Context: an optimization exercise on an open-source flow, tuned for small area, a short achievable clock period and few clock cycles per item. The choices shown serve that exercise and are no tape-out recipe. Only simulation tests tie the RTL to the original design; equivalence was not proved. Not every run is shown, and edits may drop behaviour that the tests do not exercise. No activity file was given, so power comes from the tool's default toggle rates.

## flow/design.v

```verilog
module multiplier32FP (
	input  logic        clk,
	input  logic        rst_n,
	input  logic        start_i,
	input  logic [31:0] a_i,
	input  logic [31:0] b_i,
	output logic        done_o,
	output logic        nan_o,
	output logic        infinit_o,
	output logic        overflow_o,
	output logic        underflow_o,
	output logic [31:0] product_o
);
	logic [7:0]  ea, eb;
	logic [22:0] fa, fb;
	logic        ea_nz, eb_nz, fa_nz, fb_nz, ea_max, eb_max;
	logic [23:0] ma, mb;
	logic        da, db, z, nan, inf_op, bd, rare;
	logic [22:0] fsub;
	logic [4:0]  msb;
	logic [8:0]  esum;
	assign ea = a_i[30:23];
	assign eb = b_i[30:23];
	assign fa = a_i[22:0];
	assign fb = b_i[22:0];
	assign ea_nz = |ea;
	assign eb_nz = |eb;
	assign fa_nz = |fa;
	assign fb_nz = |fb;
	assign ea_max = &ea;
	assign eb_max = &eb;
	assign ma = {ea_nz, fa};
	assign mb = {eb_nz, fb};
	assign da = !ea_nz && fa_nz;
	assign db = !eb_nz && fb_nz;
	assign z      = (!ea_nz && !fa_nz) || (!eb_nz && !fb_nz);
	assign nan    = (ea_max && fa_nz) || (eb_max && fb_nz);
	assign inf_op = (ea_max && !fa_nz) || (eb_max && !fb_nz);
	assign bd     = da && db;
	assign esum   = {1'b0, ea} + {1'b0, eb};
	assign fsub = da ? fa : fb;
	always_comb begin
		msb = 5'd0;
		for (int i = 0; i < 23; i++)
			if (fsub[i]) msb = 5'(i);
	end
	assign rare = !z && !bd &&
	              ((((da || db) || esum <= 9'd127) && !nan && !inf_op) ||
	               esum == 9'd381 || esum == 9'd382);
	logic [47:0] ms, mc, s_r, c_r;
	mul24_cs u_mul (.a(ma), .b(mb), .s(ms), .c(mc));
	logic [8:0]  esum_r;
	logic [4:0]  msb_r;
	logic        d_r, sign_r, bd_r, nan_r, z_r, inf_op_r;
	always_ff @(posedge clk) begin
		s_r      <= ms;
		c_r      <= mc;
		esum_r   <= esum;
		msb_r    <= msb;
		d_r      <= da || db;
		sign_r   <= a_i[31] ^ b_i[31];
		bd_r     <= bd;
		nan_r    <= nan;
		z_r      <= z;
		inf_op_r <= inf_op;
	end
	logic [47:0] p;
	assign p = s_r + c_r;
	logic [7:0]  fe;
	logic [22:0] fw;
	logic [31:0] f_prod;
	logic        f_nan, f_ovf, f_unf;
	sel2 #(.N(31)) u_fsel (.s(p[47]),
	                       .a({8'(esum_r - 9'd126), p[46:24]}),
	                       .b({8'(esum_r - 9'd127), p[45:23]}),
	                       .y({fe, fw}));
	always_comb begin
		f_prod = {sign_r, fe, fw};
		f_nan  = 1'b0;
		f_ovf  = 1'b0;
		f_unf  = 1'b0;
		if (bd_r) begin
			f_prod = 32'h0;
			f_unf  = 1'b1;
		end else if (nan_r) begin
			f_prod = 32'h0;
			f_nan  = 1'b1;
		end else if (z_r) begin
			f_prod = 32'h0;
		end else if (inf_op_r || esum_r >= 9'd383) begin
			f_prod = {sign_r, 31'h7FFFFFFF};
			f_ovf  = 1'b1;
		end
	end
	logic [4:0]  k;
	logic [9:0]  sum3, esum1;
	logic        low0;
	logic [5:0]  vsh;
	assign k     = d_r ? msb_r : 5'd22;
	assign sum3  = {1'b0, esum_r} + {5'b0, k};
	assign low0  = (sum3 <= 10'd149);
	assign esum1 = {1'b0, esum_r} + {9'b0, d_r};
	always_comb begin
		if (!low0)                vsh = d_r ? {1'b0, msb_r} : 6'd23;
		else if (esum1 <= 10'd88) vsh = 6'd63;
		else                      vsh = 6'(10'd151 - esum1);
	end
	logic [46:0] sh_load, sh_r;
	logic [4:0]  cnt_load, cnt_r;
	always_comb begin
		if (vsh >= 6'd48) begin
			sh_load  = 47'd0;
			cnt_load = 5'd0;
		end else if (vsh >= 6'd23) begin
			sh_load  = {22'd0, p[47:23]};
			cnt_load = 5'(vsh - 6'd23);
		end else begin
			sh_load  = p[46:0];
			cnt_load = vsh[4:0];
		end
	end
	logic pend, shifting, idle, gsel, gdone;
	assign idle  = !pend && !shifting;
	assign gdone = (pend && cnt_load == 5'd0) || (shifting && cnt_r == 5'd1);
	always_ff @(posedge clk or negedge rst_n) begin
		if (!rst_n) begin
			pend     <= 1'b0;
			shifting <= 1'b0;
			done_o   <= 1'b0;
		end else begin
			pend     <= idle && start_i && rare;
			shifting <= (pend && cnt_load != 5'd0) || (shifting && cnt_r != 5'd1);
			done_o   <= (idle && start_i && !rare) || gdone;
		end
	end
	logic [9:0]  g_sum3;
	logic        g_sign, g_nan, g_inf_op;
	always_ff @(posedge clk) begin
		gsel  <= gdone;
		sh_r  <= pend ? sh_load : {1'b0, sh_r[46:1]};
		cnt_r <= pend ? cnt_load : cnt_r - 5'd1;
		if (pend) begin
			g_sum3   <= sum3;
			g_sign   <= sign_r;
			g_nan    <= nan_r;
			g_inf_op <= inf_op_r;
		end
	end
	logic        g_low0;
	logic [7:0]  ef;
	logic        ge254, ge255, eq254, eq255;
	assign g_low0 = (g_sum3 <= 10'd149);
	assign ef    = 8'(g_sum3 - 10'd149);
	assign ge254 = (g_sum3 >= 10'd403);
	assign ge255 = (g_sum3 >= 10'd404);
	assign eq254 = (g_sum3 == 10'd403);
	assign eq255 = (g_sum3 == 10'd404);
	logic [24:0] q;
	logic        sel, wz, inf_f, ovf_n, unf_n;
	logic [22:0] w;
	logic [7:0]  e_field;
	logic [31:0] g_prod;
	logic        g_nan_o, g_inf, g_ovf, g_unf;
	assign q = sh_r[24:0];
	assign sel = q[24] && !g_low0;
	assign w = sel ? q[23:1] : q[22:0];
	assign e_field = g_low0 ? {7'b0, q[23]} : ef + {7'b0, q[24]};
	assign wz = (w == 23'd0);
	assign inf_f = (q[24] ? eq254 : eq255) && wz;
	assign ovf_n = q[24] ? ge254 : ge255;
	assign unf_n = g_low0 && !q[23] && wz;
	always_comb begin
		g_prod  = {g_sign, e_field, w};
		g_nan_o = 1'b0;
		g_inf   = 1'b0;
		g_ovf   = 1'b0;
		g_unf   = 1'b0;
		if (g_nan) begin
			g_prod  = 32'h0;
			g_nan_o = 1'b1;
			g_inf   = inf_f;
		end else if (g_inf_op || ovf_n) begin
			g_prod  = {g_sign, 31'h7FFFFFFF};
			g_inf   = inf_f;
			g_ovf   = g_inf_op || !inf_f;
		end else begin
			g_unf   = unf_n;
		end
	end
	assign product_o   = gsel ? g_prod  : f_prod;
	assign nan_o       = gsel ? g_nan_o : f_nan;
	assign infinit_o   = gsel && g_inf;
	assign overflow_o  = gsel ? g_ovf   : f_ovf;
	assign underflow_o = gsel ? g_unf   : f_unf;
endmodule
module sel2 #(parameter int N = 1) (
	input  logic         s,
	input  logic [N-1:0] a,
	input  logic [N-1:0] b,
	output logic [N-1:0] y
);
	assign y = s ? a : b;
endmodule
module mul24_cs (
	input  logic [23:0] a,
	input  logic [23:0] b,
	output logic [47:0] s,
	output logic [47:0] c
);
	logic one1;
	logic two2;
	logic neg3;
	logic pp4;
	logic pm5;
	logic pp6;
	logic pm7;
	logic pp8;
	logic pm9;
	logic pp10;
	logic pm11;
	logic pp12;
	logic pm13;
	logic pp14;
	logic pm15;
	logic pp16;
	logic pm17;
	logic pp18;
	logic pm19;
	logic pp20;
	logic pm21;
	logic pp22;
	logic pm23;
	logic pp24;
	logic pm25;
	logic pp26;
	logic pm27;
	logic pp28;
	logic pm29;
	logic pp30;
	logic pm31;
	logic pp32;
	logic pm33;
	logic pp34;
	logic pm35;
	logic pp36;
	logic pm37;
	logic pp38;
	logic pm39;
	logic pp40;
	logic pm41;
	logic pp42;
	logic pm43;
	logic pp44;
	logic pm45;
	logic pp46;
	logic pm47;
	logic pp48;
	logic pm49;
	logic pp50;
	logic pm51;
	logic pp52;
	logic pm53;
	logic ns54;
	logic one55;
	logic two56;
	logic neg57;
	logic pp58;
	logic pm59;
	logic pp60;
	logic pm61;
	logic pp62;
	logic pm63;
	logic pp64;
	logic pm65;
	logic pp66;
	logic pm67;
	logic pp68;
	logic pm69;
	logic pp70;
	logic pm71;
	logic pp72;
	logic pm73;
	logic pp74;
	logic pm75;
	logic pp76;
	logic pm77;
	logic pp78;
	logic pm79;
	logic pp80;
	logic pm81;
	logic pp82;
	logic pm83;
	logic pp84;
	logic pm85;
	logic pp86;
	logic pm87;
	logic pp88;
	logic pm89;
	logic pp90;
	logic pm91;
	logic pp92;
	logic pm93;
	logic pp94;
	logic pm95;
	logic pp96;
	logic pm97;
	logic pp98;
	logic pm99;
	logic pp100;
	logic pm101;
	logic pp102;
	logic pm103;
	logic pp104;
	logic pm105;
	logic pp106;
	logic pm107;
	logic ns108;
	logic one109;
	logic two110;
	logic neg111;
	logic pp112;
	logic pm113;
	logic pp114;
	logic pm115;
	logic pp116;
	logic pm117;
	logic pp118;
	logic pm119;
	logic pp120;
	logic pm121;
	logic pp122;
	logic pm123;
	logic pp124;
	logic pm125;
	logic pp126;
	logic pm127;
	logic pp128;
	logic pm129;
	logic pp130;
	logic pm131;
	logic pp132;
	logic pm133;
	logic pp134;
	logic pm135;
	logic pp136;
	logic pm137;
	logic pp138;
	logic pm139;
	logic pp140;
	logic pm141;
	logic pp142;
	logic pm143;
	logic pp144;
	logic pm145;
	logic pp146;
	logic pm147;
	logic pp148;
	logic pm149;
	logic pp150;
	logic pm151;
	logic pp152;
	logic pm153;
	logic pp154;
	logic pm155;
	logic pp156;
	logic pm157;
	logic pp158;
	logic pm159;
	logic pp160;
	logic pm161;
	logic ns162;
	logic one163;
	logic two164;
	logic neg165;
	logic pp166;
	logic pm167;
	logic pp168;
	logic pm169;
	logic pp170;
	logic pm171;
	logic pp172;
	logic pm173;
	logic pp174;
	logic pm175;
	logic pp176;
	logic pm177;
	logic pp178;
	logic pm179;
	logic pp180;
	logic pm181;
	logic pp182;
	logic pm183;
	logic pp184;
	logic pm185;
	logic pp186;
	logic pm187;
	logic pp188;
	logic pm189;
	logic pp190;
	logic pm191;
	logic pp192;
	logic pm193;
	logic pp194;
	logic pm195;
	logic pp196;
	logic pm197;
	logic pp198;
	logic pm199;
	logic pp200;
	logic pm201;
	logic pp202;
	logic pm203;
	logic pp204;
	logic pm205;
	logic pp206;
	logic pm207;
	logic pp208;
	logic pm209;
	logic pp210;
	logic pm211;
	logic pp212;
	logic pm213;
	logic pp214;
	logic pm215;
	logic ns216;
	logic one217;
	logic two218;
	logic neg219;
	logic pp220;
	logic pm221;
	logic pp222;
	logic pm223;
	logic pp224;
	logic pm225;
	logic pp226;
	logic pm227;
	logic pp228;
	logic pm229;
	logic pp230;
	logic pm231;
	logic pp232;
	logic pm233;
	logic pp234;
	logic pm235;
	logic pp236;
	logic pm237;
	logic pp238;
	logic pm239;
	logic pp240;
	logic pm241;
	logic pp242;
	logic pm243;
	logic pp244;
	logic pm245;
	logic pp246;
	logic pm247;
	logic pp248;
	logic pm249;
	logic pp250;
	logic pm251;
	logic pp252;
	logic pm253;
	logic pp254;
	logic pm255;
	logic pp256;
	logic pm257;
	logic pp258;
	logic pm259;
	logic pp260;
	logic pm261;
	logic pp262;
	logic pm263;
	logic pp264;
	logic pm265;
	logic pp266;
	logic pm267;
	logic pp268;
	logic pm269;
	logic ns270;
	logic one271;
	logic two272;
	logic neg273;
	logic pp274;
	logic pm275;
	logic pp276;
	logic pm277;
	logic pp278;
	logic pm279;
	logic pp280;
	logic pm281;
	logic pp282;
	logic pm283;
	logic pp284;
	logic pm285;
	logic pp286;
	logic pm287;
	logic pp288;
	logic pm289;
	logic pp290;
	logic pm291;
	logic pp292;
	logic pm293;
	logic pp294;
	logic pm295;
	logic pp296;
	logic pm297;
	logic pp298;
	logic pm299;
	logic pp300;
	logic pm301;
	logic pp302;
	logic pm303;
	logic pp304;
	logic pm305;
	logic pp306;
	logic pm307;
	logic pp308;
	logic pm309;
	logic pp310;
	logic pm311;
	logic pp312;
	logic pm313;
	logic pp314;
	logic pm315;
	logic pp316;
	logic pm317;
	logic pp318;
	logic pm319;
	logic pp320;
	logic pm321;
	logic pp322;
	logic pm323;
	logic ns324;
	logic one325;
	logic two326;
	logic neg327;
	logic pp328;
	logic pm329;
	logic pp330;
	logic pm331;
	logic pp332;
	logic pm333;
	logic pp334;
	logic pm335;
	logic pp336;
	logic pm337;
	logic pp338;
	logic pm339;
	logic pp340;
	logic pm341;
	logic pp342;
	logic pm343;
	logic pp344;
	logic pm345;
	logic pp346;
	logic pm347;
	logic pp348;
	logic pm349;
	logic pp350;
	logic pm351;
	logic pp352;
	logic pm353;
	logic pp354;
	logic pm355;
	logic pp356;
	logic pm357;
	logic pp358;
	logic pm359;
	logic pp360;
	logic pm361;
	logic pp362;
	logic pm363;
	logic pp364;
	logic pm365;
	logic pp366;
	logic pm367;
	logic pp368;
	logic pm369;
	logic pp370;
	logic pm371;
	logic pp372;
	logic pm373;
	logic pp374;
	logic pm375;
	logic pp376;
	logic pm377;
	logic ns378;
	logic one379;
	logic two380;
	logic neg381;
	logic pp382;
	logic pm383;
	logic pp384;
	logic pm385;
	logic pp386;
	logic pm387;
	logic pp388;
	logic pm389;
	logic pp390;
	logic pm391;
	logic pp392;
	logic pm393;
	logic pp394;
	logic pm395;
	logic pp396;
	logic pm397;
	logic pp398;
	logic pm399;
	logic pp400;
	logic pm401;
	logic pp402;
	logic pm403;
	logic pp404;
	logic pm405;
	logic pp406;
	logic pm407;
	logic pp408;
	logic pm409;
	logic pp410;
	logic pm411;
	logic pp412;
	logic pm413;
	logic pp414;
	logic pm415;
	logic pp416;
	logic pm417;
	logic pp418;
	logic pm419;
	logic pp420;
	logic pm421;
	logic pp422;
	logic pm423;
	logic pp424;
	logic pm425;
	logic pp426;
	logic pm427;
	logic pp428;
	logic pm429;
	logic pp430;
	logic pm431;
	logic ns432;
	logic one433;
	logic two434;
	logic neg435;
	logic pp436;
	logic pm437;
	logic pp438;
	logic pm439;
	logic pp440;
	logic pm441;
	logic pp442;
	logic pm443;
	logic pp444;
	logic pm445;
	logic pp446;
	logic pm447;
	logic pp448;
	logic pm449;
	logic pp450;
	logic pm451;
	logic pp452;
	logic pm453;
	logic pp454;
	logic pm455;
	logic pp456;
	logic pm457;
	logic pp458;
	logic pm459;
	logic pp460;
	logic pm461;
	logic pp462;
	logic pm463;
	logic pp464;
	logic pm465;
	logic pp466;
	logic pm467;
	logic pp468;
	logic pm469;
	logic pp470;
	logic pm471;
	logic pp472;
	logic pm473;
	logic pp474;
	logic pm475;
	logic pp476;
	logic pm477;
	logic pp478;
	logic pm479;
	logic pp480;
	logic pm481;
	logic pp482;
	logic pm483;
	logic pp484;
	logic pm485;
	logic ns486;
	logic one487;
	logic two488;
	logic neg489;
	logic pp490;
	logic pm491;
	logic pp492;
	logic pm493;
	logic pp494;
	logic pm495;
	logic pp496;
	logic pm497;
	logic pp498;
	logic pm499;
	logic pp500;
	logic pm501;
	logic pp502;
	logic pm503;
	logic pp504;
	logic pm505;
	logic pp506;
	logic pm507;
	logic pp508;
	logic pm509;
	logic pp510;
	logic pm511;
	logic pp512;
	logic pm513;
	logic pp514;
	logic pm515;
	logic pp516;
	logic pm517;
	logic pp518;
	logic pm519;
	logic pp520;
	logic pm521;
	logic pp522;
	logic pm523;
	logic pp524;
	logic pm525;
	logic pp526;
	logic pm527;
	logic pp528;
	logic pm529;
	logic pp530;
	logic pm531;
	logic pp532;
	logic pm533;
	logic pp534;
	logic pm535;
	logic pp536;
	logic pm537;
	logic pp538;
	logic pm539;
	logic ns540;
	logic one541;
	logic two542;
	logic neg543;
	logic pp544;
	logic pm545;
	logic pp546;
	logic pm547;
	logic pp548;
	logic pm549;
	logic pp550;
	logic pm551;
	logic pp552;
	logic pm553;
	logic pp554;
	logic pm555;
	logic pp556;
	logic pm557;
	logic pp558;
	logic pm559;
	logic pp560;
	logic pm561;
	logic pp562;
	logic pm563;
	logic pp564;
	logic pm565;
	logic pp566;
	logic pm567;
	logic pp568;
	logic pm569;
	logic pp570;
	logic pm571;
	logic pp572;
	logic pm573;
	logic pp574;
	logic pm575;
	logic pp576;
	logic pm577;
	logic pp578;
	logic pm579;
	logic pp580;
	logic pm581;
	logic pp582;
	logic pm583;
	logic pp584;
	logic pm585;
	logic pp586;
	logic pm587;
	logic pp588;
	logic pm589;
	logic pp590;
	logic pm591;
	logic pp592;
	logic pm593;
	logic ns594;
	logic one595;
	logic two596;
	logic neg597;
	logic pp598;
	logic pm599;
	logic pp600;
	logic pm601;
	logic pp602;
	logic pm603;
	logic pp604;
	logic pm605;
	logic pp606;
	logic pm607;
	logic pp608;
	logic pm609;
	logic pp610;
	logic pm611;
	logic pp612;
	logic pm613;
	logic pp614;
	logic pm615;
	logic pp616;
	logic pm617;
	logic pp618;
	logic pm619;
	logic pp620;
	logic pm621;
	logic pp622;
	logic pm623;
	logic pp624;
	logic pm625;
	logic pp626;
	logic pm627;
	logic pp628;
	logic pm629;
	logic pp630;
	logic pm631;
	logic pp632;
	logic pm633;
	logic pp634;
	logic pm635;
	logic pp636;
	logic pm637;
	logic pp638;
	logic pm639;
	logic pp640;
	logic pm641;
	logic pp642;
	logic pm643;
	logic pp644;
	logic pm645;
	logic pp646;
	logic pm647;
	logic ns648;
	logic pp649;
	logic pp650;
	logic pp651;
	logic pp652;
	logic pp653;
	logic pp654;
	logic pp655;
	logic pp656;
	logic pp657;
	logic pp658;
	logic pp659;
	logic pp660;
	logic pp661;
	logic pp662;
	logic pp663;
	logic pp664;
	logic pp665;
	logic pp666;
	logic pp667;
	logic pp668;
	logic pp669;
	logic pp670;
	logic pp671;
	logic pp672;
	logic ci673;
	logic ci674;
	logic ci675;
	logic ci676;
	logic ci677;
	logic ci678;
	logic ci679;
	logic ci680;
	logic ci681;
	logic ci682;
	logic ci683;
	logic ci684;
	logic hs685;
	logic hc686;
	logic hs687;
	logic hc688;
	logic fs689;
	logic fc690;
	logic hs691;
	logic hc692;
	logic fs693;
	logic fc694;
	logic hs695;
	logic hc696;
	logic fs697;
	logic fc698;
	logic fs699;
	logic fc700;
	logic hs701;
	logic hc702;
	logic fs703;
	logic fc704;
	logic fs705;
	logic fc706;
	logic hs707;
	logic hc708;
	logic fs709;
	logic fc710;
	logic fs711;
	logic fc712;
	logic fs713;
	logic fc714;
	logic hs715;
	logic hc716;
	logic fs717;
	logic fc718;
	logic fs719;
	logic fc720;
	logic fs721;
	logic fc722;
	logic hs723;
	logic hc724;
	logic fs725;
	logic fc726;
	logic fs727;
	logic fc728;
	logic fs729;
	logic fc730;
	logic fs731;
	logic fc732;
	logic fs733;
	logic fc734;
	logic fs735;
	logic fc736;
	logic fs737;
	logic fc738;
	logic fs739;
	logic fc740;
	logic fs741;
	logic fc742;
	logic fs743;
	logic fc744;
	logic fs745;
	logic fc746;
	logic fs747;
	logic fc748;
	logic fs749;
	logic fc750;
	logic fs751;
	logic fc752;
	logic fs753;
	logic fc754;
	logic fs755;
	logic fc756;
	logic fs757;
	logic fc758;
	logic fs759;
	logic fc760;
	logic fs761;
	logic fc762;
	logic fs763;
	logic fc764;
	logic fs765;
	logic fc766;
	logic fs767;
	logic fc768;
	logic fs769;
	logic fc770;
	logic fs771;
	logic fc772;
	logic fs773;
	logic fc774;
	logic fs775;
	logic fc776;
	logic fs777;
	logic fc778;
	logic fs779;
	logic fc780;
	logic hs781;
	logic hc782;
	logic hs783;
	logic hc784;
	logic fs785;
	logic fc786;
	logic hs787;
	logic hc788;
	logic fs789;
	logic fc790;
	logic hs791;
	logic hc792;
	logic fs793;
	logic fc794;
	logic fs795;
	logic fc796;
	logic hs797;
	logic hc798;
	logic fs799;
	logic fc800;
	logic fs801;
	logic fc802;
	logic hs803;
	logic hc804;
	logic fs805;
	logic fc806;
	logic fs807;
	logic fc808;
	logic fs809;
	logic fc810;
	logic fs811;
	logic fc812;
	logic fs813;
	logic fc814;
	logic fs815;
	logic fc816;
	logic fs817;
	logic fc818;
	logic fs819;
	logic fc820;
	logic fs821;
	logic fc822;
	logic fs823;
	logic fc824;
	logic fs825;
	logic fc826;
	logic fs827;
	logic fc828;
	logic fs829;
	logic fc830;
	logic fs831;
	logic fc832;
	logic fs833;
	logic fc834;
	logic fs835;
	logic fc836;
	logic fs837;
	logic fc838;
	logic fs839;
	logic fc840;
	logic fs841;
	logic fc842;
	logic fs843;
	logic fc844;
	logic fs845;
	logic fc846;
	logic fs847;
	logic fc848;
	logic fs849;
	logic fc850;
	logic fs851;
	logic fc852;
	logic fs853;
	logic fc854;
	logic fs855;
	logic fc856;
	logic fs857;
	logic fc858;
	logic fs859;
	logic fc860;
	logic fs861;
	logic fc862;
	logic fs863;
	logic fc864;
	logic fs865;
	logic fc866;
	logic fs867;
	logic fc868;
	logic fs869;
	logic fc870;
	logic fs871;
	logic fc872;
	logic fs873;
	logic fc874;
	logic fs875;
	logic fc876;
	logic fs877;
	logic fc878;
	logic fs879;
	logic fc880;
	logic fs881;
	logic fc882;
	logic fs883;
	logic fc884;
	logic fs885;
	logic fc886;
	logic fs887;
	logic fc888;
	logic fs889;
	logic fc890;
	logic fs891;
	logic fc892;
	logic fs893;
	logic fc894;
	logic fs895;
	logic fc896;
	logic fs897;
	logic fc898;
	logic fs899;
	logic fc900;
	logic fs901;
	logic fc902;
	logic fs903;
	logic fc904;
	logic fs905;
	logic fc906;
	logic fs907;
	logic fc908;
	logic fs909;
	logic fc910;
	logic fs911;
	logic fc912;
	logic fs913;
	logic fc914;
	logic fs915;
	logic fc916;
	logic fs917;
	logic fc918;
	logic fs919;
	logic fc920;
	logic fs921;
	logic fc922;
	logic fs923;
	logic fc924;
	logic fs925;
	logic fc926;
	logic fs927;
	logic fc928;
	logic fs929;
	logic fc930;
	logic fs931;
	logic fc932;
	logic fs933;
	logic fc934;
	logic fs935;
	logic fc936;
	logic hs937;
	logic hc938;
	logic hs939;
	logic hc940;
	logic fs941;
	logic fc942;
	logic hs943;
	logic hc944;
	logic fs945;
	logic fc946;
	logic hs947;
	logic hc948;
	logic fs949;
	logic fc950;
	logic fs951;
	logic fc952;
	logic fs953;
	logic fc954;
	logic fs955;
	logic fc956;
	logic fs957;
	logic fc958;
	logic fs959;
	logic fc960;
	logic fs961;
	logic fc962;
	logic fs963;
	logic fc964;
	logic fs965;
	logic fc966;
	logic fs967;
	logic fc968;
	logic fs969;
	logic fc970;
	logic fs971;
	logic fc972;
	logic fs973;
	logic fc974;
	logic fs975;
	logic fc976;
	logic fs977;
	logic fc978;
	logic fs979;
	logic fc980;
	logic fs981;
	logic fc982;
	logic fs983;
	logic fc984;
	logic fs985;
	logic fc986;
	logic fs987;
	logic fc988;
	logic fs989;
	logic fc990;
	logic fs991;
	logic fc992;
	logic fs993;
	logic fc994;
	logic fs995;
	logic fc996;
	logic fs997;
	logic fc998;
	logic fs999;
	logic fc1000;
	logic fs1001;
	logic fc1002;
	logic fs1003;
	logic fc1004;
	logic fs1005;
	logic fc1006;
	logic fs1007;
	logic fc1008;
	logic fs1009;
	logic fc1010;
	logic fs1011;
	logic fc1012;
	logic fs1013;
	logic fc1014;
	logic fs1015;
	logic fc1016;
	logic fs1017;
	logic fc1018;
	logic fs1019;
	logic fc1020;
	logic fs1021;
	logic fc1022;
	logic fs1023;
	logic fc1024;
	logic fs1025;
	logic fc1026;
	logic fs1027;
	logic fc1028;
	logic fs1029;
	logic fc1030;
	logic fs1031;
	logic fc1032;
	logic fs1033;
	logic fc1034;
	logic fs1035;
	logic fc1036;
	logic fs1037;
	logic fc1038;
	logic fs1039;
	logic fc1040;
	logic fs1041;
	logic fc1042;
	logic fs1043;
	logic fc1044;
	logic fs1045;
	logic fc1046;
	logic fs1047;
	logic fc1048;
	logic fs1049;
	logic fc1050;
	logic fs1051;
	logic fc1052;
	logic fs1053;
	logic fc1054;
	logic fs1055;
	logic fc1056;
	logic fs1057;
	logic fc1058;
	logic fs1059;
	logic fc1060;
	logic fs1061;
	logic fc1062;
	logic fs1063;
	logic fc1064;
	logic fs1065;
	logic fc1066;
	logic fs1067;
	logic fc1068;
	logic fs1069;
	logic fc1070;
	logic fs1071;
	logic fc1072;
	logic fs1073;
	logic fc1074;
	logic fs1075;
	logic fc1076;
	logic fs1077;
	logic fc1078;
	logic fs1079;
	logic fc1080;
	logic hs1081;
	logic hc1082;
	logic hs1083;
	logic hc1084;
	logic fs1085;
	logic fc1086;
	logic fs1087;
	logic fc1088;
	logic fs1089;
	logic fc1090;
	logic fs1091;
	logic fc1092;
	logic fs1093;
	logic fc1094;
	logic fs1095;
	logic fc1096;
	logic fs1097;
	logic fc1098;
	logic fs1099;
	logic fc1100;
	logic fs1101;
	logic fc1102;
	logic fs1103;
	logic fc1104;
	logic fs1105;
	logic fc1106;
	logic fs1107;
	logic fc1108;
	logic fs1109;
	logic fc1110;
	logic fs1111;
	logic fc1112;
	logic fs1113;
	logic fc1114;
	logic fs1115;
	logic fc1116;
	logic fs1117;
	logic fc1118;
	logic fs1119;
	logic fc1120;
	logic fs1121;
	logic fc1122;
	logic fs1123;
	logic fc1124;
	logic fs1125;
	logic fc1126;
	logic fs1127;
	logic fc1128;
	logic fs1129;
	logic fc1130;
	logic fs1131;
	logic fc1132;
	logic fs1133;
	logic fc1134;
	logic fs1135;
	logic fc1136;
	logic fs1137;
	logic fc1138;
	logic fs1139;
	logic fc1140;
	logic fs1141;
	logic fc1142;
	logic fs1143;
	logic fc1144;
	logic fs1145;
	logic fc1146;
	logic fs1147;
	logic fc1148;
	logic fs1149;
	logic fc1150;
	logic fs1151;
	logic fc1152;
	logic fs1153;
	logic fc1154;
	logic fs1155;
	logic fc1156;
	logic fs1157;
	logic fc1158;
	logic fs1159;
	logic fc1160;
	logic fs1161;
	logic fc1162;
	logic fs1163;
	logic fc1164;
	logic hs1165;
	logic hc1166;
	logic hs1167;
	logic hc1168;
	logic fs1169;
	logic fc1170;
	logic fs1171;
	logic fc1172;
	logic fs1173;
	logic fc1174;
	logic fs1175;
	logic fc1176;
	logic fs1177;
	logic fc1178;
	logic fs1179;
	logic fc1180;
	logic fs1181;
	logic fc1182;
	logic fs1183;
	logic fc1184;
	logic fs1185;
	logic fc1186;
	logic fs1187;
	logic fc1188;
	logic fs1189;
	logic fc1190;
	logic fs1191;
	logic fc1192;
	logic fs1193;
	logic fc1194;
	logic fs1195;
	logic fc1196;
	logic fs1197;
	logic fc1198;
	logic fs1199;
	logic fc1200;
	logic fs1201;
	logic fc1202;
	logic fs1203;
	logic fc1204;
	logic fs1205;
	logic fc1206;
	logic fs1207;
	logic fc1208;
	logic fs1209;
	logic fc1210;
	logic fs1211;
	logic fc1212;
	logic fs1213;
	logic fc1214;
	logic fs1215;
	logic fc1216;
	logic fs1217;
	logic fc1218;
	logic fs1219;
	logic fc1220;
	logic fs1221;
	logic fc1222;
	logic fs1223;
	logic fc1224;
	logic fs1225;
	logic fc1226;
	logic fs1227;
	logic fc1228;
	logic fs1229;
	logic fc1230;
	logic fs1231;
	logic fc1232;
	logic fs1233;
	logic fc1234;
	logic fs1235;
	logic fc1236;
	logic fs1237;
	logic fc1238;
	logic fs1239;
	logic fc1240;
	logic fs1241;
	logic fc1242;
	logic fs1243;
	logic fc1244;
	logic fs1245;
	logic fc1246;
	logic fs1247;
	logic fc1248;
	logic fs1249;
	logic fc1250;
	logic fs1251;
	logic fc1252;
	logic fs1253;
	logic fc1254;
	logic fs1255;
	logic fc1256;
	assign one1 = b[0] ^ 1'b0;
	assign two2 = (b[1] & ~b[0] & ~1'b0) | (~b[1] & b[0] & 1'b0);
	assign neg3 = b[1];
	ao22_cell u_pm5 (.a(one1), .b(a[0]), .c(two2), .d(1'b0), .y(pm5));
	xor_cell u_pp4 (.a(pm5), .b(neg3), .y(pp4));
	ao22_cell u_pm7 (.a(one1), .b(a[1]), .c(two2), .d(a[0]), .y(pm7));
	xor_cell u_pp6 (.a(pm7), .b(neg3), .y(pp6));
	ao22_cell u_pm9 (.a(one1), .b(a[2]), .c(two2), .d(a[1]), .y(pm9));
	xor_cell u_pp8 (.a(pm9), .b(neg3), .y(pp8));
	ao22_cell u_pm11 (.a(one1), .b(a[3]), .c(two2), .d(a[2]), .y(pm11));
	xor_cell u_pp10 (.a(pm11), .b(neg3), .y(pp10));
	ao22_cell u_pm13 (.a(one1), .b(a[4]), .c(two2), .d(a[3]), .y(pm13));
	xor_cell u_pp12 (.a(pm13), .b(neg3), .y(pp12));
	ao22_cell u_pm15 (.a(one1), .b(a[5]), .c(two2), .d(a[4]), .y(pm15));
	xor_cell u_pp14 (.a(pm15), .b(neg3), .y(pp14));
	ao22_cell u_pm17 (.a(one1), .b(a[6]), .c(two2), .d(a[5]), .y(pm17));
	xor_cell u_pp16 (.a(pm17), .b(neg3), .y(pp16));
	ao22_cell u_pm19 (.a(one1), .b(a[7]), .c(two2), .d(a[6]), .y(pm19));
	xor_cell u_pp18 (.a(pm19), .b(neg3), .y(pp18));
	ao22_cell u_pm21 (.a(one1), .b(a[8]), .c(two2), .d(a[7]), .y(pm21));
	xor_cell u_pp20 (.a(pm21), .b(neg3), .y(pp20));
	ao22_cell u_pm23 (.a(one1), .b(a[9]), .c(two2), .d(a[8]), .y(pm23));
	xor_cell u_pp22 (.a(pm23), .b(neg3), .y(pp22));
	ao22_cell u_pm25 (.a(one1), .b(a[10]), .c(two2), .d(a[9]), .y(pm25));
	xor_cell u_pp24 (.a(pm25), .b(neg3), .y(pp24));
	ao22_cell u_pm27 (.a(one1), .b(a[11]), .c(two2), .d(a[10]), .y(pm27));
	xor_cell u_pp26 (.a(pm27), .b(neg3), .y(pp26));
	ao22_cell u_pm29 (.a(one1), .b(a[12]), .c(two2), .d(a[11]), .y(pm29));
	xor_cell u_pp28 (.a(pm29), .b(neg3), .y(pp28));
	ao22_cell u_pm31 (.a(one1), .b(a[13]), .c(two2), .d(a[12]), .y(pm31));
	xor_cell u_pp30 (.a(pm31), .b(neg3), .y(pp30));
	ao22_cell u_pm33 (.a(one1), .b(a[14]), .c(two2), .d(a[13]), .y(pm33));
	xor_cell u_pp32 (.a(pm33), .b(neg3), .y(pp32));
	ao22_cell u_pm35 (.a(one1), .b(a[15]), .c(two2), .d(a[14]), .y(pm35));
	xor_cell u_pp34 (.a(pm35), .b(neg3), .y(pp34));
	ao22_cell u_pm37 (.a(one1), .b(a[16]), .c(two2), .d(a[15]), .y(pm37));
	xor_cell u_pp36 (.a(pm37), .b(neg3), .y(pp36));
	ao22_cell u_pm39 (.a(one1), .b(a[17]), .c(two2), .d(a[16]), .y(pm39));
	xor_cell u_pp38 (.a(pm39), .b(neg3), .y(pp38));
	ao22_cell u_pm41 (.a(one1), .b(a[18]), .c(two2), .d(a[17]), .y(pm41));
	xor_cell u_pp40 (.a(pm41), .b(neg3), .y(pp40));
	ao22_cell u_pm43 (.a(one1), .b(a[19]), .c(two2), .d(a[18]), .y(pm43));
	xor_cell u_pp42 (.a(pm43), .b(neg3), .y(pp42));
	ao22_cell u_pm45 (.a(one1), .b(a[20]), .c(two2), .d(a[19]), .y(pm45));
	xor_cell u_pp44 (.a(pm45), .b(neg3), .y(pp44));
	ao22_cell u_pm47 (.a(one1), .b(a[21]), .c(two2), .d(a[20]), .y(pm47));
	xor_cell u_pp46 (.a(pm47), .b(neg3), .y(pp46));
	ao22_cell u_pm49 (.a(one1), .b(a[22]), .c(two2), .d(a[21]), .y(pm49));
	xor_cell u_pp48 (.a(pm49), .b(neg3), .y(pp48));
	ao22_cell u_pm51 (.a(one1), .b(a[23]), .c(two2), .d(a[22]), .y(pm51));
	xor_cell u_pp50 (.a(pm51), .b(neg3), .y(pp50));
	ao22_cell u_pm53 (.a(one1), .b(1'b0), .c(two2), .d(a[23]), .y(pm53));
	xor_cell u_pp52 (.a(pm53), .b(neg3), .y(pp52));
	assign ns54 = ~neg3;
	assign one55 = b[2] ^ b[1];
	assign two56 = (b[3] & ~b[2] & ~b[1]) | (~b[3] & b[2] & b[1]);
	assign neg57 = b[3];
	ao22_cell u_pm59 (.a(one55), .b(a[0]), .c(two56), .d(1'b0), .y(pm59));
	xor_cell u_pp58 (.a(pm59), .b(neg57), .y(pp58));
	ao22_cell u_pm61 (.a(one55), .b(a[1]), .c(two56), .d(a[0]), .y(pm61));
	xor_cell u_pp60 (.a(pm61), .b(neg57), .y(pp60));
	ao22_cell u_pm63 (.a(one55), .b(a[2]), .c(two56), .d(a[1]), .y(pm63));
	xor_cell u_pp62 (.a(pm63), .b(neg57), .y(pp62));
	ao22_cell u_pm65 (.a(one55), .b(a[3]), .c(two56), .d(a[2]), .y(pm65));
	xor_cell u_pp64 (.a(pm65), .b(neg57), .y(pp64));
	ao22_cell u_pm67 (.a(one55), .b(a[4]), .c(two56), .d(a[3]), .y(pm67));
	xor_cell u_pp66 (.a(pm67), .b(neg57), .y(pp66));
	ao22_cell u_pm69 (.a(one55), .b(a[5]), .c(two56), .d(a[4]), .y(pm69));
	xor_cell u_pp68 (.a(pm69), .b(neg57), .y(pp68));
	ao22_cell u_pm71 (.a(one55), .b(a[6]), .c(two56), .d(a[5]), .y(pm71));
	xor_cell u_pp70 (.a(pm71), .b(neg57), .y(pp70));
	ao22_cell u_pm73 (.a(one55), .b(a[7]), .c(two56), .d(a[6]), .y(pm73));
	xor_cell u_pp72 (.a(pm73), .b(neg57), .y(pp72));
	ao22_cell u_pm75 (.a(one55), .b(a[8]), .c(two56), .d(a[7]), .y(pm75));
	xor_cell u_pp74 (.a(pm75), .b(neg57), .y(pp74));
	ao22_cell u_pm77 (.a(one55), .b(a[9]), .c(two56), .d(a[8]), .y(pm77));
	xor_cell u_pp76 (.a(pm77), .b(neg57), .y(pp76));
	ao22_cell u_pm79 (.a(one55), .b(a[10]), .c(two56), .d(a[9]), .y(pm79));
	xor_cell u_pp78 (.a(pm79), .b(neg57), .y(pp78));
	ao22_cell u_pm81 (.a(one55), .b(a[11]), .c(two56), .d(a[10]), .y(pm81));
	xor_cell u_pp80 (.a(pm81), .b(neg57), .y(pp80));
	ao22_cell u_pm83 (.a(one55), .b(a[12]), .c(two56), .d(a[11]), .y(pm83));
	xor_cell u_pp82 (.a(pm83), .b(neg57), .y(pp82));
	ao22_cell u_pm85 (.a(one55), .b(a[13]), .c(two56), .d(a[12]), .y(pm85));
	xor_cell u_pp84 (.a(pm85), .b(neg57), .y(pp84));
	ao22_cell u_pm87 (.a(one55), .b(a[14]), .c(two56), .d(a[13]), .y(pm87));
	xor_cell u_pp86 (.a(pm87), .b(neg57), .y(pp86));
	ao22_cell u_pm89 (.a(one55), .b(a[15]), .c(two56), .d(a[14]), .y(pm89));
	xor_cell u_pp88 (.a(pm89), .b(neg57), .y(pp88));
	ao22_cell u_pm91 (.a(one55), .b(a[16]), .c(two56), .d(a[15]), .y(pm91));
	xor_cell u_pp90 (.a(pm91), .b(neg57), .y(pp90));
	ao22_cell u_pm93 (.a(one55), .b(a[17]), .c(two56), .d(a[16]), .y(pm93));
	xor_cell u_pp92 (.a(pm93), .b(neg57), .y(pp92));
	ao22_cell u_pm95 (.a(one55), .b(a[18]), .c(two56), .d(a[17]), .y(pm95));
	xor_cell u_pp94 (.a(pm95), .b(neg57), .y(pp94));
	ao22_cell u_pm97 (.a(one55), .b(a[19]), .c(two56), .d(a[18]), .y(pm97));
	xor_cell u_pp96 (.a(pm97), .b(neg57), .y(pp96));
	ao22_cell u_pm99 (.a(one55), .b(a[20]), .c(two56), .d(a[19]), .y(pm99));
	xor_cell u_pp98 (.a(pm99), .b(neg57), .y(pp98));
	ao22_cell u_pm101 (.a(one55), .b(a[21]), .c(two56), .d(a[20]), .y(pm101));
	xor_cell u_pp100 (.a(pm101), .b(neg57), .y(pp100));
	ao22_cell u_pm103 (.a(one55), .b(a[22]), .c(two56), .d(a[21]), .y(pm103));
	xor_cell u_pp102 (.a(pm103), .b(neg57), .y(pp102));
	ao22_cell u_pm105 (.a(one55), .b(a[23]), .c(two56), .d(a[22]), .y(pm105));
	xor_cell u_pp104 (.a(pm105), .b(neg57), .y(pp104));
	ao22_cell u_pm107 (.a(one55), .b(1'b0), .c(two56), .d(a[23]), .y(pm107));
	xor_cell u_pp106 (.a(pm107), .b(neg57), .y(pp106));
	assign ns108 = ~neg57;
	assign one109 = b[4] ^ b[3];
	assign two110 = (b[5] & ~b[4] & ~b[3]) | (~b[5] & b[4] & b[3]);
	assign neg111 = b[5];
	ao22_cell u_pm113 (.a(one109), .b(a[0]), .c(two110), .d(1'b0), .y(pm113));
	xor_cell u_pp112 (.a(pm113), .b(neg111), .y(pp112));
	ao22_cell u_pm115 (.a(one109), .b(a[1]), .c(two110), .d(a[0]), .y(pm115));
	xor_cell u_pp114 (.a(pm115), .b(neg111), .y(pp114));
	ao22_cell u_pm117 (.a(one109), .b(a[2]), .c(two110), .d(a[1]), .y(pm117));
	xor_cell u_pp116 (.a(pm117), .b(neg111), .y(pp116));
	ao22_cell u_pm119 (.a(one109), .b(a[3]), .c(two110), .d(a[2]), .y(pm119));
	xor_cell u_pp118 (.a(pm119), .b(neg111), .y(pp118));
	ao22_cell u_pm121 (.a(one109), .b(a[4]), .c(two110), .d(a[3]), .y(pm121));
	xor_cell u_pp120 (.a(pm121), .b(neg111), .y(pp120));
	ao22_cell u_pm123 (.a(one109), .b(a[5]), .c(two110), .d(a[4]), .y(pm123));
	xor_cell u_pp122 (.a(pm123), .b(neg111), .y(pp122));
	ao22_cell u_pm125 (.a(one109), .b(a[6]), .c(two110), .d(a[5]), .y(pm125));
	xor_cell u_pp124 (.a(pm125), .b(neg111), .y(pp124));
	ao22_cell u_pm127 (.a(one109), .b(a[7]), .c(two110), .d(a[6]), .y(pm127));
	xor_cell u_pp126 (.a(pm127), .b(neg111), .y(pp126));
	ao22_cell u_pm129 (.a(one109), .b(a[8]), .c(two110), .d(a[7]), .y(pm129));
	xor_cell u_pp128 (.a(pm129), .b(neg111), .y(pp128));
	ao22_cell u_pm131 (.a(one109), .b(a[9]), .c(two110), .d(a[8]), .y(pm131));
	xor_cell u_pp130 (.a(pm131), .b(neg111), .y(pp130));
	ao22_cell u_pm133 (.a(one109), .b(a[10]), .c(two110), .d(a[9]), .y(pm133));
	xor_cell u_pp132 (.a(pm133), .b(neg111), .y(pp132));
	ao22_cell u_pm135 (.a(one109), .b(a[11]), .c(two110), .d(a[10]), .y(pm135));
	xor_cell u_pp134 (.a(pm135), .b(neg111), .y(pp134));
	ao22_cell u_pm137 (.a(one109), .b(a[12]), .c(two110), .d(a[11]), .y(pm137));
	xor_cell u_pp136 (.a(pm137), .b(neg111), .y(pp136));
	ao22_cell u_pm139 (.a(one109), .b(a[13]), .c(two110), .d(a[12]), .y(pm139));
	xor_cell u_pp138 (.a(pm139), .b(neg111), .y(pp138));
	ao22_cell u_pm141 (.a(one109), .b(a[14]), .c(two110), .d(a[13]), .y(pm141));
	xor_cell u_pp140 (.a(pm141), .b(neg111), .y(pp140));
	ao22_cell u_pm143 (.a(one109), .b(a[15]), .c(two110), .d(a[14]), .y(pm143));
	xor_cell u_pp142 (.a(pm143), .b(neg111), .y(pp142));
	ao22_cell u_pm145 (.a(one109), .b(a[16]), .c(two110), .d(a[15]), .y(pm145));
	xor_cell u_pp144 (.a(pm145), .b(neg111), .y(pp144));
	ao22_cell u_pm147 (.a(one109), .b(a[17]), .c(two110), .d(a[16]), .y(pm147));
	xor_cell u_pp146 (.a(pm147), .b(neg111), .y(pp146));
	ao22_cell u_pm149 (.a(one109), .b(a[18]), .c(two110), .d(a[17]), .y(pm149));
	xor_cell u_pp148 (.a(pm149), .b(neg111), .y(pp148));
	ao22_cell u_pm151 (.a(one109), .b(a[19]), .c(two110), .d(a[18]), .y(pm151));
	xor_cell u_pp150 (.a(pm151), .b(neg111), .y(pp150));
	ao22_cell u_pm153 (.a(one109), .b(a[20]), .c(two110), .d(a[19]), .y(pm153));
	xor_cell u_pp152 (.a(pm153), .b(neg111), .y(pp152));
	ao22_cell u_pm155 (.a(one109), .b(a[21]), .c(two110), .d(a[20]), .y(pm155));
	xor_cell u_pp154 (.a(pm155), .b(neg111), .y(pp154));
	ao22_cell u_pm157 (.a(one109), .b(a[22]), .c(two110), .d(a[21]), .y(pm157));
	xor_cell u_pp156 (.a(pm157), .b(neg111), .y(pp156));
	ao22_cell u_pm159 (.a(one109), .b(a[23]), .c(two110), .d(a[22]), .y(pm159));
	xor_cell u_pp158 (.a(pm159), .b(neg111), .y(pp158));
	ao22_cell u_pm161 (.a(one109), .b(1'b0), .c(two110), .d(a[23]), .y(pm161));
	xor_cell u_pp160 (.a(pm161), .b(neg111), .y(pp160));
	assign ns162 = ~neg111;
	assign one163 = b[6] ^ b[5];
	assign two164 = (b[7] & ~b[6] & ~b[5]) | (~b[7] & b[6] & b[5]);
	assign neg165 = b[7];
	ao22_cell u_pm167 (.a(one163), .b(a[0]), .c(two164), .d(1'b0), .y(pm167));
	xor_cell u_pp166 (.a(pm167), .b(neg165), .y(pp166));
	ao22_cell u_pm169 (.a(one163), .b(a[1]), .c(two164), .d(a[0]), .y(pm169));
	xor_cell u_pp168 (.a(pm169), .b(neg165), .y(pp168));
	ao22_cell u_pm171 (.a(one163), .b(a[2]), .c(two164), .d(a[1]), .y(pm171));
	xor_cell u_pp170 (.a(pm171), .b(neg165), .y(pp170));
	ao22_cell u_pm173 (.a(one163), .b(a[3]), .c(two164), .d(a[2]), .y(pm173));
	xor_cell u_pp172 (.a(pm173), .b(neg165), .y(pp172));
	ao22_cell u_pm175 (.a(one163), .b(a[4]), .c(two164), .d(a[3]), .y(pm175));
	xor_cell u_pp174 (.a(pm175), .b(neg165), .y(pp174));
	ao22_cell u_pm177 (.a(one163), .b(a[5]), .c(two164), .d(a[4]), .y(pm177));
	xor_cell u_pp176 (.a(pm177), .b(neg165), .y(pp176));
	ao22_cell u_pm179 (.a(one163), .b(a[6]), .c(two164), .d(a[5]), .y(pm179));
	xor_cell u_pp178 (.a(pm179), .b(neg165), .y(pp178));
	ao22_cell u_pm181 (.a(one163), .b(a[7]), .c(two164), .d(a[6]), .y(pm181));
	xor_cell u_pp180 (.a(pm181), .b(neg165), .y(pp180));
	ao22_cell u_pm183 (.a(one163), .b(a[8]), .c(two164), .d(a[7]), .y(pm183));
	xor_cell u_pp182 (.a(pm183), .b(neg165), .y(pp182));
	ao22_cell u_pm185 (.a(one163), .b(a[9]), .c(two164), .d(a[8]), .y(pm185));
	xor_cell u_pp184 (.a(pm185), .b(neg165), .y(pp184));
	ao22_cell u_pm187 (.a(one163), .b(a[10]), .c(two164), .d(a[9]), .y(pm187));
	xor_cell u_pp186 (.a(pm187), .b(neg165), .y(pp186));
	ao22_cell u_pm189 (.a(one163), .b(a[11]), .c(two164), .d(a[10]), .y(pm189));
	xor_cell u_pp188 (.a(pm189), .b(neg165), .y(pp188));
	ao22_cell u_pm191 (.a(one163), .b(a[12]), .c(two164), .d(a[11]), .y(pm191));
	xor_cell u_pp190 (.a(pm191), .b(neg165), .y(pp190));
	ao22_cell u_pm193 (.a(one163), .b(a[13]), .c(two164), .d(a[12]), .y(pm193));
	xor_cell u_pp192 (.a(pm193), .b(neg165), .y(pp192));
	ao22_cell u_pm195 (.a(one163), .b(a[14]), .c(two164), .d(a[13]), .y(pm195));
	xor_cell u_pp194 (.a(pm195), .b(neg165), .y(pp194));
	ao22_cell u_pm197 (.a(one163), .b(a[15]), .c(two164), .d(a[14]), .y(pm197));
	xor_cell u_pp196 (.a(pm197), .b(neg165), .y(pp196));
	ao22_cell u_pm199 (.a(one163), .b(a[16]), .c(two164), .d(a[15]), .y(pm199));
	xor_cell u_pp198 (.a(pm199), .b(neg165), .y(pp198));
	ao22_cell u_pm201 (.a(one163), .b(a[17]), .c(two164), .d(a[16]), .y(pm201));
	xor_cell u_pp200 (.a(pm201), .b(neg165), .y(pp200));
	ao22_cell u_pm203 (.a(one163), .b(a[18]), .c(two164), .d(a[17]), .y(pm203));
	xor_cell u_pp202 (.a(pm203), .b(neg165), .y(pp202));
	ao22_cell u_pm205 (.a(one163), .b(a[19]), .c(two164), .d(a[18]), .y(pm205));
	xor_cell u_pp204 (.a(pm205), .b(neg165), .y(pp204));
	ao22_cell u_pm207 (.a(one163), .b(a[20]), .c(two164), .d(a[19]), .y(pm207));
	xor_cell u_pp206 (.a(pm207), .b(neg165), .y(pp206));
	ao22_cell u_pm209 (.a(one163), .b(a[21]), .c(two164), .d(a[20]), .y(pm209));
	xor_cell u_pp208 (.a(pm209), .b(neg165), .y(pp208));
	ao22_cell u_pm211 (.a(one163), .b(a[22]), .c(two164), .d(a[21]), .y(pm211));
	xor_cell u_pp210 (.a(pm211), .b(neg165), .y(pp210));
	ao22_cell u_pm213 (.a(one163), .b(a[23]), .c(two164), .d(a[22]), .y(pm213));
	xor_cell u_pp212 (.a(pm213), .b(neg165), .y(pp212));
	ao22_cell u_pm215 (.a(one163), .b(1'b0), .c(two164), .d(a[23]), .y(pm215));
	xor_cell u_pp214 (.a(pm215), .b(neg165), .y(pp214));
	assign ns216 = ~neg165;
	assign one217 = b[8] ^ b[7];
	assign two218 = (b[9] & ~b[8] & ~b[7]) | (~b[9] & b[8] & b[7]);
	assign neg219 = b[9];
	ao22_cell u_pm221 (.a(one217), .b(a[0]), .c(two218), .d(1'b0), .y(pm221));
	xor_cell u_pp220 (.a(pm221), .b(neg219), .y(pp220));
	ao22_cell u_pm223 (.a(one217), .b(a[1]), .c(two218), .d(a[0]), .y(pm223));
	xor_cell u_pp222 (.a(pm223), .b(neg219), .y(pp222));
	ao22_cell u_pm225 (.a(one217), .b(a[2]), .c(two218), .d(a[1]), .y(pm225));
	xor_cell u_pp224 (.a(pm225), .b(neg219), .y(pp224));
	ao22_cell u_pm227 (.a(one217), .b(a[3]), .c(two218), .d(a[2]), .y(pm227));
	xor_cell u_pp226 (.a(pm227), .b(neg219), .y(pp226));
	ao22_cell u_pm229 (.a(one217), .b(a[4]), .c(two218), .d(a[3]), .y(pm229));
	xor_cell u_pp228 (.a(pm229), .b(neg219), .y(pp228));
	ao22_cell u_pm231 (.a(one217), .b(a[5]), .c(two218), .d(a[4]), .y(pm231));
	xor_cell u_pp230 (.a(pm231), .b(neg219), .y(pp230));
	ao22_cell u_pm233 (.a(one217), .b(a[6]), .c(two218), .d(a[5]), .y(pm233));
	xor_cell u_pp232 (.a(pm233), .b(neg219), .y(pp232));
	ao22_cell u_pm235 (.a(one217), .b(a[7]), .c(two218), .d(a[6]), .y(pm235));
	xor_cell u_pp234 (.a(pm235), .b(neg219), .y(pp234));
	ao22_cell u_pm237 (.a(one217), .b(a[8]), .c(two218), .d(a[7]), .y(pm237));
	xor_cell u_pp236 (.a(pm237), .b(neg219), .y(pp236));
	ao22_cell u_pm239 (.a(one217), .b(a[9]), .c(two218), .d(a[8]), .y(pm239));
	xor_cell u_pp238 (.a(pm239), .b(neg219), .y(pp238));
	ao22_cell u_pm241 (.a(one217), .b(a[10]), .c(two218), .d(a[9]), .y(pm241));
	xor_cell u_pp240 (.a(pm241), .b(neg219), .y(pp240));
	ao22_cell u_pm243 (.a(one217), .b(a[11]), .c(two218), .d(a[10]), .y(pm243));
	xor_cell u_pp242 (.a(pm243), .b(neg219), .y(pp242));
	ao22_cell u_pm245 (.a(one217), .b(a[12]), .c(two218), .d(a[11]), .y(pm245));
	xor_cell u_pp244 (.a(pm245), .b(neg219), .y(pp244));
	ao22_cell u_pm247 (.a(one217), .b(a[13]), .c(two218), .d(a[12]), .y(pm247));
	xor_cell u_pp246 (.a(pm247), .b(neg219), .y(pp246));
	ao22_cell u_pm249 (.a(one217), .b(a[14]), .c(two218), .d(a[13]), .y(pm249));
	xor_cell u_pp248 (.a(pm249), .b(neg219), .y(pp248));
	ao22_cell u_pm251 (.a(one217), .b(a[15]), .c(two218), .d(a[14]), .y(pm251));
	xor_cell u_pp250 (.a(pm251), .b(neg219), .y(pp250));
	ao22_cell u_pm253 (.a(one217), .b(a[16]), .c(two218), .d(a[15]), .y(pm253));
	xor_cell u_pp252 (.a(pm253), .b(neg219), .y(pp252));
	ao22_cell u_pm255 (.a(one217), .b(a[17]), .c(two218), .d(a[16]), .y(pm255));
	xor_cell u_pp254 (.a(pm255), .b(neg219), .y(pp254));
	ao22_cell u_pm257 (.a(one217), .b(a[18]), .c(two218), .d(a[17]), .y(pm257));
	xor_cell u_pp256 (.a(pm257), .b(neg219), .y(pp256));
	ao22_cell u_pm259 (.a(one217), .b(a[19]), .c(two218), .d(a[18]), .y(pm259));
	xor_cell u_pp258 (.a(pm259), .b(neg219), .y(pp258));
	ao22_cell u_pm261 (.a(one217), .b(a[20]), .c(two218), .d(a[19]), .y(pm261));
	xor_cell u_pp260 (.a(pm261), .b(neg219), .y(pp260));
	ao22_cell u_pm263 (.a(one217), .b(a[21]), .c(two218), .d(a[20]), .y(pm263));
	xor_cell u_pp262 (.a(pm263), .b(neg219), .y(pp262));
	ao22_cell u_pm265 (.a(one217), .b(a[22]), .c(two218), .d(a[21]), .y(pm265));
	xor_cell u_pp264 (.a(pm265), .b(neg219), .y(pp264));
	ao22_cell u_pm267 (.a(one217), .b(a[23]), .c(two218), .d(a[22]), .y(pm267));
	xor_cell u_pp266 (.a(pm267), .b(neg219), .y(pp266));
	ao22_cell u_pm269 (.a(one217), .b(1'b0), .c(two218), .d(a[23]), .y(pm269));
	xor_cell u_pp268 (.a(pm269), .b(neg219), .y(pp268));
	assign ns270 = ~neg219;
	assign one271 = b[10] ^ b[9];
	assign two272 = (b[11] & ~b[10] & ~b[9]) | (~b[11] & b[10] & b[9]);
	assign neg273 = b[11];
	ao22_cell u_pm275 (.a(one271), .b(a[0]), .c(two272), .d(1'b0), .y(pm275));
	xor_cell u_pp274 (.a(pm275), .b(neg273), .y(pp274));
	ao22_cell u_pm277 (.a(one271), .b(a[1]), .c(two272), .d(a[0]), .y(pm277));
	xor_cell u_pp276 (.a(pm277), .b(neg273), .y(pp276));
	ao22_cell u_pm279 (.a(one271), .b(a[2]), .c(two272), .d(a[1]), .y(pm279));
	xor_cell u_pp278 (.a(pm279), .b(neg273), .y(pp278));
	ao22_cell u_pm281 (.a(one271), .b(a[3]), .c(two272), .d(a[2]), .y(pm281));
	xor_cell u_pp280 (.a(pm281), .b(neg273), .y(pp280));
	ao22_cell u_pm283 (.a(one271), .b(a[4]), .c(two272), .d(a[3]), .y(pm283));
	xor_cell u_pp282 (.a(pm283), .b(neg273), .y(pp282));
	ao22_cell u_pm285 (.a(one271), .b(a[5]), .c(two272), .d(a[4]), .y(pm285));
	xor_cell u_pp284 (.a(pm285), .b(neg273), .y(pp284));
	ao22_cell u_pm287 (.a(one271), .b(a[6]), .c(two272), .d(a[5]), .y(pm287));
	xor_cell u_pp286 (.a(pm287), .b(neg273), .y(pp286));
	ao22_cell u_pm289 (.a(one271), .b(a[7]), .c(two272), .d(a[6]), .y(pm289));
	xor_cell u_pp288 (.a(pm289), .b(neg273), .y(pp288));
	ao22_cell u_pm291 (.a(one271), .b(a[8]), .c(two272), .d(a[7]), .y(pm291));
	xor_cell u_pp290 (.a(pm291), .b(neg273), .y(pp290));
	ao22_cell u_pm293 (.a(one271), .b(a[9]), .c(two272), .d(a[8]), .y(pm293));
	xor_cell u_pp292 (.a(pm293), .b(neg273), .y(pp292));
	ao22_cell u_pm295 (.a(one271), .b(a[10]), .c(two272), .d(a[9]), .y(pm295));
	xor_cell u_pp294 (.a(pm295), .b(neg273), .y(pp294));
	ao22_cell u_pm297 (.a(one271), .b(a[11]), .c(two272), .d(a[10]), .y(pm297));
	xor_cell u_pp296 (.a(pm297), .b(neg273), .y(pp296));
	ao22_cell u_pm299 (.a(one271), .b(a[12]), .c(two272), .d(a[11]), .y(pm299));
	xor_cell u_pp298 (.a(pm299), .b(neg273), .y(pp298));
	ao22_cell u_pm301 (.a(one271), .b(a[13]), .c(two272), .d(a[12]), .y(pm301));
	xor_cell u_pp300 (.a(pm301), .b(neg273), .y(pp300));
	ao22_cell u_pm303 (.a(one271), .b(a[14]), .c(two272), .d(a[13]), .y(pm303));
	xor_cell u_pp302 (.a(pm303), .b(neg273), .y(pp302));
	ao22_cell u_pm305 (.a(one271), .b(a[15]), .c(two272), .d(a[14]), .y(pm305));
	xor_cell u_pp304 (.a(pm305), .b(neg273), .y(pp304));
	ao22_cell u_pm307 (.a(one271), .b(a[16]), .c(two272), .d(a[15]), .y(pm307));
	xor_cell u_pp306 (.a(pm307), .b(neg273), .y(pp306));
	ao22_cell u_pm309 (.a(one271), .b(a[17]), .c(two272), .d(a[16]), .y(pm309));
	xor_cell u_pp308 (.a(pm309), .b(neg273), .y(pp308));
	ao22_cell u_pm311 (.a(one271), .b(a[18]), .c(two272), .d(a[17]), .y(pm311));
	xor_cell u_pp310 (.a(pm311), .b(neg273), .y(pp310));
	ao22_cell u_pm313 (.a(one271), .b(a[19]), .c(two272), .d(a[18]), .y(pm313));
	xor_cell u_pp312 (.a(pm313), .b(neg273), .y(pp312));
	ao22_cell u_pm315 (.a(one271), .b(a[20]), .c(two272), .d(a[19]), .y(pm315));
	xor_cell u_pp314 (.a(pm315), .b(neg273), .y(pp314));
	ao22_cell u_pm317 (.a(one271), .b(a[21]), .c(two272), .d(a[20]), .y(pm317));
	xor_cell u_pp316 (.a(pm317), .b(neg273), .y(pp316));
	ao22_cell u_pm319 (.a(one271), .b(a[22]), .c(two272), .d(a[21]), .y(pm319));
	xor_cell u_pp318 (.a(pm319), .b(neg273), .y(pp318));
	ao22_cell u_pm321 (.a(one271), .b(a[23]), .c(two272), .d(a[22]), .y(pm321));
	xor_cell u_pp320 (.a(pm321), .b(neg273), .y(pp320));
	ao22_cell u_pm323 (.a(one271), .b(1'b0), .c(two272), .d(a[23]), .y(pm323));
	xor_cell u_pp322 (.a(pm323), .b(neg273), .y(pp322));
	assign ns324 = ~neg273;
	assign one325 = b[12] ^ b[11];
	assign two326 = (b[13] & ~b[12] & ~b[11]) | (~b[13] & b[12] & b[11]);
	assign neg327 = b[13];
	ao22_cell u_pm329 (.a(one325), .b(a[0]), .c(two326), .d(1'b0), .y(pm329));
	xor_cell u_pp328 (.a(pm329), .b(neg327), .y(pp328));
	ao22_cell u_pm331 (.a(one325), .b(a[1]), .c(two326), .d(a[0]), .y(pm331));
	xor_cell u_pp330 (.a(pm331), .b(neg327), .y(pp330));
	ao22_cell u_pm333 (.a(one325), .b(a[2]), .c(two326), .d(a[1]), .y(pm333));
	xor_cell u_pp332 (.a(pm333), .b(neg327), .y(pp332));
	ao22_cell u_pm335 (.a(one325), .b(a[3]), .c(two326), .d(a[2]), .y(pm335));
	xor_cell u_pp334 (.a(pm335), .b(neg327), .y(pp334));
	ao22_cell u_pm337 (.a(one325), .b(a[4]), .c(two326), .d(a[3]), .y(pm337));
	xor_cell u_pp336 (.a(pm337), .b(neg327), .y(pp336));
	ao22_cell u_pm339 (.a(one325), .b(a[5]), .c(two326), .d(a[4]), .y(pm339));
	xor_cell u_pp338 (.a(pm339), .b(neg327), .y(pp338));
	ao22_cell u_pm341 (.a(one325), .b(a[6]), .c(two326), .d(a[5]), .y(pm341));
	xor_cell u_pp340 (.a(pm341), .b(neg327), .y(pp340));
	ao22_cell u_pm343 (.a(one325), .b(a[7]), .c(two326), .d(a[6]), .y(pm343));
	xor_cell u_pp342 (.a(pm343), .b(neg327), .y(pp342));
	ao22_cell u_pm345 (.a(one325), .b(a[8]), .c(two326), .d(a[7]), .y(pm345));
	xor_cell u_pp344 (.a(pm345), .b(neg327), .y(pp344));
	ao22_cell u_pm347 (.a(one325), .b(a[9]), .c(two326), .d(a[8]), .y(pm347));
	xor_cell u_pp346 (.a(pm347), .b(neg327), .y(pp346));
	ao22_cell u_pm349 (.a(one325), .b(a[10]), .c(two326), .d(a[9]), .y(pm349));
	xor_cell u_pp348 (.a(pm349), .b(neg327), .y(pp348));
	ao22_cell u_pm351 (.a(one325), .b(a[11]), .c(two326), .d(a[10]), .y(pm351));
	xor_cell u_pp350 (.a(pm351), .b(neg327), .y(pp350));
	ao22_cell u_pm353 (.a(one325), .b(a[12]), .c(two326), .d(a[11]), .y(pm353));
	xor_cell u_pp352 (.a(pm353), .b(neg327), .y(pp352));
	ao22_cell u_pm355 (.a(one325), .b(a[13]), .c(two326), .d(a[12]), .y(pm355));
	xor_cell u_pp354 (.a(pm355), .b(neg327), .y(pp354));
	ao22_cell u_pm357 (.a(one325), .b(a[14]), .c(two326), .d(a[13]), .y(pm357));
	xor_cell u_pp356 (.a(pm357), .b(neg327), .y(pp356));
	ao22_cell u_pm359 (.a(one325), .b(a[15]), .c(two326), .d(a[14]), .y(pm359));
	xor_cell u_pp358 (.a(pm359), .b(neg327), .y(pp358));
	ao22_cell u_pm361 (.a(one325), .b(a[16]), .c(two326), .d(a[15]), .y(pm361));
	xor_cell u_pp360 (.a(pm361), .b(neg327), .y(pp360));
	ao22_cell u_pm363 (.a(one325), .b(a[17]), .c(two326), .d(a[16]), .y(pm363));
	xor_cell u_pp362 (.a(pm363), .b(neg327), .y(pp362));
	ao22_cell u_pm365 (.a(one325), .b(a[18]), .c(two326), .d(a[17]), .y(pm365));
	xor_cell u_pp364 (.a(pm365), .b(neg327), .y(pp364));
	ao22_cell u_pm367 (.a(one325), .b(a[19]), .c(two326), .d(a[18]), .y(pm367));
	xor_cell u_pp366 (.a(pm367), .b(neg327), .y(pp366));
	ao22_cell u_pm369 (.a(one325), .b(a[20]), .c(two326), .d(a[19]), .y(pm369));
	xor_cell u_pp368 (.a(pm369), .b(neg327), .y(pp368));
	ao22_cell u_pm371 (.a(one325), .b(a[21]), .c(two326), .d(a[20]), .y(pm371));
	xor_cell u_pp370 (.a(pm371), .b(neg327), .y(pp370));
	ao22_cell u_pm373 (.a(one325), .b(a[22]), .c(two326), .d(a[21]), .y(pm373));
	xor_cell u_pp372 (.a(pm373), .b(neg327), .y(pp372));
	ao22_cell u_pm375 (.a(one325), .b(a[23]), .c(two326), .d(a[22]), .y(pm375));
	xor_cell u_pp374 (.a(pm375), .b(neg327), .y(pp374));
	ao22_cell u_pm377 (.a(one325), .b(1'b0), .c(two326), .d(a[23]), .y(pm377));
	xor_cell u_pp376 (.a(pm377), .b(neg327), .y(pp376));
	assign ns378 = ~neg327;
	assign one379 = b[14] ^ b[13];
	assign two380 = (b[15] & ~b[14] & ~b[13]) | (~b[15] & b[14] & b[13]);
	assign neg381 = b[15];
	ao22_cell u_pm383 (.a(one379), .b(a[0]), .c(two380), .d(1'b0), .y(pm383));
	xor_cell u_pp382 (.a(pm383), .b(neg381), .y(pp382));
	ao22_cell u_pm385 (.a(one379), .b(a[1]), .c(two380), .d(a[0]), .y(pm385));
	xor_cell u_pp384 (.a(pm385), .b(neg381), .y(pp384));
	ao22_cell u_pm387 (.a(one379), .b(a[2]), .c(two380), .d(a[1]), .y(pm387));
	xor_cell u_pp386 (.a(pm387), .b(neg381), .y(pp386));
	ao22_cell u_pm389 (.a(one379), .b(a[3]), .c(two380), .d(a[2]), .y(pm389));
	xor_cell u_pp388 (.a(pm389), .b(neg381), .y(pp388));
	ao22_cell u_pm391 (.a(one379), .b(a[4]), .c(two380), .d(a[3]), .y(pm391));
	xor_cell u_pp390 (.a(pm391), .b(neg381), .y(pp390));
	ao22_cell u_pm393 (.a(one379), .b(a[5]), .c(two380), .d(a[4]), .y(pm393));
	xor_cell u_pp392 (.a(pm393), .b(neg381), .y(pp392));
	ao22_cell u_pm395 (.a(one379), .b(a[6]), .c(two380), .d(a[5]), .y(pm395));
	xor_cell u_pp394 (.a(pm395), .b(neg381), .y(pp394));
	ao22_cell u_pm397 (.a(one379), .b(a[7]), .c(two380), .d(a[6]), .y(pm397));
	xor_cell u_pp396 (.a(pm397), .b(neg381), .y(pp396));
	ao22_cell u_pm399 (.a(one379), .b(a[8]), .c(two380), .d(a[7]), .y(pm399));
	xor_cell u_pp398 (.a(pm399), .b(neg381), .y(pp398));
	ao22_cell u_pm401 (.a(one379), .b(a[9]), .c(two380), .d(a[8]), .y(pm401));
	xor_cell u_pp400 (.a(pm401), .b(neg381), .y(pp400));
	ao22_cell u_pm403 (.a(one379), .b(a[10]), .c(two380), .d(a[9]), .y(pm403));
	xor_cell u_pp402 (.a(pm403), .b(neg381), .y(pp402));
	ao22_cell u_pm405 (.a(one379), .b(a[11]), .c(two380), .d(a[10]), .y(pm405));
	xor_cell u_pp404 (.a(pm405), .b(neg381), .y(pp404));
	ao22_cell u_pm407 (.a(one379), .b(a[12]), .c(two380), .d(a[11]), .y(pm407));
	xor_cell u_pp406 (.a(pm407), .b(neg381), .y(pp406));
	ao22_cell u_pm409 (.a(one379), .b(a[13]), .c(two380), .d(a[12]), .y(pm409));
	xor_cell u_pp408 (.a(pm409), .b(neg381), .y(pp408));
	ao22_cell u_pm411 (.a(one379), .b(a[14]), .c(two380), .d(a[13]), .y(pm411));
	xor_cell u_pp410 (.a(pm411), .b(neg381), .y(pp410));
	ao22_cell u_pm413 (.a(one379), .b(a[15]), .c(two380), .d(a[14]), .y(pm413));
	xor_cell u_pp412 (.a(pm413), .b(neg381), .y(pp412));
	ao22_cell u_pm415 (.a(one379), .b(a[16]), .c(two380), .d(a[15]), .y(pm415));
	xor_cell u_pp414 (.a(pm415), .b(neg381), .y(pp414));
	ao22_cell u_pm417 (.a(one379), .b(a[17]), .c(two380), .d(a[16]), .y(pm417));
	xor_cell u_pp416 (.a(pm417), .b(neg381), .y(pp416));
	ao22_cell u_pm419 (.a(one379), .b(a[18]), .c(two380), .d(a[17]), .y(pm419));
	xor_cell u_pp418 (.a(pm419), .b(neg381), .y(pp418));
	ao22_cell u_pm421 (.a(one379), .b(a[19]), .c(two380), .d(a[18]), .y(pm421));
	xor_cell u_pp420 (.a(pm421), .b(neg381), .y(pp420));
	ao22_cell u_pm423 (.a(one379), .b(a[20]), .c(two380), .d(a[19]), .y(pm423));
	xor_cell u_pp422 (.a(pm423), .b(neg381), .y(pp422));
	ao22_cell u_pm425 (.a(one379), .b(a[21]), .c(two380), .d(a[20]), .y(pm425));
	xor_cell u_pp424 (.a(pm425), .b(neg381), .y(pp424));
	ao22_cell u_pm427 (.a(one379), .b(a[22]), .c(two380), .d(a[21]), .y(pm427));
	xor_cell u_pp426 (.a(pm427), .b(neg381), .y(pp426));
	ao22_cell u_pm429 (.a(one379), .b(a[23]), .c(two380), .d(a[22]), .y(pm429));
	xor_cell u_pp428 (.a(pm429), .b(neg381), .y(pp428));
	ao22_cell u_pm431 (.a(one379), .b(1'b0), .c(two380), .d(a[23]), .y(pm431));
	xor_cell u_pp430 (.a(pm431), .b(neg381), .y(pp430));
	assign ns432 = ~neg381;
	assign one433 = b[16] ^ b[15];
	assign two434 = (b[17] & ~b[16] & ~b[15]) | (~b[17] & b[16] & b[15]);
	assign neg435 = b[17];
	ao22_cell u_pm437 (.a(one433), .b(a[0]), .c(two434), .d(1'b0), .y(pm437));
	xor_cell u_pp436 (.a(pm437), .b(neg435), .y(pp436));
	ao22_cell u_pm439 (.a(one433), .b(a[1]), .c(two434), .d(a[0]), .y(pm439));
	xor_cell u_pp438 (.a(pm439), .b(neg435), .y(pp438));
	ao22_cell u_pm441 (.a(one433), .b(a[2]), .c(two434), .d(a[1]), .y(pm441));
	xor_cell u_pp440 (.a(pm441), .b(neg435), .y(pp440));
	ao22_cell u_pm443 (.a(one433), .b(a[3]), .c(two434), .d(a[2]), .y(pm443));
	xor_cell u_pp442 (.a(pm443), .b(neg435), .y(pp442));
	ao22_cell u_pm445 (.a(one433), .b(a[4]), .c(two434), .d(a[3]), .y(pm445));
	xor_cell u_pp444 (.a(pm445), .b(neg435), .y(pp444));
	ao22_cell u_pm447 (.a(one433), .b(a[5]), .c(two434), .d(a[4]), .y(pm447));
	xor_cell u_pp446 (.a(pm447), .b(neg435), .y(pp446));
	ao22_cell u_pm449 (.a(one433), .b(a[6]), .c(two434), .d(a[5]), .y(pm449));
	xor_cell u_pp448 (.a(pm449), .b(neg435), .y(pp448));
	ao22_cell u_pm451 (.a(one433), .b(a[7]), .c(two434), .d(a[6]), .y(pm451));
	xor_cell u_pp450 (.a(pm451), .b(neg435), .y(pp450));
	ao22_cell u_pm453 (.a(one433), .b(a[8]), .c(two434), .d(a[7]), .y(pm453));
	xor_cell u_pp452 (.a(pm453), .b(neg435), .y(pp452));
	ao22_cell u_pm455 (.a(one433), .b(a[9]), .c(two434), .d(a[8]), .y(pm455));
	xor_cell u_pp454 (.a(pm455), .b(neg435), .y(pp454));
	ao22_cell u_pm457 (.a(one433), .b(a[10]), .c(two434), .d(a[9]), .y(pm457));
	xor_cell u_pp456 (.a(pm457), .b(neg435), .y(pp456));
	ao22_cell u_pm459 (.a(one433), .b(a[11]), .c(two434), .d(a[10]), .y(pm459));
	xor_cell u_pp458 (.a(pm459), .b(neg435), .y(pp458));
	ao22_cell u_pm461 (.a(one433), .b(a[12]), .c(two434), .d(a[11]), .y(pm461));
	xor_cell u_pp460 (.a(pm461), .b(neg435), .y(pp460));
	ao22_cell u_pm463 (.a(one433), .b(a[13]), .c(two434), .d(a[12]), .y(pm463));
	xor_cell u_pp462 (.a(pm463), .b(neg435), .y(pp462));
	ao22_cell u_pm465 (.a(one433), .b(a[14]), .c(two434), .d(a[13]), .y(pm465));
	xor_cell u_pp464 (.a(pm465), .b(neg435), .y(pp464));
	ao22_cell u_pm467 (.a(one433), .b(a[15]), .c(two434), .d(a[14]), .y(pm467));
	xor_cell u_pp466 (.a(pm467), .b(neg435), .y(pp466));
	ao22_cell u_pm469 (.a(one433), .b(a[16]), .c(two434), .d(a[15]), .y(pm469));
	xor_cell u_pp468 (.a(pm469), .b(neg435), .y(pp468));
	ao22_cell u_pm471 (.a(one433), .b(a[17]), .c(two434), .d(a[16]), .y(pm471));
	xor_cell u_pp470 (.a(pm471), .b(neg435), .y(pp470));
	ao22_cell u_pm473 (.a(one433), .b(a[18]), .c(two434), .d(a[17]), .y(pm473));
	xor_cell u_pp472 (.a(pm473), .b(neg435), .y(pp472));
	ao22_cell u_pm475 (.a(one433), .b(a[19]), .c(two434), .d(a[18]), .y(pm475));
	xor_cell u_pp474 (.a(pm475), .b(neg435), .y(pp474));
	ao22_cell u_pm477 (.a(one433), .b(a[20]), .c(two434), .d(a[19]), .y(pm477));
	xor_cell u_pp476 (.a(pm477), .b(neg435), .y(pp476));
	ao22_cell u_pm479 (.a(one433), .b(a[21]), .c(two434), .d(a[20]), .y(pm479));
	xor_cell u_pp478 (.a(pm479), .b(neg435), .y(pp478));
	ao22_cell u_pm481 (.a(one433), .b(a[22]), .c(two434), .d(a[21]), .y(pm481));
	xor_cell u_pp480 (.a(pm481), .b(neg435), .y(pp480));
	ao22_cell u_pm483 (.a(one433), .b(a[23]), .c(two434), .d(a[22]), .y(pm483));
	xor_cell u_pp482 (.a(pm483), .b(neg435), .y(pp482));
	ao22_cell u_pm485 (.a(one433), .b(1'b0), .c(two434), .d(a[23]), .y(pm485));
	xor_cell u_pp484 (.a(pm485), .b(neg435), .y(pp484));
	assign ns486 = ~neg435;
	assign one487 = b[18] ^ b[17];
	assign two488 = (b[19] & ~b[18] & ~b[17]) | (~b[19] & b[18] & b[17]);
	assign neg489 = b[19];
	ao22_cell u_pm491 (.a(one487), .b(a[0]), .c(two488), .d(1'b0), .y(pm491));
	xor_cell u_pp490 (.a(pm491), .b(neg489), .y(pp490));
	ao22_cell u_pm493 (.a(one487), .b(a[1]), .c(two488), .d(a[0]), .y(pm493));
	xor_cell u_pp492 (.a(pm493), .b(neg489), .y(pp492));
	ao22_cell u_pm495 (.a(one487), .b(a[2]), .c(two488), .d(a[1]), .y(pm495));
	xor_cell u_pp494 (.a(pm495), .b(neg489), .y(pp494));
	ao22_cell u_pm497 (.a(one487), .b(a[3]), .c(two488), .d(a[2]), .y(pm497));
	xor_cell u_pp496 (.a(pm497), .b(neg489), .y(pp496));
	ao22_cell u_pm499 (.a(one487), .b(a[4]), .c(two488), .d(a[3]), .y(pm499));
	xor_cell u_pp498 (.a(pm499), .b(neg489), .y(pp498));
	ao22_cell u_pm501 (.a(one487), .b(a[5]), .c(two488), .d(a[4]), .y(pm501));
	xor_cell u_pp500 (.a(pm501), .b(neg489), .y(pp500));
	ao22_cell u_pm503 (.a(one487), .b(a[6]), .c(two488), .d(a[5]), .y(pm503));
	xor_cell u_pp502 (.a(pm503), .b(neg489), .y(pp502));
	ao22_cell u_pm505 (.a(one487), .b(a[7]), .c(two488), .d(a[6]), .y(pm505));
	xor_cell u_pp504 (.a(pm505), .b(neg489), .y(pp504));
	ao22_cell u_pm507 (.a(one487), .b(a[8]), .c(two488), .d(a[7]), .y(pm507));
	xor_cell u_pp506 (.a(pm507), .b(neg489), .y(pp506));
	ao22_cell u_pm509 (.a(one487), .b(a[9]), .c(two488), .d(a[8]), .y(pm509));
	xor_cell u_pp508 (.a(pm509), .b(neg489), .y(pp508));
	ao22_cell u_pm511 (.a(one487), .b(a[10]), .c(two488), .d(a[9]), .y(pm511));
	xor_cell u_pp510 (.a(pm511), .b(neg489), .y(pp510));
	ao22_cell u_pm513 (.a(one487), .b(a[11]), .c(two488), .d(a[10]), .y(pm513));
	xor_cell u_pp512 (.a(pm513), .b(neg489), .y(pp512));
	ao22_cell u_pm515 (.a(one487), .b(a[12]), .c(two488), .d(a[11]), .y(pm515));
	xor_cell u_pp514 (.a(pm515), .b(neg489), .y(pp514));
	ao22_cell u_pm517 (.a(one487), .b(a[13]), .c(two488), .d(a[12]), .y(pm517));
	xor_cell u_pp516 (.a(pm517), .b(neg489), .y(pp516));
	ao22_cell u_pm519 (.a(one487), .b(a[14]), .c(two488), .d(a[13]), .y(pm519));
	xor_cell u_pp518 (.a(pm519), .b(neg489), .y(pp518));
	ao22_cell u_pm521 (.a(one487), .b(a[15]), .c(two488), .d(a[14]), .y(pm521));
	xor_cell u_pp520 (.a(pm521), .b(neg489), .y(pp520));
	ao22_cell u_pm523 (.a(one487), .b(a[16]), .c(two488), .d(a[15]), .y(pm523));
	xor_cell u_pp522 (.a(pm523), .b(neg489), .y(pp522));
	ao22_cell u_pm525 (.a(one487), .b(a[17]), .c(two488), .d(a[16]), .y(pm525));
	xor_cell u_pp524 (.a(pm525), .b(neg489), .y(pp524));
	ao22_cell u_pm527 (.a(one487), .b(a[18]), .c(two488), .d(a[17]), .y(pm527));
	xor_cell u_pp526 (.a(pm527), .b(neg489), .y(pp526));
	ao22_cell u_pm529 (.a(one487), .b(a[19]), .c(two488), .d(a[18]), .y(pm529));
	xor_cell u_pp528 (.a(pm529), .b(neg489), .y(pp528));
	ao22_cell u_pm531 (.a(one487), .b(a[20]), .c(two488), .d(a[19]), .y(pm531));
	xor_cell u_pp530 (.a(pm531), .b(neg489), .y(pp530));
	ao22_cell u_pm533 (.a(one487), .b(a[21]), .c(two488), .d(a[20]), .y(pm533));
	xor_cell u_pp532 (.a(pm533), .b(neg489), .y(pp532));
	ao22_cell u_pm535 (.a(one487), .b(a[22]), .c(two488), .d(a[21]), .y(pm535));
	xor_cell u_pp534 (.a(pm535), .b(neg489), .y(pp534));
	ao22_cell u_pm537 (.a(one487), .b(a[23]), .c(two488), .d(a[22]), .y(pm537));
	xor_cell u_pp536 (.a(pm537), .b(neg489), .y(pp536));
	ao22_cell u_pm539 (.a(one487), .b(1'b0), .c(two488), .d(a[23]), .y(pm539));
	xor_cell u_pp538 (.a(pm539), .b(neg489), .y(pp538));
	assign ns540 = ~neg489;
	assign one541 = b[20] ^ b[19];
	assign two542 = (b[21] & ~b[20] & ~b[19]) | (~b[21] & b[20] & b[19]);
	assign neg543 = b[21];
	ao22_cell u_pm545 (.a(one541), .b(a[0]), .c(two542), .d(1'b0), .y(pm545));
	xor_cell u_pp544 (.a(pm545), .b(neg543), .y(pp544));
	ao22_cell u_pm547 (.a(one541), .b(a[1]), .c(two542), .d(a[0]), .y(pm547));
	xor_cell u_pp546 (.a(pm547), .b(neg543), .y(pp546));
	ao22_cell u_pm549 (.a(one541), .b(a[2]), .c(two542), .d(a[1]), .y(pm549));
	xor_cell u_pp548 (.a(pm549), .b(neg543), .y(pp548));
	ao22_cell u_pm551 (.a(one541), .b(a[3]), .c(two542), .d(a[2]), .y(pm551));
	xor_cell u_pp550 (.a(pm551), .b(neg543), .y(pp550));
	ao22_cell u_pm553 (.a(one541), .b(a[4]), .c(two542), .d(a[3]), .y(pm553));
	xor_cell u_pp552 (.a(pm553), .b(neg543), .y(pp552));
	ao22_cell u_pm555 (.a(one541), .b(a[5]), .c(two542), .d(a[4]), .y(pm555));
	xor_cell u_pp554 (.a(pm555), .b(neg543), .y(pp554));
	ao22_cell u_pm557 (.a(one541), .b(a[6]), .c(two542), .d(a[5]), .y(pm557));
	xor_cell u_pp556 (.a(pm557), .b(neg543), .y(pp556));
	ao22_cell u_pm559 (.a(one541), .b(a[7]), .c(two542), .d(a[6]), .y(pm559));
	xor_cell u_pp558 (.a(pm559), .b(neg543), .y(pp558));
	ao22_cell u_pm561 (.a(one541), .b(a[8]), .c(two542), .d(a[7]), .y(pm561));
	xor_cell u_pp560 (.a(pm561), .b(neg543), .y(pp560));
	ao22_cell u_pm563 (.a(one541), .b(a[9]), .c(two542), .d(a[8]), .y(pm563));
	xor_cell u_pp562 (.a(pm563), .b(neg543), .y(pp562));
	ao22_cell u_pm565 (.a(one541), .b(a[10]), .c(two542), .d(a[9]), .y(pm565));
	xor_cell u_pp564 (.a(pm565), .b(neg543), .y(pp564));
	ao22_cell u_pm567 (.a(one541), .b(a[11]), .c(two542), .d(a[10]), .y(pm567));
	xor_cell u_pp566 (.a(pm567), .b(neg543), .y(pp566));
	ao22_cell u_pm569 (.a(one541), .b(a[12]), .c(two542), .d(a[11]), .y(pm569));
	xor_cell u_pp568 (.a(pm569), .b(neg543), .y(pp568));
	ao22_cell u_pm571 (.a(one541), .b(a[13]), .c(two542), .d(a[12]), .y(pm571));
	xor_cell u_pp570 (.a(pm571), .b(neg543), .y(pp570));
	ao22_cell u_pm573 (.a(one541), .b(a[14]), .c(two542), .d(a[13]), .y(pm573));
	xor_cell u_pp572 (.a(pm573), .b(neg543), .y(pp572));
	ao22_cell u_pm575 (.a(one541), .b(a[15]), .c(two542), .d(a[14]), .y(pm575));
	xor_cell u_pp574 (.a(pm575), .b(neg543), .y(pp574));
	ao22_cell u_pm577 (.a(one541), .b(a[16]), .c(two542), .d(a[15]), .y(pm577));
	xor_cell u_pp576 (.a(pm577), .b(neg543), .y(pp576));
	ao22_cell u_pm579 (.a(one541), .b(a[17]), .c(two542), .d(a[16]), .y(pm579));
	xor_cell u_pp578 (.a(pm579), .b(neg543), .y(pp578));
	ao22_cell u_pm581 (.a(one541), .b(a[18]), .c(two542), .d(a[17]), .y(pm581));
	xor_cell u_pp580 (.a(pm581), .b(neg543), .y(pp580));
	ao22_cell u_pm583 (.a(one541), .b(a[19]), .c(two542), .d(a[18]), .y(pm583));
	xor_cell u_pp582 (.a(pm583), .b(neg543), .y(pp582));
	ao22_cell u_pm585 (.a(one541), .b(a[20]), .c(two542), .d(a[19]), .y(pm585));
	xor_cell u_pp584 (.a(pm585), .b(neg543), .y(pp584));
	ao22_cell u_pm587 (.a(one541), .b(a[21]), .c(two542), .d(a[20]), .y(pm587));
	xor_cell u_pp586 (.a(pm587), .b(neg543), .y(pp586));
	ao22_cell u_pm589 (.a(one541), .b(a[22]), .c(two542), .d(a[21]), .y(pm589));
	xor_cell u_pp588 (.a(pm589), .b(neg543), .y(pp588));
	ao22_cell u_pm591 (.a(one541), .b(a[23]), .c(two542), .d(a[22]), .y(pm591));
	xor_cell u_pp590 (.a(pm591), .b(neg543), .y(pp590));
	ao22_cell u_pm593 (.a(one541), .b(1'b0), .c(two542), .d(a[23]), .y(pm593));
	xor_cell u_pp592 (.a(pm593), .b(neg543), .y(pp592));
	assign ns594 = ~neg543;
	assign one595 = b[22] ^ b[21];
	assign two596 = (b[23] & ~b[22] & ~b[21]) | (~b[23] & b[22] & b[21]);
	assign neg597 = b[23];
	ao22_cell u_pm599 (.a(one595), .b(a[0]), .c(two596), .d(1'b0), .y(pm599));
	xor_cell u_pp598 (.a(pm599), .b(neg597), .y(pp598));
	ao22_cell u_pm601 (.a(one595), .b(a[1]), .c(two596), .d(a[0]), .y(pm601));
	xor_cell u_pp600 (.a(pm601), .b(neg597), .y(pp600));
	ao22_cell u_pm603 (.a(one595), .b(a[2]), .c(two596), .d(a[1]), .y(pm603));
	xor_cell u_pp602 (.a(pm603), .b(neg597), .y(pp602));
	ao22_cell u_pm605 (.a(one595), .b(a[3]), .c(two596), .d(a[2]), .y(pm605));
	xor_cell u_pp604 (.a(pm605), .b(neg597), .y(pp604));
	ao22_cell u_pm607 (.a(one595), .b(a[4]), .c(two596), .d(a[3]), .y(pm607));
	xor_cell u_pp606 (.a(pm607), .b(neg597), .y(pp606));
	ao22_cell u_pm609 (.a(one595), .b(a[5]), .c(two596), .d(a[4]), .y(pm609));
	xor_cell u_pp608 (.a(pm609), .b(neg597), .y(pp608));
	ao22_cell u_pm611 (.a(one595), .b(a[6]), .c(two596), .d(a[5]), .y(pm611));
	xor_cell u_pp610 (.a(pm611), .b(neg597), .y(pp610));
	ao22_cell u_pm613 (.a(one595), .b(a[7]), .c(two596), .d(a[6]), .y(pm613));
	xor_cell u_pp612 (.a(pm613), .b(neg597), .y(pp612));
	ao22_cell u_pm615 (.a(one595), .b(a[8]), .c(two596), .d(a[7]), .y(pm615));
	xor_cell u_pp614 (.a(pm615), .b(neg597), .y(pp614));
	ao22_cell u_pm617 (.a(one595), .b(a[9]), .c(two596), .d(a[8]), .y(pm617));
	xor_cell u_pp616 (.a(pm617), .b(neg597), .y(pp616));
	ao22_cell u_pm619 (.a(one595), .b(a[10]), .c(two596), .d(a[9]), .y(pm619));
	xor_cell u_pp618 (.a(pm619), .b(neg597), .y(pp618));
	ao22_cell u_pm621 (.a(one595), .b(a[11]), .c(two596), .d(a[10]), .y(pm621));
	xor_cell u_pp620 (.a(pm621), .b(neg597), .y(pp620));
	ao22_cell u_pm623 (.a(one595), .b(a[12]), .c(two596), .d(a[11]), .y(pm623));
	xor_cell u_pp622 (.a(pm623), .b(neg597), .y(pp622));
	ao22_cell u_pm625 (.a(one595), .b(a[13]), .c(two596), .d(a[12]), .y(pm625));
	xor_cell u_pp624 (.a(pm625), .b(neg597), .y(pp624));
	ao22_cell u_pm627 (.a(one595), .b(a[14]), .c(two596), .d(a[13]), .y(pm627));
	xor_cell u_pp626 (.a(pm627), .b(neg597), .y(pp626));
	ao22_cell u_pm629 (.a(one595), .b(a[15]), .c(two596), .d(a[14]), .y(pm629));
	xor_cell u_pp628 (.a(pm629), .b(neg597), .y(pp628));
	ao22_cell u_pm631 (.a(one595), .b(a[16]), .c(two596), .d(a[15]), .y(pm631));
	xor_cell u_pp630 (.a(pm631), .b(neg597), .y(pp630));
	ao22_cell u_pm633 (.a(one595), .b(a[17]), .c(two596), .d(a[16]), .y(pm633));
	xor_cell u_pp632 (.a(pm633), .b(neg597), .y(pp632));
	ao22_cell u_pm635 (.a(one595), .b(a[18]), .c(two596), .d(a[17]), .y(pm635));
	xor_cell u_pp634 (.a(pm635), .b(neg597), .y(pp634));
	ao22_cell u_pm637 (.a(one595), .b(a[19]), .c(two596), .d(a[18]), .y(pm637));
	xor_cell u_pp636 (.a(pm637), .b(neg597), .y(pp636));
	ao22_cell u_pm639 (.a(one595), .b(a[20]), .c(two596), .d(a[19]), .y(pm639));
	xor_cell u_pp638 (.a(pm639), .b(neg597), .y(pp638));
	ao22_cell u_pm641 (.a(one595), .b(a[21]), .c(two596), .d(a[20]), .y(pm641));
	xor_cell u_pp640 (.a(pm641), .b(neg597), .y(pp640));
	ao22_cell u_pm643 (.a(one595), .b(a[22]), .c(two596), .d(a[21]), .y(pm643));
	xor_cell u_pp642 (.a(pm643), .b(neg597), .y(pp642));
	ao22_cell u_pm645 (.a(one595), .b(a[23]), .c(two596), .d(a[22]), .y(pm645));
	xor_cell u_pp644 (.a(pm645), .b(neg597), .y(pp644));
	ao22_cell u_pm647 (.a(one595), .b(1'b0), .c(two596), .d(a[23]), .y(pm647));
	xor_cell u_pp646 (.a(pm647), .b(neg597), .y(pp646));
	assign ns648 = ~neg597;
	assign pp649 = a[0] & b[23];
	assign pp650 = a[1] & b[23];
	assign pp651 = a[2] & b[23];
	assign pp652 = a[3] & b[23];
	assign pp653 = a[4] & b[23];
	assign pp654 = a[5] & b[23];
	assign pp655 = a[6] & b[23];
	assign pp656 = a[7] & b[23];
	assign pp657 = a[8] & b[23];
	assign pp658 = a[9] & b[23];
	assign pp659 = a[10] & b[23];
	assign pp660 = a[11] & b[23];
	assign pp661 = a[12] & b[23];
	assign pp662 = a[13] & b[23];
	assign pp663 = a[14] & b[23];
	assign pp664 = a[15] & b[23];
	assign pp665 = a[16] & b[23];
	assign pp666 = a[17] & b[23];
	assign pp667 = a[18] & b[23];
	assign pp668 = a[19] & b[23];
	assign pp669 = a[20] & b[23];
	assign pp670 = a[21] & b[23];
	assign pp671 = a[22] & b[23];
	assign pp672 = a[23] & b[23];
	assign ci673 = ~ns54;
	assign ci674 = ~pp106;
	assign ci675 = ~pp160;
	assign ci676 = ~pp214;
	assign ci677 = ~pp268;
	assign ci678 = ~pp322;
	assign ci679 = ~pp376;
	assign ci680 = ~pp430;
	assign ci681 = ~pp484;
	assign ci682 = ~pp538;
	assign ci683 = ~pp592;
	assign ci684 = ~pp646;
	ha_cell u_hs685 (.a(neg435), .b(pp36), .s(hs685), .co(hc686));
	ha_cell u_hs687 (.a(pp38), .b(pp88), .s(hs687), .co(hc688));
	fa_cell u_fs689 (.a(neg489), .b(pp40), .ci(pp90), .s(fs689), .co(fc690));
	ha_cell u_hs691 (.a(pp140), .b(pp190), .s(hs691), .co(hc692));
	fa_cell u_fs693 (.a(pp42), .b(pp92), .ci(pp142), .s(fs693), .co(fc694));
	ha_cell u_hs695 (.a(pp192), .b(pp242), .s(hs695), .co(hc696));
	fa_cell u_fs697 (.a(neg543), .b(pp44), .ci(pp94), .s(fs697), .co(fc698));
	fa_cell u_fs699 (.a(pp144), .b(pp194), .ci(pp244), .s(fs699), .co(fc700));
	ha_cell u_hs701 (.a(pp294), .b(pp344), .s(hs701), .co(hc702));
	fa_cell u_fs703 (.a(pp46), .b(pp96), .ci(pp146), .s(fs703), .co(fc704));
	fa_cell u_fs705 (.a(pp196), .b(pp246), .ci(pp296), .s(fs705), .co(fc706));
	ha_cell u_hs707 (.a(pp346), .b(pp396), .s(hs707), .co(hc708));
	fa_cell u_fs709 (.a(neg597), .b(pp48), .ci(pp98), .s(fs709), .co(fc710));
	fa_cell u_fs711 (.a(pp148), .b(pp198), .ci(pp248), .s(fs711), .co(fc712));
	fa_cell u_fs713 (.a(pp298), .b(pp348), .ci(pp398), .s(fs713), .co(fc714));
	ha_cell u_hs715 (.a(pp448), .b(pp498), .s(hs715), .co(hc716));
	fa_cell u_fs717 (.a(pp50), .b(pp100), .ci(pp150), .s(fs717), .co(fc718));
	fa_cell u_fs719 (.a(pp200), .b(pp250), .ci(pp300), .s(fs719), .co(fc720));
	fa_cell u_fs721 (.a(pp350), .b(pp400), .ci(pp450), .s(fs721), .co(fc722));
	ha_cell u_hs723 (.a(pp500), .b(pp550), .s(hs723), .co(hc724));
	fa_cell u_fs725 (.a(pp649), .b(pp52), .ci(pp102), .s(fs725), .co(fc726));
	fa_cell u_fs727 (.a(pp152), .b(pp202), .ci(pp252), .s(fs727), .co(fc728));
	fa_cell u_fs729 (.a(pp302), .b(pp352), .ci(pp402), .s(fs729), .co(fc730));
	fa_cell u_fs731 (.a(pp452), .b(pp502), .ci(pp552), .s(fs731), .co(fc732));
	fa_cell u_fs733 (.a(pp650), .b(ci673), .ci(pp104), .s(fs733), .co(fc734));
	fa_cell u_fs735 (.a(pp154), .b(pp204), .ci(pp254), .s(fs735), .co(fc736));
	fa_cell u_fs737 (.a(pp304), .b(pp354), .ci(pp404), .s(fs737), .co(fc738));
	fa_cell u_fs739 (.a(pp454), .b(pp504), .ci(pp554), .s(fs739), .co(fc740));
	fa_cell u_fs741 (.a(pp651), .b(ns54), .ci(pp156), .s(fs741), .co(fc742));
	fa_cell u_fs743 (.a(pp206), .b(pp256), .ci(pp306), .s(fs743), .co(fc744));
	fa_cell u_fs745 (.a(pp356), .b(pp406), .ci(pp456), .s(fs745), .co(fc746));
	fa_cell u_fs747 (.a(pp506), .b(pp556), .ci(ci674), .s(fs747), .co(fc748));
	fa_cell u_fs749 (.a(pp652), .b(ns108), .ci(pp158), .s(fs749), .co(fc750));
	fa_cell u_fs751 (.a(pp208), .b(pp258), .ci(pp308), .s(fs751), .co(fc752));
	fa_cell u_fs753 (.a(pp358), .b(pp408), .ci(pp458), .s(fs753), .co(fc754));
	fa_cell u_fs755 (.a(pp508), .b(pp558), .ci(pp106), .s(fs755), .co(fc756));
	fa_cell u_fs757 (.a(pp653), .b(pp210), .ci(pp260), .s(fs757), .co(fc758));
	fa_cell u_fs759 (.a(pp310), .b(pp360), .ci(pp410), .s(fs759), .co(fc760));
	fa_cell u_fs761 (.a(pp460), .b(pp510), .ci(pp560), .s(fs761), .co(fc762));
	fa_cell u_fs763 (.a(pp654), .b(ns162), .ci(pp212), .s(fs763), .co(fc764));
	fa_cell u_fs765 (.a(pp262), .b(pp312), .ci(pp362), .s(fs765), .co(fc766));
	fa_cell u_fs767 (.a(pp412), .b(pp462), .ci(pp512), .s(fs767), .co(fc768));
	fa_cell u_fs769 (.a(pp655), .b(pp264), .ci(pp314), .s(fs769), .co(fc770));
	fa_cell u_fs771 (.a(pp364), .b(pp414), .ci(pp464), .s(fs771), .co(fc772));
	fa_cell u_fs773 (.a(pp656), .b(ns216), .ci(pp266), .s(fs773), .co(fc774));
	fa_cell u_fs775 (.a(pp316), .b(pp366), .ci(pp416), .s(fs775), .co(fc776));
	fa_cell u_fs777 (.a(pp657), .b(pp318), .ci(pp368), .s(fs777), .co(fc778));
	fa_cell u_fs779 (.a(pp658), .b(ns270), .ci(pp320), .s(fs779), .co(fc780));
	ha_cell u_hs781 (.a(neg273), .b(pp24), .s(hs781), .co(hc782));
	ha_cell u_hs783 (.a(pp26), .b(pp76), .s(hs783), .co(hc784));
	fa_cell u_fs785 (.a(neg327), .b(pp28), .ci(pp78), .s(fs785), .co(fc786));
	ha_cell u_hs787 (.a(pp128), .b(pp178), .s(hs787), .co(hc788));
	fa_cell u_fs789 (.a(pp30), .b(pp80), .ci(pp130), .s(fs789), .co(fc790));
	ha_cell u_hs791 (.a(pp180), .b(pp230), .s(hs791), .co(hc792));
	fa_cell u_fs793 (.a(neg381), .b(pp32), .ci(pp82), .s(fs793), .co(fc794));
	fa_cell u_fs795 (.a(pp132), .b(pp182), .ci(pp232), .s(fs795), .co(fc796));
	ha_cell u_hs797 (.a(pp282), .b(pp332), .s(hs797), .co(hc798));
	fa_cell u_fs799 (.a(pp34), .b(pp84), .ci(pp134), .s(fs799), .co(fc800));
	fa_cell u_fs801 (.a(pp184), .b(pp234), .ci(pp284), .s(fs801), .co(fc802));
	ha_cell u_hs803 (.a(pp334), .b(pp384), .s(hs803), .co(hc804));
	fa_cell u_fs805 (.a(pp86), .b(pp136), .ci(pp186), .s(fs805), .co(fc806));
	fa_cell u_fs807 (.a(pp236), .b(pp286), .ci(pp336), .s(fs807), .co(fc808));
	fa_cell u_fs809 (.a(pp386), .b(pp436), .ci(hs685), .s(fs809), .co(fc810));
	fa_cell u_fs811 (.a(pp138), .b(pp188), .ci(pp238), .s(fs811), .co(fc812));
	fa_cell u_fs813 (.a(pp288), .b(pp338), .ci(pp388), .s(fs813), .co(fc814));
	fa_cell u_fs815 (.a(pp438), .b(hc686), .ci(hs687), .s(fs815), .co(fc816));
	fa_cell u_fs817 (.a(pp240), .b(pp290), .ci(pp340), .s(fs817), .co(fc818));
	fa_cell u_fs819 (.a(pp390), .b(pp440), .ci(pp490), .s(fs819), .co(fc820));
	fa_cell u_fs821 (.a(hc688), .b(hs691), .ci(fs689), .s(fs821), .co(fc822));
	fa_cell u_fs823 (.a(pp292), .b(pp342), .ci(pp392), .s(fs823), .co(fc824));
	fa_cell u_fs825 (.a(pp442), .b(pp492), .ci(hc692), .s(fs825), .co(fc826));
	fa_cell u_fs827 (.a(hs695), .b(fc690), .ci(fs693), .s(fs827), .co(fc828));
	fa_cell u_fs829 (.a(pp394), .b(pp444), .ci(pp494), .s(fs829), .co(fc830));
	fa_cell u_fs831 (.a(pp544), .b(hc696), .ci(hs701), .s(fs831), .co(fc832));
	fa_cell u_fs833 (.a(fc694), .b(fs697), .ci(fs699), .s(fs833), .co(fc834));
	fa_cell u_fs835 (.a(pp446), .b(pp496), .ci(pp546), .s(fs835), .co(fc836));
	fa_cell u_fs837 (.a(hc702), .b(hs707), .ci(fc698), .s(fs837), .co(fc838));
	fa_cell u_fs839 (.a(fc700), .b(fs703), .ci(fs705), .s(fs839), .co(fc840));
	fa_cell u_fs841 (.a(pp548), .b(hc708), .ci(hs715), .s(fs841), .co(fc842));
	fa_cell u_fs843 (.a(fc704), .b(fc706), .ci(fs709), .s(fs843), .co(fc844));
	fa_cell u_fs845 (.a(fs711), .b(fs713), .ci(pp598), .s(fs845), .co(fc846));
	fa_cell u_fs847 (.a(hc716), .b(hs723), .ci(fc710), .s(fs847), .co(fc848));
	fa_cell u_fs849 (.a(fc712), .b(fc714), .ci(fs717), .s(fs849), .co(fc850));
	fa_cell u_fs851 (.a(fs719), .b(fs721), .ci(pp600), .s(fs851), .co(fc852));
	fa_cell u_fs853 (.a(hc724), .b(fc718), .ci(fc720), .s(fs853), .co(fc854));
	fa_cell u_fs855 (.a(fc722), .b(fs725), .ci(fs727), .s(fs855), .co(fc856));
	fa_cell u_fs857 (.a(fs729), .b(fs731), .ci(pp602), .s(fs857), .co(fc858));
	fa_cell u_fs859 (.a(fc726), .b(fc728), .ci(fc730), .s(fs859), .co(fc860));
	fa_cell u_fs861 (.a(fc732), .b(fs733), .ci(fs735), .s(fs861), .co(fc862));
	fa_cell u_fs863 (.a(fs737), .b(fs739), .ci(pp604), .s(fs863), .co(fc864));
	fa_cell u_fs865 (.a(fc734), .b(fc736), .ci(fc738), .s(fs865), .co(fc866));
	fa_cell u_fs867 (.a(fc740), .b(fs741), .ci(fs743), .s(fs867), .co(fc868));
	fa_cell u_fs869 (.a(fs745), .b(pp606), .ci(fs747), .s(fs869), .co(fc870));
	fa_cell u_fs871 (.a(fc742), .b(fc744), .ci(fc746), .s(fs871), .co(fc872));
	fa_cell u_fs873 (.a(fs749), .b(fs751), .ci(fs753), .s(fs873), .co(fc874));
	fa_cell u_fs875 (.a(fs755), .b(pp608), .ci(fc748), .s(fs875), .co(fc876));
	fa_cell u_fs877 (.a(ci675), .b(fc750), .ci(fc752), .s(fs877), .co(fc878));
	fa_cell u_fs879 (.a(fc754), .b(fc756), .ci(fs757), .s(fs879), .co(fc880));
	fa_cell u_fs881 (.a(fs759), .b(fs761), .ci(pp610), .s(fs881), .co(fc882));
	fa_cell u_fs883 (.a(pp562), .b(pp160), .ci(fc758), .s(fs883), .co(fc884));
	fa_cell u_fs885 (.a(fc760), .b(fc762), .ci(fs763), .s(fs885), .co(fc886));
	fa_cell u_fs887 (.a(fs765), .b(fs767), .ci(pp612), .s(fs887), .co(fc888));
	fa_cell u_fs889 (.a(pp514), .b(pp564), .ci(ci676), .s(fs889), .co(fc890));
	fa_cell u_fs891 (.a(fc764), .b(fc766), .ci(fc768), .s(fs891), .co(fc892));
	fa_cell u_fs893 (.a(fs769), .b(fs771), .ci(pp614), .s(fs893), .co(fc894));
	fa_cell u_fs895 (.a(pp466), .b(pp516), .ci(pp566), .s(fs895), .co(fc896));
	fa_cell u_fs897 (.a(pp214), .b(fc770), .ci(fc772), .s(fs897), .co(fc898));
	fa_cell u_fs899 (.a(fs773), .b(fs775), .ci(pp616), .s(fs899), .co(fc900));
	fa_cell u_fs901 (.a(pp418), .b(pp468), .ci(pp518), .s(fs901), .co(fc902));
	fa_cell u_fs903 (.a(pp568), .b(ci677), .ci(fc774), .s(fs903), .co(fc904));
	fa_cell u_fs905 (.a(fc776), .b(fs777), .ci(pp618), .s(fs905), .co(fc906));
	fa_cell u_fs907 (.a(pp370), .b(pp420), .ci(pp470), .s(fs907), .co(fc908));
	fa_cell u_fs909 (.a(pp520), .b(pp570), .ci(pp268), .s(fs909), .co(fc910));
	fa_cell u_fs911 (.a(fc778), .b(fs779), .ci(pp620), .s(fs911), .co(fc912));
	fa_cell u_fs913 (.a(pp659), .b(pp372), .ci(pp422), .s(fs913), .co(fc914));
	fa_cell u_fs915 (.a(pp472), .b(pp522), .ci(pp572), .s(fs915), .co(fc916));
	fa_cell u_fs917 (.a(ci678), .b(fc780), .ci(pp622), .s(fs917), .co(fc918));
	fa_cell u_fs919 (.a(pp660), .b(ns324), .ci(pp374), .s(fs919), .co(fc920));
	fa_cell u_fs921 (.a(pp424), .b(pp474), .ci(pp524), .s(fs921), .co(fc922));
	fa_cell u_fs923 (.a(pp574), .b(pp322), .ci(pp624), .s(fs923), .co(fc924));
	fa_cell u_fs925 (.a(pp661), .b(pp426), .ci(pp476), .s(fs925), .co(fc926));
	fa_cell u_fs927 (.a(pp526), .b(pp576), .ci(ci679), .s(fs927), .co(fc928));
	fa_cell u_fs929 (.a(pp662), .b(ns378), .ci(pp428), .s(fs929), .co(fc930));
	fa_cell u_fs931 (.a(pp478), .b(pp528), .ci(pp578), .s(fs931), .co(fc932));
	fa_cell u_fs933 (.a(pp663), .b(pp480), .ci(pp530), .s(fs933), .co(fc934));
	fa_cell u_fs935 (.a(pp664), .b(ns432), .ci(pp482), .s(fs935), .co(fc936));
	ha_cell u_hs937 (.a(neg165), .b(pp16), .s(hs937), .co(hc938));
	ha_cell u_hs939 (.a(pp18), .b(pp68), .s(hs939), .co(hc940));
	fa_cell u_fs941 (.a(neg219), .b(pp20), .ci(pp70), .s(fs941), .co(fc942));
	ha_cell u_hs943 (.a(pp120), .b(pp170), .s(hs943), .co(hc944));
	fa_cell u_fs945 (.a(pp22), .b(pp72), .ci(pp122), .s(fs945), .co(fc946));
	ha_cell u_hs947 (.a(pp172), .b(pp222), .s(hs947), .co(hc948));
	fa_cell u_fs949 (.a(pp74), .b(pp124), .ci(pp174), .s(fs949), .co(fc950));
	fa_cell u_fs951 (.a(pp224), .b(pp274), .ci(hs781), .s(fs951), .co(fc952));
	fa_cell u_fs953 (.a(pp126), .b(pp176), .ci(pp226), .s(fs953), .co(fc954));
	fa_cell u_fs955 (.a(pp276), .b(hc782), .ci(hs783), .s(fs955), .co(fc956));
	fa_cell u_fs957 (.a(pp228), .b(pp278), .ci(pp328), .s(fs957), .co(fc958));
	fa_cell u_fs959 (.a(hc784), .b(hs787), .ci(fs785), .s(fs959), .co(fc960));
	fa_cell u_fs961 (.a(pp280), .b(pp330), .ci(hc788), .s(fs961), .co(fc962));
	fa_cell u_fs963 (.a(hs791), .b(fc786), .ci(fs789), .s(fs963), .co(fc964));
	fa_cell u_fs965 (.a(pp382), .b(hc792), .ci(hs797), .s(fs965), .co(fc966));
	fa_cell u_fs967 (.a(fc790), .b(fs793), .ci(fs795), .s(fs967), .co(fc968));
	fa_cell u_fs969 (.a(hc798), .b(hs803), .ci(fc794), .s(fs969), .co(fc970));
	fa_cell u_fs971 (.a(fc796), .b(fs799), .ci(fs801), .s(fs971), .co(fc972));
	fa_cell u_fs973 (.a(hc804), .b(fc800), .ci(fc802), .s(fs973), .co(fc974));
	fa_cell u_fs975 (.a(fs805), .b(fs807), .ci(fs809), .s(fs975), .co(fc976));
	fa_cell u_fs977 (.a(fc806), .b(fc808), .ci(fs811), .s(fs977), .co(fc978));
	fa_cell u_fs979 (.a(fs813), .b(fc810), .ci(fs815), .s(fs979), .co(fc980));
	fa_cell u_fs981 (.a(fc812), .b(fc814), .ci(fs817), .s(fs981), .co(fc982));
	fa_cell u_fs983 (.a(fs819), .b(fc816), .ci(fs821), .s(fs983), .co(fc984));
	fa_cell u_fs985 (.a(fc818), .b(fc820), .ci(fs823), .s(fs985), .co(fc986));
	fa_cell u_fs987 (.a(fs825), .b(fc822), .ci(fs827), .s(fs987), .co(fc988));
	fa_cell u_fs989 (.a(fc824), .b(fs829), .ci(fc826), .s(fs989), .co(fc990));
	fa_cell u_fs991 (.a(fs831), .b(fc828), .ci(fs833), .s(fs991), .co(fc992));
	fa_cell u_fs993 (.a(fc830), .b(fs835), .ci(fc832), .s(fs993), .co(fc994));
	fa_cell u_fs995 (.a(fs837), .b(fc834), .ci(fs839), .s(fs995), .co(fc996));
	fa_cell u_fs997 (.a(fc836), .b(fs841), .ci(fc838), .s(fs997), .co(fc998));
	fa_cell u_fs999 (.a(fc840), .b(fs843), .ci(fs845), .s(fs999), .co(fc1000));
	fa_cell u_fs1001 (.a(fc842), .b(fs847), .ci(fc844), .s(fs1001), .co(fc1002));
	fa_cell u_fs1003 (.a(fc846), .b(fs849), .ci(fs851), .s(fs1003), .co(fc1004));
	fa_cell u_fs1005 (.a(fc848), .b(fs853), .ci(fc850), .s(fs1005), .co(fc1006));
	fa_cell u_fs1007 (.a(fc852), .b(fs855), .ci(fs857), .s(fs1007), .co(fc1008));
	fa_cell u_fs1009 (.a(fc854), .b(fs859), .ci(fc856), .s(fs1009), .co(fc1010));
	fa_cell u_fs1011 (.a(fc858), .b(fs861), .ci(fs863), .s(fs1011), .co(fc1012));
	fa_cell u_fs1013 (.a(fc860), .b(fs865), .ci(fc862), .s(fs1013), .co(fc1014));
	fa_cell u_fs1015 (.a(fc864), .b(fs867), .ci(fs869), .s(fs1015), .co(fc1016));
	fa_cell u_fs1017 (.a(fc866), .b(fs871), .ci(fc868), .s(fs1017), .co(fc1018));
	fa_cell u_fs1019 (.a(fs873), .b(fc870), .ci(fs875), .s(fs1019), .co(fc1020));
	fa_cell u_fs1021 (.a(fc872), .b(fs877), .ci(fc874), .s(fs1021), .co(fc1022));
	fa_cell u_fs1023 (.a(fc876), .b(fs879), .ci(fs881), .s(fs1023), .co(fc1024));
	fa_cell u_fs1025 (.a(fc878), .b(fs883), .ci(fc880), .s(fs1025), .co(fc1026));
	fa_cell u_fs1027 (.a(fc882), .b(fs885), .ci(fs887), .s(fs1027), .co(fc1028));
	fa_cell u_fs1029 (.a(fs889), .b(fc884), .ci(fs891), .s(fs1029), .co(fc1030));
	fa_cell u_fs1031 (.a(fc886), .b(fc888), .ci(fs893), .s(fs1031), .co(fc1032));
	fa_cell u_fs1033 (.a(fs895), .b(fc890), .ci(fc892), .s(fs1033), .co(fc1034));
	fa_cell u_fs1035 (.a(fs897), .b(fc894), .ci(fs899), .s(fs1035), .co(fc1036));
	fa_cell u_fs1037 (.a(fc896), .b(fs901), .ci(fc898), .s(fs1037), .co(fc1038));
	fa_cell u_fs1039 (.a(fs903), .b(fc900), .ci(fs905), .s(fs1039), .co(fc1040));
	fa_cell u_fs1041 (.a(fc902), .b(fs907), .ci(fs909), .s(fs1041), .co(fc1042));
	fa_cell u_fs1043 (.a(fc904), .b(fc906), .ci(fs911), .s(fs1043), .co(fc1044));
	fa_cell u_fs1045 (.a(fc908), .b(fc910), .ci(fs913), .s(fs1045), .co(fc1046));
	fa_cell u_fs1047 (.a(fs915), .b(fc912), .ci(fs917), .s(fs1047), .co(fc1048));
	fa_cell u_fs1049 (.a(fc914), .b(fc916), .ci(fs919), .s(fs1049), .co(fc1050));
	fa_cell u_fs1051 (.a(fs921), .b(fc918), .ci(fs923), .s(fs1051), .co(fc1052));
	fa_cell u_fs1053 (.a(fc920), .b(fc922), .ci(fs925), .s(fs1053), .co(fc1054));
	fa_cell u_fs1055 (.a(pp626), .b(fs927), .ci(fc924), .s(fs1055), .co(fc1056));
	fa_cell u_fs1057 (.a(pp376), .b(fc926), .ci(fs929), .s(fs1057), .co(fc1058));
	fa_cell u_fs1059 (.a(fs931), .b(pp628), .ci(fc928), .s(fs1059), .co(fc1060));
	fa_cell u_fs1061 (.a(pp580), .b(ci680), .ci(fc930), .s(fs1061), .co(fc1062));
	fa_cell u_fs1063 (.a(fc932), .b(fs933), .ci(pp630), .s(fs1063), .co(fc1064));
	fa_cell u_fs1065 (.a(pp532), .b(pp582), .ci(pp430), .s(fs1065), .co(fc1066));
	fa_cell u_fs1067 (.a(fc934), .b(fs935), .ci(pp632), .s(fs1067), .co(fc1068));
	fa_cell u_fs1069 (.a(pp665), .b(pp534), .ci(pp584), .s(fs1069), .co(fc1070));
	fa_cell u_fs1071 (.a(ci681), .b(fc936), .ci(pp634), .s(fs1071), .co(fc1072));
	fa_cell u_fs1073 (.a(pp666), .b(ns486), .ci(pp536), .s(fs1073), .co(fc1074));
	fa_cell u_fs1075 (.a(pp586), .b(pp484), .ci(pp636), .s(fs1075), .co(fc1076));
	fa_cell u_fs1077 (.a(pp667), .b(pp588), .ci(ci682), .s(fs1077), .co(fc1078));
	fa_cell u_fs1079 (.a(pp668), .b(ns540), .ci(pp590), .s(fs1079), .co(fc1080));
	ha_cell u_hs1081 (.a(neg111), .b(pp12), .s(hs1081), .co(hc1082));
	ha_cell u_hs1083 (.a(pp14), .b(pp64), .s(hs1083), .co(hc1084));
	fa_cell u_fs1085 (.a(pp66), .b(pp116), .ci(pp166), .s(fs1085), .co(fc1086));
	fa_cell u_fs1087 (.a(pp118), .b(pp168), .ci(hc938), .s(fs1087), .co(fc1088));
	fa_cell u_fs1089 (.a(pp220), .b(hc940), .ci(hs943), .s(fs1089), .co(fc1090));
	fa_cell u_fs1091 (.a(hc944), .b(hs947), .ci(fc942), .s(fs1091), .co(fc1092));
	fa_cell u_fs1093 (.a(hc948), .b(fc946), .ci(fs949), .s(fs1093), .co(fc1094));
	fa_cell u_fs1095 (.a(fc950), .b(fs953), .ci(fc952), .s(fs1095), .co(fc1096));
	fa_cell u_fs1097 (.a(fc954), .b(fs957), .ci(fc956), .s(fs1097), .co(fc1098));
	fa_cell u_fs1099 (.a(fc958), .b(fs961), .ci(fc960), .s(fs1099), .co(fc1100));
	fa_cell u_fs1101 (.a(fc962), .b(fs965), .ci(fc964), .s(fs1101), .co(fc1102));
	fa_cell u_fs1103 (.a(fc966), .b(fs969), .ci(fc968), .s(fs1103), .co(fc1104));
	fa_cell u_fs1105 (.a(fc970), .b(fs973), .ci(fc972), .s(fs1105), .co(fc1106));
	fa_cell u_fs1107 (.a(fc974), .b(fs977), .ci(fc976), .s(fs1107), .co(fc1108));
	fa_cell u_fs1109 (.a(fc978), .b(fs981), .ci(fc980), .s(fs1109), .co(fc1110));
	fa_cell u_fs1111 (.a(fc982), .b(fs985), .ci(fc984), .s(fs1111), .co(fc1112));
	fa_cell u_fs1113 (.a(fc986), .b(fs989), .ci(fc988), .s(fs1113), .co(fc1114));
	fa_cell u_fs1115 (.a(fc990), .b(fs993), .ci(fc992), .s(fs1115), .co(fc1116));
	fa_cell u_fs1117 (.a(fc994), .b(fs997), .ci(fc996), .s(fs1117), .co(fc1118));
	fa_cell u_fs1119 (.a(fc998), .b(fc1000), .ci(fs1001), .s(fs1119), .co(fc1120));
	fa_cell u_fs1121 (.a(fc1002), .b(fc1004), .ci(fs1005), .s(fs1121), .co(fc1122));
	fa_cell u_fs1123 (.a(fc1006), .b(fc1008), .ci(fs1009), .s(fs1123), .co(fc1124));
	fa_cell u_fs1125 (.a(fc1010), .b(fc1012), .ci(fs1013), .s(fs1125), .co(fc1126));
	fa_cell u_fs1127 (.a(fc1014), .b(fs1017), .ci(fc1016), .s(fs1127), .co(fc1128));
	fa_cell u_fs1129 (.a(fc1018), .b(fs1021), .ci(fc1020), .s(fs1129), .co(fc1130));
	fa_cell u_fs1131 (.a(fc1022), .b(fc1024), .ci(fs1025), .s(fs1131), .co(fc1132));
	fa_cell u_fs1133 (.a(fc1026), .b(fs1029), .ci(fc1028), .s(fs1133), .co(fc1134));
	fa_cell u_fs1135 (.a(fc1030), .b(fs1033), .ci(fc1032), .s(fs1135), .co(fc1136));
	fa_cell u_fs1137 (.a(fc1034), .b(fs1037), .ci(fc1036), .s(fs1137), .co(fc1138));
	fa_cell u_fs1139 (.a(fs1041), .b(fc1038), .ci(fc1040), .s(fs1139), .co(fc1140));
	fa_cell u_fs1141 (.a(fc1042), .b(fs1045), .ci(fc1044), .s(fs1141), .co(fc1142));
	fa_cell u_fs1143 (.a(fc1046), .b(fs1049), .ci(fc1048), .s(fs1143), .co(fc1144));
	fa_cell u_fs1145 (.a(fc1050), .b(fs1053), .ci(fc1052), .s(fs1145), .co(fc1146));
	fa_cell u_fs1147 (.a(fc1054), .b(fs1057), .ci(fs1059), .s(fs1147), .co(fc1148));
	fa_cell u_fs1149 (.a(fs1061), .b(fc1058), .ci(fc1060), .s(fs1149), .co(fc1150));
	fa_cell u_fs1151 (.a(fs1065), .b(fc1062), .ci(fc1064), .s(fs1151), .co(fc1152));
	fa_cell u_fs1153 (.a(fc1066), .b(fs1069), .ci(fc1068), .s(fs1153), .co(fc1154));
	fa_cell u_fs1155 (.a(fc1070), .b(fs1073), .ci(fc1072), .s(fs1155), .co(fc1156));
	fa_cell u_fs1157 (.a(fc1074), .b(pp638), .ci(fs1077), .s(fs1157), .co(fc1158));
	fa_cell u_fs1159 (.a(pp538), .b(fs1079), .ci(pp640), .s(fs1159), .co(fc1160));
	fa_cell u_fs1161 (.a(pp669), .b(ci683), .ci(fc1080), .s(fs1161), .co(fc1162));
	fa_cell u_fs1163 (.a(pp670), .b(ns594), .ci(pp592), .s(fs1163), .co(fc1164));
	ha_cell u_hs1165 (.a(neg57), .b(pp8), .s(hs1165), .co(hc1166));
	ha_cell u_hs1167 (.a(pp10), .b(pp60), .s(hs1167), .co(hc1168));
	fa_cell u_fs1169 (.a(pp62), .b(pp112), .ci(hs1081), .s(fs1169), .co(fc1170));
	fa_cell u_fs1171 (.a(pp114), .b(hc1082), .ci(hs1083), .s(fs1171), .co(fc1172));
	fa_cell u_fs1173 (.a(hc1084), .b(hs937), .ci(fs1085), .s(fs1173), .co(fc1174));
	fa_cell u_fs1175 (.a(hs939), .b(fc1086), .ci(fs1087), .s(fs1175), .co(fc1176));
	fa_cell u_fs1177 (.a(fs941), .b(fc1088), .ci(fs1089), .s(fs1177), .co(fc1178));
	fa_cell u_fs1179 (.a(fs945), .b(fc1090), .ci(fs1091), .s(fs1179), .co(fc1180));
	fa_cell u_fs1181 (.a(fs951), .b(fc1092), .ci(fs1093), .s(fs1181), .co(fc1182));
	fa_cell u_fs1183 (.a(fs955), .b(fc1094), .ci(fs1095), .s(fs1183), .co(fc1184));
	fa_cell u_fs1185 (.a(fs959), .b(fc1096), .ci(fs1097), .s(fs1185), .co(fc1186));
	fa_cell u_fs1187 (.a(fs963), .b(fc1098), .ci(fs1099), .s(fs1187), .co(fc1188));
	fa_cell u_fs1189 (.a(fs967), .b(fc1100), .ci(fs1101), .s(fs1189), .co(fc1190));
	fa_cell u_fs1191 (.a(fs971), .b(fc1102), .ci(fs1103), .s(fs1191), .co(fc1192));
	fa_cell u_fs1193 (.a(fs975), .b(fc1104), .ci(fs1105), .s(fs1193), .co(fc1194));
	fa_cell u_fs1195 (.a(fs979), .b(fc1106), .ci(fs1107), .s(fs1195), .co(fc1196));
	fa_cell u_fs1197 (.a(fs983), .b(fc1108), .ci(fs1109), .s(fs1197), .co(fc1198));
	fa_cell u_fs1199 (.a(fs987), .b(fc1110), .ci(fs1111), .s(fs1199), .co(fc1200));
	fa_cell u_fs1201 (.a(fs991), .b(fc1112), .ci(fs1113), .s(fs1201), .co(fc1202));
	fa_cell u_fs1203 (.a(fs995), .b(fc1114), .ci(fs1115), .s(fs1203), .co(fc1204));
	fa_cell u_fs1205 (.a(fs999), .b(fc1116), .ci(fs1117), .s(fs1205), .co(fc1206));
	fa_cell u_fs1207 (.a(fs1003), .b(fc1118), .ci(fs1119), .s(fs1207), .co(fc1208));
	fa_cell u_fs1209 (.a(fs1007), .b(fc1120), .ci(fs1121), .s(fs1209), .co(fc1210));
	fa_cell u_fs1211 (.a(fs1011), .b(fc1122), .ci(fs1123), .s(fs1211), .co(fc1212));
	fa_cell u_fs1213 (.a(fs1015), .b(fc1124), .ci(fs1125), .s(fs1213), .co(fc1214));
	fa_cell u_fs1215 (.a(fs1019), .b(fc1126), .ci(fs1127), .s(fs1215), .co(fc1216));
	fa_cell u_fs1217 (.a(fs1023), .b(fc1128), .ci(fs1129), .s(fs1217), .co(fc1218));
	fa_cell u_fs1219 (.a(fs1027), .b(fc1130), .ci(fs1131), .s(fs1219), .co(fc1220));
	fa_cell u_fs1221 (.a(fs1031), .b(fc1132), .ci(fs1133), .s(fs1221), .co(fc1222));
	fa_cell u_fs1223 (.a(fs1035), .b(fc1134), .ci(fs1135), .s(fs1223), .co(fc1224));
	fa_cell u_fs1225 (.a(fs1039), .b(fc1136), .ci(fs1137), .s(fs1225), .co(fc1226));
	fa_cell u_fs1227 (.a(fs1043), .b(fc1138), .ci(fs1139), .s(fs1227), .co(fc1228));
	fa_cell u_fs1229 (.a(fs1047), .b(fc1140), .ci(fs1141), .s(fs1229), .co(fc1230));
	fa_cell u_fs1231 (.a(fs1051), .b(fc1142), .ci(fs1143), .s(fs1231), .co(fc1232));
	fa_cell u_fs1233 (.a(fs1055), .b(fc1144), .ci(fs1145), .s(fs1233), .co(fc1234));
	fa_cell u_fs1235 (.a(fc1056), .b(fs1147), .ci(fc1146), .s(fs1235), .co(fc1236));
	fa_cell u_fs1237 (.a(fs1063), .b(fc1148), .ci(fs1149), .s(fs1237), .co(fc1238));
	fa_cell u_fs1239 (.a(fs1067), .b(fc1150), .ci(fs1151), .s(fs1239), .co(fc1240));
	fa_cell u_fs1241 (.a(fs1071), .b(fc1152), .ci(fs1153), .s(fs1241), .co(fc1242));
	fa_cell u_fs1243 (.a(fs1075), .b(fc1154), .ci(fs1155), .s(fs1243), .co(fc1244));
	fa_cell u_fs1245 (.a(fc1076), .b(fs1157), .ci(fc1156), .s(fs1245), .co(fc1246));
	fa_cell u_fs1247 (.a(fc1078), .b(fs1159), .ci(fc1158), .s(fs1247), .co(fc1248));
	fa_cell u_fs1249 (.a(pp642), .b(fs1161), .ci(fc1160), .s(fs1249), .co(fc1250));
	fa_cell u_fs1251 (.a(fs1163), .b(pp644), .ci(fc1162), .s(fs1251), .co(fc1252));
	fa_cell u_fs1253 (.a(pp671), .b(fc1164), .ci(ci684), .s(fs1253), .co(fc1254));
	fa_cell u_fs1255 (.a(pp672), .b(ns648), .ci(pp646), .s(fs1255), .co(fc1256));
	assign s = {fc1254, fc1252, fc1250, fc1248, fc1246, fc1244, fc1242, fc1240, fc1238, fc1236, fc1234, fc1232, fc1230, fc1228, fc1226, fc1224, fc1222, fc1220, fc1218, fc1216, fc1214, fc1212, fc1210, fc1208, fc1206, fc1204, fc1202, fc1200, fc1198, fc1196, fc1194, fc1192, fc1190, fc1188, fc1186, fc1184, fc1182, fc1180, fc1178, fc1176, fc1174, fc1172, fc1170, hc1168, hc1166, hs1165, pp6, neg3};
	assign c = {fs1255, fs1253, fs1251, fs1249, fs1247, fs1245, fs1243, fs1241, fs1239, fs1237, fs1235, fs1233, fs1231, fs1229, fs1227, fs1225, fs1223, fs1221, fs1219, fs1217, fs1215, fs1213, fs1211, fs1209, fs1207, fs1205, fs1203, fs1201, fs1199, fs1197, fs1195, fs1193, fs1191, fs1189, fs1187, fs1185, fs1183, fs1181, fs1179, fs1177, fs1175, fs1173, fs1171, fs1169, hs1167, pp58, 1'b0, pp4};
endmodule
module fa_cell (input logic a, b, ci, output logic s, co);
	assign s  = a ^ b ^ ci;
	assign co = (a & b) | (a & ci) | (b & ci);
endmodule
module ao22_cell (input logic a, b, c, d, output logic y);
	assign y = (a & b) | (c & d);
endmodule
module xor_cell (input logic a, b, output logic y);
	assign y = a ^ b;
endmodule
module ha_cell (input logic a, b, output logic s, co);
	assign s  = a ^ b;
	assign co = a & b;
endmodule
```

## flow/flow/run.sh

```bash
#!/bin/bash
# Own layout flow: the standard ORFS flow (standard.sh) with two changes:
#  - the input and output ports are buffered with buf_4 cells instead of the
#    default port-buffer choice;
#  - timing repair aims for 8 ns of setup slack (the clock period and the
#    constraints are unchanged; this only makes repair work on paths that
#    already meet them).
# Each make step writes its own log under orfs/logs; the make output as a
# whole goes to standard.log.
set -euo pipefail
export BUFFER_PORTS_ARGS="-buffer_cell sky130_fd_sc_hd__buf_4"
export SETUP_SLACK_MARGIN=8
bash standard.sh > standard.log 2>&1
```

## flow/standard.sh

```bash
#!/bin/bash
# synth_recipe.tcl (not shown) runs the flow's synth.tcl, then flattens the netlist and writes it again
# the make line also repeats each setting of config.mk as NAME=value (left out here)
make -C /OpenROAD-flow-scripts/flow DESIGN_CONFIG=/design/flow/config.mk WORK_HOME=/design/flow/orfs CLKGATE_MAP_FILE= SYNTH_SCRIPT=/design/flow/synth_recipe.tcl "${@:-finish}"
```

## flow/config.mk

```make
export PLATFORM = sky130hd
export DESIGN_NAME = multiplier32FP
export DESIGN_NICKNAME = multiplier32FP
export VERILOG_FILES = /design/flow/design.v
export SDC_FILE = /design/flow/constraint.sdc
export NUM_CORES = 4
export LEC_CHECK = 0
export CAP_MARGIN = 20
export CORE_MARGIN = 2
export CORE_UTILIZATION = 40
export PLACE_DENSITY = 0.6
export SLEW_MARGIN = 20
export SYNTH_HIERARCHICAL = 1
```

## flow/constraint.sdc

```tcl
create_clock -name core_clock -period 15.0 [get_ports {clk}]
set_input_delay 3.0000 -clock core_clock [delete_from_list [all_inputs] [get_ports {clk}]]
set_output_delay 3.0000 -clock core_clock [all_outputs]
set_load 0.01 [all_outputs]
```

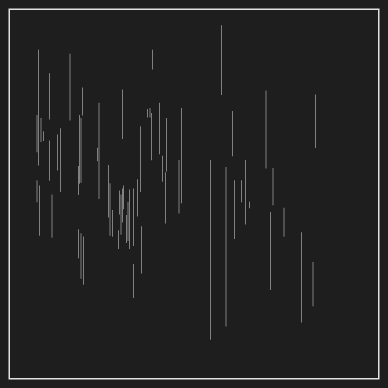
run_1/layer_met4.png
Drawn at 1.5 px/µm.
47 nets have wire on it. The layer holds 2.6% of the routed length. The wires run mostly vertical. The longest straight run is 120 µm.
DR vias: 19.4k
routed wire length: 78800 µm

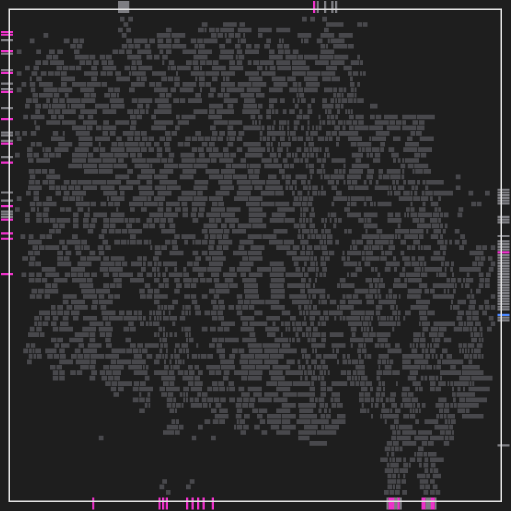
run_1/io_placement.png
Drawn at 2 px/µm. Pins as bars across the die edge, other pins in grey.
Key: blue = `done_o` [pins 1, direction output, edge right]; magenta = `b_i` [pins 32, direction input, edge 17 bottom, 13 left, 1 top, 1 right]
quantity of I/O buffers inserted on ports: 103
die width: 245 µm

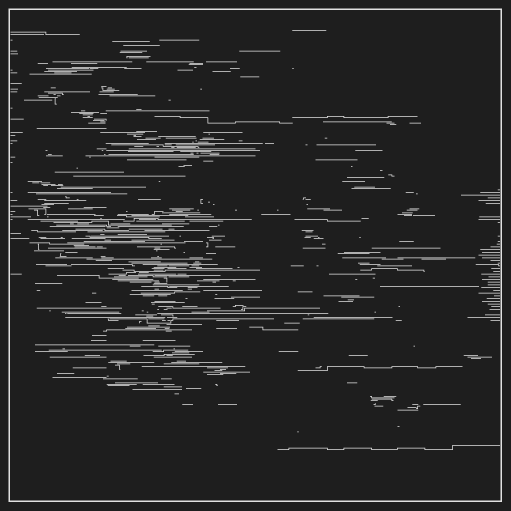
run_1/layer_met3.png
Drawn at 2 px/µm.
The wires run mostly horizontal. The longest straight run is 85.1 µm.
met3 GRT Util: 0.0550

==> out/results.tsv, run 1 <==
stage	metric	value	unit
hold_path	hp-start	sh_r[35]	
finish	fillCellCount	5416	
place	place.gp.congestion	0.927	
power	p_per_area	250	nW/µm²
synthesis	synthTopCellsByArea	fa_1, dfxtp_1, xor2_1	
worst_setup_path	cp.required	12000	ps
worst_setup_path	crit_path_start	s_r[0]	
sta	whs	442	ps
drt	drt-initial-drc-count	1930	
place	dp.cells	3134	
drt	avgRoutedWirePerCell	24.7	µm
synthesis	synth_common_cells	xor2_1, a22o_1, fa_1	
synthesis	syn_area_per_cell	9.89	µm²
worst_setup_path	crit_type	flip-flop to primary output	
power	ir_drop	160	µV
flow_run	drv_cap	0	
sta	setup_violations	0	
floorplanning	start_util	0.404	
finish	layout.cells.non_filler	3186	
synthesis	synth_edf_count	13	
sta	worst_pin_slew	1060	ps
cts	cts_buffers	17	
cts	htreeDepth	4	
synthesis	async_reset_ff_frac	0.0162	
sta	period_share	0.459	
sta	rsz0062_at_grt	true	
synthesis	ys.flop_type	dfxtp_1	
synthesis	synth_most_common_cell	xor2_1	
synthesis	ys_types	85	
cts	cts-root-buf	clkbuf_16	
drt	ant_nets	0	
sta	final_max_slew_viol_count	0	
floorplanning	num_rows	88	
cts	cts_num_sinks	185	
worst_setup_path	startpoint_type	flip-flop	
status	status	timing/DRC/antenna clean	
sta	fin_tns_setup	0	ps
worst_setup_path	path_max_fanout	5	
worst_setup_path	r2r-start	d_r	
cts	cts_buffer_depth	2	
worst_setup_path	cp.arrival	3880	ps
sta	period_minus_slack	6880	ps
sta	fmax	0.145	GHz
place	hpwlAfterDp	54100	µm
synthesis	yosysTopAreaCellShare	0.230	
grt	antenna_found_initial	2	
finish	areaGrowthSynthToFinish	11.2	%
drt	drt_first_pass_iters	6	
cts	holdBufCountCts	0	
grt	grt_pass1_vias	19800	
synthesis	ys_seq_area_frac	0.165	
hold_path	hold_path.class	flip-flop to flip-flop	
worst_setup_path	setup.worst_path.end_class	primary output	
grt	track_usage	0.260	
drt	drc_errors	0	
power	p_leak	10.7	nW
sta	hold_violations	0	
sta	fin_ws	8120	ps
floorplanning	die-area	60200	µm²
grt	grt_pass1_wl	120000	µm
synthesis	synth_area	23300	µm²
finish	nets	2834	
synthesis	ys_seq_elements	185	
cts	insertion_delay	500	ps
place	post-place-ws	7560	ps
finish	drive_gt1_frac	0.141	
synthesis	syn-instance-count	2355	
floorplanning	core_area	57600	µm²
grt	grt_max_degree	40	
synthesis	yosys.area.top_type	fa_1	
floorplanning	io_pins	104	
finish	post-route-util	0.449	
sta	skew	22.9	ps
cts	clkTransAtPathRegs	80	ps
sta	relSlewSlack	0.290	
grt	overflow	0	
drt	vias_per_cell	6.08	
cts	cts_tree	done	
synthesis	ys.warnings.count	9	
Testbench counts for the RTL of run 1, summed over its fixed seeds: cycles 3,321, ops 3,200.
[run 1: Yosys stat by module, one instance, submodules excluded, a selection]
module,area [µm²],cells,flip-flops and latches
ha_cell,12.5,1,0
multiplier32FP,10800,1244,185
fa_cell,20.0,1,0
ao22_cell,8.76,1,0
mul24_cs,1300,191,0
xor_cell,8.76,1,0
[run 1: cell usage in the layout (no fill, tap or decap), types with 22 or more instances in the layout]
cell,count
mux2_2,33
inv_1,88
nor3_1,27
buf_4,150
nor2_1,80
nand2_1,87
a21oi_1,106
ha_1,66
ha_4,22
o21ai_0,63
and2_1,25
dfxtp_1,160
fa_1,266
nand3_1,35
xnor2_1,41
nand2b_1,29
a21o_1,33
conb_1,25
mux2i_1,36
xor2_1,333
a22o_1,316
[run 1: logic make-up after synthesis]
kind of cell    Yosys count  synth area share
compound gates          709             0.229
mux                      72            0.0332
flops                   185             0.165
buf+inv                 234            0.0556
other cells               1          0.000161
fa+ha+maj               361             0.280
xor+xnor                387             0.146
simple gates            406            0.0907
[run 1: metal layers]
| layer | vias up | track usage | wire length, µm | share of wire |
|---|---|---|---|---|
| met3 | 141 | 0.0550 | 6830 | 0.087 |
| met5 | - | 0 | 12 | 0.00015 |
| li1 | 8546 | - | - | - |
| met2 | 982 | 0.421 | 36300 | 0.46 |
| met1 | 9704 | 0.350 | 33600 | 0.43 |
| met4 | 2 | 0.0757 | 2050 | 0.026 |
[run 1: metrics by stage]
step	power, W	cell area, µm²
3_5_place_dp	0.00551	24500
4_1_cts	0.00618	25400
6_report	0.00646	25900
2_1_floorplan	0.00472	23400
3_3_place_gp	0.00538	24500
5_1_grt	0.00698	25900
[run 1: flip-flops by register name, summed over array words and instances, names as in the netlist]
register / count
bd_r: 1
c_r: 48
cnt_r: 5
d_r: 1
done_o: 1
esum_r: 9
g_inf_op: 1
g_nan: 1
g_sign: 1
g_sum3: 10
gsel: 1
inf_op_r: 1
msb_r: 5
nan_r: 1
pend: 1
s_r: 48
sh_r: 47
shifting: 1
sign_r: 1
z_r: 1
[run 1: report_power, final]
group	internal (W)	switching, W
sequential	0.000756	0.000160
combinational	0.00225	0.00281
clock	0.000235	0.000255
[run 1: layout make-up]
cell class	count	area, µm²	share of cell area
multi-input cells	1960	18900	0.729
flip-flops and latches	185	3860	0.149
repair buffers	154	1210	0.0467
well taps	765	957	0.0370
clock buffers	17	425	0.0164
inverters	89	334	0.0129
clock inverters	15	220	0.00851
diodes	1	2.50	0.0000967
[run 1: worst paths after layout]
path / slack (ps) / cells after the start / endpoint
min: 440 / 1 / sh_r[34]
max: 8120 / 15 / product_o[18]
min reg2reg: 440 / 1 / sh_r[34]
min in group asynchronous: 2280 / 1 / shifting
max in group asynchronous: 12610 / 1 / pend
max reg2reg: 9430 / 17 / sh_r[22]
[run 1: worst max-delay path, cell delays in order, from the launching register on]
cell	delay [ps]
dfxtp_1	320
ha_1	250
fa_2	280
nand3_1	100
a21oi_2	220
o21ai_2	110
a211oi_1	230
buf_4	190
o21a_1	180
o21ai_0	130
and2_1	180
xnor2_1	540
mux2_2	280
a21oi_1	60
o21ai_0	150
buf_4	170
[run 1: repair_timing]
item / 4_1_cts / 5_1_grt
endpoints found under the setup margin: 31 / 45
resized for setup: 41 / 87
buffers inserted: 6 / 11
pin swaps: 8 / 20
gates cloned: 1 / 1
==> run 2: changes to the inputs <==
--- a/flow/config.mk
+++ b/flow/config.mk
@@ -7,7 +7,7 @@
 export LEC_CHECK = 0
 export CAP_MARGIN = 20
 export CORE_MARGIN = 2
-export CORE_UTILIZATION = 40
-export PLACE_DENSITY = 0.6
+export CORE_UTILIZATION = 55
+export PLACE_DENSITY = 0.72
 export SLEW_MARGIN = 20
 export SYNTH_HIERARCHICAL = 1
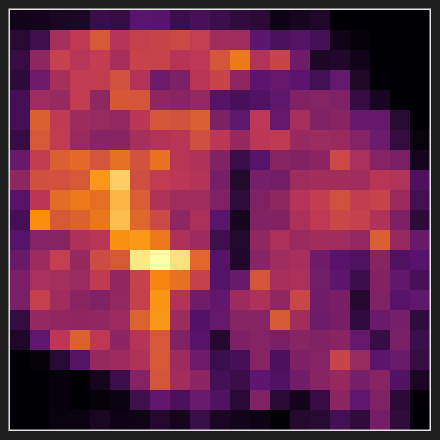
run_2/metal_density.png
Drawn at 2 px/µm. The die is cut into 21 by 21 equal tiles; black is low, pale yellow is high, scaled to the fullest tile. Values are wire area over tile area, all layers added.
21% of the tiles are over half the peak. The densest ninth of the die: left middle. The mean over all tiles is 0.28. The emptiest ninth of the die: top right. The fullest tile reaches 0.81.
Avg WL per Cell: 24.5 µm
GRT Util Overall: 0.327
routed wire length: 72300 µm
DR vias: 19.4k

==> run 2 against run 1 <==
  * Non-clock buffer count shrank 10
  * Worst hold slack got worse by 4.1 ps
  * Critical path depth fell by 1
  * Still clean
  * Clock power fell by 8.8%
  * Clock skew down 8.6 ps
  * Critical endpoint is now product_o[22]
  * Register-to-register slack improved by 110 ps
  * Via count about the same
  * Final area shrank 2.5%
  * Sequential power is 3.2% lower
  * Sequential share of layout area up 0.33 points
  * Die area decreased by 27%
==> out/results.tsv, run 2 <==
stage	metric	value	unit
status	status	timing/DRC/antenna clean	
cts	cts-root-buf	clkbuf_16	
finish	multiInputGateArea	18700	µm²
sta	fmax	0.145	GHz
synthesis	async_reset_ff_frac	0.0162	
finish	fillCellCount	3564	
sta	skew	14.3	ps
worst_setup_path	worstPathCellList	ha_4, a21oi_2, nand2_1, a221oi_4, o21ai_4, a2111oi_4, a211oi_2, a211oi_4, buf_4, clkbuf_16, mux2_2, a21oi_1, o21ai_0, buf_4	
sta	rsz0062_at_grt	true	
sta	worst_pin_slew	1010	ps
sta	period_share	0.460	
sta	relSlewSlack	0.326	
synthesis	synth_common_cells	xor2_1, a22o_1, fa_1	
cts	cts_num_sinks	185	
place	place.gp.congestion	0.971	
floorplanning	core_area	41900	µm²
synthesis	syn-instance-count	2355	
finish	final_common_cell	xor2_1	
cts	htreeDepth	4	
worst_setup_path	startpoint_type	flip-flop	
floorplanning	start_util	0.556	
worst_setup_path	cp.arrival	3890	ps
synthesis	ys_types	85	
finish	seq_area	3850	µm²
synthesis	synth_most_common_cell	xor2_1	
cts	cts_buffer_depth	2	
worst_setup_path	crit_top_cell	buf_4	
sta	final_max_slew_viol_count	0	
grt	antenna_found_initial	0	
cts	clkTransAtPathRegs	70	ps
power	ir_drop	213	µV
worst_setup_path	cp_num_buf_inv	3	
synthesis	syn_area_per_cell	9.89	µm²
finish	nets	2824	
place	placed_cell_area	24200	µm²
drt	ant_nets	0	
grt	grt_pass1_vias	19300	
finish	areaGrowthSynthToFinish	8.43	%
sta	hold_violations	0	
worst_setup_path	critPathMaxStageDelay	450	ps
grt	grt_pass1_wl	112000	µm
cts	insertion_delay	460	ps
synthesis	ys_seq_area_frac	0.165	
drt	drt-initial-drc-count	2032	
worst_setup_path	crit_path_start	c_r[33]	
worst_setup_path	path_max_fanout	16	
power	p_total	0.00620	W
synthesis	ys_seq_elements	185	
synthesis	ys.warnings.count	9	
cts	cts_buffers	17	
synthesis	yosys.area.top_type	fa_1	
finish	drive_gt1_frac	0.123	
hold_path	hp-start	sh_r[28]	
drt	drt_first_pass_iters	8	
finish	mostFrequentLayoutCells	xor2_1, a22o_1, fa_1, dfxtp_1, buf_4	
sta	fin_tns_setup	0	ps
grt	grt_max_degree	57	
hold_path	hold_path.class	flip-flop to flip-flop	
floorplanning	io_pins	104	
finish	largestRegisters	c_r x48, s_r x48, sh_r x47	
place	hpwlAfterDp	50900	µm
synthesis	synthTopCellsByArea	fa_1, dfxtp_1, xor2_1	
worst_setup_path	setup.worst_path.end_class	primary output	
place	portBuffers	103	
synthesis	yosysTopAreaCellShare	0.230	
drt	vias_per_cell	6.57	
worst_setup_path	crit_type	flip-flop to primary output	
synthesis	synth_area	23300	µm²
grt	overflow	0	
synthesis	ys.flop_type	dfxtp_1	
worst_setup_path	cp_slowest_cell	dfxtp_1	
worst_setup_path	critical-path-top-delay-family	compound AO/OA/AOI/OAI gates	
floorplanning	num_rows	75	
power	p_per_area	246	nW/µm²
cts	cts_tree	done	
finish	fin_area	25200	µm²
synthesis	synth_edf_count	13	
power	p_leak	10.6	nW
worst_setup_path	r2r-start	d_r	
flow_run	drv_cap	0	
worst_setup_path	cp.required	12000	ps
sta	period_minus_slack	6890	ps
drt	drc_errors	0	
sta	setup_violations	0	
floorplanning	die-area	44000	µm²
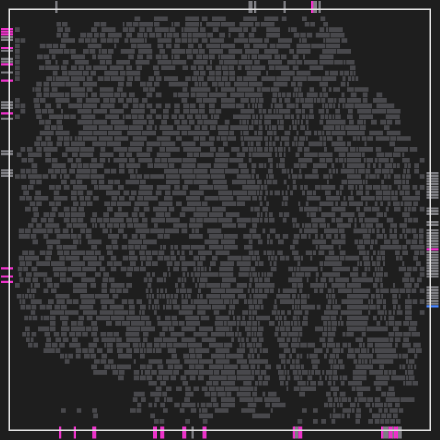
run_2/io_placement.png
Drawn at 2 px/µm. Pins as bars across the die edge, other pins in grey.
Die Span Y: 210 µm
die width: 210 µm

-- run 2: cell counts after synthesis --
Identical to the previous run, type by type.
-- run 2: kinds of logic after synthesis --
logic type / after synthesis / synth area share
compound gates: 709 / 0.229
simple gates: 406 / 0.0907
buf+inv: 234 / 0.0556
fa+ha+maj: 361 / 0.280
flops: 185 / 0.165
xor+xnor: 387 / 0.146
other cells: 1 / 0.000161
mux: 72 / 0.0332
-- run 2: per-stage QoR --
stage	setup slack (ps)	cells	hold slack (ps)	utilization
global placement	7760	2905	415	0.578
detailed placement	7640	2905	422	0.578
finish	8110	2950	438	0.603
CTS	7970	2938	442	0.594
global route	7940	2949	450	0.603
floorplan	8020	2379	407	-
-- run 2: path summary, 6_finish.rpt --
check | end | slack [ps] | cells after the start
worst max-delay path | product_o[22] | 8110 | 14
worst min-delay path | sh_r[27] | 440 | 1
worst max register to register | sh_r[22] | 9540 | 17
worst min register to register | sh_r[27] | 440 | 1
max in group asynchronous | pend | 12570 | 1
min in group asynchronous | shifting | 2330 | 1
-- run 2: where the power goes --
| part | internal [W] | switching, W | total, W |
|---|---|---|---|
| combinational | 0.00214 | 0.00273 | 0.00487 |
| sequential | 0.000753 | 0.000134 | 0.000887 |
| clock | 0.000238 | 0.000208 | 0.000446 |
-- run 2: what timing repair did --
action                                  CTS  global route
pin swaps                                 2            15
hold buffers                              0             0
buffers inserted                          1            10
gates cloned                              0             1
gates resized for setup                  19            55
endpoints found under the setup margin   31            40
-- run 2: modules after synthesis, one instance, submodules excluded, a selection --
module | flip-flops and latches | cells inside | cell area [µm²]
xor_cell | 0 | 1 | 8.76
multiplier32FP | 185 | 1244 | 10800
fa_cell | 0 | 1 | 20.0
ha_cell | 0 | 1 | 12.5
mul24_cs | 0 | 191 | 1300
ao22_cell | 0 | 1 | 8.76
-- run 2: metal layers --
metal  wire, µm  track usage
met1      30000        0.446
met3       7320       0.0735
met4       2050        0.122
met5          0            0
met2      32900        0.512
-- run 2: final cells by class --
type                            instances  share of cell area
Sequential cell                       185               0.152
Tap cell                              539              0.0267
Clock buffer                           19              0.0175
Clock inverter                         13             0.00530
Antenna cell                            1           0.0000991
Multi-Input combinational cell       1960               0.741
Timing Repair Buffer                  144              0.0440
Inverter                               89              0.0132
==> run 3: changes to the inputs <==
==> flow/flow/run.sh (replaced) <==
#!/bin/bash
# Own layout flow: the standard ORFS flow (standard.sh) with two changes:
#  - the input and output ports are buffered with buf_4 cells instead of the
#    default port-buffer choice;
#  - timing repair aims for 7.5 ns of setup slack (the clock period and the
#    constraints are unchanged; this only makes repair work on paths that
#    already meet them).
# Each make step writes its own log under orfs/logs; the make output as a
# whole goes to standard.log.
set -euo pipefail
export BUFFER_PORTS_ARGS="-buffer_cell sky130_fd_sc_hd__buf_4"
export SETUP_SLACK_MARGIN=7.5
bash standard.sh > standard.log 2>&1
--- a/flow/config.mk
+++ b/flow/config.mk
@@ -7,7 +7,7 @@
 export LEC_CHECK = 0
 export CAP_MARGIN = 20
 export CORE_MARGIN = 2
-export CORE_UTILIZATION = 55
-export PLACE_DENSITY = 0.72
+export CORE_UTILIZATION = 40
+export PLACE_DENSITY = 0.6
 export SLEW_MARGIN = 20
 export SYNTH_HIERARCHICAL = 1
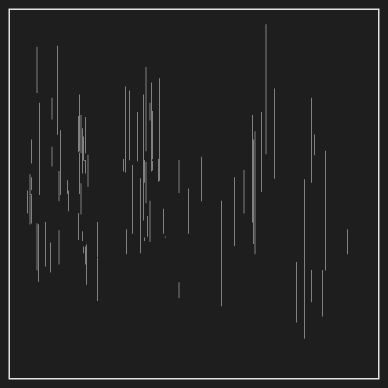
run_3/layer_met4.png
Drawn at 1.5 px/µm.
The layer holds 3.3% of the routed length. The layer carries 2560 µm of wire. 48 nets have wire on it. The longest straight run is 106 µm.
DR vias: 19.3k
routed wire length: 78000 µm

==> run 3 against run 2 <==
  * Sequential cell count did not move
  * Non-clock buffer count is 8 lower
  * Routed wire length rose by 8.0%
  * Maximum frequency fell by 5.9%
  * Count of clock-buffer cells in the layout decreased by 1
  * Synthesized cell count unchanged
  * Largest power group unchanged
  * Die area rose by 37%
  * First-iteration DRC count down 3.1%
  * Combinational power is 3% lower
  * Final cell count up 7.4%
  * Clock power rose by 4.5%
  * Highest routed layer is now met5
==> out/results.tsv, run 3 <==
stage	metric	value	unit
status	status	timing/DRC/antenna clean	
cts	cts_num_sinks	185	
worst_setup_path	reg2reg_slack	9480	ps
cts	insertion_delay	490	ps
power	p_int	0.00298	W
floorplanning	core_area	57600	µm²
sta	final_max_slew_viol_count	0	
place	dp.cells	3135	
worst_setup_path	startpoint_type	flip-flop	
cts	cts_tree	done	
grt	grt_pass1_wl	120000	µm
place	place.gp.congestion	0.880	
grt	grt_max_degree	57	
worst_setup_path	worstRegToRegCells	17	
cts	cts-root-buf	clkbuf_16	
cts	cts_buffer_depth	2	
sta	hold_violations	0	
power	p_sw	0.00308	W
sta	rsz0062_at_grt	false	
power	switching_share	0.509	
synthesis	synthTopCellsByArea	fa_1, dfxtp_1, xor2_1	
synthesis	syn_area_per_cell	9.89	µm²
finish	nets	2816	
finish	mostFrequentLayoutCells	xor2_1, a22o_1, fa_1, dfxtp_1, buf_4	
finish	drive_gt1_frac	0.107	
worst_setup_path	worst_r2r_endpoint	sh_r[22]	
floorplanning	die-area	60200	µm²
finish	final_common_cell	xor2_1	
synthesis	synth_common_cells	xor2_1, a22o_1, fa_1	
worst_setup_path	crit_path_start	s_r[6]	
worst_setup_path	path_max_fanout	6	
sta	period_minus_slack	7330	ps
power	p_leak	10.5	nW
synthesis	yosys.area.top_type	fa_1	
finish	post-route-util	0.437	
grt	antenna_found_initial	4	
synthesis	ys.warnings.count	9	
synthesis	async_reset_ff_frac	0.0162	
synthesis	synth_most_common_cell	xor2_1	
sta	whs	436	ps
drt	drt_first_pass_iters	6	
power	ir_drop	199	µV
sta	fin_tns_setup	0	ps
synthesis	ys_seq_area_frac	0.165	
finish	num_antenna_cells	0	
worst_setup_path	r2r-start	d_r	
synthesis	synth_area	23300	µm²
synthesis	syn-instance-count	2355	
drt	drc_errors	0	
sta	fmax	0.136	GHz
drt	vias_per_cell	6.10	
worst_setup_path	crit_type	flip-flop to primary output	
cts	clkTransAtPathRegs	80	ps
cts	htreeDepth	4	
finish	layout.cells.non_filler	3167	
synthesis	ys_types	85	
grt	overflow	0	
drt	ant_nets	0	
sta	skew	17.7	ps
place	portBuffers	103	
sta	setup_violations	0	
hold_path	hold_path.class	flip-flop to flip-flop	
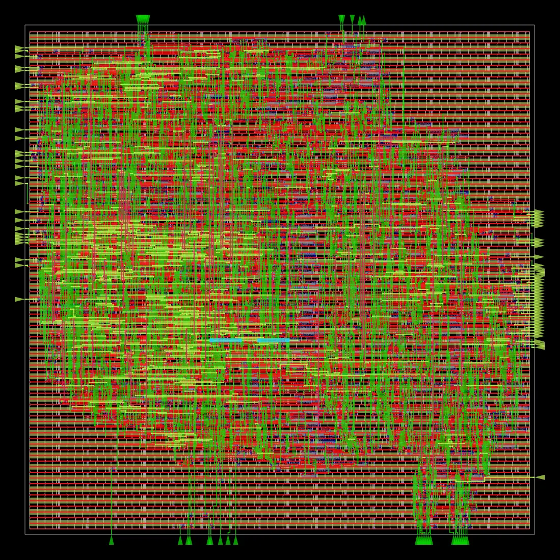
run_3/routing.png
wl on met1: 33700 µm
met2 WL: 35200 µm
GRT Util Overall: 0.260

run 3: cell counts after synthesis:
No cell type changed its count.
run 3: repair_timing:
action / 4_1_cts / 5_1_grt
cloned: 0 / 0
setup endpoints to repair: 31 / 31
pin swaps: 0 / 1
gates resized for setup: 7 / 11
run 3: how the worst min path moves through the flow:
stage	cells past startpoint	slack, ps	start	end
after floorplan	1	410	sh_r[35]	sh_r[34]
after global placement	1	420	sh_r[46]	sh_r[45]
after detailed placement	0	420	sign_r	g_sign
after CTS	2	430	sh_r[26]	sh_r[25]
after global routing	1	460	sh_r[28]	sh_r[27]
final	2	440	sh_r[26]	sh_r[25]
run 3: layer usage:
layer	GRT usage	routed length [µm]
met2	0.411	35200
met1	0.353	33700
met3	0.0488	6500
met4	0.0974	2560
met5	0	27
run 3: cells by family after synthesis:
group | synth area share
AO/OA/AOI/OAI | 0.229
XOR/XNOR | 0.146
adder cells (fa/ha/maj) | 0.280
buffers and inverters | 0.0556
flip-flops | 0.165
multiplexers | 0.0332
other | 0.000161
AND/OR/NAND/NOR | 0.0907
run 3: power groups by stage:
stage / combinational (W) / clock, W / sequential (W)
4_1_cts: 0.00463 / 0.000472 / 0.000885
2_1_floorplan: 0.00388 / 0 / 0.000832
3_3_place_gp: 0.00449 / 0 / 0.000894
6_report: 0.00470 / 0.000466 / 0.000890
3_5_place_dp: 0.00459 / 0 / 0.000894
5_1_grt: 0.00519 / 0.000491 / 0.000905
run 3: area by class of cell:
| cell class | instances | area [µm²] |
|---|---|---|
| clock buffers | 18 | 439 |
| clock inverters | 14 | 151 |
| fillers | 5514 | 32400 |
| inverters | 89 | 334 |
| multi-input cells | 1960 | 18400 |
| flip-flops and latches | 185 | 3850 |
| well taps | 765 | 957 |
| repair buffers | 136 | 1030 |
run 3: worst max-delay path: stages (launching register included):
cell and delay, ps:
dfxtp_1 310, ha_1 360, a2111oi_1 510, o21ai_2 200, a21o_1 240, a41oi_2 400, o211ai_1 260, nand3_1 150
a21oi_1 90, nor3_2 390, inv_1 140, mux2_2 290, a21oi_1 110, o21ai_0 170, buf_4 220
run 3: through the flow:
stage	power (W)	area (µm²)	setup WS, ps
floorplan	0.00472	23400	7510
global placement	0.00538	24500	7660
detailed placement	0.00549	24500	7630
CTS	0.00598	25100	7490
global route	0.00659	25200	7490
finish	0.00606	25200	7670
run 3: modules after synthesis (local to each module, per instance), a selection:
module,copies in the design,cell area [µm²],flip-flops and latches
fa_cell,264,20.0,0
xor_cell,300,8.76,0
ao22_cell,300,8.76,0
multiplier32FP,1,10800,185
mul24_cs,1,1300,0
ha_cell,22,12.5,0
==> run 4: changes to the inputs <==
--- a/flow/design.v
+++ b/flow/design.v
@@ -65,7 +65,7 @@
 		inf_op_r <= inf_op;
 	end
 	logic [47:0] p;
-	assign p = s_r + c_r;
+	add48 u_add (.a(s_r), .b(c_r), .s(p));
 	logic [7:0]  fe;
 	logic [22:0] fw;
 	logic [31:0] f_prod;
@@ -193,6 +193,568 @@
 	assign overflow_o  = gsel ? g_ovf   : f_ovf;
 	assign underflow_o = gsel ? g_unf   : f_unf;
 endmodule
+module add48 (input logic [47:0] a, input logic [47:0] b, output logic [47:0] s);
+	logic g0_0;
+	logic g0_1;
+	logic g0_2;
+	logic g0_3;
+	logic g0_4;
+	logic g0_5;
+	logic g0_6;
+	logic g0_7;
+	logic g0_8;
+	logic g0_9;
+	logic g0_10;
+	logic g0_11;
+	logic g0_12;
+	logic g0_13;
+	logic g0_14;
+	logic g0_15;
+	logic g0_16;
+	logic g0_17;
+	logic g0_18;
+	logic g0_19;
+	logic g0_20;
+	logic g0_21;
+	logic g0_22;
+	logic g0_23;
+	logic g0_24;
+	logic g0_25;
+	logic g0_26;
+	logic g0_27;
+	logic g0_28;
+	logic g0_29;
+	logic g0_30;
+	logic g0_31;
+	logic g0_32;
+	logic g0_33;
+	logic g0_34;
+	logic g0_35;
+	logic g0_36;
+	logic g0_37;
+	logic g0_38;
+	logic g0_39;
+	logic g0_40;
+	logic g0_41;
+	logic g0_42;
+	logic g0_43;
+	logic g0_44;
+	logic g0_45;
+	logic g0_46;
+	logic g0_47;
+	logic p0_0;
+	logic p0_1;
+	logic p0_2;
+	logic p0_3;
+	logic p0_4;
+	logic p0_5;
+	logic p0_6;
+	logic p0_7;
+	logic p0_8;
+	logic p0_9;
+	logic p0_10;
+	logic p0_11;
+	logic p0_12;
+	logic p0_13;
+	logic p0_14;
+	logic p0_15;
+	logic p0_16;
+	logic p0_17;
+	logic p0_18;
+	logic p0_19;
+	logic p0_20;
+	logic p0_21;
+	logic p0_22;
+	logic p0_23;
+	logic p0_24;
+	logic p0_25;
+	logic p0_26;
+	logic p0_27;
+	logic p0_28;
+	logic p0_29;
+	logic p0_30;
+	logic p0_31;
+	logic p0_32;
+	logic p0_33;
+	logic p0_34;
+	logic p0_35;
+	logic p0_36;
+	logic p0_37;
+	logic p0_38;
+	logic p0_39;
+	logic p0_40;
+	logic p0_41;
+	logic p0_42;
+	logic p0_43;
+	logic p0_44;
+	logic p0_45;
+	logic p0_46;
+	logic p0_47;
+	logic g1_1;
+	logic g1_3;
+	logic p1_3;
+	logic g1_5;
+	logic p1_5;
+	logic g1_7;
+	logic p1_7;
+	logic g1_9;
+	logic p1_9;
+	logic g1_11;
+	logic p1_11;
+	logic g1_13;
+	logic p1_13;
+	logic g1_15;
+	logic p1_15;
+	logic g1_17;
+	logic p1_17;
+	logic g1_19;
+	logic p1_19;
+	logic g1_21;
+	logic p1_21;
+	logic g1_23;
+	logic p1_23;
+	logic g1_25;
+	logic p1_25;
+	logic g1_27;
+	logic p1_27;
+	logic g1_29;
+	logic p1_29;
+	logic g1_31;
+	logic p1_31;
+	logic g1_33;
+	logic p1_33;
+	logic g1_35;
+	logic p1_35;
+	logic g1_37;
+	logic p1_37;
+	logic g1_39;
+	logic p1_39;
+	logic g1_41;
+	logic p1_41;
+	logic g1_43;
+	logic p1_43;
+	logic g1_45;
+	logic p1_45;
+	logic g1_47;
+	logic p1_47;
+	logic g2_3;
+	logic g2_5;
+	logic p2_5;
+	logic g2_7;
+	logic p2_7;
+	logic g2_9;
+	logic p2_9;
+	logic g2_11;
+	logic p2_11;
+	logic g2_13;
+	logic p2_13;
+	logic g2_15;
+	logic p2_15;
+	logic g2_17;
+	logic p2_17;
+	logic g2_19;
+	logic p2_19;
+	logic g2_21;
+	logic p2_21;
+	logic g2_23;
+	logic p2_23;
+	logic g2_25;
+	logic p2_25;
+	logic g2_27;
+	logic p2_27;
+	logic g2_29;
+	logic p2_29;
+	logic g2_31;
+	logic p2_31;
+	logic g2_33;
+	logic p2_33;
+	logic g2_35;
+	logic p2_35;
+	logic g2_37;
+	logic p2_37;
+	logic g2_39;
+	logic p2_39;
+	logic g2_41;
+	logic p2_41;
+	logic g2_43;
+	logic p2_43;
+	logic g2_45;
+	logic p2_45;
+	logic g2_47;
+	logic p2_47;
+	logic g3_5;
+	logic g3_7;
+	logic g3_9;
+	logic p3_9;
+	logic g3_11;
+	logic p3_11;
+	logic g3_13;
+	logic p3_13;
+	logic g3_15;
+	logic p3_15;
+	logic g3_17;
+	logic p3_17;
+	logic g3_19;
+	logic p3_19;
+	logic g3_21;
+	logic p3_21;
+	logic g3_23;
+	logic p3_23;
+	logic g3_25;
+	logic p3_25;
+	logic g3_27;
+	logic p3_27;
+	logic g3_29;
+	logic p3_29;
+	logic g3_31;
+	logic p3_31;
+	logic g3_33;
+	logic p3_33;
+	logic g3_35;
+	logic p3_35;
+	logic g3_37;
+	logic p3_37;
+	logic g3_39;
+	logic p3_39;
+	logic g3_41;
+	logic p3_41;
+	logic g3_43;
+	logic p3_43;
+	logic g3_45;
+	logic p3_45;
+	logic g3_47;
+	logic p3_47;
+	logic g4_9;
+	logic g4_11;
+	logic g4_13;
+	logic g4_15;
+	logic g4_17;
+	logic p4_17;
+	logic g4_19;
+	logic p4_19;
+	logic g4_21;
+	logic p4_21;
+	logic g4_23;
+	logic p4_23;
+	logic g4_25;
+	logic p4_25;
+	logic g4_27;
+	logic p4_27;
+	logic g4_29;
+	logic p4_29;
+	logic g4_31;
+	logic p4_31;
+	logic g4_33;
+	logic p4_33;
+	logic g4_35;
+	logic p4_35;
+	logic g4_37;
+	logic p4_37;
+	logic g4_39;
+	logic p4_39;
+	logic g4_41;
+	logic p4_41;
+	logic g4_43;
+	logic p4_43;
+	logic g4_45;
+	logic p4_45;
+	logic g4_47;
+	logic p4_47;
+	logic g5_17;
+	logic g5_19;
+	logic g5_21;
+	logic g5_23;
+	logic g5_25;
+	logic g5_27;
+	logic g5_29;
+	logic g5_31;
+	logic g5_33;
+	logic p5_33;
+	logic g5_35;
+	logic p5_35;
+	logic g5_37;
+	logic p5_37;
+	logic g5_39;
+	logic p5_39;
+	logic g5_41;
+	logic p5_41;
+	logic g5_43;
+	logic p5_43;
+	logic g5_45;
+	logic p5_45;
+	logic g5_47;
+	logic p5_47;
+	logic g6_33;
+	logic g6_35;
+	logic g6_37;
+	logic g6_39;
+	logic g6_41;
+	logic g6_43;
+	logic g6_45;
+	logic g6_47;
+	logic g7_2;
+	logic g7_4;
+	logic g7_6;
+	logic g7_8;
+	logic g7_10;
+	logic g7_12;
+	logic g7_14;
+	logic g7_16;
+	logic g7_18;
+	logic g7_20;
+	logic g7_22;
+	logic g7_24;
+	logic g7_26;
+	logic g7_28;
+	logic g7_30;
+	logic g7_32;
+	logic g7_34;
+	logic g7_36;
+	logic g7_38;
+	logic g7_40;
+	logic g7_42;
+	logic g7_44;
+	logic g7_46;
+	ha_cell u_h0 (.a(a[0]), .b(b[0]), .s(p0_0), .co(g0_0));
+	ha_cell u_h1 (.a(a[1]), .b(b[1]), .s(p0_1), .co(g0_1));
+	ha_cell u_h2 (.a(a[2]), .b(b[2]), .s(p0_2), .co(g0_2));
+	ha_cell u_h3 (.a(a[3]), .b(b[3]), .s(p0_3), .co(g0_3));
+	ha_cell u_h4 (.a(a[4]), .b(b[4]), .s(p0_4), .co(g0_4));
+	ha_cell u_h5 (.a(a[5]), .b(b[5]), .s(p0_5), .co(g0_5));
+	ha_cell u_h6 (.a(a[6]), .b(b[6]), .s(p0_6), .co(g0_6));
+	ha_cell u_h7 (.a(a[7]), .b(b[7]), .s(p0_7), .co(g0_7));
+	ha_cell u_h8 (.a(a[8]), .b(b[8]), .s(p0_8), .co(g0_8));
+	ha_cell u_h9 (.a(a[9]), .b(b[9]), .s(p0_9), .co(g0_9));
+	ha_cell u_h10 (.a(a[10]), .b(b[10]), .s(p0_10), .co(g0_10));
+	ha_cell u_h11 (.a(a[11]), .b(b[11]), .s(p0_11), .co(g0_11));
+	ha_cell u_h12 (.a(a[12]), .b(b[12]), .s(p0_12), .co(g0_12));
+	ha_cell u_h13 (.a(a[13]), .b(b[13]), .s(p0_13), .co(g0_13));
+	ha_cell u_h14 (.a(a[14]), .b(b[14]), .s(p0_14), .co(g0_14));
+	ha_cell u_h15 (.a(a[15]), .b(b[15]), .s(p0_15), .co(g0_15));
+	ha_cell u_h16 (.a(a[16]), .b(b[16]), .s(p0_16), .co(g0_16));
+	ha_cell u_h17 (.a(a[17]), .b(b[17]), .s(p0_17), .co(g0_17));
+	ha_cell u_h18 (.a(a[18]), .b(b[18]), .s(p0_18), .co(g0_18));
+	ha_cell u_h19 (.a(a[19]), .b(b[19]), .s(p0_19), .co(g0_19));
+	ha_cell u_h20 (.a(a[20]), .b(b[20]), .s(p0_20), .co(g0_20));
+	ha_cell u_h21 (.a(a[21]), .b(b[21]), .s(p0_21), .co(g0_21));
+	ha_cell u_h22 (.a(a[22]), .b(b[22]), .s(p0_22), .co(g0_22));
+	ha_cell u_h23 (.a(a[23]), .b(b[23]), .s(p0_23), .co(g0_23));
+	ha_cell u_h24 (.a(a[24]), .b(b[24]), .s(p0_24), .co(g0_24));
+	ha_cell u_h25 (.a(a[25]), .b(b[25]), .s(p0_25), .co(g0_25));
+	ha_cell u_h26 (.a(a[26]), .b(b[26]), .s(p0_26), .co(g0_26));
+	ha_cell u_h27 (.a(a[27]), .b(b[27]), .s(p0_27), .co(g0_27));
+	ha_cell u_h28 (.a(a[28]), .b(b[28]), .s(p0_28), .co(g0_28));
+	ha_cell u_h29 (.a(a[29]), .b(b[29]), .s(p0_29), .co(g0_29));
+	ha_cell u_h30 (.a(a[30]), .b(b[30]), .s(p0_30), .co(g0_30));
+	ha_cell u_h31 (.a(a[31]), .b(b[31]), .s(p0_31), .co(g0_31));
+	ha_cell u_h32 (.a(a[32]), .b(b[32]), .s(p0_32), .co(g0_32));
+	ha_cell u_h33 (.a(a[33]), .b(b[33]), .s(p0_33), .co(g0_33));
+	ha_cell u_h34 (.a(a[34]), .b(b[34]), .s(p0_34), .co(g0_34));
+	ha_cell u_h35 (.a(a[35]), .b(b[35]), .s(p0_35), .co(g0_35));
+	ha_cell u_h36 (.a(a[36]), .b(b[36]), .s(p0_36), .co(g0_36));
+	ha_cell u_h37 (.a(a[37]), .b(b[37]), .s(p0_37), .co(g0_37));
+	ha_cell u_h38 (.a(a[38]), .b(b[38]), .s(p0_38), .co(g0_38));
+	ha_cell u_h39 (.a(a[39]), .b(b[39]), .s(p0_39), .co(g0_39));
+	ha_cell u_h40 (.a(a[40]), .b(b[40]), .s(p0_40), .co(g0_40));
+	ha_cell u_h41 (.a(a[41]), .b(b[41]), .s(p0_41), .co(g0_41));
+	ha_cell u_h42 (.a(a[42]), .b(b[42]), .s(p0_42), .co(g0_42));
+	ha_cell u_h43 (.a(a[43]), .b(b[43]), .s(p0_43), .co(g0_43));
+	ha_cell u_h44 (.a(a[44]), .b(b[44]), .s(p0_44), .co(g0_44));
+	ha_cell u_h45 (.a(a[45]), .b(b[45]), .s(p0_45), .co(g0_45));
+	ha_cell u_h46 (.a(a[46]), .b(b[46]), .s(p0_46), .co(g0_46));
+	ha_cell u_h47 (.a(a[47]), .b(b[47]), .s(p0_47), .co(g0_47));
+	pg_grey u_g1_1 (.gh(g0_1), .ph(p0_1), .gl(g0_0), .g(g1_1));
+	pg_black u_b1_3 (.gh(g0_3), .ph(p0_3), .gl(g0_2), .pl(p0_2), .g(g1_3), .p(p1_3));
+	pg_black u_b1_5 (.gh(g0_5), .ph(p0_5), .gl(g0_4), .pl(p0_4), .g(g1_5), .p(p1_5));
+	pg_black u_b1_7 (.gh(g0_7), .ph(p0_7), .gl(g0_6), .pl(p0_6), .g(g1_7), .p(p1_7));
+	pg_black u_b1_9 (.gh(g0_9), .ph(p0_9), .gl(g0_8), .pl(p0_8), .g(g1_9), .p(p1_9));
+	pg_black u_b1_11 (.gh(g0_11), .ph(p0_11), .gl(g0_10), .pl(p0_10), .g(g1_11), .p(p1_11));
+	pg_black u_b1_13 (.gh(g0_13), .ph(p0_13), .gl(g0_12), .pl(p0_12), .g(g1_13), .p(p1_13));
+	pg_black u_b1_15 (.gh(g0_15), .ph(p0_15), .gl(g0_14), .pl(p0_14), .g(g1_15), .p(p1_15));
+	pg_black u_b1_17 (.gh(g0_17), .ph(p0_17), .gl(g0_16), .pl(p0_16), .g(g1_17), .p(p1_17));
+	pg_black u_b1_19 (.gh(g0_19), .ph(p0_19), .gl(g0_18), .pl(p0_18), .g(g1_19), .p(p1_19));
+	pg_black u_b1_21 (.gh(g0_21), .ph(p0_21), .gl(g0_20), .pl(p0_20), .g(g1_21), .p(p1_21));
+	pg_black u_b1_23 (.gh(g0_23), .ph(p0_23), .gl(g0_22), .pl(p0_22), .g(g1_23), .p(p1_23));
+	pg_black u_b1_25 (.gh(g0_25), .ph(p0_25), .gl(g0_24), .pl(p0_24), .g(g1_25), .p(p1_25));
+	pg_black u_b1_27 (.gh(g0_27), .ph(p0_27), .gl(g0_26), .pl(p0_26), .g(g1_27), .p(p1_27));
+	pg_black u_b1_29 (.gh(g0_29), .ph(p0_29), .gl(g0_28), .pl(p0_28), .g(g1_29), .p(p1_29));
+	pg_black u_b1_31 (.gh(g0_31), .ph(p0_31), .gl(g0_30), .pl(p0_30), .g(g1_31), .p(p1_31));
+	pg_black u_b1_33 (.gh(g0_33), .ph(p0_33), .gl(g0_32), .pl(p0_32), .g(g1_33), .p(p1_33));
+	pg_black u_b1_35 (.gh(g0_35), .ph(p0_35), .gl(g0_34), .pl(p0_34), .g(g1_35), .p(p1_35));
+	pg_black u_b1_37 (.gh(g0_37), .ph(p0_37), .gl(g0_36), .pl(p0_36), .g(g1_37), .p(p1_37));
+	pg_black u_b1_39 (.gh(g0_39), .ph(p0_39), .gl(g0_38), .pl(p0_38), .g(g1_39), .p(p1_39));
+	pg_black u_b1_41 (.gh(g0_41), .ph(p0_41), .gl(g0_40), .pl(p0_40), .g(g1_41), .p(p1_41));
+	pg_black u_b1_43 (.gh(g0_43), .ph(p0_43), .gl(g0_42), .pl(p0_42), .g(g1_43), .p(p1_43));
+	pg_black u_b1_45 (.gh(g0_45), .ph(p0_45), .gl(g0_44), .pl(p0_44), .g(g1_45), .p(p1_45));
+	pg_black u_b1_47 (.gh(g0_47), .ph(p0_47), .gl(g0_46), .pl(p0_46), .g(g1_47), .p(p1_47));
+	pg_grey u_g2_3 (.gh(g1_3), .ph(p1_3), .gl(g1_1), .g(g2_3));
+	pg_black u_b2_5 (.gh(g1_5), .ph(p1_5), .gl(g1_3), .pl(p1_3), .g(g2_5), .p(p2_5));
+	pg_black u_b2_7 (.gh(g1_7), .ph(p1_7), .gl(g1_5), .pl(p1_5), .g(g2_7), .p(p2_7));
+	pg_black u_b2_9 (.gh(g1_9), .ph(p1_9), .gl(g1_7), .pl(p1_7), .g(g2_9), .p(p2_9));
+	pg_black u_b2_11 (.gh(g1_11), .ph(p1_11), .gl(g1_9), .pl(p1_9), .g(g2_11), .p(p2_11));
+	pg_black u_b2_13 (.gh(g1_13), .ph(p1_13), .gl(g1_11), .pl(p1_11), .g(g2_13), .p(p2_13));
+	pg_black u_b2_15 (.gh(g1_15), .ph(p1_15), .gl(g1_13), .pl(p1_13), .g(g2_15), .p(p2_15));
+	pg_black u_b2_17 (.gh(g1_17), .ph(p1_17), .gl(g1_15), .pl(p1_15), .g(g2_17), .p(p2_17));
+	pg_black u_b2_19 (.gh(g1_19), .ph(p1_19), .gl(g1_17), .pl(p1_17), .g(g2_19), .p(p2_19));
+	pg_black u_b2_21 (.gh(g1_21), .ph(p1_21), .gl(g1_19), .pl(p1_19), .g(g2_21), .p(p2_21));
+	pg_black u_b2_23 (.gh(g1_23), .ph(p1_23), .gl(g1_21), .pl(p1_21), .g(g2_23), .p(p2_23));
+	pg_black u_b2_25 (.gh(g1_25), .ph(p1_25), .gl(g1_23), .pl(p1_23), .g(g2_25), .p(p2_25));
+	pg_black u_b2_27 (.gh(g1_27), .ph(p1_27), .gl(g1_25), .pl(p1_25), .g(g2_27), .p(p2_27));
+	pg_black u_b2_29 (.gh(g1_29), .ph(p1_29), .gl(g1_27), .pl(p1_27), .g(g2_29), .p(p2_29));
+	pg_black u_b2_31 (.gh(g1_31), .ph(p1_31), .gl(g1_29), .pl(p1_29), .g(g2_31), .p(p2_31));
+	pg_black u_b2_33 (.gh(g1_33), .ph(p1_33), .gl(g1_31), .pl(p1_31), .g(g2_33), .p(p2_33));
+	pg_black u_b2_35 (.gh(g1_35), .ph(p1_35), .gl(g1_33), .pl(p1_33), .g(g2_35), .p(p2_35));
+	pg_black u_b2_37 (.gh(g1_37), .ph(p1_37), .gl(g1_35), .pl(p1_35), .g(g2_37), .p(p2_37));
+	pg_black u_b2_39 (.gh(g1_39), .ph(p1_39), .gl(g1_37), .pl(p1_37), .g(g2_39), .p(p2_39));
+	pg_black u_b2_41 (.gh(g1_41), .ph(p1_41), .gl(g1_39), .pl(p1_39), .g(g2_41), .p(p2_41));
+	pg_black u_b2_43 (.gh(g1_43), .ph(p1_43), .gl(g1_41), .pl(p1_41), .g(g2_43), .p(p2_43));
+	pg_black u_b2_45 (.gh(g1_45), .ph(p1_45), .gl(g1_43), .pl(p1_43), .g(g2_45), .p(p2_45));
+	pg_black u_b2_47 (.gh(g1_47), .ph(p1_47), .gl(g1_45), .pl(p1_45), .g(g2_47), .p(p2_47));
+	pg_grey u_g3_5 (.gh(g2_5), .ph(p2_5), .gl(g1_1), .g(g3_5));
+	pg_grey u_g3_7 (.gh(g2_7), .ph(p2_7), .gl(g2_3), .g(g3_7));
+	pg_black u_b3_9 (.gh(g2_9), .ph(p2_9), .gl(g2_5), .pl(p2_5), .g(g3_9), .p(p3_9));
+	pg_black u_b3_11 (.gh(g2_11), .ph(p2_11), .gl(g2_7), .pl(p2_7), .g(g3_11), .p(p3_11));
+	pg_black u_b3_13 (.gh(g2_13), .ph(p2_13), .gl(g2_9), .pl(p2_9), .g(g3_13), .p(p3_13));
+	pg_black u_b3_15 (.gh(g2_15), .ph(p2_15), .gl(g2_11), .pl(p2_11), .g(g3_15), .p(p3_15));
+	pg_black u_b3_17 (.gh(g2_17), .ph(p2_17), .gl(g2_13), .pl(p2_13), .g(g3_17), .p(p3_17));
+	pg_black u_b3_19 (.gh(g2_19), .ph(p2_19), .gl(g2_15), .pl(p2_15), .g(g3_19), .p(p3_19));
+	pg_black u_b3_21 (.gh(g2_21), .ph(p2_21), .gl(g2_17), .pl(p2_17), .g(g3_21), .p(p3_21));
+	pg_black u_b3_23 (.gh(g2_23), .ph(p2_23), .gl(g2_19), .pl(p2_19), .g(g3_23), .p(p3_23));
+	pg_black u_b3_25 (.gh(g2_25), .ph(p2_25), .gl(g2_21), .pl(p2_21), .g(g3_25), .p(p3_25));
+	pg_black u_b3_27 (.gh(g2_27), .ph(p2_27), .gl(g2_23), .pl(p2_23), .g(g3_27), .p(p3_27));
+	pg_black u_b3_29 (.gh(g2_29), .ph(p2_29), .gl(g2_25), .pl(p2_25), .g(g3_29), .p(p3_29));
+	pg_black u_b3_31 (.gh(g2_31), .ph(p2_31), .gl(g2_27), .pl(p2_27), .g(g3_31), .p(p3_31));
+	pg_black u_b3_33 (.gh(g2_33), .ph(p2_33), .gl(g2_29), .pl(p2_29), .g(g3_33), .p(p3_33));
+	pg_black u_b3_35 (.gh(g2_35), .ph(p2_35), .gl(g2_31), .pl(p2_31), .g(g3_35), .p(p3_35));
+	pg_black u_b3_37 (.gh(g2_37), .ph(p2_37), .gl(g2_33), .pl(p2_33), .g(g3_37), .p(p3_37));
+	pg_black u_b3_39 (.gh(g2_39), .ph(p2_39), .gl(g2_35), .pl(p2_35), .g(g3_39), .p(p3_39));
+	pg_black u_b3_41 (.gh(g2_41), .ph(p2_41), .gl(g2_37), .pl(p2_37), .g(g3_41), .p(p3_41));
+	pg_black u_b3_43 (.gh(g2_43), .ph(p2_43), .gl(g2_39), .pl(p2_39), .g(g3_43), .p(p3_43));
+	pg_black u_b3_45 (.gh(g2_45), .ph(p2_45), .gl(g2_41), .pl(p2_41), .g(g3_45), .p(p3_45));
+	pg_black u_b3_47 (.gh(g2_47), .ph(p2_47), .gl(g2_43), .pl(p2_43), .g(g3_47), .p(p3_47));
+	pg_grey u_g4_9 (.gh(g3_9), .ph(p3_9), .gl(g1_1), .g(g4_9));
+	pg_grey u_g4_11 (.gh(g3_11), .ph(p3_11), .gl(g2_3), .g(g4_11));
+	pg_grey u_g4_13 (.gh(g3_13), .ph(p3_13), .gl(g3_5), .g(g4_13));
+	pg_grey u_g4_15 (.gh(g3_15), .ph(p3_15), .gl(g3_7), .g(g4_15));
+	pg_black u_b4_17 (.gh(g3_17), .ph(p3_17), .gl(g3_9), .pl(p3_9), .g(g4_17), .p(p4_17));
+	pg_black u_b4_19 (.gh(g3_19), .ph(p3_19), .gl(g3_11), .pl(p3_11), .g(g4_19), .p(p4_19));
+	pg_black u_b4_21 (.gh(g3_21), .ph(p3_21), .gl(g3_13), .pl(p3_13), .g(g4_21), .p(p4_21));
+	pg_black u_b4_23 (.gh(g3_23), .ph(p3_23), .gl(g3_15), .pl(p3_15), .g(g4_23), .p(p4_23));
+	pg_black u_b4_25 (.gh(g3_25), .ph(p3_25), .gl(g3_17), .pl(p3_17), .g(g4_25), .p(p4_25));
+	pg_black u_b4_27 (.gh(g3_27), .ph(p3_27), .gl(g3_19), .pl(p3_19), .g(g4_27), .p(p4_27));
+	pg_black u_b4_29 (.gh(g3_29), .ph(p3_29), .gl(g3_21), .pl(p3_21), .g(g4_29), .p(p4_29));
+	pg_black u_b4_31 (.gh(g3_31), .ph(p3_31), .gl(g3_23), .pl(p3_23), .g(g4_31), .p(p4_31));
+	pg_black u_b4_33 (.gh(g3_33), .ph(p3_33), .gl(g3_25), .pl(p3_25), .g(g4_33), .p(p4_33));
+	pg_black u_b4_35 (.gh(g3_35), .ph(p3_35), .gl(g3_27), .pl(p3_27), .g(g4_35), .p(p4_35));
+	pg_black u_b4_37 (.gh(g3_37), .ph(p3_37), .gl(g3_29), .pl(p3_29), .g(g4_37), .p(p4_37));
+	pg_black u_b4_39 (.gh(g3_39), .ph(p3_39), .gl(g3_31), .pl(p3_31), .g(g4_39), .p(p4_39));
+	pg_black u_b4_41 (.gh(g3_41), .ph(p3_41), .gl(g3_33), .pl(p3_33), .g(g4_41), .p(p4_41));
+	pg_black u_b4_43 (.gh(g3_43), .ph(p3_43), .gl(g3_35), .pl(p3_35), .g(g4_43), .p(p4_43));
+	pg_black u_b4_45 (.gh(g3_45), .ph(p3_45), .gl(g3_37), .pl(p3_37), .g(g4_45), .p(p4_45));
+	pg_black u_b4_47 (.gh(g3_47), .ph(p3_47), .gl(g3_39), .pl(p3_39), .g(g4_47), .p(p4_47));
+	pg_grey u_g5_17 (.gh(g4_17), .ph(p4_17), .gl(g1_1), .g(g5_17));
+	pg_grey u_g5_19 (.gh(g4_19), .ph(p4_19), .gl(g2_3), .g(g5_19));
+	pg_grey u_g5_21 (.gh(g4_21), .ph(p4_21), .gl(g3_5), .g(g5_21));
+	pg_grey u_g5_23 (.gh(g4_23), .ph(p4_23), .gl(g3_7), .g(g5_23));
+	pg_grey u_g5_25 (.gh(g4_25), .ph(p4_25), .gl(g4_9), .g(g5_25));
+	pg_grey u_g5_27 (.gh(g4_27), .ph(p4_27), .gl(g4_11), .g(g5_27));
+	pg_grey u_g5_29 (.gh(g4_29), .ph(p4_29), .gl(g4_13), .g(g5_29));
+	pg_grey u_g5_31 (.gh(g4_31), .ph(p4_31), .gl(g4_15), .g(g5_31));
+	pg_black u_b5_33 (.gh(g4_33), .ph(p4_33), .gl(g4_17), .pl(p4_17), .g(g5_33), .p(p5_33));
+	pg_black u_b5_35 (.gh(g4_35), .ph(p4_35), .gl(g4_19), .pl(p4_19), .g(g5_35), .p(p5_35));
+	pg_black u_b5_37 (.gh(g4_37), .ph(p4_37), .gl(g4_21), .pl(p4_21), .g(g5_37), .p(p5_37));
+	pg_black u_b5_39 (.gh(g4_39), .ph(p4_39), .gl(g4_23), .pl(p4_23), .g(g5_39), .p(p5_39));
+	pg_black u_b5_41 (.gh(g4_41), .ph(p4_41), .gl(g4_25), .pl(p4_25), .g(g5_41), .p(p5_41));
+	pg_black u_b5_43 (.gh(g4_43), .ph(p4_43), .gl(g4_27), .pl(p4_27), .g(g5_43), .p(p5_43));
+	pg_black u_b5_45 (.gh(g4_45), .ph(p4_45), .gl(g4_29), .pl(p4_29), .g(g5_45), .p(p5_45));
+	pg_black u_b5_47 (.gh(g4_47), .ph(p4_47), .gl(g4_31), .pl(p4_31), .g(g5_47), .p(p5_47));
+	pg_grey u_g6_33 (.gh(g5_33), .ph(p5_33), .gl(g1_1), .g(g6_33));
+	pg_grey u_g6_35 (.gh(g5_35), .ph(p5_35), .gl(g2_3), .g(g6_35));
+	pg_grey u_g6_37 (.gh(g5_37), .ph(p5_37), .gl(g3_5), .g(g6_37));
+	pg_grey u_g6_39 (.gh(g5_39), .ph(p5_39), .gl(g3_7), .g(g6_39));
+	pg_grey u_g6_41 (.gh(g5_41), .ph(p5_41), .gl(g4_9), .g(g6_41));
+	pg_grey u_g6_43 (.gh(g5_43), .ph(p5_43), .gl(g4_11), .g(g6_43));
+	pg_grey u_g6_45 (.gh(g5_45), .ph(p5_45), .gl(g4_13), .g(g6_45));
+	pg_grey u_g6_47 (.gh(g5_47), .ph(p5_47), .gl(g4_15), .g(g6_47));
+	pg_grey u_g7_2 (.gh(g0_2), .ph(p0_2), .gl(g1_1), .g(g7_2));
+	pg_grey u_g7_4 (.gh(g0_4), .ph(p0_4), .gl(g2_3), .g(g7_4));
+	pg_grey u_g7_6 (.gh(g0_6), .ph(p0_6), .gl(g3_5), .g(g7_6));
+	pg_grey u_g7_8 (.gh(g0_8), .ph(p0_8), .gl(g3_7), .g(g7_8));
+	pg_grey u_g7_10 (.gh(g0_10), .ph(p0_10), .gl(g4_9), .g(g7_10));
+	pg_grey u_g7_12 (.gh(g0_12), .ph(p0_12), .gl(g4_11), .g(g7_12));
+	pg_grey u_g7_14 (.gh(g0_14), .ph(p0_14), .gl(g4_13), .g(g7_14));
+	pg_grey u_g7_16 (.gh(g0_16), .ph(p0_16), .gl(g4_15), .g(g7_16));
+	pg_grey u_g7_18 (.gh(g0_18), .ph(p0_18), .gl(g5_17), .g(g7_18));
+	pg_grey u_g7_20 (.gh(g0_20), .ph(p0_20), .gl(g5_19), .g(g7_20));
+	pg_grey u_g7_22 (.gh(g0_22), .ph(p0_22), .gl(g5_21), .g(g7_22));
+	pg_grey u_g7_24 (.gh(g0_24), .ph(p0_24), .gl(g5_23), .g(g7_24));
+	pg_grey u_g7_26 (.gh(g0_26), .ph(p0_26), .gl(g5_25), .g(g7_26));
+	pg_grey u_g7_28 (.gh(g0_28), .ph(p0_28), .gl(g5_27), .g(g7_28));
+	pg_grey u_g7_30 (.gh(g0_30), .ph(p0_30), .gl(g5_29), .g(g7_30));
+	pg_grey u_g7_32 (.gh(g0_32), .ph(p0_32), .gl(g5_31), .g(g7_32));
+	pg_grey u_g7_34 (.gh(g0_34), .ph(p0_34), .gl(g6_33), .g(g7_34));
+	pg_grey u_g7_36 (.gh(g0_36), .ph(p0_36), .gl(g6_35), .g(g7_36));
+	pg_grey u_g7_38 (.gh(g0_38), .ph(p0_38), .gl(g6_37), .g(g7_38));
+	pg_grey u_g7_40 (.gh(g0_40), .ph(p0_40), .gl(g6_39), .g(g7_40));
+	pg_grey u_g7_42 (.gh(g0_42), .ph(p0_42), .gl(g6_41), .g(g7_42));
+	pg_grey u_g7_44 (.gh(g0_44), .ph(p0_44), .gl(g6_43), .g(g7_44));
+	pg_grey u_g7_46 (.gh(g0_46), .ph(p0_46), .gl(g6_45), .g(g7_46));
+	assign s[0] = p0_0;
+	xor_cell u_x1 (.a(p0_1), .b(g0_0), .y(s[1]));
+	xor_cell u_x2 (.a(p0_2), .b(g1_1), .y(s[2]));
+	xor_cell u_x3 (.a(p0_3), .b(g7_2), .y(s[3]));
+	xor_cell u_x4 (.a(p0_4), .b(g2_3), .y(s[4]));
+	xor_cell u_x5 (.a(p0_5), .b(g7_4), .y(s[5]));
+	xor_cell u_x6 (.a(p0_6), .b(g3_5), .y(s[6]));
+	xor_cell u_x7 (.a(p0_7), .b(g7_6), .y(s[7]));
+	xor_cell u_x8 (.a(p0_8), .b(g3_7), .y(s[8]));
+	xor_cell u_x9 (.a(p0_9), .b(g7_8), .y(s[9]));
+	xor_cell u_x10 (.a(p0_10), .b(g4_9), .y(s[10]));
+	xor_cell u_x11 (.a(p0_11), .b(g7_10), .y(s[11]));
+	xor_cell u_x12 (.a(p0_12), .b(g4_11), .y(s[12]));
+	xor_cell u_x13 (.a(p0_13), .b(g7_12), .y(s[13]));
+	xor_cell u_x14 (.a(p0_14), .b(g4_13), .y(s[14]));
+	xor_cell u_x15 (.a(p0_15), .b(g7_14), .y(s[15]));
+	xor_cell u_x16 (.a(p0_16), .b(g4_15), .y(s[16]));
+	xor_cell u_x17 (.a(p0_17), .b(g7_16), .y(s[17]));
+	xor_cell u_x18 (.a(p0_18), .b(g5_17), .y(s[18]));
+	xor_cell u_x19 (.a(p0_19), .b(g7_18), .y(s[19]));
+	xor_cell u_x20 (.a(p0_20), .b(g5_19), .y(s[20]));
+	xor_cell u_x21 (.a(p0_21), .b(g7_20), .y(s[21]));
+	xor_cell u_x22 (.a(p0_22), .b(g5_21), .y(s[22]));
+	xor_cell u_x23 (.a(p0_23), .b(g7_22), .y(s[23]));
+	xor_cell u_x24 (.a(p0_24), .b(g5_23), .y(s[24]));
+	xor_cell u_x25 (.a(p0_25), .b(g7_24), .y(s[25]));
+	xor_cell u_x26 (.a(p0_26), .b(g5_25), .y(s[26]));
+	xor_cell u_x27 (.a(p0_27), .b(g7_26), .y(s[27]));
+	xor_cell u_x28 (.a(p0_28), .b(g5_27), .y(s[28]));
+	xor_cell u_x29 (.a(p0_29), .b(g7_28), .y(s[29]));
+	xor_cell u_x30 (.a(p0_30), .b(g5_29), .y(s[30]));
+	xor_cell u_x31 (.a(p0_31), .b(g7_30), .y(s[31]));
+	xor_cell u_x32 (.a(p0_32), .b(g5_31), .y(s[32]));
+	xor_cell u_x33 (.a(p0_33), .b(g7_32), .y(s[33]));
+	xor_cell u_x34 (.a(p0_34), .b(g6_33), .y(s[34]));
+	xor_cell u_x35 (.a(p0_35), .b(g7_34), .y(s[35]));
+	xor_cell u_x36 (.a(p0_36), .b(g6_35), .y(s[36]));
+	xor_cell u_x37 (.a(p0_37), .b(g7_36), .y(s[37]));
+	xor_cell u_x38 (.a(p0_38), .b(g6_37), .y(s[38]));
+	xor_cell u_x39 (.a(p0_39), .b(g7_38), .y(s[39]));
+	xor_cell u_x40 (.a(p0_40), .b(g6_39), .y(s[40]));
+	xor_cell u_x41 (.a(p0_41), .b(g7_40), .y(s[41]));
+	xor_cell u_x42 (.a(p0_42), .b(g6_41), .y(s[42]));
+	xor_cell u_x43 (.a(p0_43), .b(g7_42), .y(s[43]));
+	xor_cell u_x44 (.a(p0_44), .b(g6_43), .y(s[44]));
+	xor_cell u_x45 (.a(p0_45), .b(g7_44), .y(s[45]));
+	xor_cell u_x46 (.a(p0_46), .b(g6_45), .y(s[46]));
+	xor_cell u_x47 (.a(p0_47), .b(g7_46), .y(s[47]));
+endmodule
+module pg_grey (input logic gh, ph, gl, output logic g);
+	assign g = gh | (ph & gl);
+endmodule
+module pg_black (input logic gh, ph, gl, pl, output logic g, p);
+	assign g = gh | (ph & gl);
+	assign p = ph & pl;
+endmodule
 module sel2 #(parameter int N = 1) (
 	input  logic         s,
 	input  logic [N-1:0] a,
==> flow/flow/run.sh (replaced) <==
#!/bin/bash
# Own layout flow: the standard ORFS flow (standard.sh) with two changes:
#  - the input and output ports are buffered with buf_4 cells instead of the
#    default port-buffer choice;
#  - timing repair aims for 8 ns of setup slack (the clock period and the
#    constraints are unchanged; this only makes repair work on paths that
#    already meet them).
# Each make step writes its own log under orfs/logs; the make output as a
# whole goes to standard.log.
set -euo pipefail
export BUFFER_PORTS_ARGS="-buffer_cell sky130_fd_sc_hd__buf_4"
export SETUP_SLACK_MARGIN=8
bash standard.sh > standard.log 2>&1
==> flow/config.mk (replaced) <==
export PLATFORM = sky130hd
export DESIGN_NAME = multiplier32FP
export DESIGN_NICKNAME = multiplier32FP
export VERILOG_FILES = /design/flow/design.v
export SDC_FILE = /design/flow/constraint.sdc
export NUM_CORES = 4
export LEC_CHECK = 0
export CAP_MARGIN = 0
export CORE_MARGIN = 2
export CORE_UTILIZATION = 60
export PLACE_DENSITY = 0.75
export SLEW_MARGIN = 0
export SYNTH_HIERARCHICAL = 1
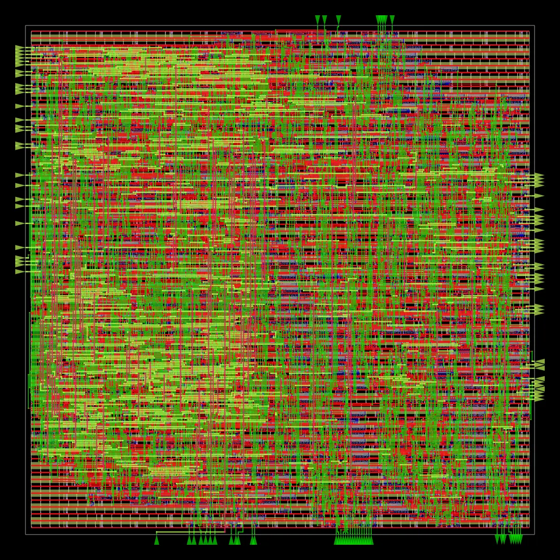
run_4/routing.png
Avg WL per Cell: 26.1 µm
DR vias: 19.0k
met3 wire len: 8060 µm
wl on met1: 29700 µm

==> run 4 against run 3 <==
  * Clock power fell by 7.5%
  * Core utilization is 21 points higher
  * Highest routed layer is now met4
  * Worst setup slack better by 400 ps
==> out/results.tsv, run 4 <==
stage	metric	value	unit
cts	cts_num_sinks	185	
sta	relSlewSlack	0.316	
worst_setup_path	reg2reg_slack	9320	ps
worst_setup_path	path_max_fanout	16	
power	switching_share	0.491	
sta	period_share	0.462	
worst_setup_path	crit_type	flip-flop to primary output	
sta	rsz0062_at_grt	true	
place	post-place-ws	7450	ps
finish	post-route-util	0.645	
finish	areaGrowthSynthToFinish	6.71	%
cts	htreeDepth	4	
synthesis	ys.warnings.count	9	
power	pwr-share-seq	0.150	
floorplanning	io_pins	104	
sta	fmax	0.144	GHz
cts	cts-root-buf	clkbuf_16	
power	p_sw	0.00287	W
place	hpwlAfterDp	51000	µm
synthesis	synth_common_cells	xor2_1, a22o_1, fa_1	
cts	holdBufCountCts	0	
floorplanning	num_rows	72	
synthesis	ys_seq_area_frac	0.166	
synthesis	ys_seq_elements	185	
grt	track_usage	0.367	
worst_setup_path	cp.arrival	3930	ps
finish	seq_area	3850	µm²
cts	insertion_delay	450	ps
sta	skew	14.0	ps
flow_run	drv_cap	0	
synthesis	synth_most_common_cell	xor2_1	
finish	final_common_cell	xor2_1	
floorplanning	start_util	0.604	
sta	hold_violations	0	
floorplanning	core_area	38500	µm²
synthesis	ys.flop_type	dfxtp_1	
sta	whs	431	ps
synthesis	synth_edf_count	13	
finish	drive_gt1_frac	0.104	
power	pwr-share-comb	0.776	
drt	drt-total-wl	74300	µm
hold_path	hold_path.class	flip-flop to flip-flop	
synthesis	synth_area	23200	µm²
power	pwr-share-clk	0.074	
synthesis	syn-instance-count	2286	
grt	grt_max_degree	73	
drt	drt_first_pass_iters	5	
power	p_leak	11.1	nW
finish	largestRegisters	c_r x48, s_r x48, sh_r x47	
sta	setup_violations	0	
sta	final_max_slew_viol_count	0	
grt	antenna_found_initial	0	
worst_setup_path	setup.worst_path.end_class	primary output	
synthesis	ys_types	76	
power	p_int	0.00298	W
worst_setup_path	cp.required	12000	ps
power	p_total	0.00585	W
sta	worst_pin_slew	1030	ps
grt	grt_pass1_vias	19200	
drt	ant_nets	0	
synthesis	yosys.area.top_type	fa_1	
cts	cts_buffer_depth	2	
synthesis	yosysTopAreaCellShare	0.229	
synthesis	async_reset_ff_frac	0.0162	
grt	grt_pass1_wl	114000	µm
power	ir_drop	144	µV
worst_setup_path	startpoint_type	flip-flop	
cts	clkTransAtPathRegs	70	ps
floorplanning	die-area	40300	µm²
drt	drc_errors	0	
place	place.gp.congestion	0.942	
cts	cts_buffers	17	
sta	fin_tns_setup	0	ps
grt	overflow	0	
cts	cts_tree	done	
status	status	timing/DRC/antenna clean	
place	portBuffers	103	
power	p_per_area	236	nW/µm²
finish	num_antenna_cells	0	
synthesis	syn_area_per_cell	10.2	µm²
synthesis	synthTopCellsByArea	fa_1, dfxtp_1, xor2_1	
sta	period_minus_slack	6930	ps
finish	multiInputGateArea	18500	µm²
finish	mostFrequentLayoutCells	xor2_1, a22o_1, fa_1, dfxtp_1, a21o_1	
finish	fillCellCount	3155	
Testbench counts for the RTL of run 4, summed over its fixed seeds: cycles 3,321, ops 3,200.
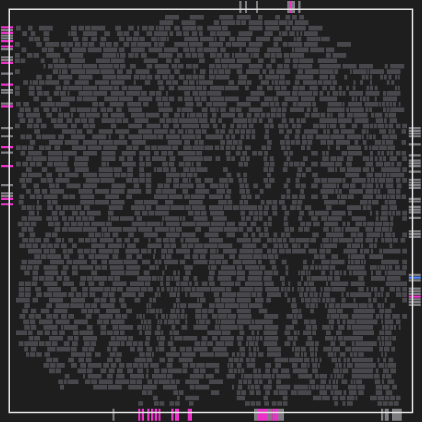
run_4/io_placement.png
Drawn at 2 px/µm. Pins as bars across the die edge, other pins in grey.
Key: blue = `done_o` [pins 1, direction output, edge right]; magenta = `b_i` [pins 32, direction input, edge 19 bottom, 11 left, 1 top, 1 right]
All pins by edge: 36 bottom, 33 right, 27 left, 8 top.
die width: 201 µm
Die Span Y: 201 µm

## run 4: routing by layer
metal / vias to the layer above / wire (µm) / track usage
met2: 1221 / 33700 / 0.577
met4: 0 / 2910 / 0.154
li1: 8176 / - / -
met5: - / 0 / 0
met3: 225 / 8060 / 0.0791
met1: 9408 / 29700 / 0.494
## run 4: timing repair
item / CTS / global route
setup buffers: 1 / 1
setup endpoints to repair: 36 / 24
gates cloned: 1 / 0
pin swaps: 1 / 1
gates resized for setup: 7 / 3
## run 4: per-module statistics from Yosys (local to each module, per instance), a selection
module,flip-flops and latches,cells
add48,0,1
fa_cell,0,1
ha_cell,0,1
mul24_cs,0,191
multiplier32FP,185,865
pg_black,0,2
## run 4: cell families after synthesis
logic type      after synthesis  synth area share
other cells                   1          0.000161
mux                          88            0.0397
fa+ha+maj                   359             0.279
xor+xnor                    397             0.150
compound gates              681             0.226
simple gates                355            0.0860
buf+inv                     220            0.0540
flops                       185             0.166
## run 4: cell type report
class	instances	share of cell area
Timing Repair Buffer	130	0.0404
Inverter	79	0.0120
Clock inverter	9	0.00373
Clock buffer	20	0.0180
Tap cell	518	0.0261
Multi-Input combinational cell	1906	0.745
Sequential cell	185	0.155
## run 4: final timing paths
check	endpoint	start	cells after the start
worst min register to register	sh_r[43]	sh_r[44]	2
worst max register to register	sh_r[14]	d_r	17
worst max-delay path	product_o[23]	s_r[15]	13
min in group asynchronous	shifting	rst_n	1
worst min-delay path	sh_r[43]	sh_r[44]	2
max in group asynchronous	pend	rst_n	1
## run 4: through the flow
step | instance area, µm² | std cells
final | 24800 | 2847
after global routing | 24800 | 2847
after CTS | 24800 | 2846
after detailed placement | 24100 | 2815
after global placement | 24100 | 2815
after floorplan | 23300 | 2310
## run 4: power groups by stage
stage / registers (W) / clock network, W / logic, W
finish: 0.000878 / 0.000431 / 0.00454
global route: 0.000891 / 0.000453 / 0.00490
CTS: 0.000871 / 0.000436 / 0.00444
detailed placement: 0.000881 / 0 / 0.00439
global placement: 0.000878 / 0 / 0.00427
floorplan: 0.000824 / 0 / 0.00378
## run 4: worst max-delay path, cell delays in order, from the launching register on
cell	delay, ps
dfxtp_1	300
ha_1	380
a21o_1	230
a21o_1	220
a21o_1	220
a21o_1	200
a21o_1	170
a21o_1	190
a21o_1	320
xor2_4	210
buf_12	180
mux2_2	350
a221o_1	350
buf_4	160
==> run 5: changes to the inputs <==
--- a/flow/config.mk
+++ b/flow/config.mk
@@ -7,7 +7,8 @@
 export LEC_CHECK = 0
 export CAP_MARGIN = 0
 export CORE_MARGIN = 2
-export CORE_UTILIZATION = 60
-export PLACE_DENSITY = 0.75
+export CORE_UTILIZATION = 65
+export GPL_TIMING_DRIVEN = 1
+export PLACE_DENSITY = 0.78
 export SLEW_MARGIN = 0
 export SYNTH_HIERARCHICAL = 1
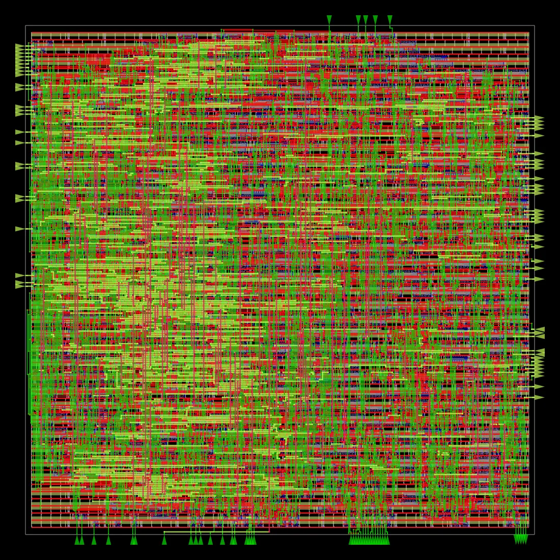
run_5/routing.png
met2 WL: 33400 µm
GRT Util Overall: 0.391
wl on met1: 27800 µm
routed wire length: 72600 µm

==> run 5 against run 4 <==
  * Routed wire length down 2.4%
  * Power rose by 0.97%
  * Via count is 0.63% higher
  * Sequential power fell by 2.6%
  * Global-route usage rose by 2.4 points
  * Synthesized cell count did not move
  * First-iteration DRC count increased by 0.90%
  * Non-clock buffer count grew 3
  * Clock skew is 5.8 ps lower
  * Worst setup slack got worse by 4.4 ps
  * Worst hold slack improved by 6.5 ps
  * Die area fell by 7.5%
  * Largest power group unchanged
  * Highest routed layer unchanged
==> out/results.tsv, run 5 <==
stage	metric	value	unit
sta	period_share	0.462	
hold_path	hold_end	sh_r[25]	
cts	clkTransAtPathRegs	70	ps
grt	grt_pass1_wl	111000	µm
sta	worst_pin_slew	1020	ps
sta	period_minus_slack	6930	ps
grt	grt_use_met2	0.641	
synthesis	synth_most_common_cell	xor2_1	
place	hpwlAfterDp	48800	µm
cts	cts_buffer_depth	2	
status	status	timing/DRC/antenna clean	
synthesis	syn_area_per_cell	10.2	µm²
sta	hold_violations	0	
hold_path	hold_path_depth	2	
finish	seq_area	3850	µm²
synthesis	ys_seq_area_frac	0.166	
drt	vias_per_cell	6.84	
sta	skew	8.21	ps
sta	relSlewSlack	0.319	
cts	cts_tree	done	
floorplanning	die-area	37300	µm²
place	dp.cells	2756	
worst_setup_path	worstRegToRegCells	17	
finish	areaGrowthSynthToFinish	6.90	%
synthesis	synthTopCellsByArea	fa_1, dfxtp_1, xor2_1	
synthesis	yosysTopAreaCellShare	0.229	
power	ir_drop	328	µV
worst_setup_path	crit_type	input pin to flip-flop	
synthesis	syn-instance-count	2286	
place	place.gp.congestion	0.948	
power	p_sw	0.00289	W
grt	grt_pass1_vias	19700	
synthesis	ys_seq_elements	185	
grt	met3_usage	0.0934	
cts	insertion_delay	440	ps
floorplanning	start_util	0.657	
finish	mostFrequentLayoutCells	xor2_1, a22o_1, fa_1, dfxtp_1, a21o_1	
grt	antenna_found_initial	1	
worst_setup_path	cp.required	15320	ps
drt	drc_errors	0	
floorplanning	num_rows	69	
floorplanning	io_pins	104	
drt	drt-initial-drc-count	1905	
flow_run	drv_cap	0	
synthesis	ys_types	76	
drt	drt_first_pass_iters	8	
cts	htreeDepth	4	
sta	rsz0062_at_grt	true	
synthesis	synth_common_cells	xor2_1, a22o_1, fa_1	
hold_path	hp-start	sh_r[26]	
finish	drive_gt1_frac	0.107	
drt	ant_nets	0	
sta	fin_tns_setup	0	ps
worst_setup_path	cp.arrival	7250	ps
synthesis	ys.warnings.count	9	
sta	setup_violations	0	
worst_setup_path	r2r-start	d_r	
floorplanning	core_area	35400	µm²
cts	holdBufCountCts	0	
sta	whs	437	ps
sta	fmax	0.144	GHz
finish	multiInputGateArea	18500	µm²
finish	nets	2748	
finish	fillCellCount	2755	
cts	cts_buffers	17	
power	p_per_area	238	nW/µm²
hold_path	hold_path.class	flip-flop to flip-flop	
grt	use_met1	0.494	
power	p_int	0.00302	W
worst_setup_path	path_max_fanout	35	
synthesis	ys.flop_type	dfxtp_1	
power	p_leak	11.1	nW
cts	cts_num_sinks	185	
worst_setup_path	setup.worst_path.end_class	flip-flop	
grt	busiest_layer	met2	
finish	layout.cells.non_filler	2798	
grt	overflow	0	
finish	final_common_cell	xor2_1	
finish	largestRegisters	c_r x48, s_r x48, sh_r x47	
synthesis	yosys.area.top_type	fa_1	
synthesis	synth_edf_count	13	
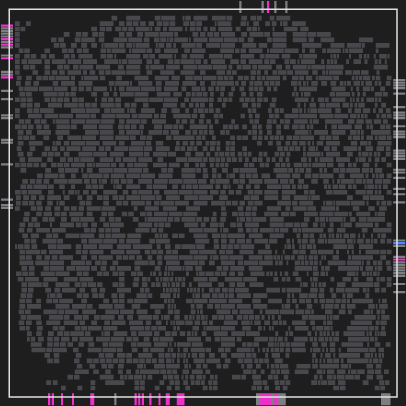
run_5/io_placement.png
Drawn at 2 px/µm. Pins as bars across the die edge, other pins in grey.
Key: blue = `done_o` [pins 1, direction output, edge right]; magenta = `b_i` [pins 32, direction input, edge 25 bottom, 5 left, 1 top, 1 right]
All pins by edge: 39 bottom, 36 right, 24 left, 5 top.
Die Span Y: 193 µm
die width: 193 µm

[run 5: per-stage QoR]
step | setup WS, ps | instance area [µm²] | power, W | util
finish | 8070 | 24800 | 0.00591 | 0.702
global route | 7970 | 24800 | 0.00630 | 0.702
CTS | 8020 | 24800 | 0.00578 | 0.700
detailed placement | 7470 | 24100 | 0.00525 | 0.680
global placement | 7650 | 24100 | 0.00509 | 0.680
floorplan | 8020 | 23300 | 0.00460 | -
[run 5: kinds of logic (layout without fill, tap and decap cells)]
kind of cell	Yosys count	count (layout)	share of synthesized area
compound gates	681	681	0.226
xor+xnor	397	398	0.150
fa+ha+maj	359	359	0.279
buf+inv	220	245	0.0540
flops	185	185	0.166
mux	88	88	0.0397
other cells	1	26	0.000161
simple gates	355	355	0.0860
[run 5: worst max path at each step]
stage               cells after the start       endpoint  slack (ps)    start
finish                                  9        c_r[27]        8070  b_i[17]
global route                           14   product_o[4]        7970  c_r[15]
CTS                                    13  product_o[24]        8020  s_r[15]
detailed placement                     12        c_r[29]        7470  b_i[24]
global placement                       12        c_r[24]        7650  b_i[24]
floorplan                              10        c_r[29]        8020   b_i[2]
[run 5: metal layers]
metal	part of all wire	wire [µm]	up-vias
met1	0.38	27800	9354
met3	0.11	8180	257
met2	0.46	33400	1345
met4	0.044	3180	0
met5	0	0	-
li1	-	-	8194
[run 5: worst max-delay path, stage by stage]
cell and delay, ps:
buf_4 530, xor2_4 840, a22o_1 290, xor2_1 240
fa_1 480, fa_1 430, fa_1 440, fa_1 520
fa_1 430
[run 5: cell type report]
type	instances	share of cell area
multi-input combinational	1906	0.744
sequential	185	0.155
timing repair buffer	133	0.0418
tap	461	0.0232
clock buffer	17	0.0171
inverter	79	0.0121
clock inverter	15	0.00660
timing repair inverter	1	0.000201
antenna	1	0.000101
[run 5: power groups by stage]
stage	Clock, W	Sequential, W	Combinational (W)
5_1_grt	0.000480	0.000874	0.00494
6_report	0.000458	0.000855	0.00460
2_1_floorplan	0	0.000824	0.00378
3_3_place_gp	0	0.000858	0.00423
4_1_cts	0.000463	0.000853	0.00446
3_5_place_dp	0	0.000861	0.00439
[run 5: what timing repair did]
item / in CTS / in global routing
pin swaps: 2 / 1
endpoints found under the setup margin: 36 / 33
setup buffers: 4 / 2
resized for setup: 4 / 7
gates cloned: 1 / 1
[run 5: modules after synthesis (local to each module, per instance), excerpt]
module | times used | flip-flops and latches | cell area, µm²
ha_cell | 70 | 0 | 12.5
multiplier32FP | 1 | 185 | 8220
mul24_cs | 1 | 0 | 1300
fa_cell | 264 | 0 | 20.0
xor_cell | 347 | 0 | 8.76
add48 | 1 | 0 | 7.51
ao22_cell | 300 | 0 | 8.76
pg_black | 84 | 0 | 13.8
==> run 6: changes to the inputs <==
==> flow/flow/run.sh (replaced) <==
#!/bin/bash
# Own layout flow: the standard ORFS flow (standard.sh) with two changes:
#  - the input and output ports are buffered with buf_4 cells instead of the
#    default port-buffer choice;
#  - timing repair aims for 8.2 ns of setup slack (the clock period and the
#    constraints are unchanged; this only makes repair work on paths that
#    already meet them).
# Each make step writes its own log under orfs/logs; the make output as a
# whole goes to standard.log.
set -euo pipefail
export BUFFER_PORTS_ARGS="-buffer_cell sky130_fd_sc_hd__buf_4"
export SETUP_SLACK_MARGIN=8.2
bash standard.sh > standard.log 2>&1
--- a/flow/config.mk
+++ b/flow/config.mk
@@ -7,8 +7,7 @@
 export LEC_CHECK = 0
 export CAP_MARGIN = 0
 export CORE_MARGIN = 2
-export CORE_UTILIZATION = 65
-export GPL_TIMING_DRIVEN = 1
-export PLACE_DENSITY = 0.78
+export CORE_UTILIZATION = 60
+export PLACE_DENSITY = 0.75
 export SLEW_MARGIN = 0
 export SYNTH_HIERARCHICAL = 1
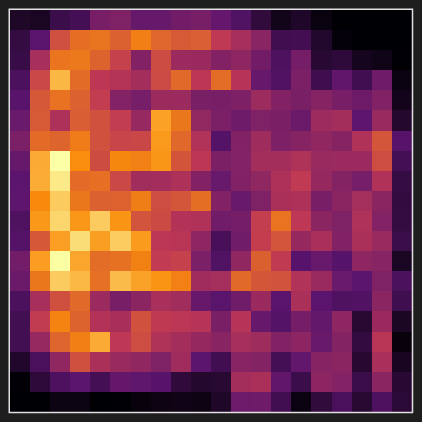
run_6/metal_density.png
Drawn at 2 px/µm. The die is cut into 20 by 20 equal tiles; black is low, pale yellow is high, scaled to the fullest tile. Values are wire area over tile area, all layers added.
3.7% of the tiles are nearly empty. The fullest tile reaches 0.82. The emptiest ninth of the die: top right. The mean over all tiles is 0.33. The densest ninth of the die: left middle. 28% of the tiles are over half the peak.
DR vias: 19.4k
Avg WL per Cell: 26.8 µm
routed wire length: 76800 µm

==> run 6 against run 5 <==
  * Final cell count is 2.3% higher
  * Sequential power is 6.7% higher
  * Synthesized area stayed put
  * Worst hold slack better by 1.4 ps
  * Critical path type unchanged
  * Largest power group unchanged
==> out/results.tsv, run 6 <==
stage	metric	value	unit
status	status	timing/DRC/antenna clean	
synthesis	ys_seq_area_frac	0.166	
finish	post-route-util	0.665	
synthesis	async_reset_ff_frac	0.0162	
synthesis	ys.warnings.count	9	
place	post-place-ws	7220	ps
cts	cts_buffers	17	
synthesis	synthTopCellsByArea	fa_1, dfxtp_1, xor2_1	
finish	largestRegisters	c_r x48, s_r x48, sh_r x47	
sta	whs	439	ps
synthesis	yosys.area.top_type	fa_1	
grt	grt_max_degree	73	
finish	seq_area	3860	µm²
cts	cts_num_sinks	185	
sta	relSlewSlack	0.267	
sta	skew	12.7	ps
cts	htreeDepth	4	
finish	fillCellCount	3052	
finish	final_common_cell	xor2_1	
worst_setup_path	critPathMaxStageDelay	580	ps
power	ir_drop	119	µV
finish	drive_gt1_frac	0.133	
cts	clkTransAtPathRegs	80	ps
hold_path	hold_path.class	flip-flop to flip-flop	
sta	period_share	0.452	
sta	rsz0062_at_grt	true	
synthesis	ys.flop_type	dfxtp_1	
synthesis	syn-instance-count	2286	
worst_setup_path	reg2reg_slack	9030	ps
worst_setup_path	critical-path-top-delay-family	adder cells	
power	p_sw	0.00297	W
floorplanning	io_pins	104	
sta	final_max_slew_viol_count	0	
floorplanning	die_w	201	µm
grt	antenna_found_initial	0	
finish	mostFrequentLayoutCells	xor2_1, a22o_1, fa_1, dfxtp_1, a21o_1	
worst_setup_path	r2r-start	d_r	
worst_setup_path	cp_slowest_cell	fa_1	
synthesis	synth_area	23200	µm²
power	pwr-share-clk	0.072	
synthesis	synth_most_common_cell	xor2_1	
drt	drt-initial-drc-count	1930	
hold_path	hold_path_depth	2	
hold_path	hp-start	sh_r[36]	
place	portBuffers	103	
sta	period_minus_slack	6780	ps
drt	ant_nets	0	
drt	drt_first_pass_iters	6	
hold_path	hold_end	sh_r[35]	
worst_setup_path	cp.required	15330	ps
worst_setup_path	startpoint_type	input pin	
worst_setup_path	cp_num_buf_inv	3	
worst_setup_path	worstRegToRegCells	18	
synthesis	synth_common_cells	xor2_1, a22o_1, fa_1	
floorplanning	start_util	0.604	
cts	cts-root-buf	clkbuf_16	
drt	drc_errors	0	
sta	fin_tns_setup	0	ps
worst_setup_path	setup.worst_path.end_class	flip-flop	
worst_setup_path	path_max_fanout	35	
sta	setup_violations	0	
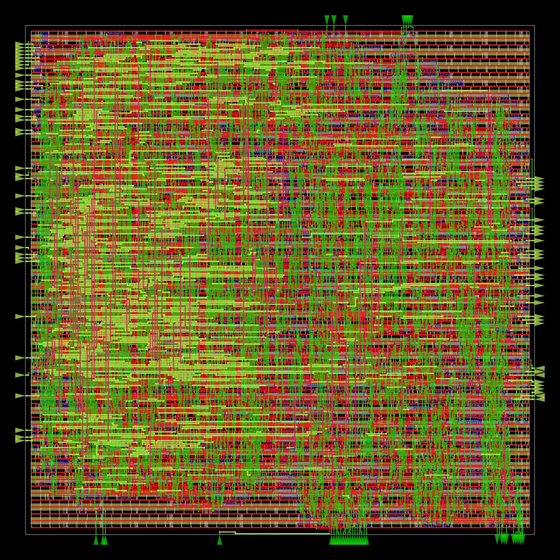
run_6/routing.png
wl on met1: 30200 µm
max layer used: met4
GRT Util Overall: 0.376

==> run 6: power by group through the flow <==
stage / Combinational, W / Clock (W) / Sequential (W)
after CTS: 0.00445 / 0.000445 / 0.000871
after floorplan: 0.00378 / 0 / 0.000824
after global routing: 0.00510 / 0.000463 / 0.000926
after global placement: 0.00422 / 0 / 0.000876
final: 0.00473 / 0.000438 / 0.000912
after detailed placement: 0.00437 / 0 / 0.000879
==> run 6: cells by family after synthesis <==
logic type	Yosys count	synth area share
compound gates	681	0.226
mux	88	0.0397
buf+inv	220	0.0540
flops	185	0.166
xor+xnor	397	0.150
other cells	1	0.000161
simple gates	355	0.0860
fa+ha+maj	359	0.279
==> run 6: cell type report <==
class,instances,share of cell area
clock buffers,20,0.0179
well taps,518,0.0253
clock inverters,12,0.00420
multi-input cells,1913,0.744
inverters,79,0.0116
flip-flops and latches,185,0.151
repair buffers,134,0.0460
==> run 6: worst max-delay path by stage <==
stage | startpoint | to | cells after the start
floorplan | b_i[23] | c_r[30] | 10
global placement | b_i[7] | c_r[25] | 10
detailed placement | b_i[13] | c_r[32] | 10
CTS | s_r[15] | product_o[23] | 13
global route | c_r[13] | product_o[30] | 12
finish | b_i[3] | c_r[27] | 12
==> run 6: timing repair <==
item	4_1_cts	5_1_grt
buffers inserted	9	2
cloned	8	1
hold buffers	0	0
gates resized for setup	19	77
pin swaps	9	8
endpoints found under the setup margin	77	73
==> run 6: layer usage <==
metal / part of all wire / GRT usage / up-vias / routed length, µm
met2: 0.45 / 0.589 / 1313 / 34700
met1: 0.39 / 0.500 / 9653 / 30200
met4: 0.039 / 0.142 / 0 / 3020
met5: 0 / 0 / - / 0
li1: - / - / 8212 / -
met3: 0.12 / 0.0992 / 262 / 8840
==> run 6: modules after synthesis, one instance, submodules excluded, a selection <==
module	copies in the design	cells
add48	1	1
ao22_cell	300	1
fa_cell	264	1
ha_cell	70	1
mul24_cs	1	191
multiplier32FP	1	865
pg_black	84	2
pg_grey	46	1
xor_cell	347	1
==> run 6: stage by stage <==
step,area (µm²),cells
after floorplan,23500,2310
after global placement,24100,2808
after detailed placement,24200,2809
after CTS,25100,2858
after global routing,25600,2861
final,25600,2861
==> run 6: worst reg2reg max path: stages, from the launching register on <==
cell	delay, ps
dfxtp_1	650
nand2b_1	270
fa_1	490
a21o_1	190
o21ai_1	150
xnor2_1	210
o2111ai_1	230
a41oi_4	630
a31oi_1	240
ha_1	390
a211oi_1	320
o211ai_1	180
nand2_1	140
o211ai_1	180
mux2i_4	200
buf_4	570
a32oi_1	290
a32o_1	340
o21bai_1	150
==> run 7: changes to the inputs <==
==> flow/flow/run.sh (replaced) <==
#!/bin/bash
# Own layout flow: the standard ORFS flow (standard.sh) with two changes:
#  - the input and output ports are buffered with buf_2 cells instead of the
#    default port-buffer choice;
#  - timing repair aims for 8 ns of setup slack (the clock period and the
#    constraints are unchanged; this only makes repair work on paths that
#    already meet them).
# Each make step writes its own log under orfs/logs; the make output as a
# whole goes to standard.log.
set -euo pipefail
export BUFFER_PORTS_ARGS="-buffer_cell sky130_fd_sc_hd__buf_2"
export SETUP_SLACK_MARGIN=8
bash standard.sh > standard.log 2>&1
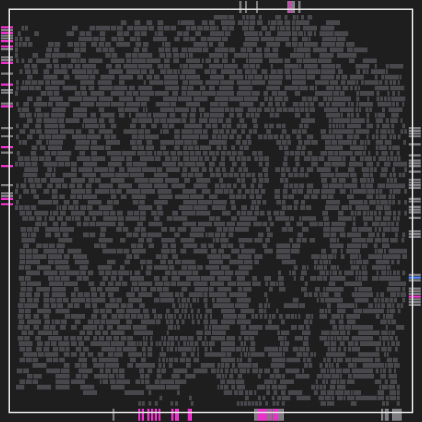
run_7/io_placement.png
Drawn at 2 px/µm. Pins as bars across the die edge, other pins in grey.
Key: blue = `done_o` [pins 1, direction output, edge right]; magenta = `b_i` [pins 32, direction input, edge 19 bottom, 11 left, 1 top, 1 right]
Die Span Y: 201 µm
die width: 201 µm

==> run 7 against run 6 <==
  * Critical endpoint is now c_r[29]
  * Synthesized cell count unchanged
  * Global-route usage down 0.46 points
  * Via count down 1.7%
  * Largest cell class unchanged
  * Register-to-register slack worse by 120 ps
  * Maximum frequency down 1.8%
  * Largest power group unchanged
  * Core utilization down 1.8 points
==> out/results.tsv, run 7 <==
stage	metric	value	unit
worst_setup_path	worstPathCellList	buf_2, nor4_1, nand2_2, buf_4, nand3b_1, o21ai_4, a22o_1, xor2_1, fa_1, fa_1, fa_1, fa_1	
worst_setup_path	critical-path-top-delay-family	adder cells	
worst_setup_path	crit_path_start	b_i[24]	
cts	holdBufCountCts	0	
drt	vias_per_cell	6.65	
power	p_leak	11.1	nW
cts	cts_buffers	17	
sta	rsz0062_at_grt	false	
synthesis	synth_most_common_cell	xor2_1	
grt	grt_max_degree	73	
worst_setup_path	crit_type	input pin to flip-flop	
finish	areaGrowthSynthToFinish	7.09	%
finish	fillCellCount	3166	
floorplanning	num_rows	72	
synthesis	synth_edf_count	13	
worst_setup_path	reg2reg_slack	8910	ps
worst_setup_path	r2r-start	d_r	
sta	final_max_slew_viol_count	0	
synthesis	ys.warnings.count	9	
worst_setup_path	crit_top_cell	fa_1	
hold_path	hold_path_depth	2	
cts	htreeDepth	4	
place	dp.cells	2830	
hold_path	hold_path.class	flip-flop to flip-flop	
place	hpwlAfterDp	51100	µm
grt	grt_pass1_vias	19500	
synthesis	yosysTopAreaCellShare	0.229	
synthesis	syn-instance-count	2286	
grt	track_usage	0.371	
worst_setup_path	path_max_fanout	55	
power	ir_drop	123	µV
drt	drt-initial-drc-count	1991	
floorplanning	core_area	38500	µm²
grt	grt_pass1_wl	115000	µm
synthesis	synth_area	23200	µm²
sta	setup_violations	0	
drt	drt_first_pass_iters	6	
status	status	timing/DRC/antenna clean	
worst_setup_path	cp.required	15320	ps
worst_setup_path	startpoint_type	input pin	
sta	skew	8.26	ps
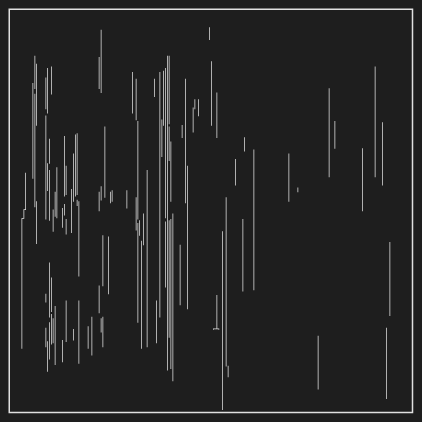
run_7/layer_met4.png
Drawn at 2 px/µm.
The layer holds 4.1% of the routed length. 71 nets have wire on it.
DR vias: 19.1k
routed wire length: 75400 µm

[run 7: changes by cell type in the layout (fill, tap and decap cells not counted), moves of 4 or more]
cell | previous run | this run
o21ai_0 | 61 | 68
mux2_4 | 4 | 0
buf_6 | 11 | 4
buf_12 | 7 | 2
dfxtp_2 | 11 | 0
o21ai_4 | 12 | 4
ha_4 | 24 | 0
buf_4 | 113 | 40
a21o_1 | 133 | 137
ha_1 | 66 | 91
a21o_4 | 4 | 0
mux2_2 | 30 | 34
buf_2 | 0 | 103
dfxtp_1 | 158 | 169
[run 7: area by class of cell]
class                           instances  area, µm²  share of cell area
Inverter                               79        300              0.0121
Clock buffer                           19        443              0.0178
Clock inverter                         13        180             0.00724
Timing Repair inverter                  1       5.00            0.000201
Multi-Input combinational cell       1908      18600               0.746
Timing Repair Buffer                  149        901              0.0362
Sequential cell                       185       3850               0.155
Tap cell                              518        648              0.0260
[run 7: worst max-delay path by stage]
stage / endpoint / cells past startpoint
after floorplan: c_r[29] / 10
after global placement: c_r[27] / 12
after detailed placement: c_r[29] / 11
after CTS: product_o[23] / 13
after global routing: c_r[27] / 12
final: c_r[29] / 12
[run 7: per-stage QoR]
step / hold slack [ps] / power (W) / utilization / worst slack, ps / instance area [µm²]
floorplan: 408 / 0.00460 / - / 8020 / 23300
global placement: 421 / 0.00505 / 0.625 / 7540 / 24100
detailed placement: 428 / 0.00519 / 0.625 / 7440 / 24100
CTS: 441 / 0.00573 / 0.645 / 8030 / 24800
global route: 452 / 0.00624 / 0.647 / 8020 / 24900
finish: 437 / 0.00582 / 0.647 / 8100 / 24900
[run 7: repair_timing]
| item | in CTS | in global routing |
|---|---|---|
| gates resized for setup | 6 | 11 |
| gates cloned | 2 | 2 |
| pin swaps | 2 | 2 |
| setup endpoints to repair | 38 | 51 |
| buffers inserted | 6 | 0 |
| endpoints found under the hold margin | 0 | 0 |
[run 7: report_power, final]
| part | switching [W] | internal [W] | total [W] | leakage [nW] |
|---|---|---|---|---|
| Combinational | 0.00255 | 0.00192 | 0.00448 | 9.28 |
| Sequential | 0.000123 | 0.000748 | 0.000871 | 1.57 |
| Clock | 0.000205 | 0.000272 | 0.000477 | 0.299 |
| Total | 0.00288 | 0.00294 | 0.00582 | 11.1 |
[run 7: logic make-up after synthesis]
kind of cell               count (synthesis)  share of synthesized area
DFF                                      185                      0.166
adders and majority gates                359                      0.279
muxes                                     88                     0.0397
xor gates and xnor gates                 397                      0.150
buffers and inverters                    220                     0.0540
AOI/OAI and AO/OA                        681                      0.226
other                                      1                   0.000161
and+or+nand+nor                          355                     0.0860
[run 7: tightest hold or removal path: stages, from the launching register on]
cell and delay, ps:
dfxtp_1 300, inv_1 40, o21ai_0 60
[run 7: Yosys stat by module, one instance, submodules excluded, a selection]
| module | flip-flops and latches | cell area (µm²) | cells | times used |
|---|---|---|---|---|
| ao22_cell | 0 | 8.76 | 1 | 300 |
| xor_cell | 0 | 8.76 | 1 | 347 |
| pg_grey | 0 | 7.51 | 1 | 46 |
| fa_cell | 0 | 20.0 | 1 | 264 |
| pg_black | 0 | 13.8 | 2 | 84 |
| mul24_cs | 0 | 1300 | 191 | 1 |
| ha_cell | 0 | 12.5 | 1 | 70 |
| multiplier32FP | 185 | 8220 | 865 | 1 |
| add48 | 0 | 7.51 | 1 | 1 |
[run 7: routing by layer]
metal | up-vias | track usage | routed length [µm]
li1 | 8249 | - | -
met5 | - | 0 | 0
met2 | 1183 | 0.594 | 34400
met4 | 0 | 0.150 | 3090
met1 | 9432 | 0.491 | 30300
met3 | 238 | 0.0813 | 7690
==> run 8: changes to the inputs <==
==> flow/run.sh (new file) <==
#!/bin/bash
# synth_recipe.tcl (not shown) runs the flow's synth.tcl, then flattens the netlist and writes it again
# the make line also repeats each setting of config.mk as NAME=value (left out here)
make -C /OpenROAD-flow-scripts/flow DESIGN_CONFIG=/design/flow/config.mk WORK_HOME=/design/flow/orfs CLKGATE_MAP_FILE= SYNTH_SCRIPT=/design/flow/synth_recipe.tcl finish
--- a/flow/config.mk
+++ b/flow/config.mk
@@ -9,5 +9,6 @@
 export CORE_MARGIN = 2
 export CORE_UTILIZATION = 60
 export PLACE_DENSITY = 0.75
+export SETUP_SLACK_MARGIN = 5
 export SLEW_MARGIN = 0
 export SYNTH_HIERARCHICAL = 1
removed: flow/flow/run.sh
removed: flow/standard.sh
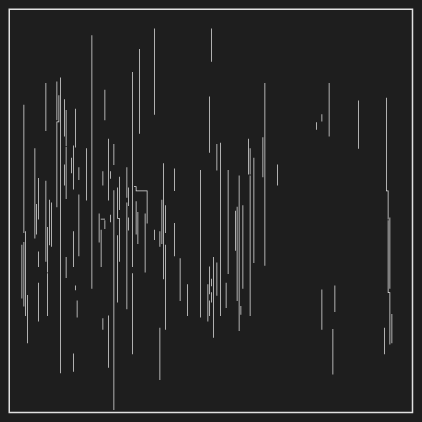
run_8/layer_met4.png
Drawn at 2 px/µm.
The wires run mostly vertical. The longest straight run is 148 µm. The layer holds 4.2% of the routed length.
DR vias: 19.3k
routed wire length: 74000 µm

==> run 8 against run 7 <==
  * Power increased by 2.9%
  * Largest power group unchanged
  * Sequential power is 0.8% lower
  * Highest routed layer unchanged
  * Worst hold slack lost 3.7 ps
  * Still clean
  * Via count rose by 0.82%
  * Final cell count grew 0.35%
  * Largest cell class unchanged
==> out/results.tsv, run 8 <==
stage	metric	value	unit
grt	grt_pass1_vias	19900	
place	place.gp.congestion	0.945	
place	hpwlAfterDp	50600	µm
cts	cts_resized	0	
synthesis	yosysTopAreaCellShare	0.229	
floorplanning	core_area	38500	µm²
drt	drt-initial-drc-count	1967	
cts	cts_tree	done	
worst_setup_path	setup.worst_path.end_class	primary output	
sta	worst_pin_slew	1090	ps
grt	grt_max_degree	73	
sta	whs	434	ps
synthesis	synth_edf_count	13	
drt	vias_per_cell	6.68	
floorplanning	io_pins	104	
synthesis	synthTopCellsByArea	fa_1, dfxtp_1, xor2_1	
cts	cts_num_sinks	185	
status	status	timing/DRC/antenna clean	
floorplanning	start_util	0.604	
finish	multiInputGateArea	18500	µm²
synthesis	syn_area_per_cell	10.2	µm²
place	placed_cell_area	24700	µm²
place	portBuffers	103	
finish	drive_gt1_frac	0.0787	
sta	rsz0062_at_grt	false	
finish	final_common_cell	xor2_1	
grt	antenna_found_initial	0	
finish	seq_area	3850	µm²
power	p_leak	11.2	nW
finish	fillCellCount	3156	
finish	mostFrequentLayoutCells	xor2_1, a22o_1, fa_1, dfxtp_1, a21o_1	
synthesis	ys_seq_area_frac	0.166	
finish	nets	2776	
cts	cts_buffers	17	
floorplanning	die_h	201	µm
sta	hold_violations	0	
sta	final_max_slew_viol_count	0	
synthesis	synth_common_cells	xor2_1, a22o_1, fa_1	
cts	cts_buffer_depth	2	
synthesis	ys.warnings.count	9	
finish	num_antenna_cells	0	
synthesis	ys_seq_elements	185	
grt	overflow	0	
worst_setup_path	cp.required	12000	ps
sta	setup_violations	0	
cts	cts-root-buf	clkbuf_16	
worst_setup_path	cp.arrival	4850	ps
cts	holdBufCountCts	0	
grt	grt_pass1_wl	114000	µm
sta	fmax	0.127	GHz
power	p_per_area	237	nW/µm²
finish	layout.cells.non_filler	2882	
finish	largestRegisters	c_r x48, s_r x48, sh_r x47	
sta	fin_tns_setup	0	ps
flow_run	drv_cap	0	
cts	clkTransAtPathRegs	70	ps
worst_setup_path	crit_type	flip-flop to primary output	
worst_setup_path	startpoint_type	flip-flop	
sta	relSlewSlack	0.269	
floorplanning	die_w	201	µm
cts	postCtsSetupBuffers	0	
place	dp.cells	2850	
power	ir_drop	145	µV
synthesis	yosys.area.top_type	fa_1	
floorplanning	die-area	40300	µm²
cts	insertion_delay	440	ps
finish	fin_area	25300	µm²
synthesis	syn-instance-count	2286	
sta	period_minus_slack	7850	ps
finish	areaGrowthSynthToFinish	8.82	%
synthesis	synth_area	23200	µm²
floorplanning	num_rows	72	
synthesis	async_reset_ff_frac	0.0162	
sta	period_share	0.523	
hold_path	hold_path.class	flip-flop to flip-flop	
drt	ant_nets	0	
synthesis	ys_types	76	
worst_setup_path	path_max_fanout	32	
drt	drc_errors	0	
drt	drt_first_pass_iters	5	
cts	htreeDepth	4	
synthesis	synth_most_common_cell	xor2_1	
synthesis	ys.flop_type	dfxtp_1	
sta	skew	11.9	ps
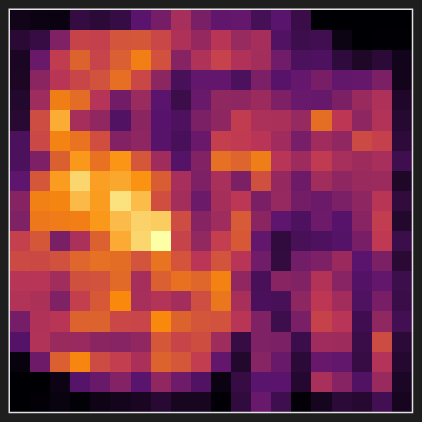
run_8/metal_density.png
Drawn at 2 px/µm. The die is cut into 20 by 20 equal tiles; black is low, pale yellow is high, scaled to the fullest tile. Values are wire area over tile area, all layers added.
The densest ninth of the die: left middle. 29% of the tiles are over half the peak. The emptiest ninth of the die: top right. The fullest tile reaches 0.81. The mean over all tiles is 0.31. 3.7% of the tiles are nearly empty.
GRT Util Overall: 0.364
Avg WL per Cell: 25.7 µm

## run 8: cell counts after synthesis
No cell type changed its count.
## run 8: per-layer routing
| metal | wire, µm | GRT usage | share of wire |
|---|---|---|---|
| met3 | 7540 | 0.0698 | 0.10 |
| met1 | 29300 | 0.477 | 0.40 |
| met5 | 0 | 0 | 0 |
| met4 | 3140 | 0.162 | 0.042 |
| met2 | 34100 | 0.589 | 0.46 |
## run 8: final cells by class
type | count | share of cell area
Clock buffer | 20 | 0.0181
Clock inverter | 12 | 0.00633
Tap cell | 518 | 0.0256
Timing Repair Buffer | 163 | 0.0562
Multi-Input combinational cell | 1905 | 0.730
Inverter | 79 | 0.0117
Sequential cell | 185 | 0.152
## run 8: cell families after synthesis
kind of cell | after synthesis | synth area share
AND/OR/NAND/NOR | 355 | 0.0860
flip-flops | 185 | 0.166
adder cells (fa/ha/maj) | 359 | 0.279
multiplexers | 88 | 0.0397
buffers and inverters | 220 | 0.0540
other | 1 | 0.000161
XOR/XNOR | 397 | 0.150
AO/OA/AOI/OAI | 681 | 0.226
## run 8: Yosys stat by module, one instance, submodules excluded, excerpt
module | flops+latches | cells
add48 | 0 | 1
ha_cell | 0 | 1
fa_cell | 0 | 1
mul24_cs | 0 | 191
pg_grey | 0 | 1
pg_black | 0 | 2
xor_cell | 0 | 1
ao22_cell | 0 | 1
multiplier32FP | 185 | 865
## run 8: worst paths after layout
| kind | startpoint | to | slack, ps | cells past startpoint |
|---|---|---|---|---|
| hold / removal | sh_r[25] | sh_r[24] | 430 | 1 |
| min in group asynchronous | rst_n | done_o | 2740 | 1 |
| setup reg to reg | d_r | sh_r[14] | 9210 | 17 |
| hold reg to reg | sh_r[25] | sh_r[24] | 430 | 1 |
| max in group asynchronous | rst_n | pend | 12110 | 1 |
| setup / recovery | s_r[15] | product_o[29] | 7150 | 12 |
## run 8: critical path, stage by stage (launching register included)
cell             delay [ps]
dfxtp_1                 350
ha_1                    420
a21o_1                  260
a21o_1                  220
a21o_1                  200
a21o_1                  200
a21o_1                  170
a21o_1                  190
a21o_1                  220
xor2_4                  870
mux2_2                  440
a221o_1                 320
clkdlybuf4s50_1         510
## run 8: where the power goes
part | leakage (nW) | internal, W | switching (W)
sequential | 1.57 | 0.000748 | 0.000116
clock | 0.304 | 0.000274 | 0.000202
combinational | 9.31 | 0.00207 | 0.00258
total | 11.2 | 0.00309 | 0.00290
## run 8: per-stage QoR
step | power (W) | worst slack [ps] | util
floorplan | 0.00460 | 7060 | -
detailed placement | 0.00540 | 7130 | 0.642
CTS | 0.00589 | 7190 | 0.658
global route | 0.00640 | 7050 | 0.658
finish | 0.00599 | 7150 | 0.658
global placement | 0.00522 | 7360 | 0.642
## Run 9: large edit since run 8, in outline
flow/design.v: 3014 -> 2480 lines; modules unchanged: 5
  multiplier32FP: edited, 195 -> 195 lines
  mul24_cs: edited, 2235 -> 2259 lines
  booth_enc: new, 4 lines
  removed: add48, pg_grey, pg_black
==> module multiplier32FP as of run 9 <==
module multiplier32FP (
	input  logic        clk,
	input  logic        rst_n,
	input  logic        start_i,
	input  logic [31:0] a_i,
	input  logic [31:0] b_i,
	output logic        done_o,
	output logic        nan_o,
	output logic        infinit_o,
	output logic        overflow_o,
	output logic        underflow_o,
	output logic [31:0] product_o
);
	logic [7:0]  ea, eb;
	logic [22:0] fa, fb;
	logic        ea_nz, eb_nz, fa_nz, fb_nz, ea_max, eb_max;
	logic [23:0] ma, mb;
	logic        da, db, z, nan, inf_op, bd, rare;
	logic [22:0] fsub;
	logic [4:0]  msb;
	logic [8:0]  esum;
	assign ea = a_i[30:23];
	assign eb = b_i[30:23];
	assign fa = a_i[22:0];
	assign fb = b_i[22:0];
	assign ea_nz = |ea;
	assign eb_nz = |eb;
	assign fa_nz = |fa;
	assign fb_nz = |fb;
	assign ea_max = &ea;
	assign eb_max = &eb;
	assign ma = {ea_nz, fa};
	assign mb = {eb_nz, fb};
	assign da = !ea_nz && fa_nz;
	assign db = !eb_nz && fb_nz;
	assign z      = (!ea_nz && !fa_nz) || (!eb_nz && !fb_nz);
	assign nan    = (ea_max && fa_nz) || (eb_max && fb_nz);
	assign inf_op = (ea_max && !fa_nz) || (eb_max && !fb_nz);
	assign bd     = da && db;
	assign esum   = {1'b0, ea} + {1'b0, eb};
	assign fsub = da ? fa : fb;
	always_comb begin
		msb = 5'd0;
		for (int i = 0; i < 23; i++)
			if (fsub[i]) msb = 5'(i);
	end
	assign rare = !z && !bd &&
	              ((((da || db) || esum <= 9'd127) && !nan && !inf_op) ||
	               esum == 9'd381 || esum == 9'd382);
	logic [47:0] ms, mc, s_r, c_r;
	mul24_cs u_mul (.a(ma), .b(mb), .s(ms), .c(mc));
	logic [8:0]  esum_r;
	logic [4:0]  msb_r;
	logic        d_r, sign_r, bd_r, nan_r, z_r, inf_op_r;
	always_ff @(posedge clk) begin
		s_r      <= ms;
		c_r      <= mc;
		esum_r   <= esum;
		msb_r    <= msb;
		d_r      <= da || db;
		sign_r   <= a_i[31] ^ b_i[31];
		bd_r     <= bd;
		nan_r    <= nan;
		z_r      <= z;
		inf_op_r <= inf_op;
	end
	logic [47:0] p;
	assign p = s_r + c_r;
	logic [7:0]  fe;
	logic [22:0] fw;
	logic [31:0] f_prod;
	logic        f_nan, f_ovf, f_unf;
	sel2 #(.N(31)) u_fsel (.s(p[47]),
	                       .a({8'(esum_r - 9'd126), p[46:24]}),
	                       .b({8'(esum_r - 9'd127), p[45:23]}),
	                       .y({fe, fw}));
	always_comb begin
		f_prod = {sign_r, fe, fw};
		f_nan  = 1'b0;
		f_ovf  = 1'b0;
		f_unf  = 1'b0;
		if (bd_r) begin
			f_prod = 32'h0;
			f_unf  = 1'b1;
		end else if (nan_r) begin
			f_prod = 32'h0;
			f_nan  = 1'b1;
		end else if (z_r) begin
			f_prod = 32'h0;
		end else if (inf_op_r || esum_r >= 9'd383) begin
			f_prod = {sign_r, 31'h7FFFFFFF};
			f_ovf  = 1'b1;
		end
	end
	logic [4:0]  k;
	logic [9:0]  sum3, esum1;
	logic        low0;
	logic [5:0]  vsh;
	assign k     = d_r ? msb_r : 5'd22;
	assign sum3  = {1'b0, esum_r} + {5'b0, k};
	assign low0  = (sum3 <= 10'd149);
	assign esum1 = {1'b0, esum_r} + {9'b0, d_r};
	always_comb begin
		if (!low0)                vsh = d_r ? {1'b0, msb_r} : 6'd23;
		else if (esum1 <= 10'd88) vsh = 6'd63;
		else                      vsh = 6'(10'd151 - esum1);
	end
	logic [46:0] sh_load, sh_r;
	logic [4:0]  cnt_load, cnt_r;
	always_comb begin
		if (vsh >= 6'd48) begin
			sh_load  = 47'd0;
			cnt_load = 5'd0;
		end else if (vsh >= 6'd23) begin
			sh_load  = {22'd0, p[47:23]};
			cnt_load = 5'(vsh - 6'd23);
		end else begin
			sh_load  = p[46:0];
			cnt_load = vsh[4:0];
		end
	end
	logic pend, shifting, idle, gsel, gdone;
	assign idle  = !pend && !shifting;
	assign gdone = (pend && cnt_load == 5'd0) || (shifting && cnt_r == 5'd1);
	always_ff @(posedge clk or negedge rst_n) begin
		if (!rst_n) begin
			pend     <= 1'b0;
			shifting <= 1'b0;
			done_o   <= 1'b0;
		end else begin
			pend     <= idle && start_i && rare;
			shifting <= (pend && cnt_load != 5'd0) || (shifting && cnt_r != 5'd1);
			done_o   <= (idle && start_i && !rare) || gdone;
		end
	end
	logic [9:0]  g_sum3;
	logic        g_sign, g_nan, g_inf_op;
	always_ff @(posedge clk) begin
		gsel  <= gdone;
		sh_r  <= pend ? sh_load : {1'b0, sh_r[46:1]};
		cnt_r <= pend ? cnt_load : cnt_r - 5'd1;
		if (pend) begin
			g_sum3   <= sum3;
			g_sign   <= sign_r;
			g_nan    <= nan_r;
			g_inf_op <= inf_op_r;
		end
	end
	logic        g_low0;
	logic [7:0]  ef;
	logic        ge254, ge255, eq254, eq255;
	assign g_low0 = (g_sum3 <= 10'd149);
	assign ef    = 8'(g_sum3 - 10'd149);
	assign ge254 = (g_sum3 >= 10'd403);
	assign ge255 = (g_sum3 >= 10'd404);
	assign eq254 = (g_sum3 == 10'd403);
	assign eq255 = (g_sum3 == 10'd404);
	logic [24:0] q;
	logic        sel, wz, inf_f, ovf_n, unf_n;
	logic [22:0] w;
	logic [7:0]  e_field;
	logic [31:0] g_prod;
	logic        g_nan_o, g_inf, g_ovf, g_unf;
	assign q = sh_r[24:0];
	assign sel = q[24] && !g_low0;
	assign w = sel ? q[23:1] : q[22:0];
	assign e_field = g_low0 ? {7'b0, q[23]} : ef + {7'b0, q[24]};
	assign wz = (w == 23'd0);
	assign inf_f = (q[24] ? eq254 : eq255) && wz;
	assign ovf_n = q[24] ? ge254 : ge255;
	assign unf_n = g_low0 && !q[23] && wz;
	always_comb begin
		g_prod  = {g_sign, e_field, w};
		g_nan_o = 1'b0;
		g_inf   = 1'b0;
		g_ovf   = 1'b0;
		g_unf   = 1'b0;
		if (g_nan) begin
			g_prod  = 32'h0;
			g_nan_o = 1'b1;
			g_inf   = inf_f;
		end else if (g_inf_op || ovf_n) begin
			g_prod  = {g_sign, 31'h7FFFFFFF};
			g_inf   = inf_f;
			g_ovf   = g_inf_op || !inf_f;
		end else begin
			g_unf   = unf_n;
		end
	end
	assign product_o   = gsel ? g_prod  : f_prod;
	assign nan_o       = gsel ? g_nan_o : f_nan;
	assign infinit_o   = gsel && g_inf;
	assign overflow_o  = gsel ? g_ovf   : f_ovf;
	assign underflow_o = gsel ? g_unf   : f_unf;
endmodule
==> module booth_enc as of run 9 <==
module booth_enc (input logic b2, b1, b0, output logic one, two);
	assign one = b1 ^ b0;
	assign two = (b2 & ~b1 & ~b0) | (~b2 & b1 & b0);
endmodule
==> flow/flow/run.sh (new file) <==
#!/bin/bash
# Own layout flow: the standard ORFS flow (standard.sh) with two changes:
#  - the input and output ports are buffered with buf_4 cells instead of the
#    default port-buffer choice;
#  - timing repair aims for 8 ns of setup slack (the clock period and the
#    constraints are unchanged; this only makes repair work on paths that
#    already meet them).
# Each make step writes its own log under orfs/logs; the make output as a
# whole goes to standard.log.
set -euo pipefail
export BUFFER_PORTS_ARGS="-buffer_cell sky130_fd_sc_hd__buf_4"
export SETUP_SLACK_MARGIN=8
bash standard.sh > standard.log 2>&1
==> flow/standard.sh (new file) <==
#!/bin/bash
# synth_recipe.tcl (not shown) runs the flow's synth.tcl, then flattens the netlist and writes it again
# the make line also repeats each setting of config.mk as NAME=value (left out here)
make -C /OpenROAD-flow-scripts/flow DESIGN_CONFIG=/design/flow/config.mk WORK_HOME=/design/flow/orfs CLKGATE_MAP_FILE= SYNTH_SCRIPT=/design/flow/synth_recipe.tcl "${@:-finish}"
==> flow/config.mk (replaced) <==
export PLATFORM = sky130hd
export DESIGN_NAME = multiplier32FP
export DESIGN_NICKNAME = multiplier32FP
export VERILOG_FILES = /design/flow/design.v
export SDC_FILE = /design/flow/constraint.sdc
export NUM_CORES = 4
export LEC_CHECK = 0
export CAP_MARGIN = 20
export CORE_MARGIN = 2
export CORE_UTILIZATION = 40
export PLACE_DENSITY = 0.6
export SLEW_MARGIN = 20
export SYNTH_HIERARCHICAL = 1
removed: flow/run.sh
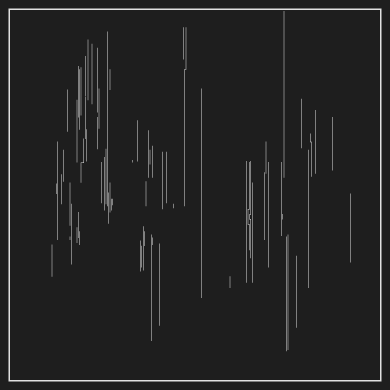
run_9/layer_met4.png
Drawn at 1.5 px/µm.
The layer holds 3.5% of the routed length. The longest straight run is 139 µm.
DR vias: 19.1k
routed wire length: 77300 µm

==> run 9 against run 8 <==
  * Still clean
  * First-iteration DRC count grew 2.9%
  * Synthesized area is 1.3% higher
  * Worst setup slack improved by 770 ps
  * Critical path depth increased by 4
  * Critical endpoint is now product_o[18]
  * Highest routed layer is now met5
==> out/results.tsv, run 9 <==
stage	metric	value	unit
flow_run	drv_cap	0	
place	post-place-ws	7510	ps
cts	insertion_delay	450	ps
synthesis	synthTopCellsByArea	fa_1, dfxtp_1, xor2_1	
cts	cts_buffer_depth	2	
worst_setup_path	path_max_fanout	3	
drt	drt_first_pass_iters	6	
hold_path	hold_path_depth	1	
grt	grt_pass1_wl	118000	µm
power	switching_share	0.497	
drt	vias_per_cell	5.99	
finish	seq_area	3850	µm²
sta	period_share	0.472	
hold_path	hold_path.class	flip-flop to flip-flop	
synthesis	synth_most_common_cell	xor2_1	
drt	drc_errors	0	
finish	drive_gt1_frac	0.139	
finish	nets	2834	
synthesis	ys_types	83	
synthesis	ys.flop_type	dfxtp_1	
sta	fmax	0.141	GHz
worst_setup_path	cp.arrival	4070	ps
sta	fin_tns_setup	0	ps
power	p_sw	0.00312	W
finish	mostFrequentLayoutCells	xor2_1, a22o_1, fa_1, dfxtp_1, buf_4	
floorplanning	die_w	247	µm
grt	grt_max_degree	57	
synthesis	async_reset_ff_frac	0.0162	
sta	final_max_slew_viol_count	0	
grt	overflow	0	
worst_setup_path	crit_path_start	s_r[0]	
cts	cts_tree	done	
worst_setup_path	r2r-start	d_r	
sta	rsz0062_at_grt	true	
worst_setup_path	setup.worst_path.end_class	primary output	
synthesis	synth_edf_count	13	
worst_setup_path	crit_type	flip-flop to primary output	
worst_setup_path	startpoint_type	flip-flop	
power	p_int	0.00316	W
grt	track_usage	0.252	
synthesis	ys_seq_elements	185	
status	status	timing/DRC/antenna clean	
worst_setup_path	worst_r2r_endpoint	sh_r[23]	
grt	antenna_found_initial	2	
drt	drt-initial-drc-count	2024	
sta	period_minus_slack	7070	ps
cts	htreeDepth	4	
finish	areaGrowthSynthToFinish	9.45	%
sta	skew	11.8	ps
worst_setup_path	cp-endpoint	product_o[18]	
synthesis	synth_area	23600	µm²
grt	grt_pass1_vias	19700	
power	pwr-share-clk	0.068	
place	hpwlAfterDp	54500	µm
floorplanning	die_h	247	µm
sta	relSlewSlack	0.287	
floorplanning	start_util	0.407	
finish	multiInputGateArea	19000	µm²
finish	final_common_cell	xor2_1	
floorplanning	num_rows	88	
drt	avgRoutedWirePerCell	24.2	µm
synthesis	synth_common_cells	xor2_1, a22o_1, fa_1	
worst_setup_path	reg2reg_slack	9780	ps
floorplanning	core_area	57900	µm²
power	pwr-share-seq	0.140	
finish	largestRegisters	c_r x48, s_r x48, sh_r x47	
synthesis	ys_seq_area_frac	0.163	
synthesis	ys.warnings.count	9	
cts	cts_num_sinks	185	
floorplanning	io_pins	104	
cts	clkTransAtPathRegs	70	ps
Testbench counts for the RTL of run 9, summed over its fixed seeds: cycles 3,321, ops 3,200.
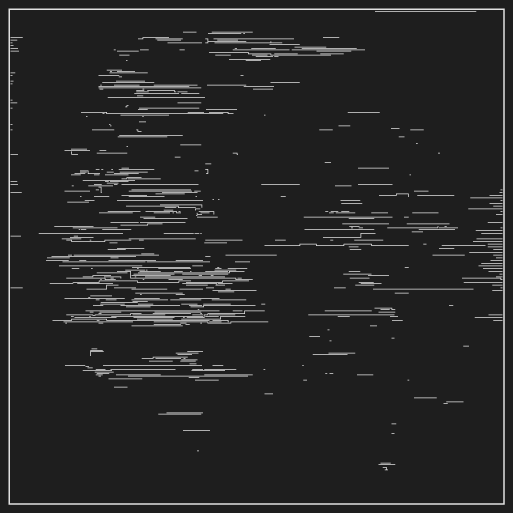
run_9/layer_met3.png
Drawn at 2 px/µm.
The layer carries 5870 µm of wire. The layer holds 7.6% of the routed length. 286 nets have wire on it. The longest straight run is 66.7 µm.
met3 GRT Util: 0.0418

run 9: changes by cell type after synthesis, moves of 35 or more:
cell,previous run,this run
a21o_1,138,41
and2_1,102,20
nand2_1,30,101
a21oi_1,62,118
nor2_1,58,93
run 9: cell families after synthesis:
| logic type | synth area share |
|---|---|
| AOI/OAI and AO/OA | 0.235 |
| xor gates and xnor gates | 0.153 |
| and+or+nand+nor | 0.0860 |
| adders and majority gates | 0.275 |
| buffers and inverters | 0.0544 |
| DFF | 0.163 |
| muxes | 0.0329 |
| other | 0.000159 |
run 9: area by class of cell:
type / instances / share of cell area
Clock inverter: 13 / 0.00398
Sequential cell: 185 / 0.149
Clock buffer: 19 / 0.0168
Tap cell: 765 / 0.0371
Multi-Input combinational cell: 1986 / 0.737
Timing Repair Buffer: 146 / 0.0452
Inverter: 73 / 0.0106
Antenna cell: 2 / 0.000194
run 9: critical path, cell delays in order (launching register included):
cell and delay (ps):
dfxtp_2 340, ha_4 160, fa_2 330, a21o_1 180
a221o_1 340, a22o_1 260, o211a_1 260, o211ai_1 290
o21ai_2 130, a21o_1 200, a21oi_2 170, xor2_2 240
inv_2 70, mux2_4 270, a21oi_2 120, o21ai_1 90
buf_4 180
run 9: how the worst min path moves through the flow:
stage,startpoint,end
after floorplan,sh_r[25],sh_r[24]
after global placement,sh_r[25],sh_r[24]
after detailed placement,sh_r[27],sh_r[26]
after CTS,sh_r[32],sh_r[31]
after global routing,sh_r[32],sh_r[31]
final,sh_r[32],sh_r[31]
run 9: timing repair:
action	CTS	global route
buffers inserted	9	8
gates resized for setup	36	55
hold buffers	0	0
setup endpoints to repair	33	53
gates cloned	0	3
pin swaps	14	17
run 9: layer usage:
metal	part of all wire	GRT usage	vias up
li1	-	-	8540
met1	0.44	0.342	9521
met2	0.45	0.400	891
met3	0.076	0.0418	164
met4	0.035	0.0962	2
met5	0.00016	0	-
run 9: stage by stage:
stage	power, W	util	area (µm²)	std cells	hold WS (ps)
floorplan	0.00477	-	23700	2394	406
global placement	0.00537	0.424	24600	3134	413
detailed placement	0.00548	0.424	24600	3134	416
CTS	0.00604	0.437	25300	3175	431
global route	0.00678	0.445	25800	3187	438
finish	0.00627	0.445	25800	3189	423
run 9: power groups by stage:
stage	clock network (W)	registers [W]	logic (W)
2_1_floorplan	0	0.000833	0.00394
3_3_place_gp	0	0.000878	0.00450
3_5_place_dp	0	0.000880	0.00460
4_1_cts	0.000436	0.000871	0.00473
5_1_grt	0.000455	0.000897	0.00543
6_report	0.000426	0.000876	0.00497
run 9: per-module statistics from Yosys, one instance, submodules excluded, a selection:
module | area, µm² | cells | times used
ao22_cell | 8.76 | 1 | 300
booth_enc | 31.3 | 4 | 24
fa_cell | 20.0 | 1 | 264
ha_cell | 12.5 | 1 | 22
mul24_cs | 997 | 146 | 1
multiplier32FP | 10600 | 1202 | 1
xor_cell | 8.76 | 1 | 300
## Run 10: large edit since run 9, in outline
flow/design.v: 2480 -> 3043 lines; modules unchanged: 5
  multiplier32FP: edited, 195 -> 195 lines
  add48: new, 555 lines
  pg_grey: new, 3 lines
  pg_black: new, 4 lines
  mul24_cs: edited, 2259 -> 2259 lines
  booth_enc: edited, 4 -> 5 lines
==> module pg_black as of run 10 <==
module pg_black (input logic gh, ph, gl, pl, output logic g, p);
	assign g = gh | (ph & gl);
	assign p = ph & pl;
endmodule
==> module booth_enc as of run 10 <==
module booth_enc (input logic b2, b1, b0, output logic one, two, neg);
	assign one = b1 ^ b0;
	assign two = (b2 & ~b1 & ~b0) | (~b2 & b1 & b0);
	assign neg = b2;
endmodule
==> module pg_grey as of run 10 <==
module pg_grey (input logic gh, ph, gl, output logic g);
	assign g = gh | (ph & gl);
endmodule
--- a/flow/config.mk
+++ b/flow/config.mk
@@ -8,6 +8,6 @@
 export CAP_MARGIN = 20
 export CORE_MARGIN = 2
-export CORE_UTILIZATION = 40
-export PLACE_DENSITY = 0.6
+export CORE_UTILIZATION = 55
+export PLACE_DENSITY = 0.72
 export SLEW_MARGIN = 20
 export SYNTH_HIERARCHICAL = 1
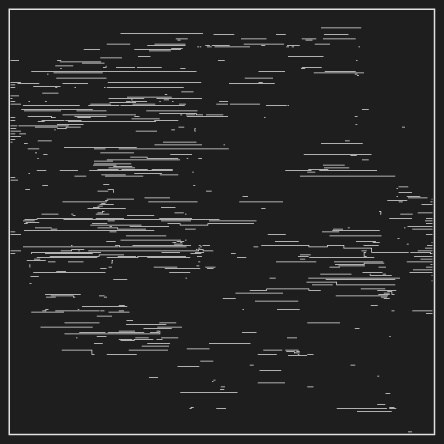
run_10/layer_met3.png
Drawn at 2 px/µm.
DR vias: 18.5k
routed wire length: 69000 µm
met3 GRT Util: 0.0488

==> run 10 against run 9 <==
  * First-iteration DRC count decreased by 12%
  * Critical endpoint is now product_o[27]
  * Non-clock buffer count decreased by 31
  * Core utilization increased by 14 points
  * Power decreased by 7.8%
  * Combinational power decreased by 11%
  * Global-route usage increased by 5.8 points
==> out/results.tsv, run 10 <==
stage	metric	value	unit
sta	fmax	0.144	GHz
finish	fillCellCount	3702	
flow_run	drv_cap	0	
floorplanning	num_rows	76	
grt	grt_max_degree	72	
floorplanning	start_util	0.554	
cts	htreeDepth	4	
sta	period_share	0.462	
drt	drc_errors	0	
synthesis	synth_edf_count	13	
grt	antenna_found_initial	1	
synthesis	syn_area_per_cell	10.1	µm²
finish	final_common_cell	xor2_1	
synthesis	ys_types	72	
synthesis	syn-instance-count	2347	
grt	grt_pass1_vias	18600	
worst_setup_path	setup.worst_path.end_class	primary output	
synthesis	ys.warnings.count	9	
power	pwr-share-clk	0.082	
cts	cts_num_sinks	185	
floorplanning	die_w	212	µm
synthesis	yosys.area.top_type	fa_1	
worst_setup_path	startpoint_type	flip-flop	
finish	largestRegisters	c_r x48, s_r x48, sh_r x47	
worst_setup_path	crit_type	flip-flop to primary output	
hold_path	hold_path.class	flip-flop to flip-flop	
grt	grt_use_met2	0.473	
finish	mostFrequentLayoutCells	xor2_1, a22o_1, fa_1, dfxtp_1, a21o_1	
cts	cts_tree	done	
finish	multiInputGateArea	18700	µm²
cts	cts-root-buf	clkbuf_16	
grt	busiest_layer	met2	
power	p_leak	11.1	nW
worst_setup_path	cp_num_buf_inv	3	
floorplanning	die-area	44900	µm²
worst_setup_path	worstPathCellList	ha_1, a21o_1, a21o_1, a21o_1, a21o_1, a21o_1, a21o_4, a21o_1, xor2_4, buf_12, clkbuf_16, mux2_2, a221o_1, buf_4	
finish	seq_area	3850	µm²
power	p_per_area	230	nW/µm²
synthesis	synth_common_cells	xor2_1, a22o_1, fa_1	
cts	holdBufCountCts	0	
synthesis	synth_area	23800	µm²
worst_setup_path	crit_top_cell	a21o_1	
finish	areaGrowthSynthToFinish	5.70	%
cts	cts_buffers	17	
power	p_int	0.00299	W
grt	overflow	0	
synthesis	ys_seq_area_frac	0.162	
grt	use_met1	0.433	
sta	setup_violations	0	
finish	post-route-util	0.586	
synthesis	synthTopCellsByArea	fa_1, xor2_1, dfxtp_1	
worst_setup_path	cp_slowest_cell	mux2_2	
sta	fin_tns_setup	0	ps
worst_setup_path	critical-path-top-delay-family	compound AO/OA/AOI/OAI gates	
sta	skew	14.8	ps
sta	period_minus_slack	6920	ps
power	pwr-share-seq	0.152	
sta	rsz0062_at_grt	true	
finish	nets	2768	
drt	drt-initial-drc-count	1775	
sta	worst_pin_slew	1140	ps
worst_setup_path	cp.arrival	3920	ps
power	ir_drop	209	µV
floorplanning	die_h	212	µm
drt	drt_first_pass_iters	6	
power	p_sw	0.00280	W
power	switching_share	0.483	
worst_setup_path	critPathMaxStageDelay	380	ps
floorplanning	io_pins	104	
cts	insertion_delay	450	ps
synthesis	ys.flop_type	dfxtp_1	
power	pwr-share-comb	0.766	
cts	clkTransAtPathRegs	80	ps
sta	final_max_slew_viol_count	0	
sta	relSlewSlack	0.238	
finish	drive_gt1_frac	0.108	
worst_setup_path	cp.required	12000	ps
floorplanning	core_area	42900	µm²
drt	ant_nets	0	
drt	vias_per_cell	6.29	
synthesis	synth_most_common_cell	xor2_1	
finish	num_antenna_cells	0	
place	hpwlAfterDp	51200	µm
synthesis	yosysTopAreaCellShare	0.224	
sta	hold_violations	0	
worst_setup_path	path_max_fanout	16	
place	place.gp.congestion	0.978	
synthesis	async_reset_ff_frac	0.0162	
place	portBuffers	103	
status	status	timing/DRC/antenna clean	
cts	cts_buffer_depth	2	
Testbench counts for the RTL of run 10, summed over its fixed seeds: cycles 3,321, ops 3,200.
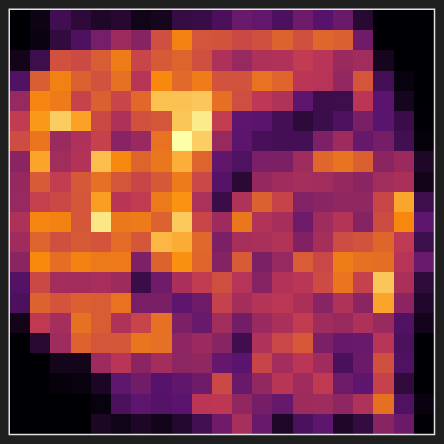
run_10/metal_density.png
Drawn at 2 px/µm. The die is cut into 21 by 21 equal tiles; black is low, pale yellow is high, scaled to the fullest tile. Values are wire area over tile area, all layers added.
The densest ninth of the die: left middle. 37% of the tiles are over half the peak. 7.3% of the tiles are nearly empty. The mean over all tiles is 0.25. The fullest tile reaches 0.62.
Avg WL per Cell: 23.5 µm
GRT Util Overall: 0.310

==> run 10: changes by cell type after synthesis, sizes merged, moves of 18 or more <==
| cell | change |
|---|---|
| a21o | +93 |
| a21oi | -63 |
| and2 | +78 |
| buf | +31 |
| mux2i | +18 |
| nand2 | -41 |
| nor2 | -50 |
| xnor2 | -23 |
| xor2 | +26 |
==> run 10: Yosys stat by module, one instance, submodules excluded, a selection <==
module / cells inside / times used / flops+latches / cell area (µm²)
fa_cell: 1 / 264 / 0 / 20.0
ha_cell: 1 / 70 / 0 / 12.5
ao22_cell: 1 / 300 / 0 / 8.76
mul24_cs: 146 / 1 / 0 / 1010
pg_grey: 1 / 46 / 0 / 7.51
add48: 1 / 1 / 0 / 7.51
booth_enc: 5 / 24 / 0 / 38.8
xor_cell: 1 / 347 / 0 / 8.76
multiplier32FP: 851 / 1 / 185 / 8120
pg_black: 2 / 84 / 0 / 13.8
==> run 10: layout make-up <==
class,instances,area share
multi-input combinational,1942,0.745
tap,585,0.0291
clock inverter,13,0.00687
timing repair buffer,115,0.0360
sequential,185,0.153
inverter,82,0.0122
clock buffer,19,0.0176
==> run 10: worst reg2reg max path, stage by stage, from the launching register on <==
cell       delay (ps)
dfxtp_1           560
and2_1            210
ha_1              170
inv_1              60
fa_1              390
nand2b_1          180
a21oi_1           220
a31oi_1           210
nor2_1            230
nor2_1             70
o22ai_2           640
mux2_2            440
ha_1              310
nand2_1           120
nand3b_1           80
o22ai_1           220
o211ai_1          210
mux2i_4           220
buf_4             580
mux2i_1           350
o2bb2ai_1          90
==> run 10: power by group through the flow <==
| stage | sequential (W) | clock [W] | combinational, W |
|---|---|---|---|
| after floorplan | 0.000828 | 0 | 0.00385 |
| after global placement | 0.000882 | 0 | 0.00420 |
| after detailed placement | 0.000885 | 0 | 0.00432 |
| after CTS | 0.000875 | 0.000484 | 0.00434 |
| after global routing | 0.000897 | 0.000506 | 0.00487 |
| final | 0.000880 | 0.000476 | 0.00443 |
==> run 10: per-layer routing <==
layer,wire length [µm],part of all wire
met1,30100,0.44
met2,31100,0.45
met3,4880,0.071
met4,2950,0.043
met5,0,0
==> run 10: cells by family (layout without fill, tap and decap cells) <==
logic type | Yosys count | count (layout) | share of synthesized area
compound gates | 679 | 679 | 0.225
buf+inv | 250 | 229 | 0.0625
mux | 85 | 85 | 0.0378
fa+ha+maj | 358 | 358 | 0.272
xor+xnor | 414 | 414 | 0.153
flops | 185 | 185 | 0.162
simple gates | 375 | 375 | 0.0875
other cells | 1 | 31 | 0.000158
==> run 10: path summary, 6_finish.rpt <==
path                           from            end  slack, ps  cells past startpoint
setup / recovery            c_r[23]  product_o[27]       8080                     14
hold / removal             sh_r[44]       sh_r[43]        420                      2
setup reg to reg                d_r       sh_r[15]       9350                     20
hold reg to reg            sh_r[44]       sh_r[43]        420                      2
max in group asynchronous     rst_n           pend      12560                      1
min in group asynchronous     rst_n         done_o       2330                      1
==> run 10: through the flow <==
stage	hold slack, ps	worst slack, ps	area (µm²)	total power (W)	instances
after CTS	423	8060	24900	0.00570	2939
after global placement	410	7670	24300	0.00508	2907
after detailed placement	418	7570	24300	0.00521	2907
after floorplan	407	8280	23900	0.00468	2377
final	422	8080	25100	0.00579	2941
after global routing	441	7940	25100	0.00627	2941
==> run 10: repair_timing <==
action,in CTS,in global routing
setup buffers,0,1
gates cloned,0,1
pin swaps,0,1
gates resized for setup,1,16
setup endpoints to repair,1,52
==> run 11: changes to the inputs <==
==> flow/flow/run.sh (replaced) <==
#!/bin/bash
# Own layout flow: the standard ORFS flow (standard.sh) with two changes:
#  - the input and output ports are buffered with buf_4 cells instead of the
#    default port-buffer choice;
#  - timing repair aims for 8.5 ns of setup slack (the clock period and the
#    constraints are unchanged; this only makes repair work on paths that
#    already meet them).
# Each make step writes its own log under orfs/logs; the make output as a
# whole goes to standard.log.
set -euo pipefail
export BUFFER_PORTS_ARGS="-buffer_cell sky130_fd_sc_hd__buf_4"
export SETUP_SLACK_MARGIN=8.5
bash standard.sh > standard.log 2>&1
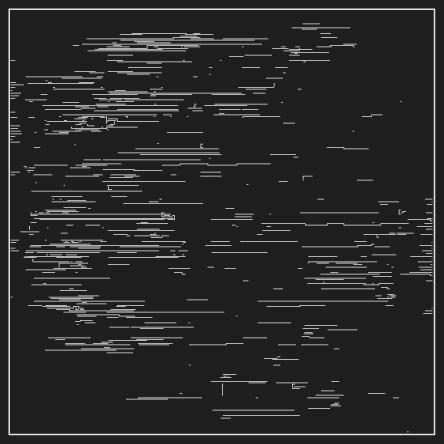
run_11/layer_met3.png
Drawn at 2 px/µm.
DR vias: 19.0k
met3 GRT Util: 0.0625
routed wire length: 70800 µm

==> run 11 against run 10 <==
  * Non-clock buffer count is 39 higher
  * Worst hold slack worse by 3.5 ps
  * Final cell count is 1.4% higher
  * Combinational power is 9.9% higher
  * Power is 7.9% higher
  * Die area stayed put
  * Sequential share of layout area is 0.67 points lower
  * Highest routed layer unchanged
  * Core utilization is 3.4 points higher
==> out/results.tsv, run 11 <==
stage	metric	value	unit
power	p_per_area	235	nW/µm²
cts	cts_tree	done	
cts	htreeDepth	4	
cts	clkTransAtPathRegs	80	ps
power	ir_drop	167	µV
worst_setup_path	cp.arrival	3700	ps
grt	antenna_found_initial	0	
finish	drive_gt1_frac	0.167	
floorplanning	start_util	0.554	
synthesis	async_reset_ff_frac	0.0162	
sta	rsz0062_at_grt	true	
cts	holdBufCountCts	0	
worst_setup_path	crit_type	flip-flop to primary output	
synthesis	yosys.area.top_type	fa_1	
floorplanning	die_h	212	µm
drt	drt-initial-drc-count	1897	
floorplanning	die-area	44900	µm²
power	switching_share	0.471	
synthesis	synth_most_common_cell	xor2_1	
power	pwr-share-seq	0.150	
place	hpwlAfterDp	51000	µm
grt	track_usage	0.319	
floorplanning	io_pins	104	
floorplanning	die_w	212	µm
sta	period_minus_slack	6700	ps
sta	final_max_slew_viol_count	0	
synthesis	synth_area	23800	µm²
drt	vias_per_cell	6.36	
power	pwr-share-comb	0.779	
finish	num_antenna_cells	0	
finish	fin_area	26600	µm²
synthesis	yosysTopAreaCellShare	0.224	
synthesis	ys.flop_type	dfxtp_1	
grt	overflow	0	
cts	cts_buffer_depth	2	
synthesis	synthTopCellsByArea	fa_1, xor2_1, dfxtp_1	
place	placed_cell_area	24400	µm²
cts	cts_num_sinks	185	
hold_path	hold_path.class	flip-flop to flip-flop	
finish	final_common_cell	xor2_1	
sta	period_share	0.446	
power	pwr-share-clk	0.071	
drt	wl_met3	5780	µm
sta	fmax	0.149	GHz
drt	drt_first_pass_iters	6	
drt	drc_errors	0	
synthesis	ys_seq_elements	185	
sta	hold_violations	0	
flow_run	drv_cap	0	
synthesis	ys_seq_area_frac	0.162	
grt	grt_pass1_wl	110000	µm
cts	cts-root-buf	clkbuf_16	
cts	cts_buffers	17	
power	p_sw	0.00294	W
synthesis	ys.warnings.count	9	
worst_setup_path	startpoint_type	flip-flop	
power	p_total	0.00624	W
place	place.gp.congestion	0.943	
cts	insertion_delay	460	ps
finish	largestRegisters	c_r x48, s_r x48, sh_r x47	
synthesis	syn_area_per_cell	10.1	µm²
finish	fillCellCount	3533	
floorplanning	num_rows	76	
drt	dr_wl_met2	32900	µm
drt	ant_nets	0	
sta	relSlewSlack	0.285	
synthesis	synth_common_cells	xor2_1, a22o_1, fa_1	
status	status	timing/DRC/antenna clean	
sta	worst_pin_slew	1070	ps
power	p_leak	11.5	nW
synthesis	synth_edf_count	13	
place	portBuffers	103	
finish	areaGrowthSynthToFinish	11.9	%
synthesis	syn-instance-count	2347	
synthesis	ys_types	72	
worst_setup_path	cp.required	12000	ps
worst_setup_path	setup.worst_path.end_class	primary output	
power	p_int	0.00330	W
worst_setup_path	path_max_fanout	8	
drt	top_layer	met4	
finish	nets	2809	
finish	mostFrequentLayoutCells	xor2_1, a22o_1, fa_1, dfxtp_1, a21o_1	
sta	setup_violations	0	
floorplanning	core_area	42900	µm²
sta	fin_tns_setup	0	ps
drt	avgRoutedWirePerCell	23.8	µm
grt	grt_max_degree	72	
sta	skew	19.7	ps
drt	met1Wirelength	29600	µm
grt	grt_pass1_vias	19100	
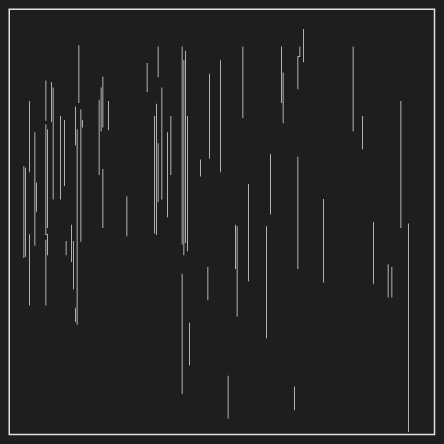
run_11/layer_met4.png
Drawn at 2 px/µm.

==> run 11: cell counts after synthesis <==
No cell type changed its count.
==> run 11: layout make-up <==
class	instances	area, µm²	share of cell area
clock buffers	18	439	0.0165
well taps	585	732	0.0275
clock inverters	13	135	0.00508
multi-input cells	1944	19700	0.739
repair buffers	154	1430	0.0536
flip-flops and latches	185	3900	0.147
inverters	82	308	0.0116
==> run 11: Yosys stat by module (local to each module, per instance), a selection <==
| module | cell area, µm² | times used |
|---|---|---|
| add48 | 7.51 | 1 |
| ao22_cell | 8.76 | 300 |
| booth_enc | 38.8 | 24 |
| fa_cell | 20.0 | 264 |
| ha_cell | 12.5 | 70 |
| mul24_cs | 1010 | 1 |
| multiplier32FP | 8120 | 1 |
| pg_black | 13.8 | 84 |
| pg_grey | 7.51 | 46 |
==> run 11: cells by family (layout without fill, tap and decap cells) <==
family	count (synthesis)	after routing	synth area share
AO/OA/AOI/OAI	679	680	0.225
XOR/XNOR	414	414	0.153
AND/OR/NAND/NOR	375	376	0.0875
adder cells (fa/ha/maj)	358	358	0.272
buffers and inverters	250	267	0.0625
flip-flops	185	185	0.162
multiplexers	85	85	0.0378
other	1	31	0.000158
==> run 11: timing repair <==
item                       4_1_cts  5_1_grt
setup endpoints to repair       73       66
gates resized for setup        166       65
pin swaps                       33       11
hold endpoints to repair         0        0
gates cloned                     5        0
buffers inserted                22       18
==> run 11: final timing paths <==
kind | startpoint | endpoint | slack [ps] | cells past startpoint
max in group asynchronous | rst_n | pend | 12570 | 1
hold reg to reg | sh_r[41] | sh_r[40] | 420 | 2
setup / recovery | s_r[35] | product_o[14] | 8300 | 16
hold / removal | sh_r[41] | sh_r[40] | 420 | 2
setup reg to reg | d_r | sh_r[22] | 9270 | 20
min in group asynchronous | rst_n | shifting | 2320 | 1
==> run 11: power by group through the flow <==
stage,logic (W),registers (W),clock network [W]
finish,0.00487,0.000936,0.000443
global route,0.00532,0.000954,0.000471
CTS,0.00474,0.000929,0.000448
detailed placement,0.00432,0.000881,0
global placement,0.00420,0.000880,0
floorplan,0.00386,0.000828,0
==> run 11: metal layers <==
metal | up-vias | global-route usage
met5 | - | 0
met4 | 0 | 0.127
met3 | 143 | 0.0625
met2 | 926 | 0.507
met1 | 9548 | 0.428
li1 | 8338 | -
==> run 11: worst max-delay path: stages, from the launching register on <==
cell	delay [ps]
dfxtp_2	340
ha_4	260
a21o_1	180
a21o_1	210
a21o_1	170
a21o_1	170
a21o_1	160
a21o_4	200
a21o_1	200
xor2_4	170
buf_12	150
buf_12	130
buf_16	140
mux2_4	290
a21oi_1	140
o21ai_1	120
buf_4	210
==> run 11: metrics by stage <==
stage	std cells	worst slack, ps	utilization	hold WS, ps
2_1_floorplan	2377	8480	-	407
3_3_place_gp	2905	7640	0.568	409
3_5_place_dp	2905	7570	0.569	417
4_1_cts	2963	8310	0.610	421
5_1_grt	2981	8190	0.620	438
6_report	2981	8300	0.620	418

==> gallery <==
Metal 4.
Drawn at 2 px/µm.
(a)
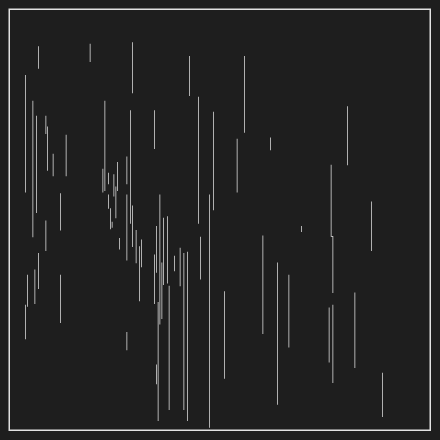
(b)
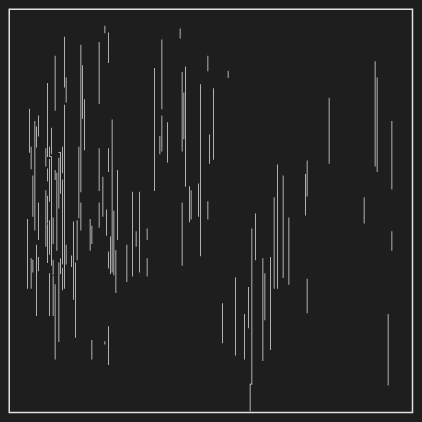
(c)
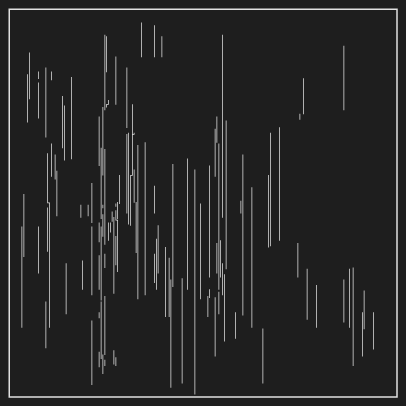
(d)
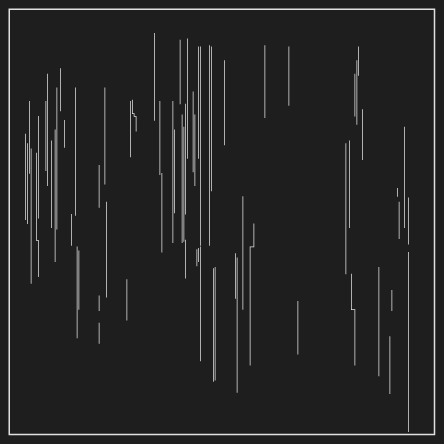
(e)
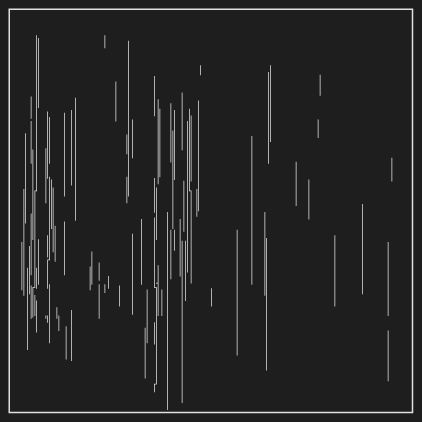
(e) is run 4.
(b) is run 6.
(d) is run 10.
(c) is run 5.
(a) is run 2.


==> screenshots <==
Signal routing as the flow saved it.
picture 1
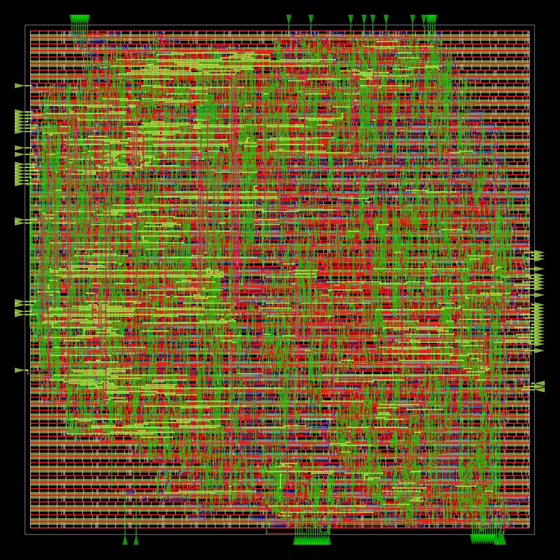
picture 2
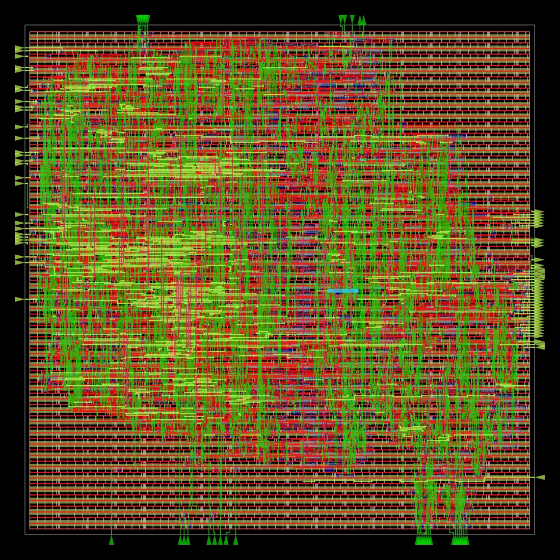
picture 3
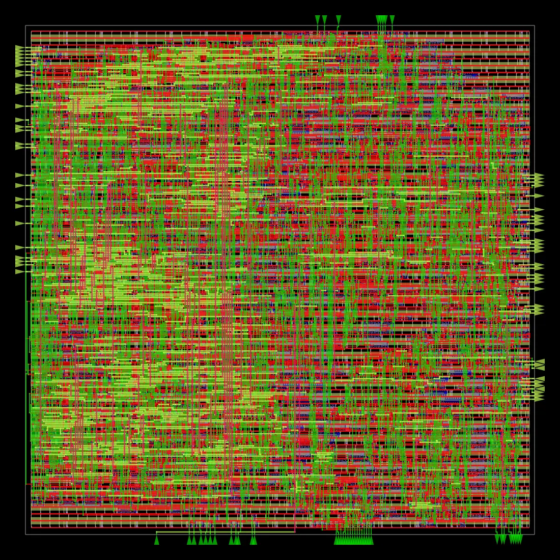
Of these, lowest track usage: picture 2
Of these, highest track usage: picture 3
Picture 2 comes from run 1.
Picture 1 comes from run 11.
Picture 3 comes from run 7.

==> separate check: timing with driven ports <==
Ports are ideal in the flow. The routed layouts listed here were re-timed in OpenROAD. Step 1 assumes that a clkbuf_16 drives the clock port and a buf_2 every other input. Step 2 also shifts input and output timing later by t, the mid clock arrival at the registers, as if the neighbouring blocks saw the same clock. Slacks: ideal ports / drivers / drivers and shift; pairs: ideal ports / drivers.
run	t, ns	setup WS [ns]	worst hold slack (ns)
run 1	0.544	8.117 / 8.061 / 7.640	0.442 / 0.442 / 0.442
run 2	0.497	8.106 / 8.057 / 7.693	0.438 / 0.438 / 0.438
run 3	0.548	7.670 / 7.608 / 7.552	0.436 / 0.436 / 0.436
run 4	0.492	8.070 / 8.017 / 7.611	0.431 / 0.431 / 0.431
run 5	0.491	8.065 / 8.045 / 7.601	0.437 / 0.437 / 0.437
run 6	0.487	8.222 / 8.180 / 7.749	0.439 / 0.439 / 0.439
run 7	0.479	8.097 / 8.093 / 7.645	0.437 / 0.437 / 0.437
run 8	0.498	7.153 / 7.094 / 7.048	0.434 / 0.434 / 0.434
run 9	0.498	7.927 / 7.872 / 7.571	0.423 / 0.423 / 0.423
run 10	0.498	8.076 / 8.024 / 7.609	0.422 / 0.422 / 0.422
run 11	0.504	8.304 / 8.249 / 8.068	0.418 / 0.418 / 0.418
After both steps setup and hold are still met in every run listed. The setup slack of run 1, which loses most, moves by -0.056 ns with the drivers and by -0.477 ns with both steps.
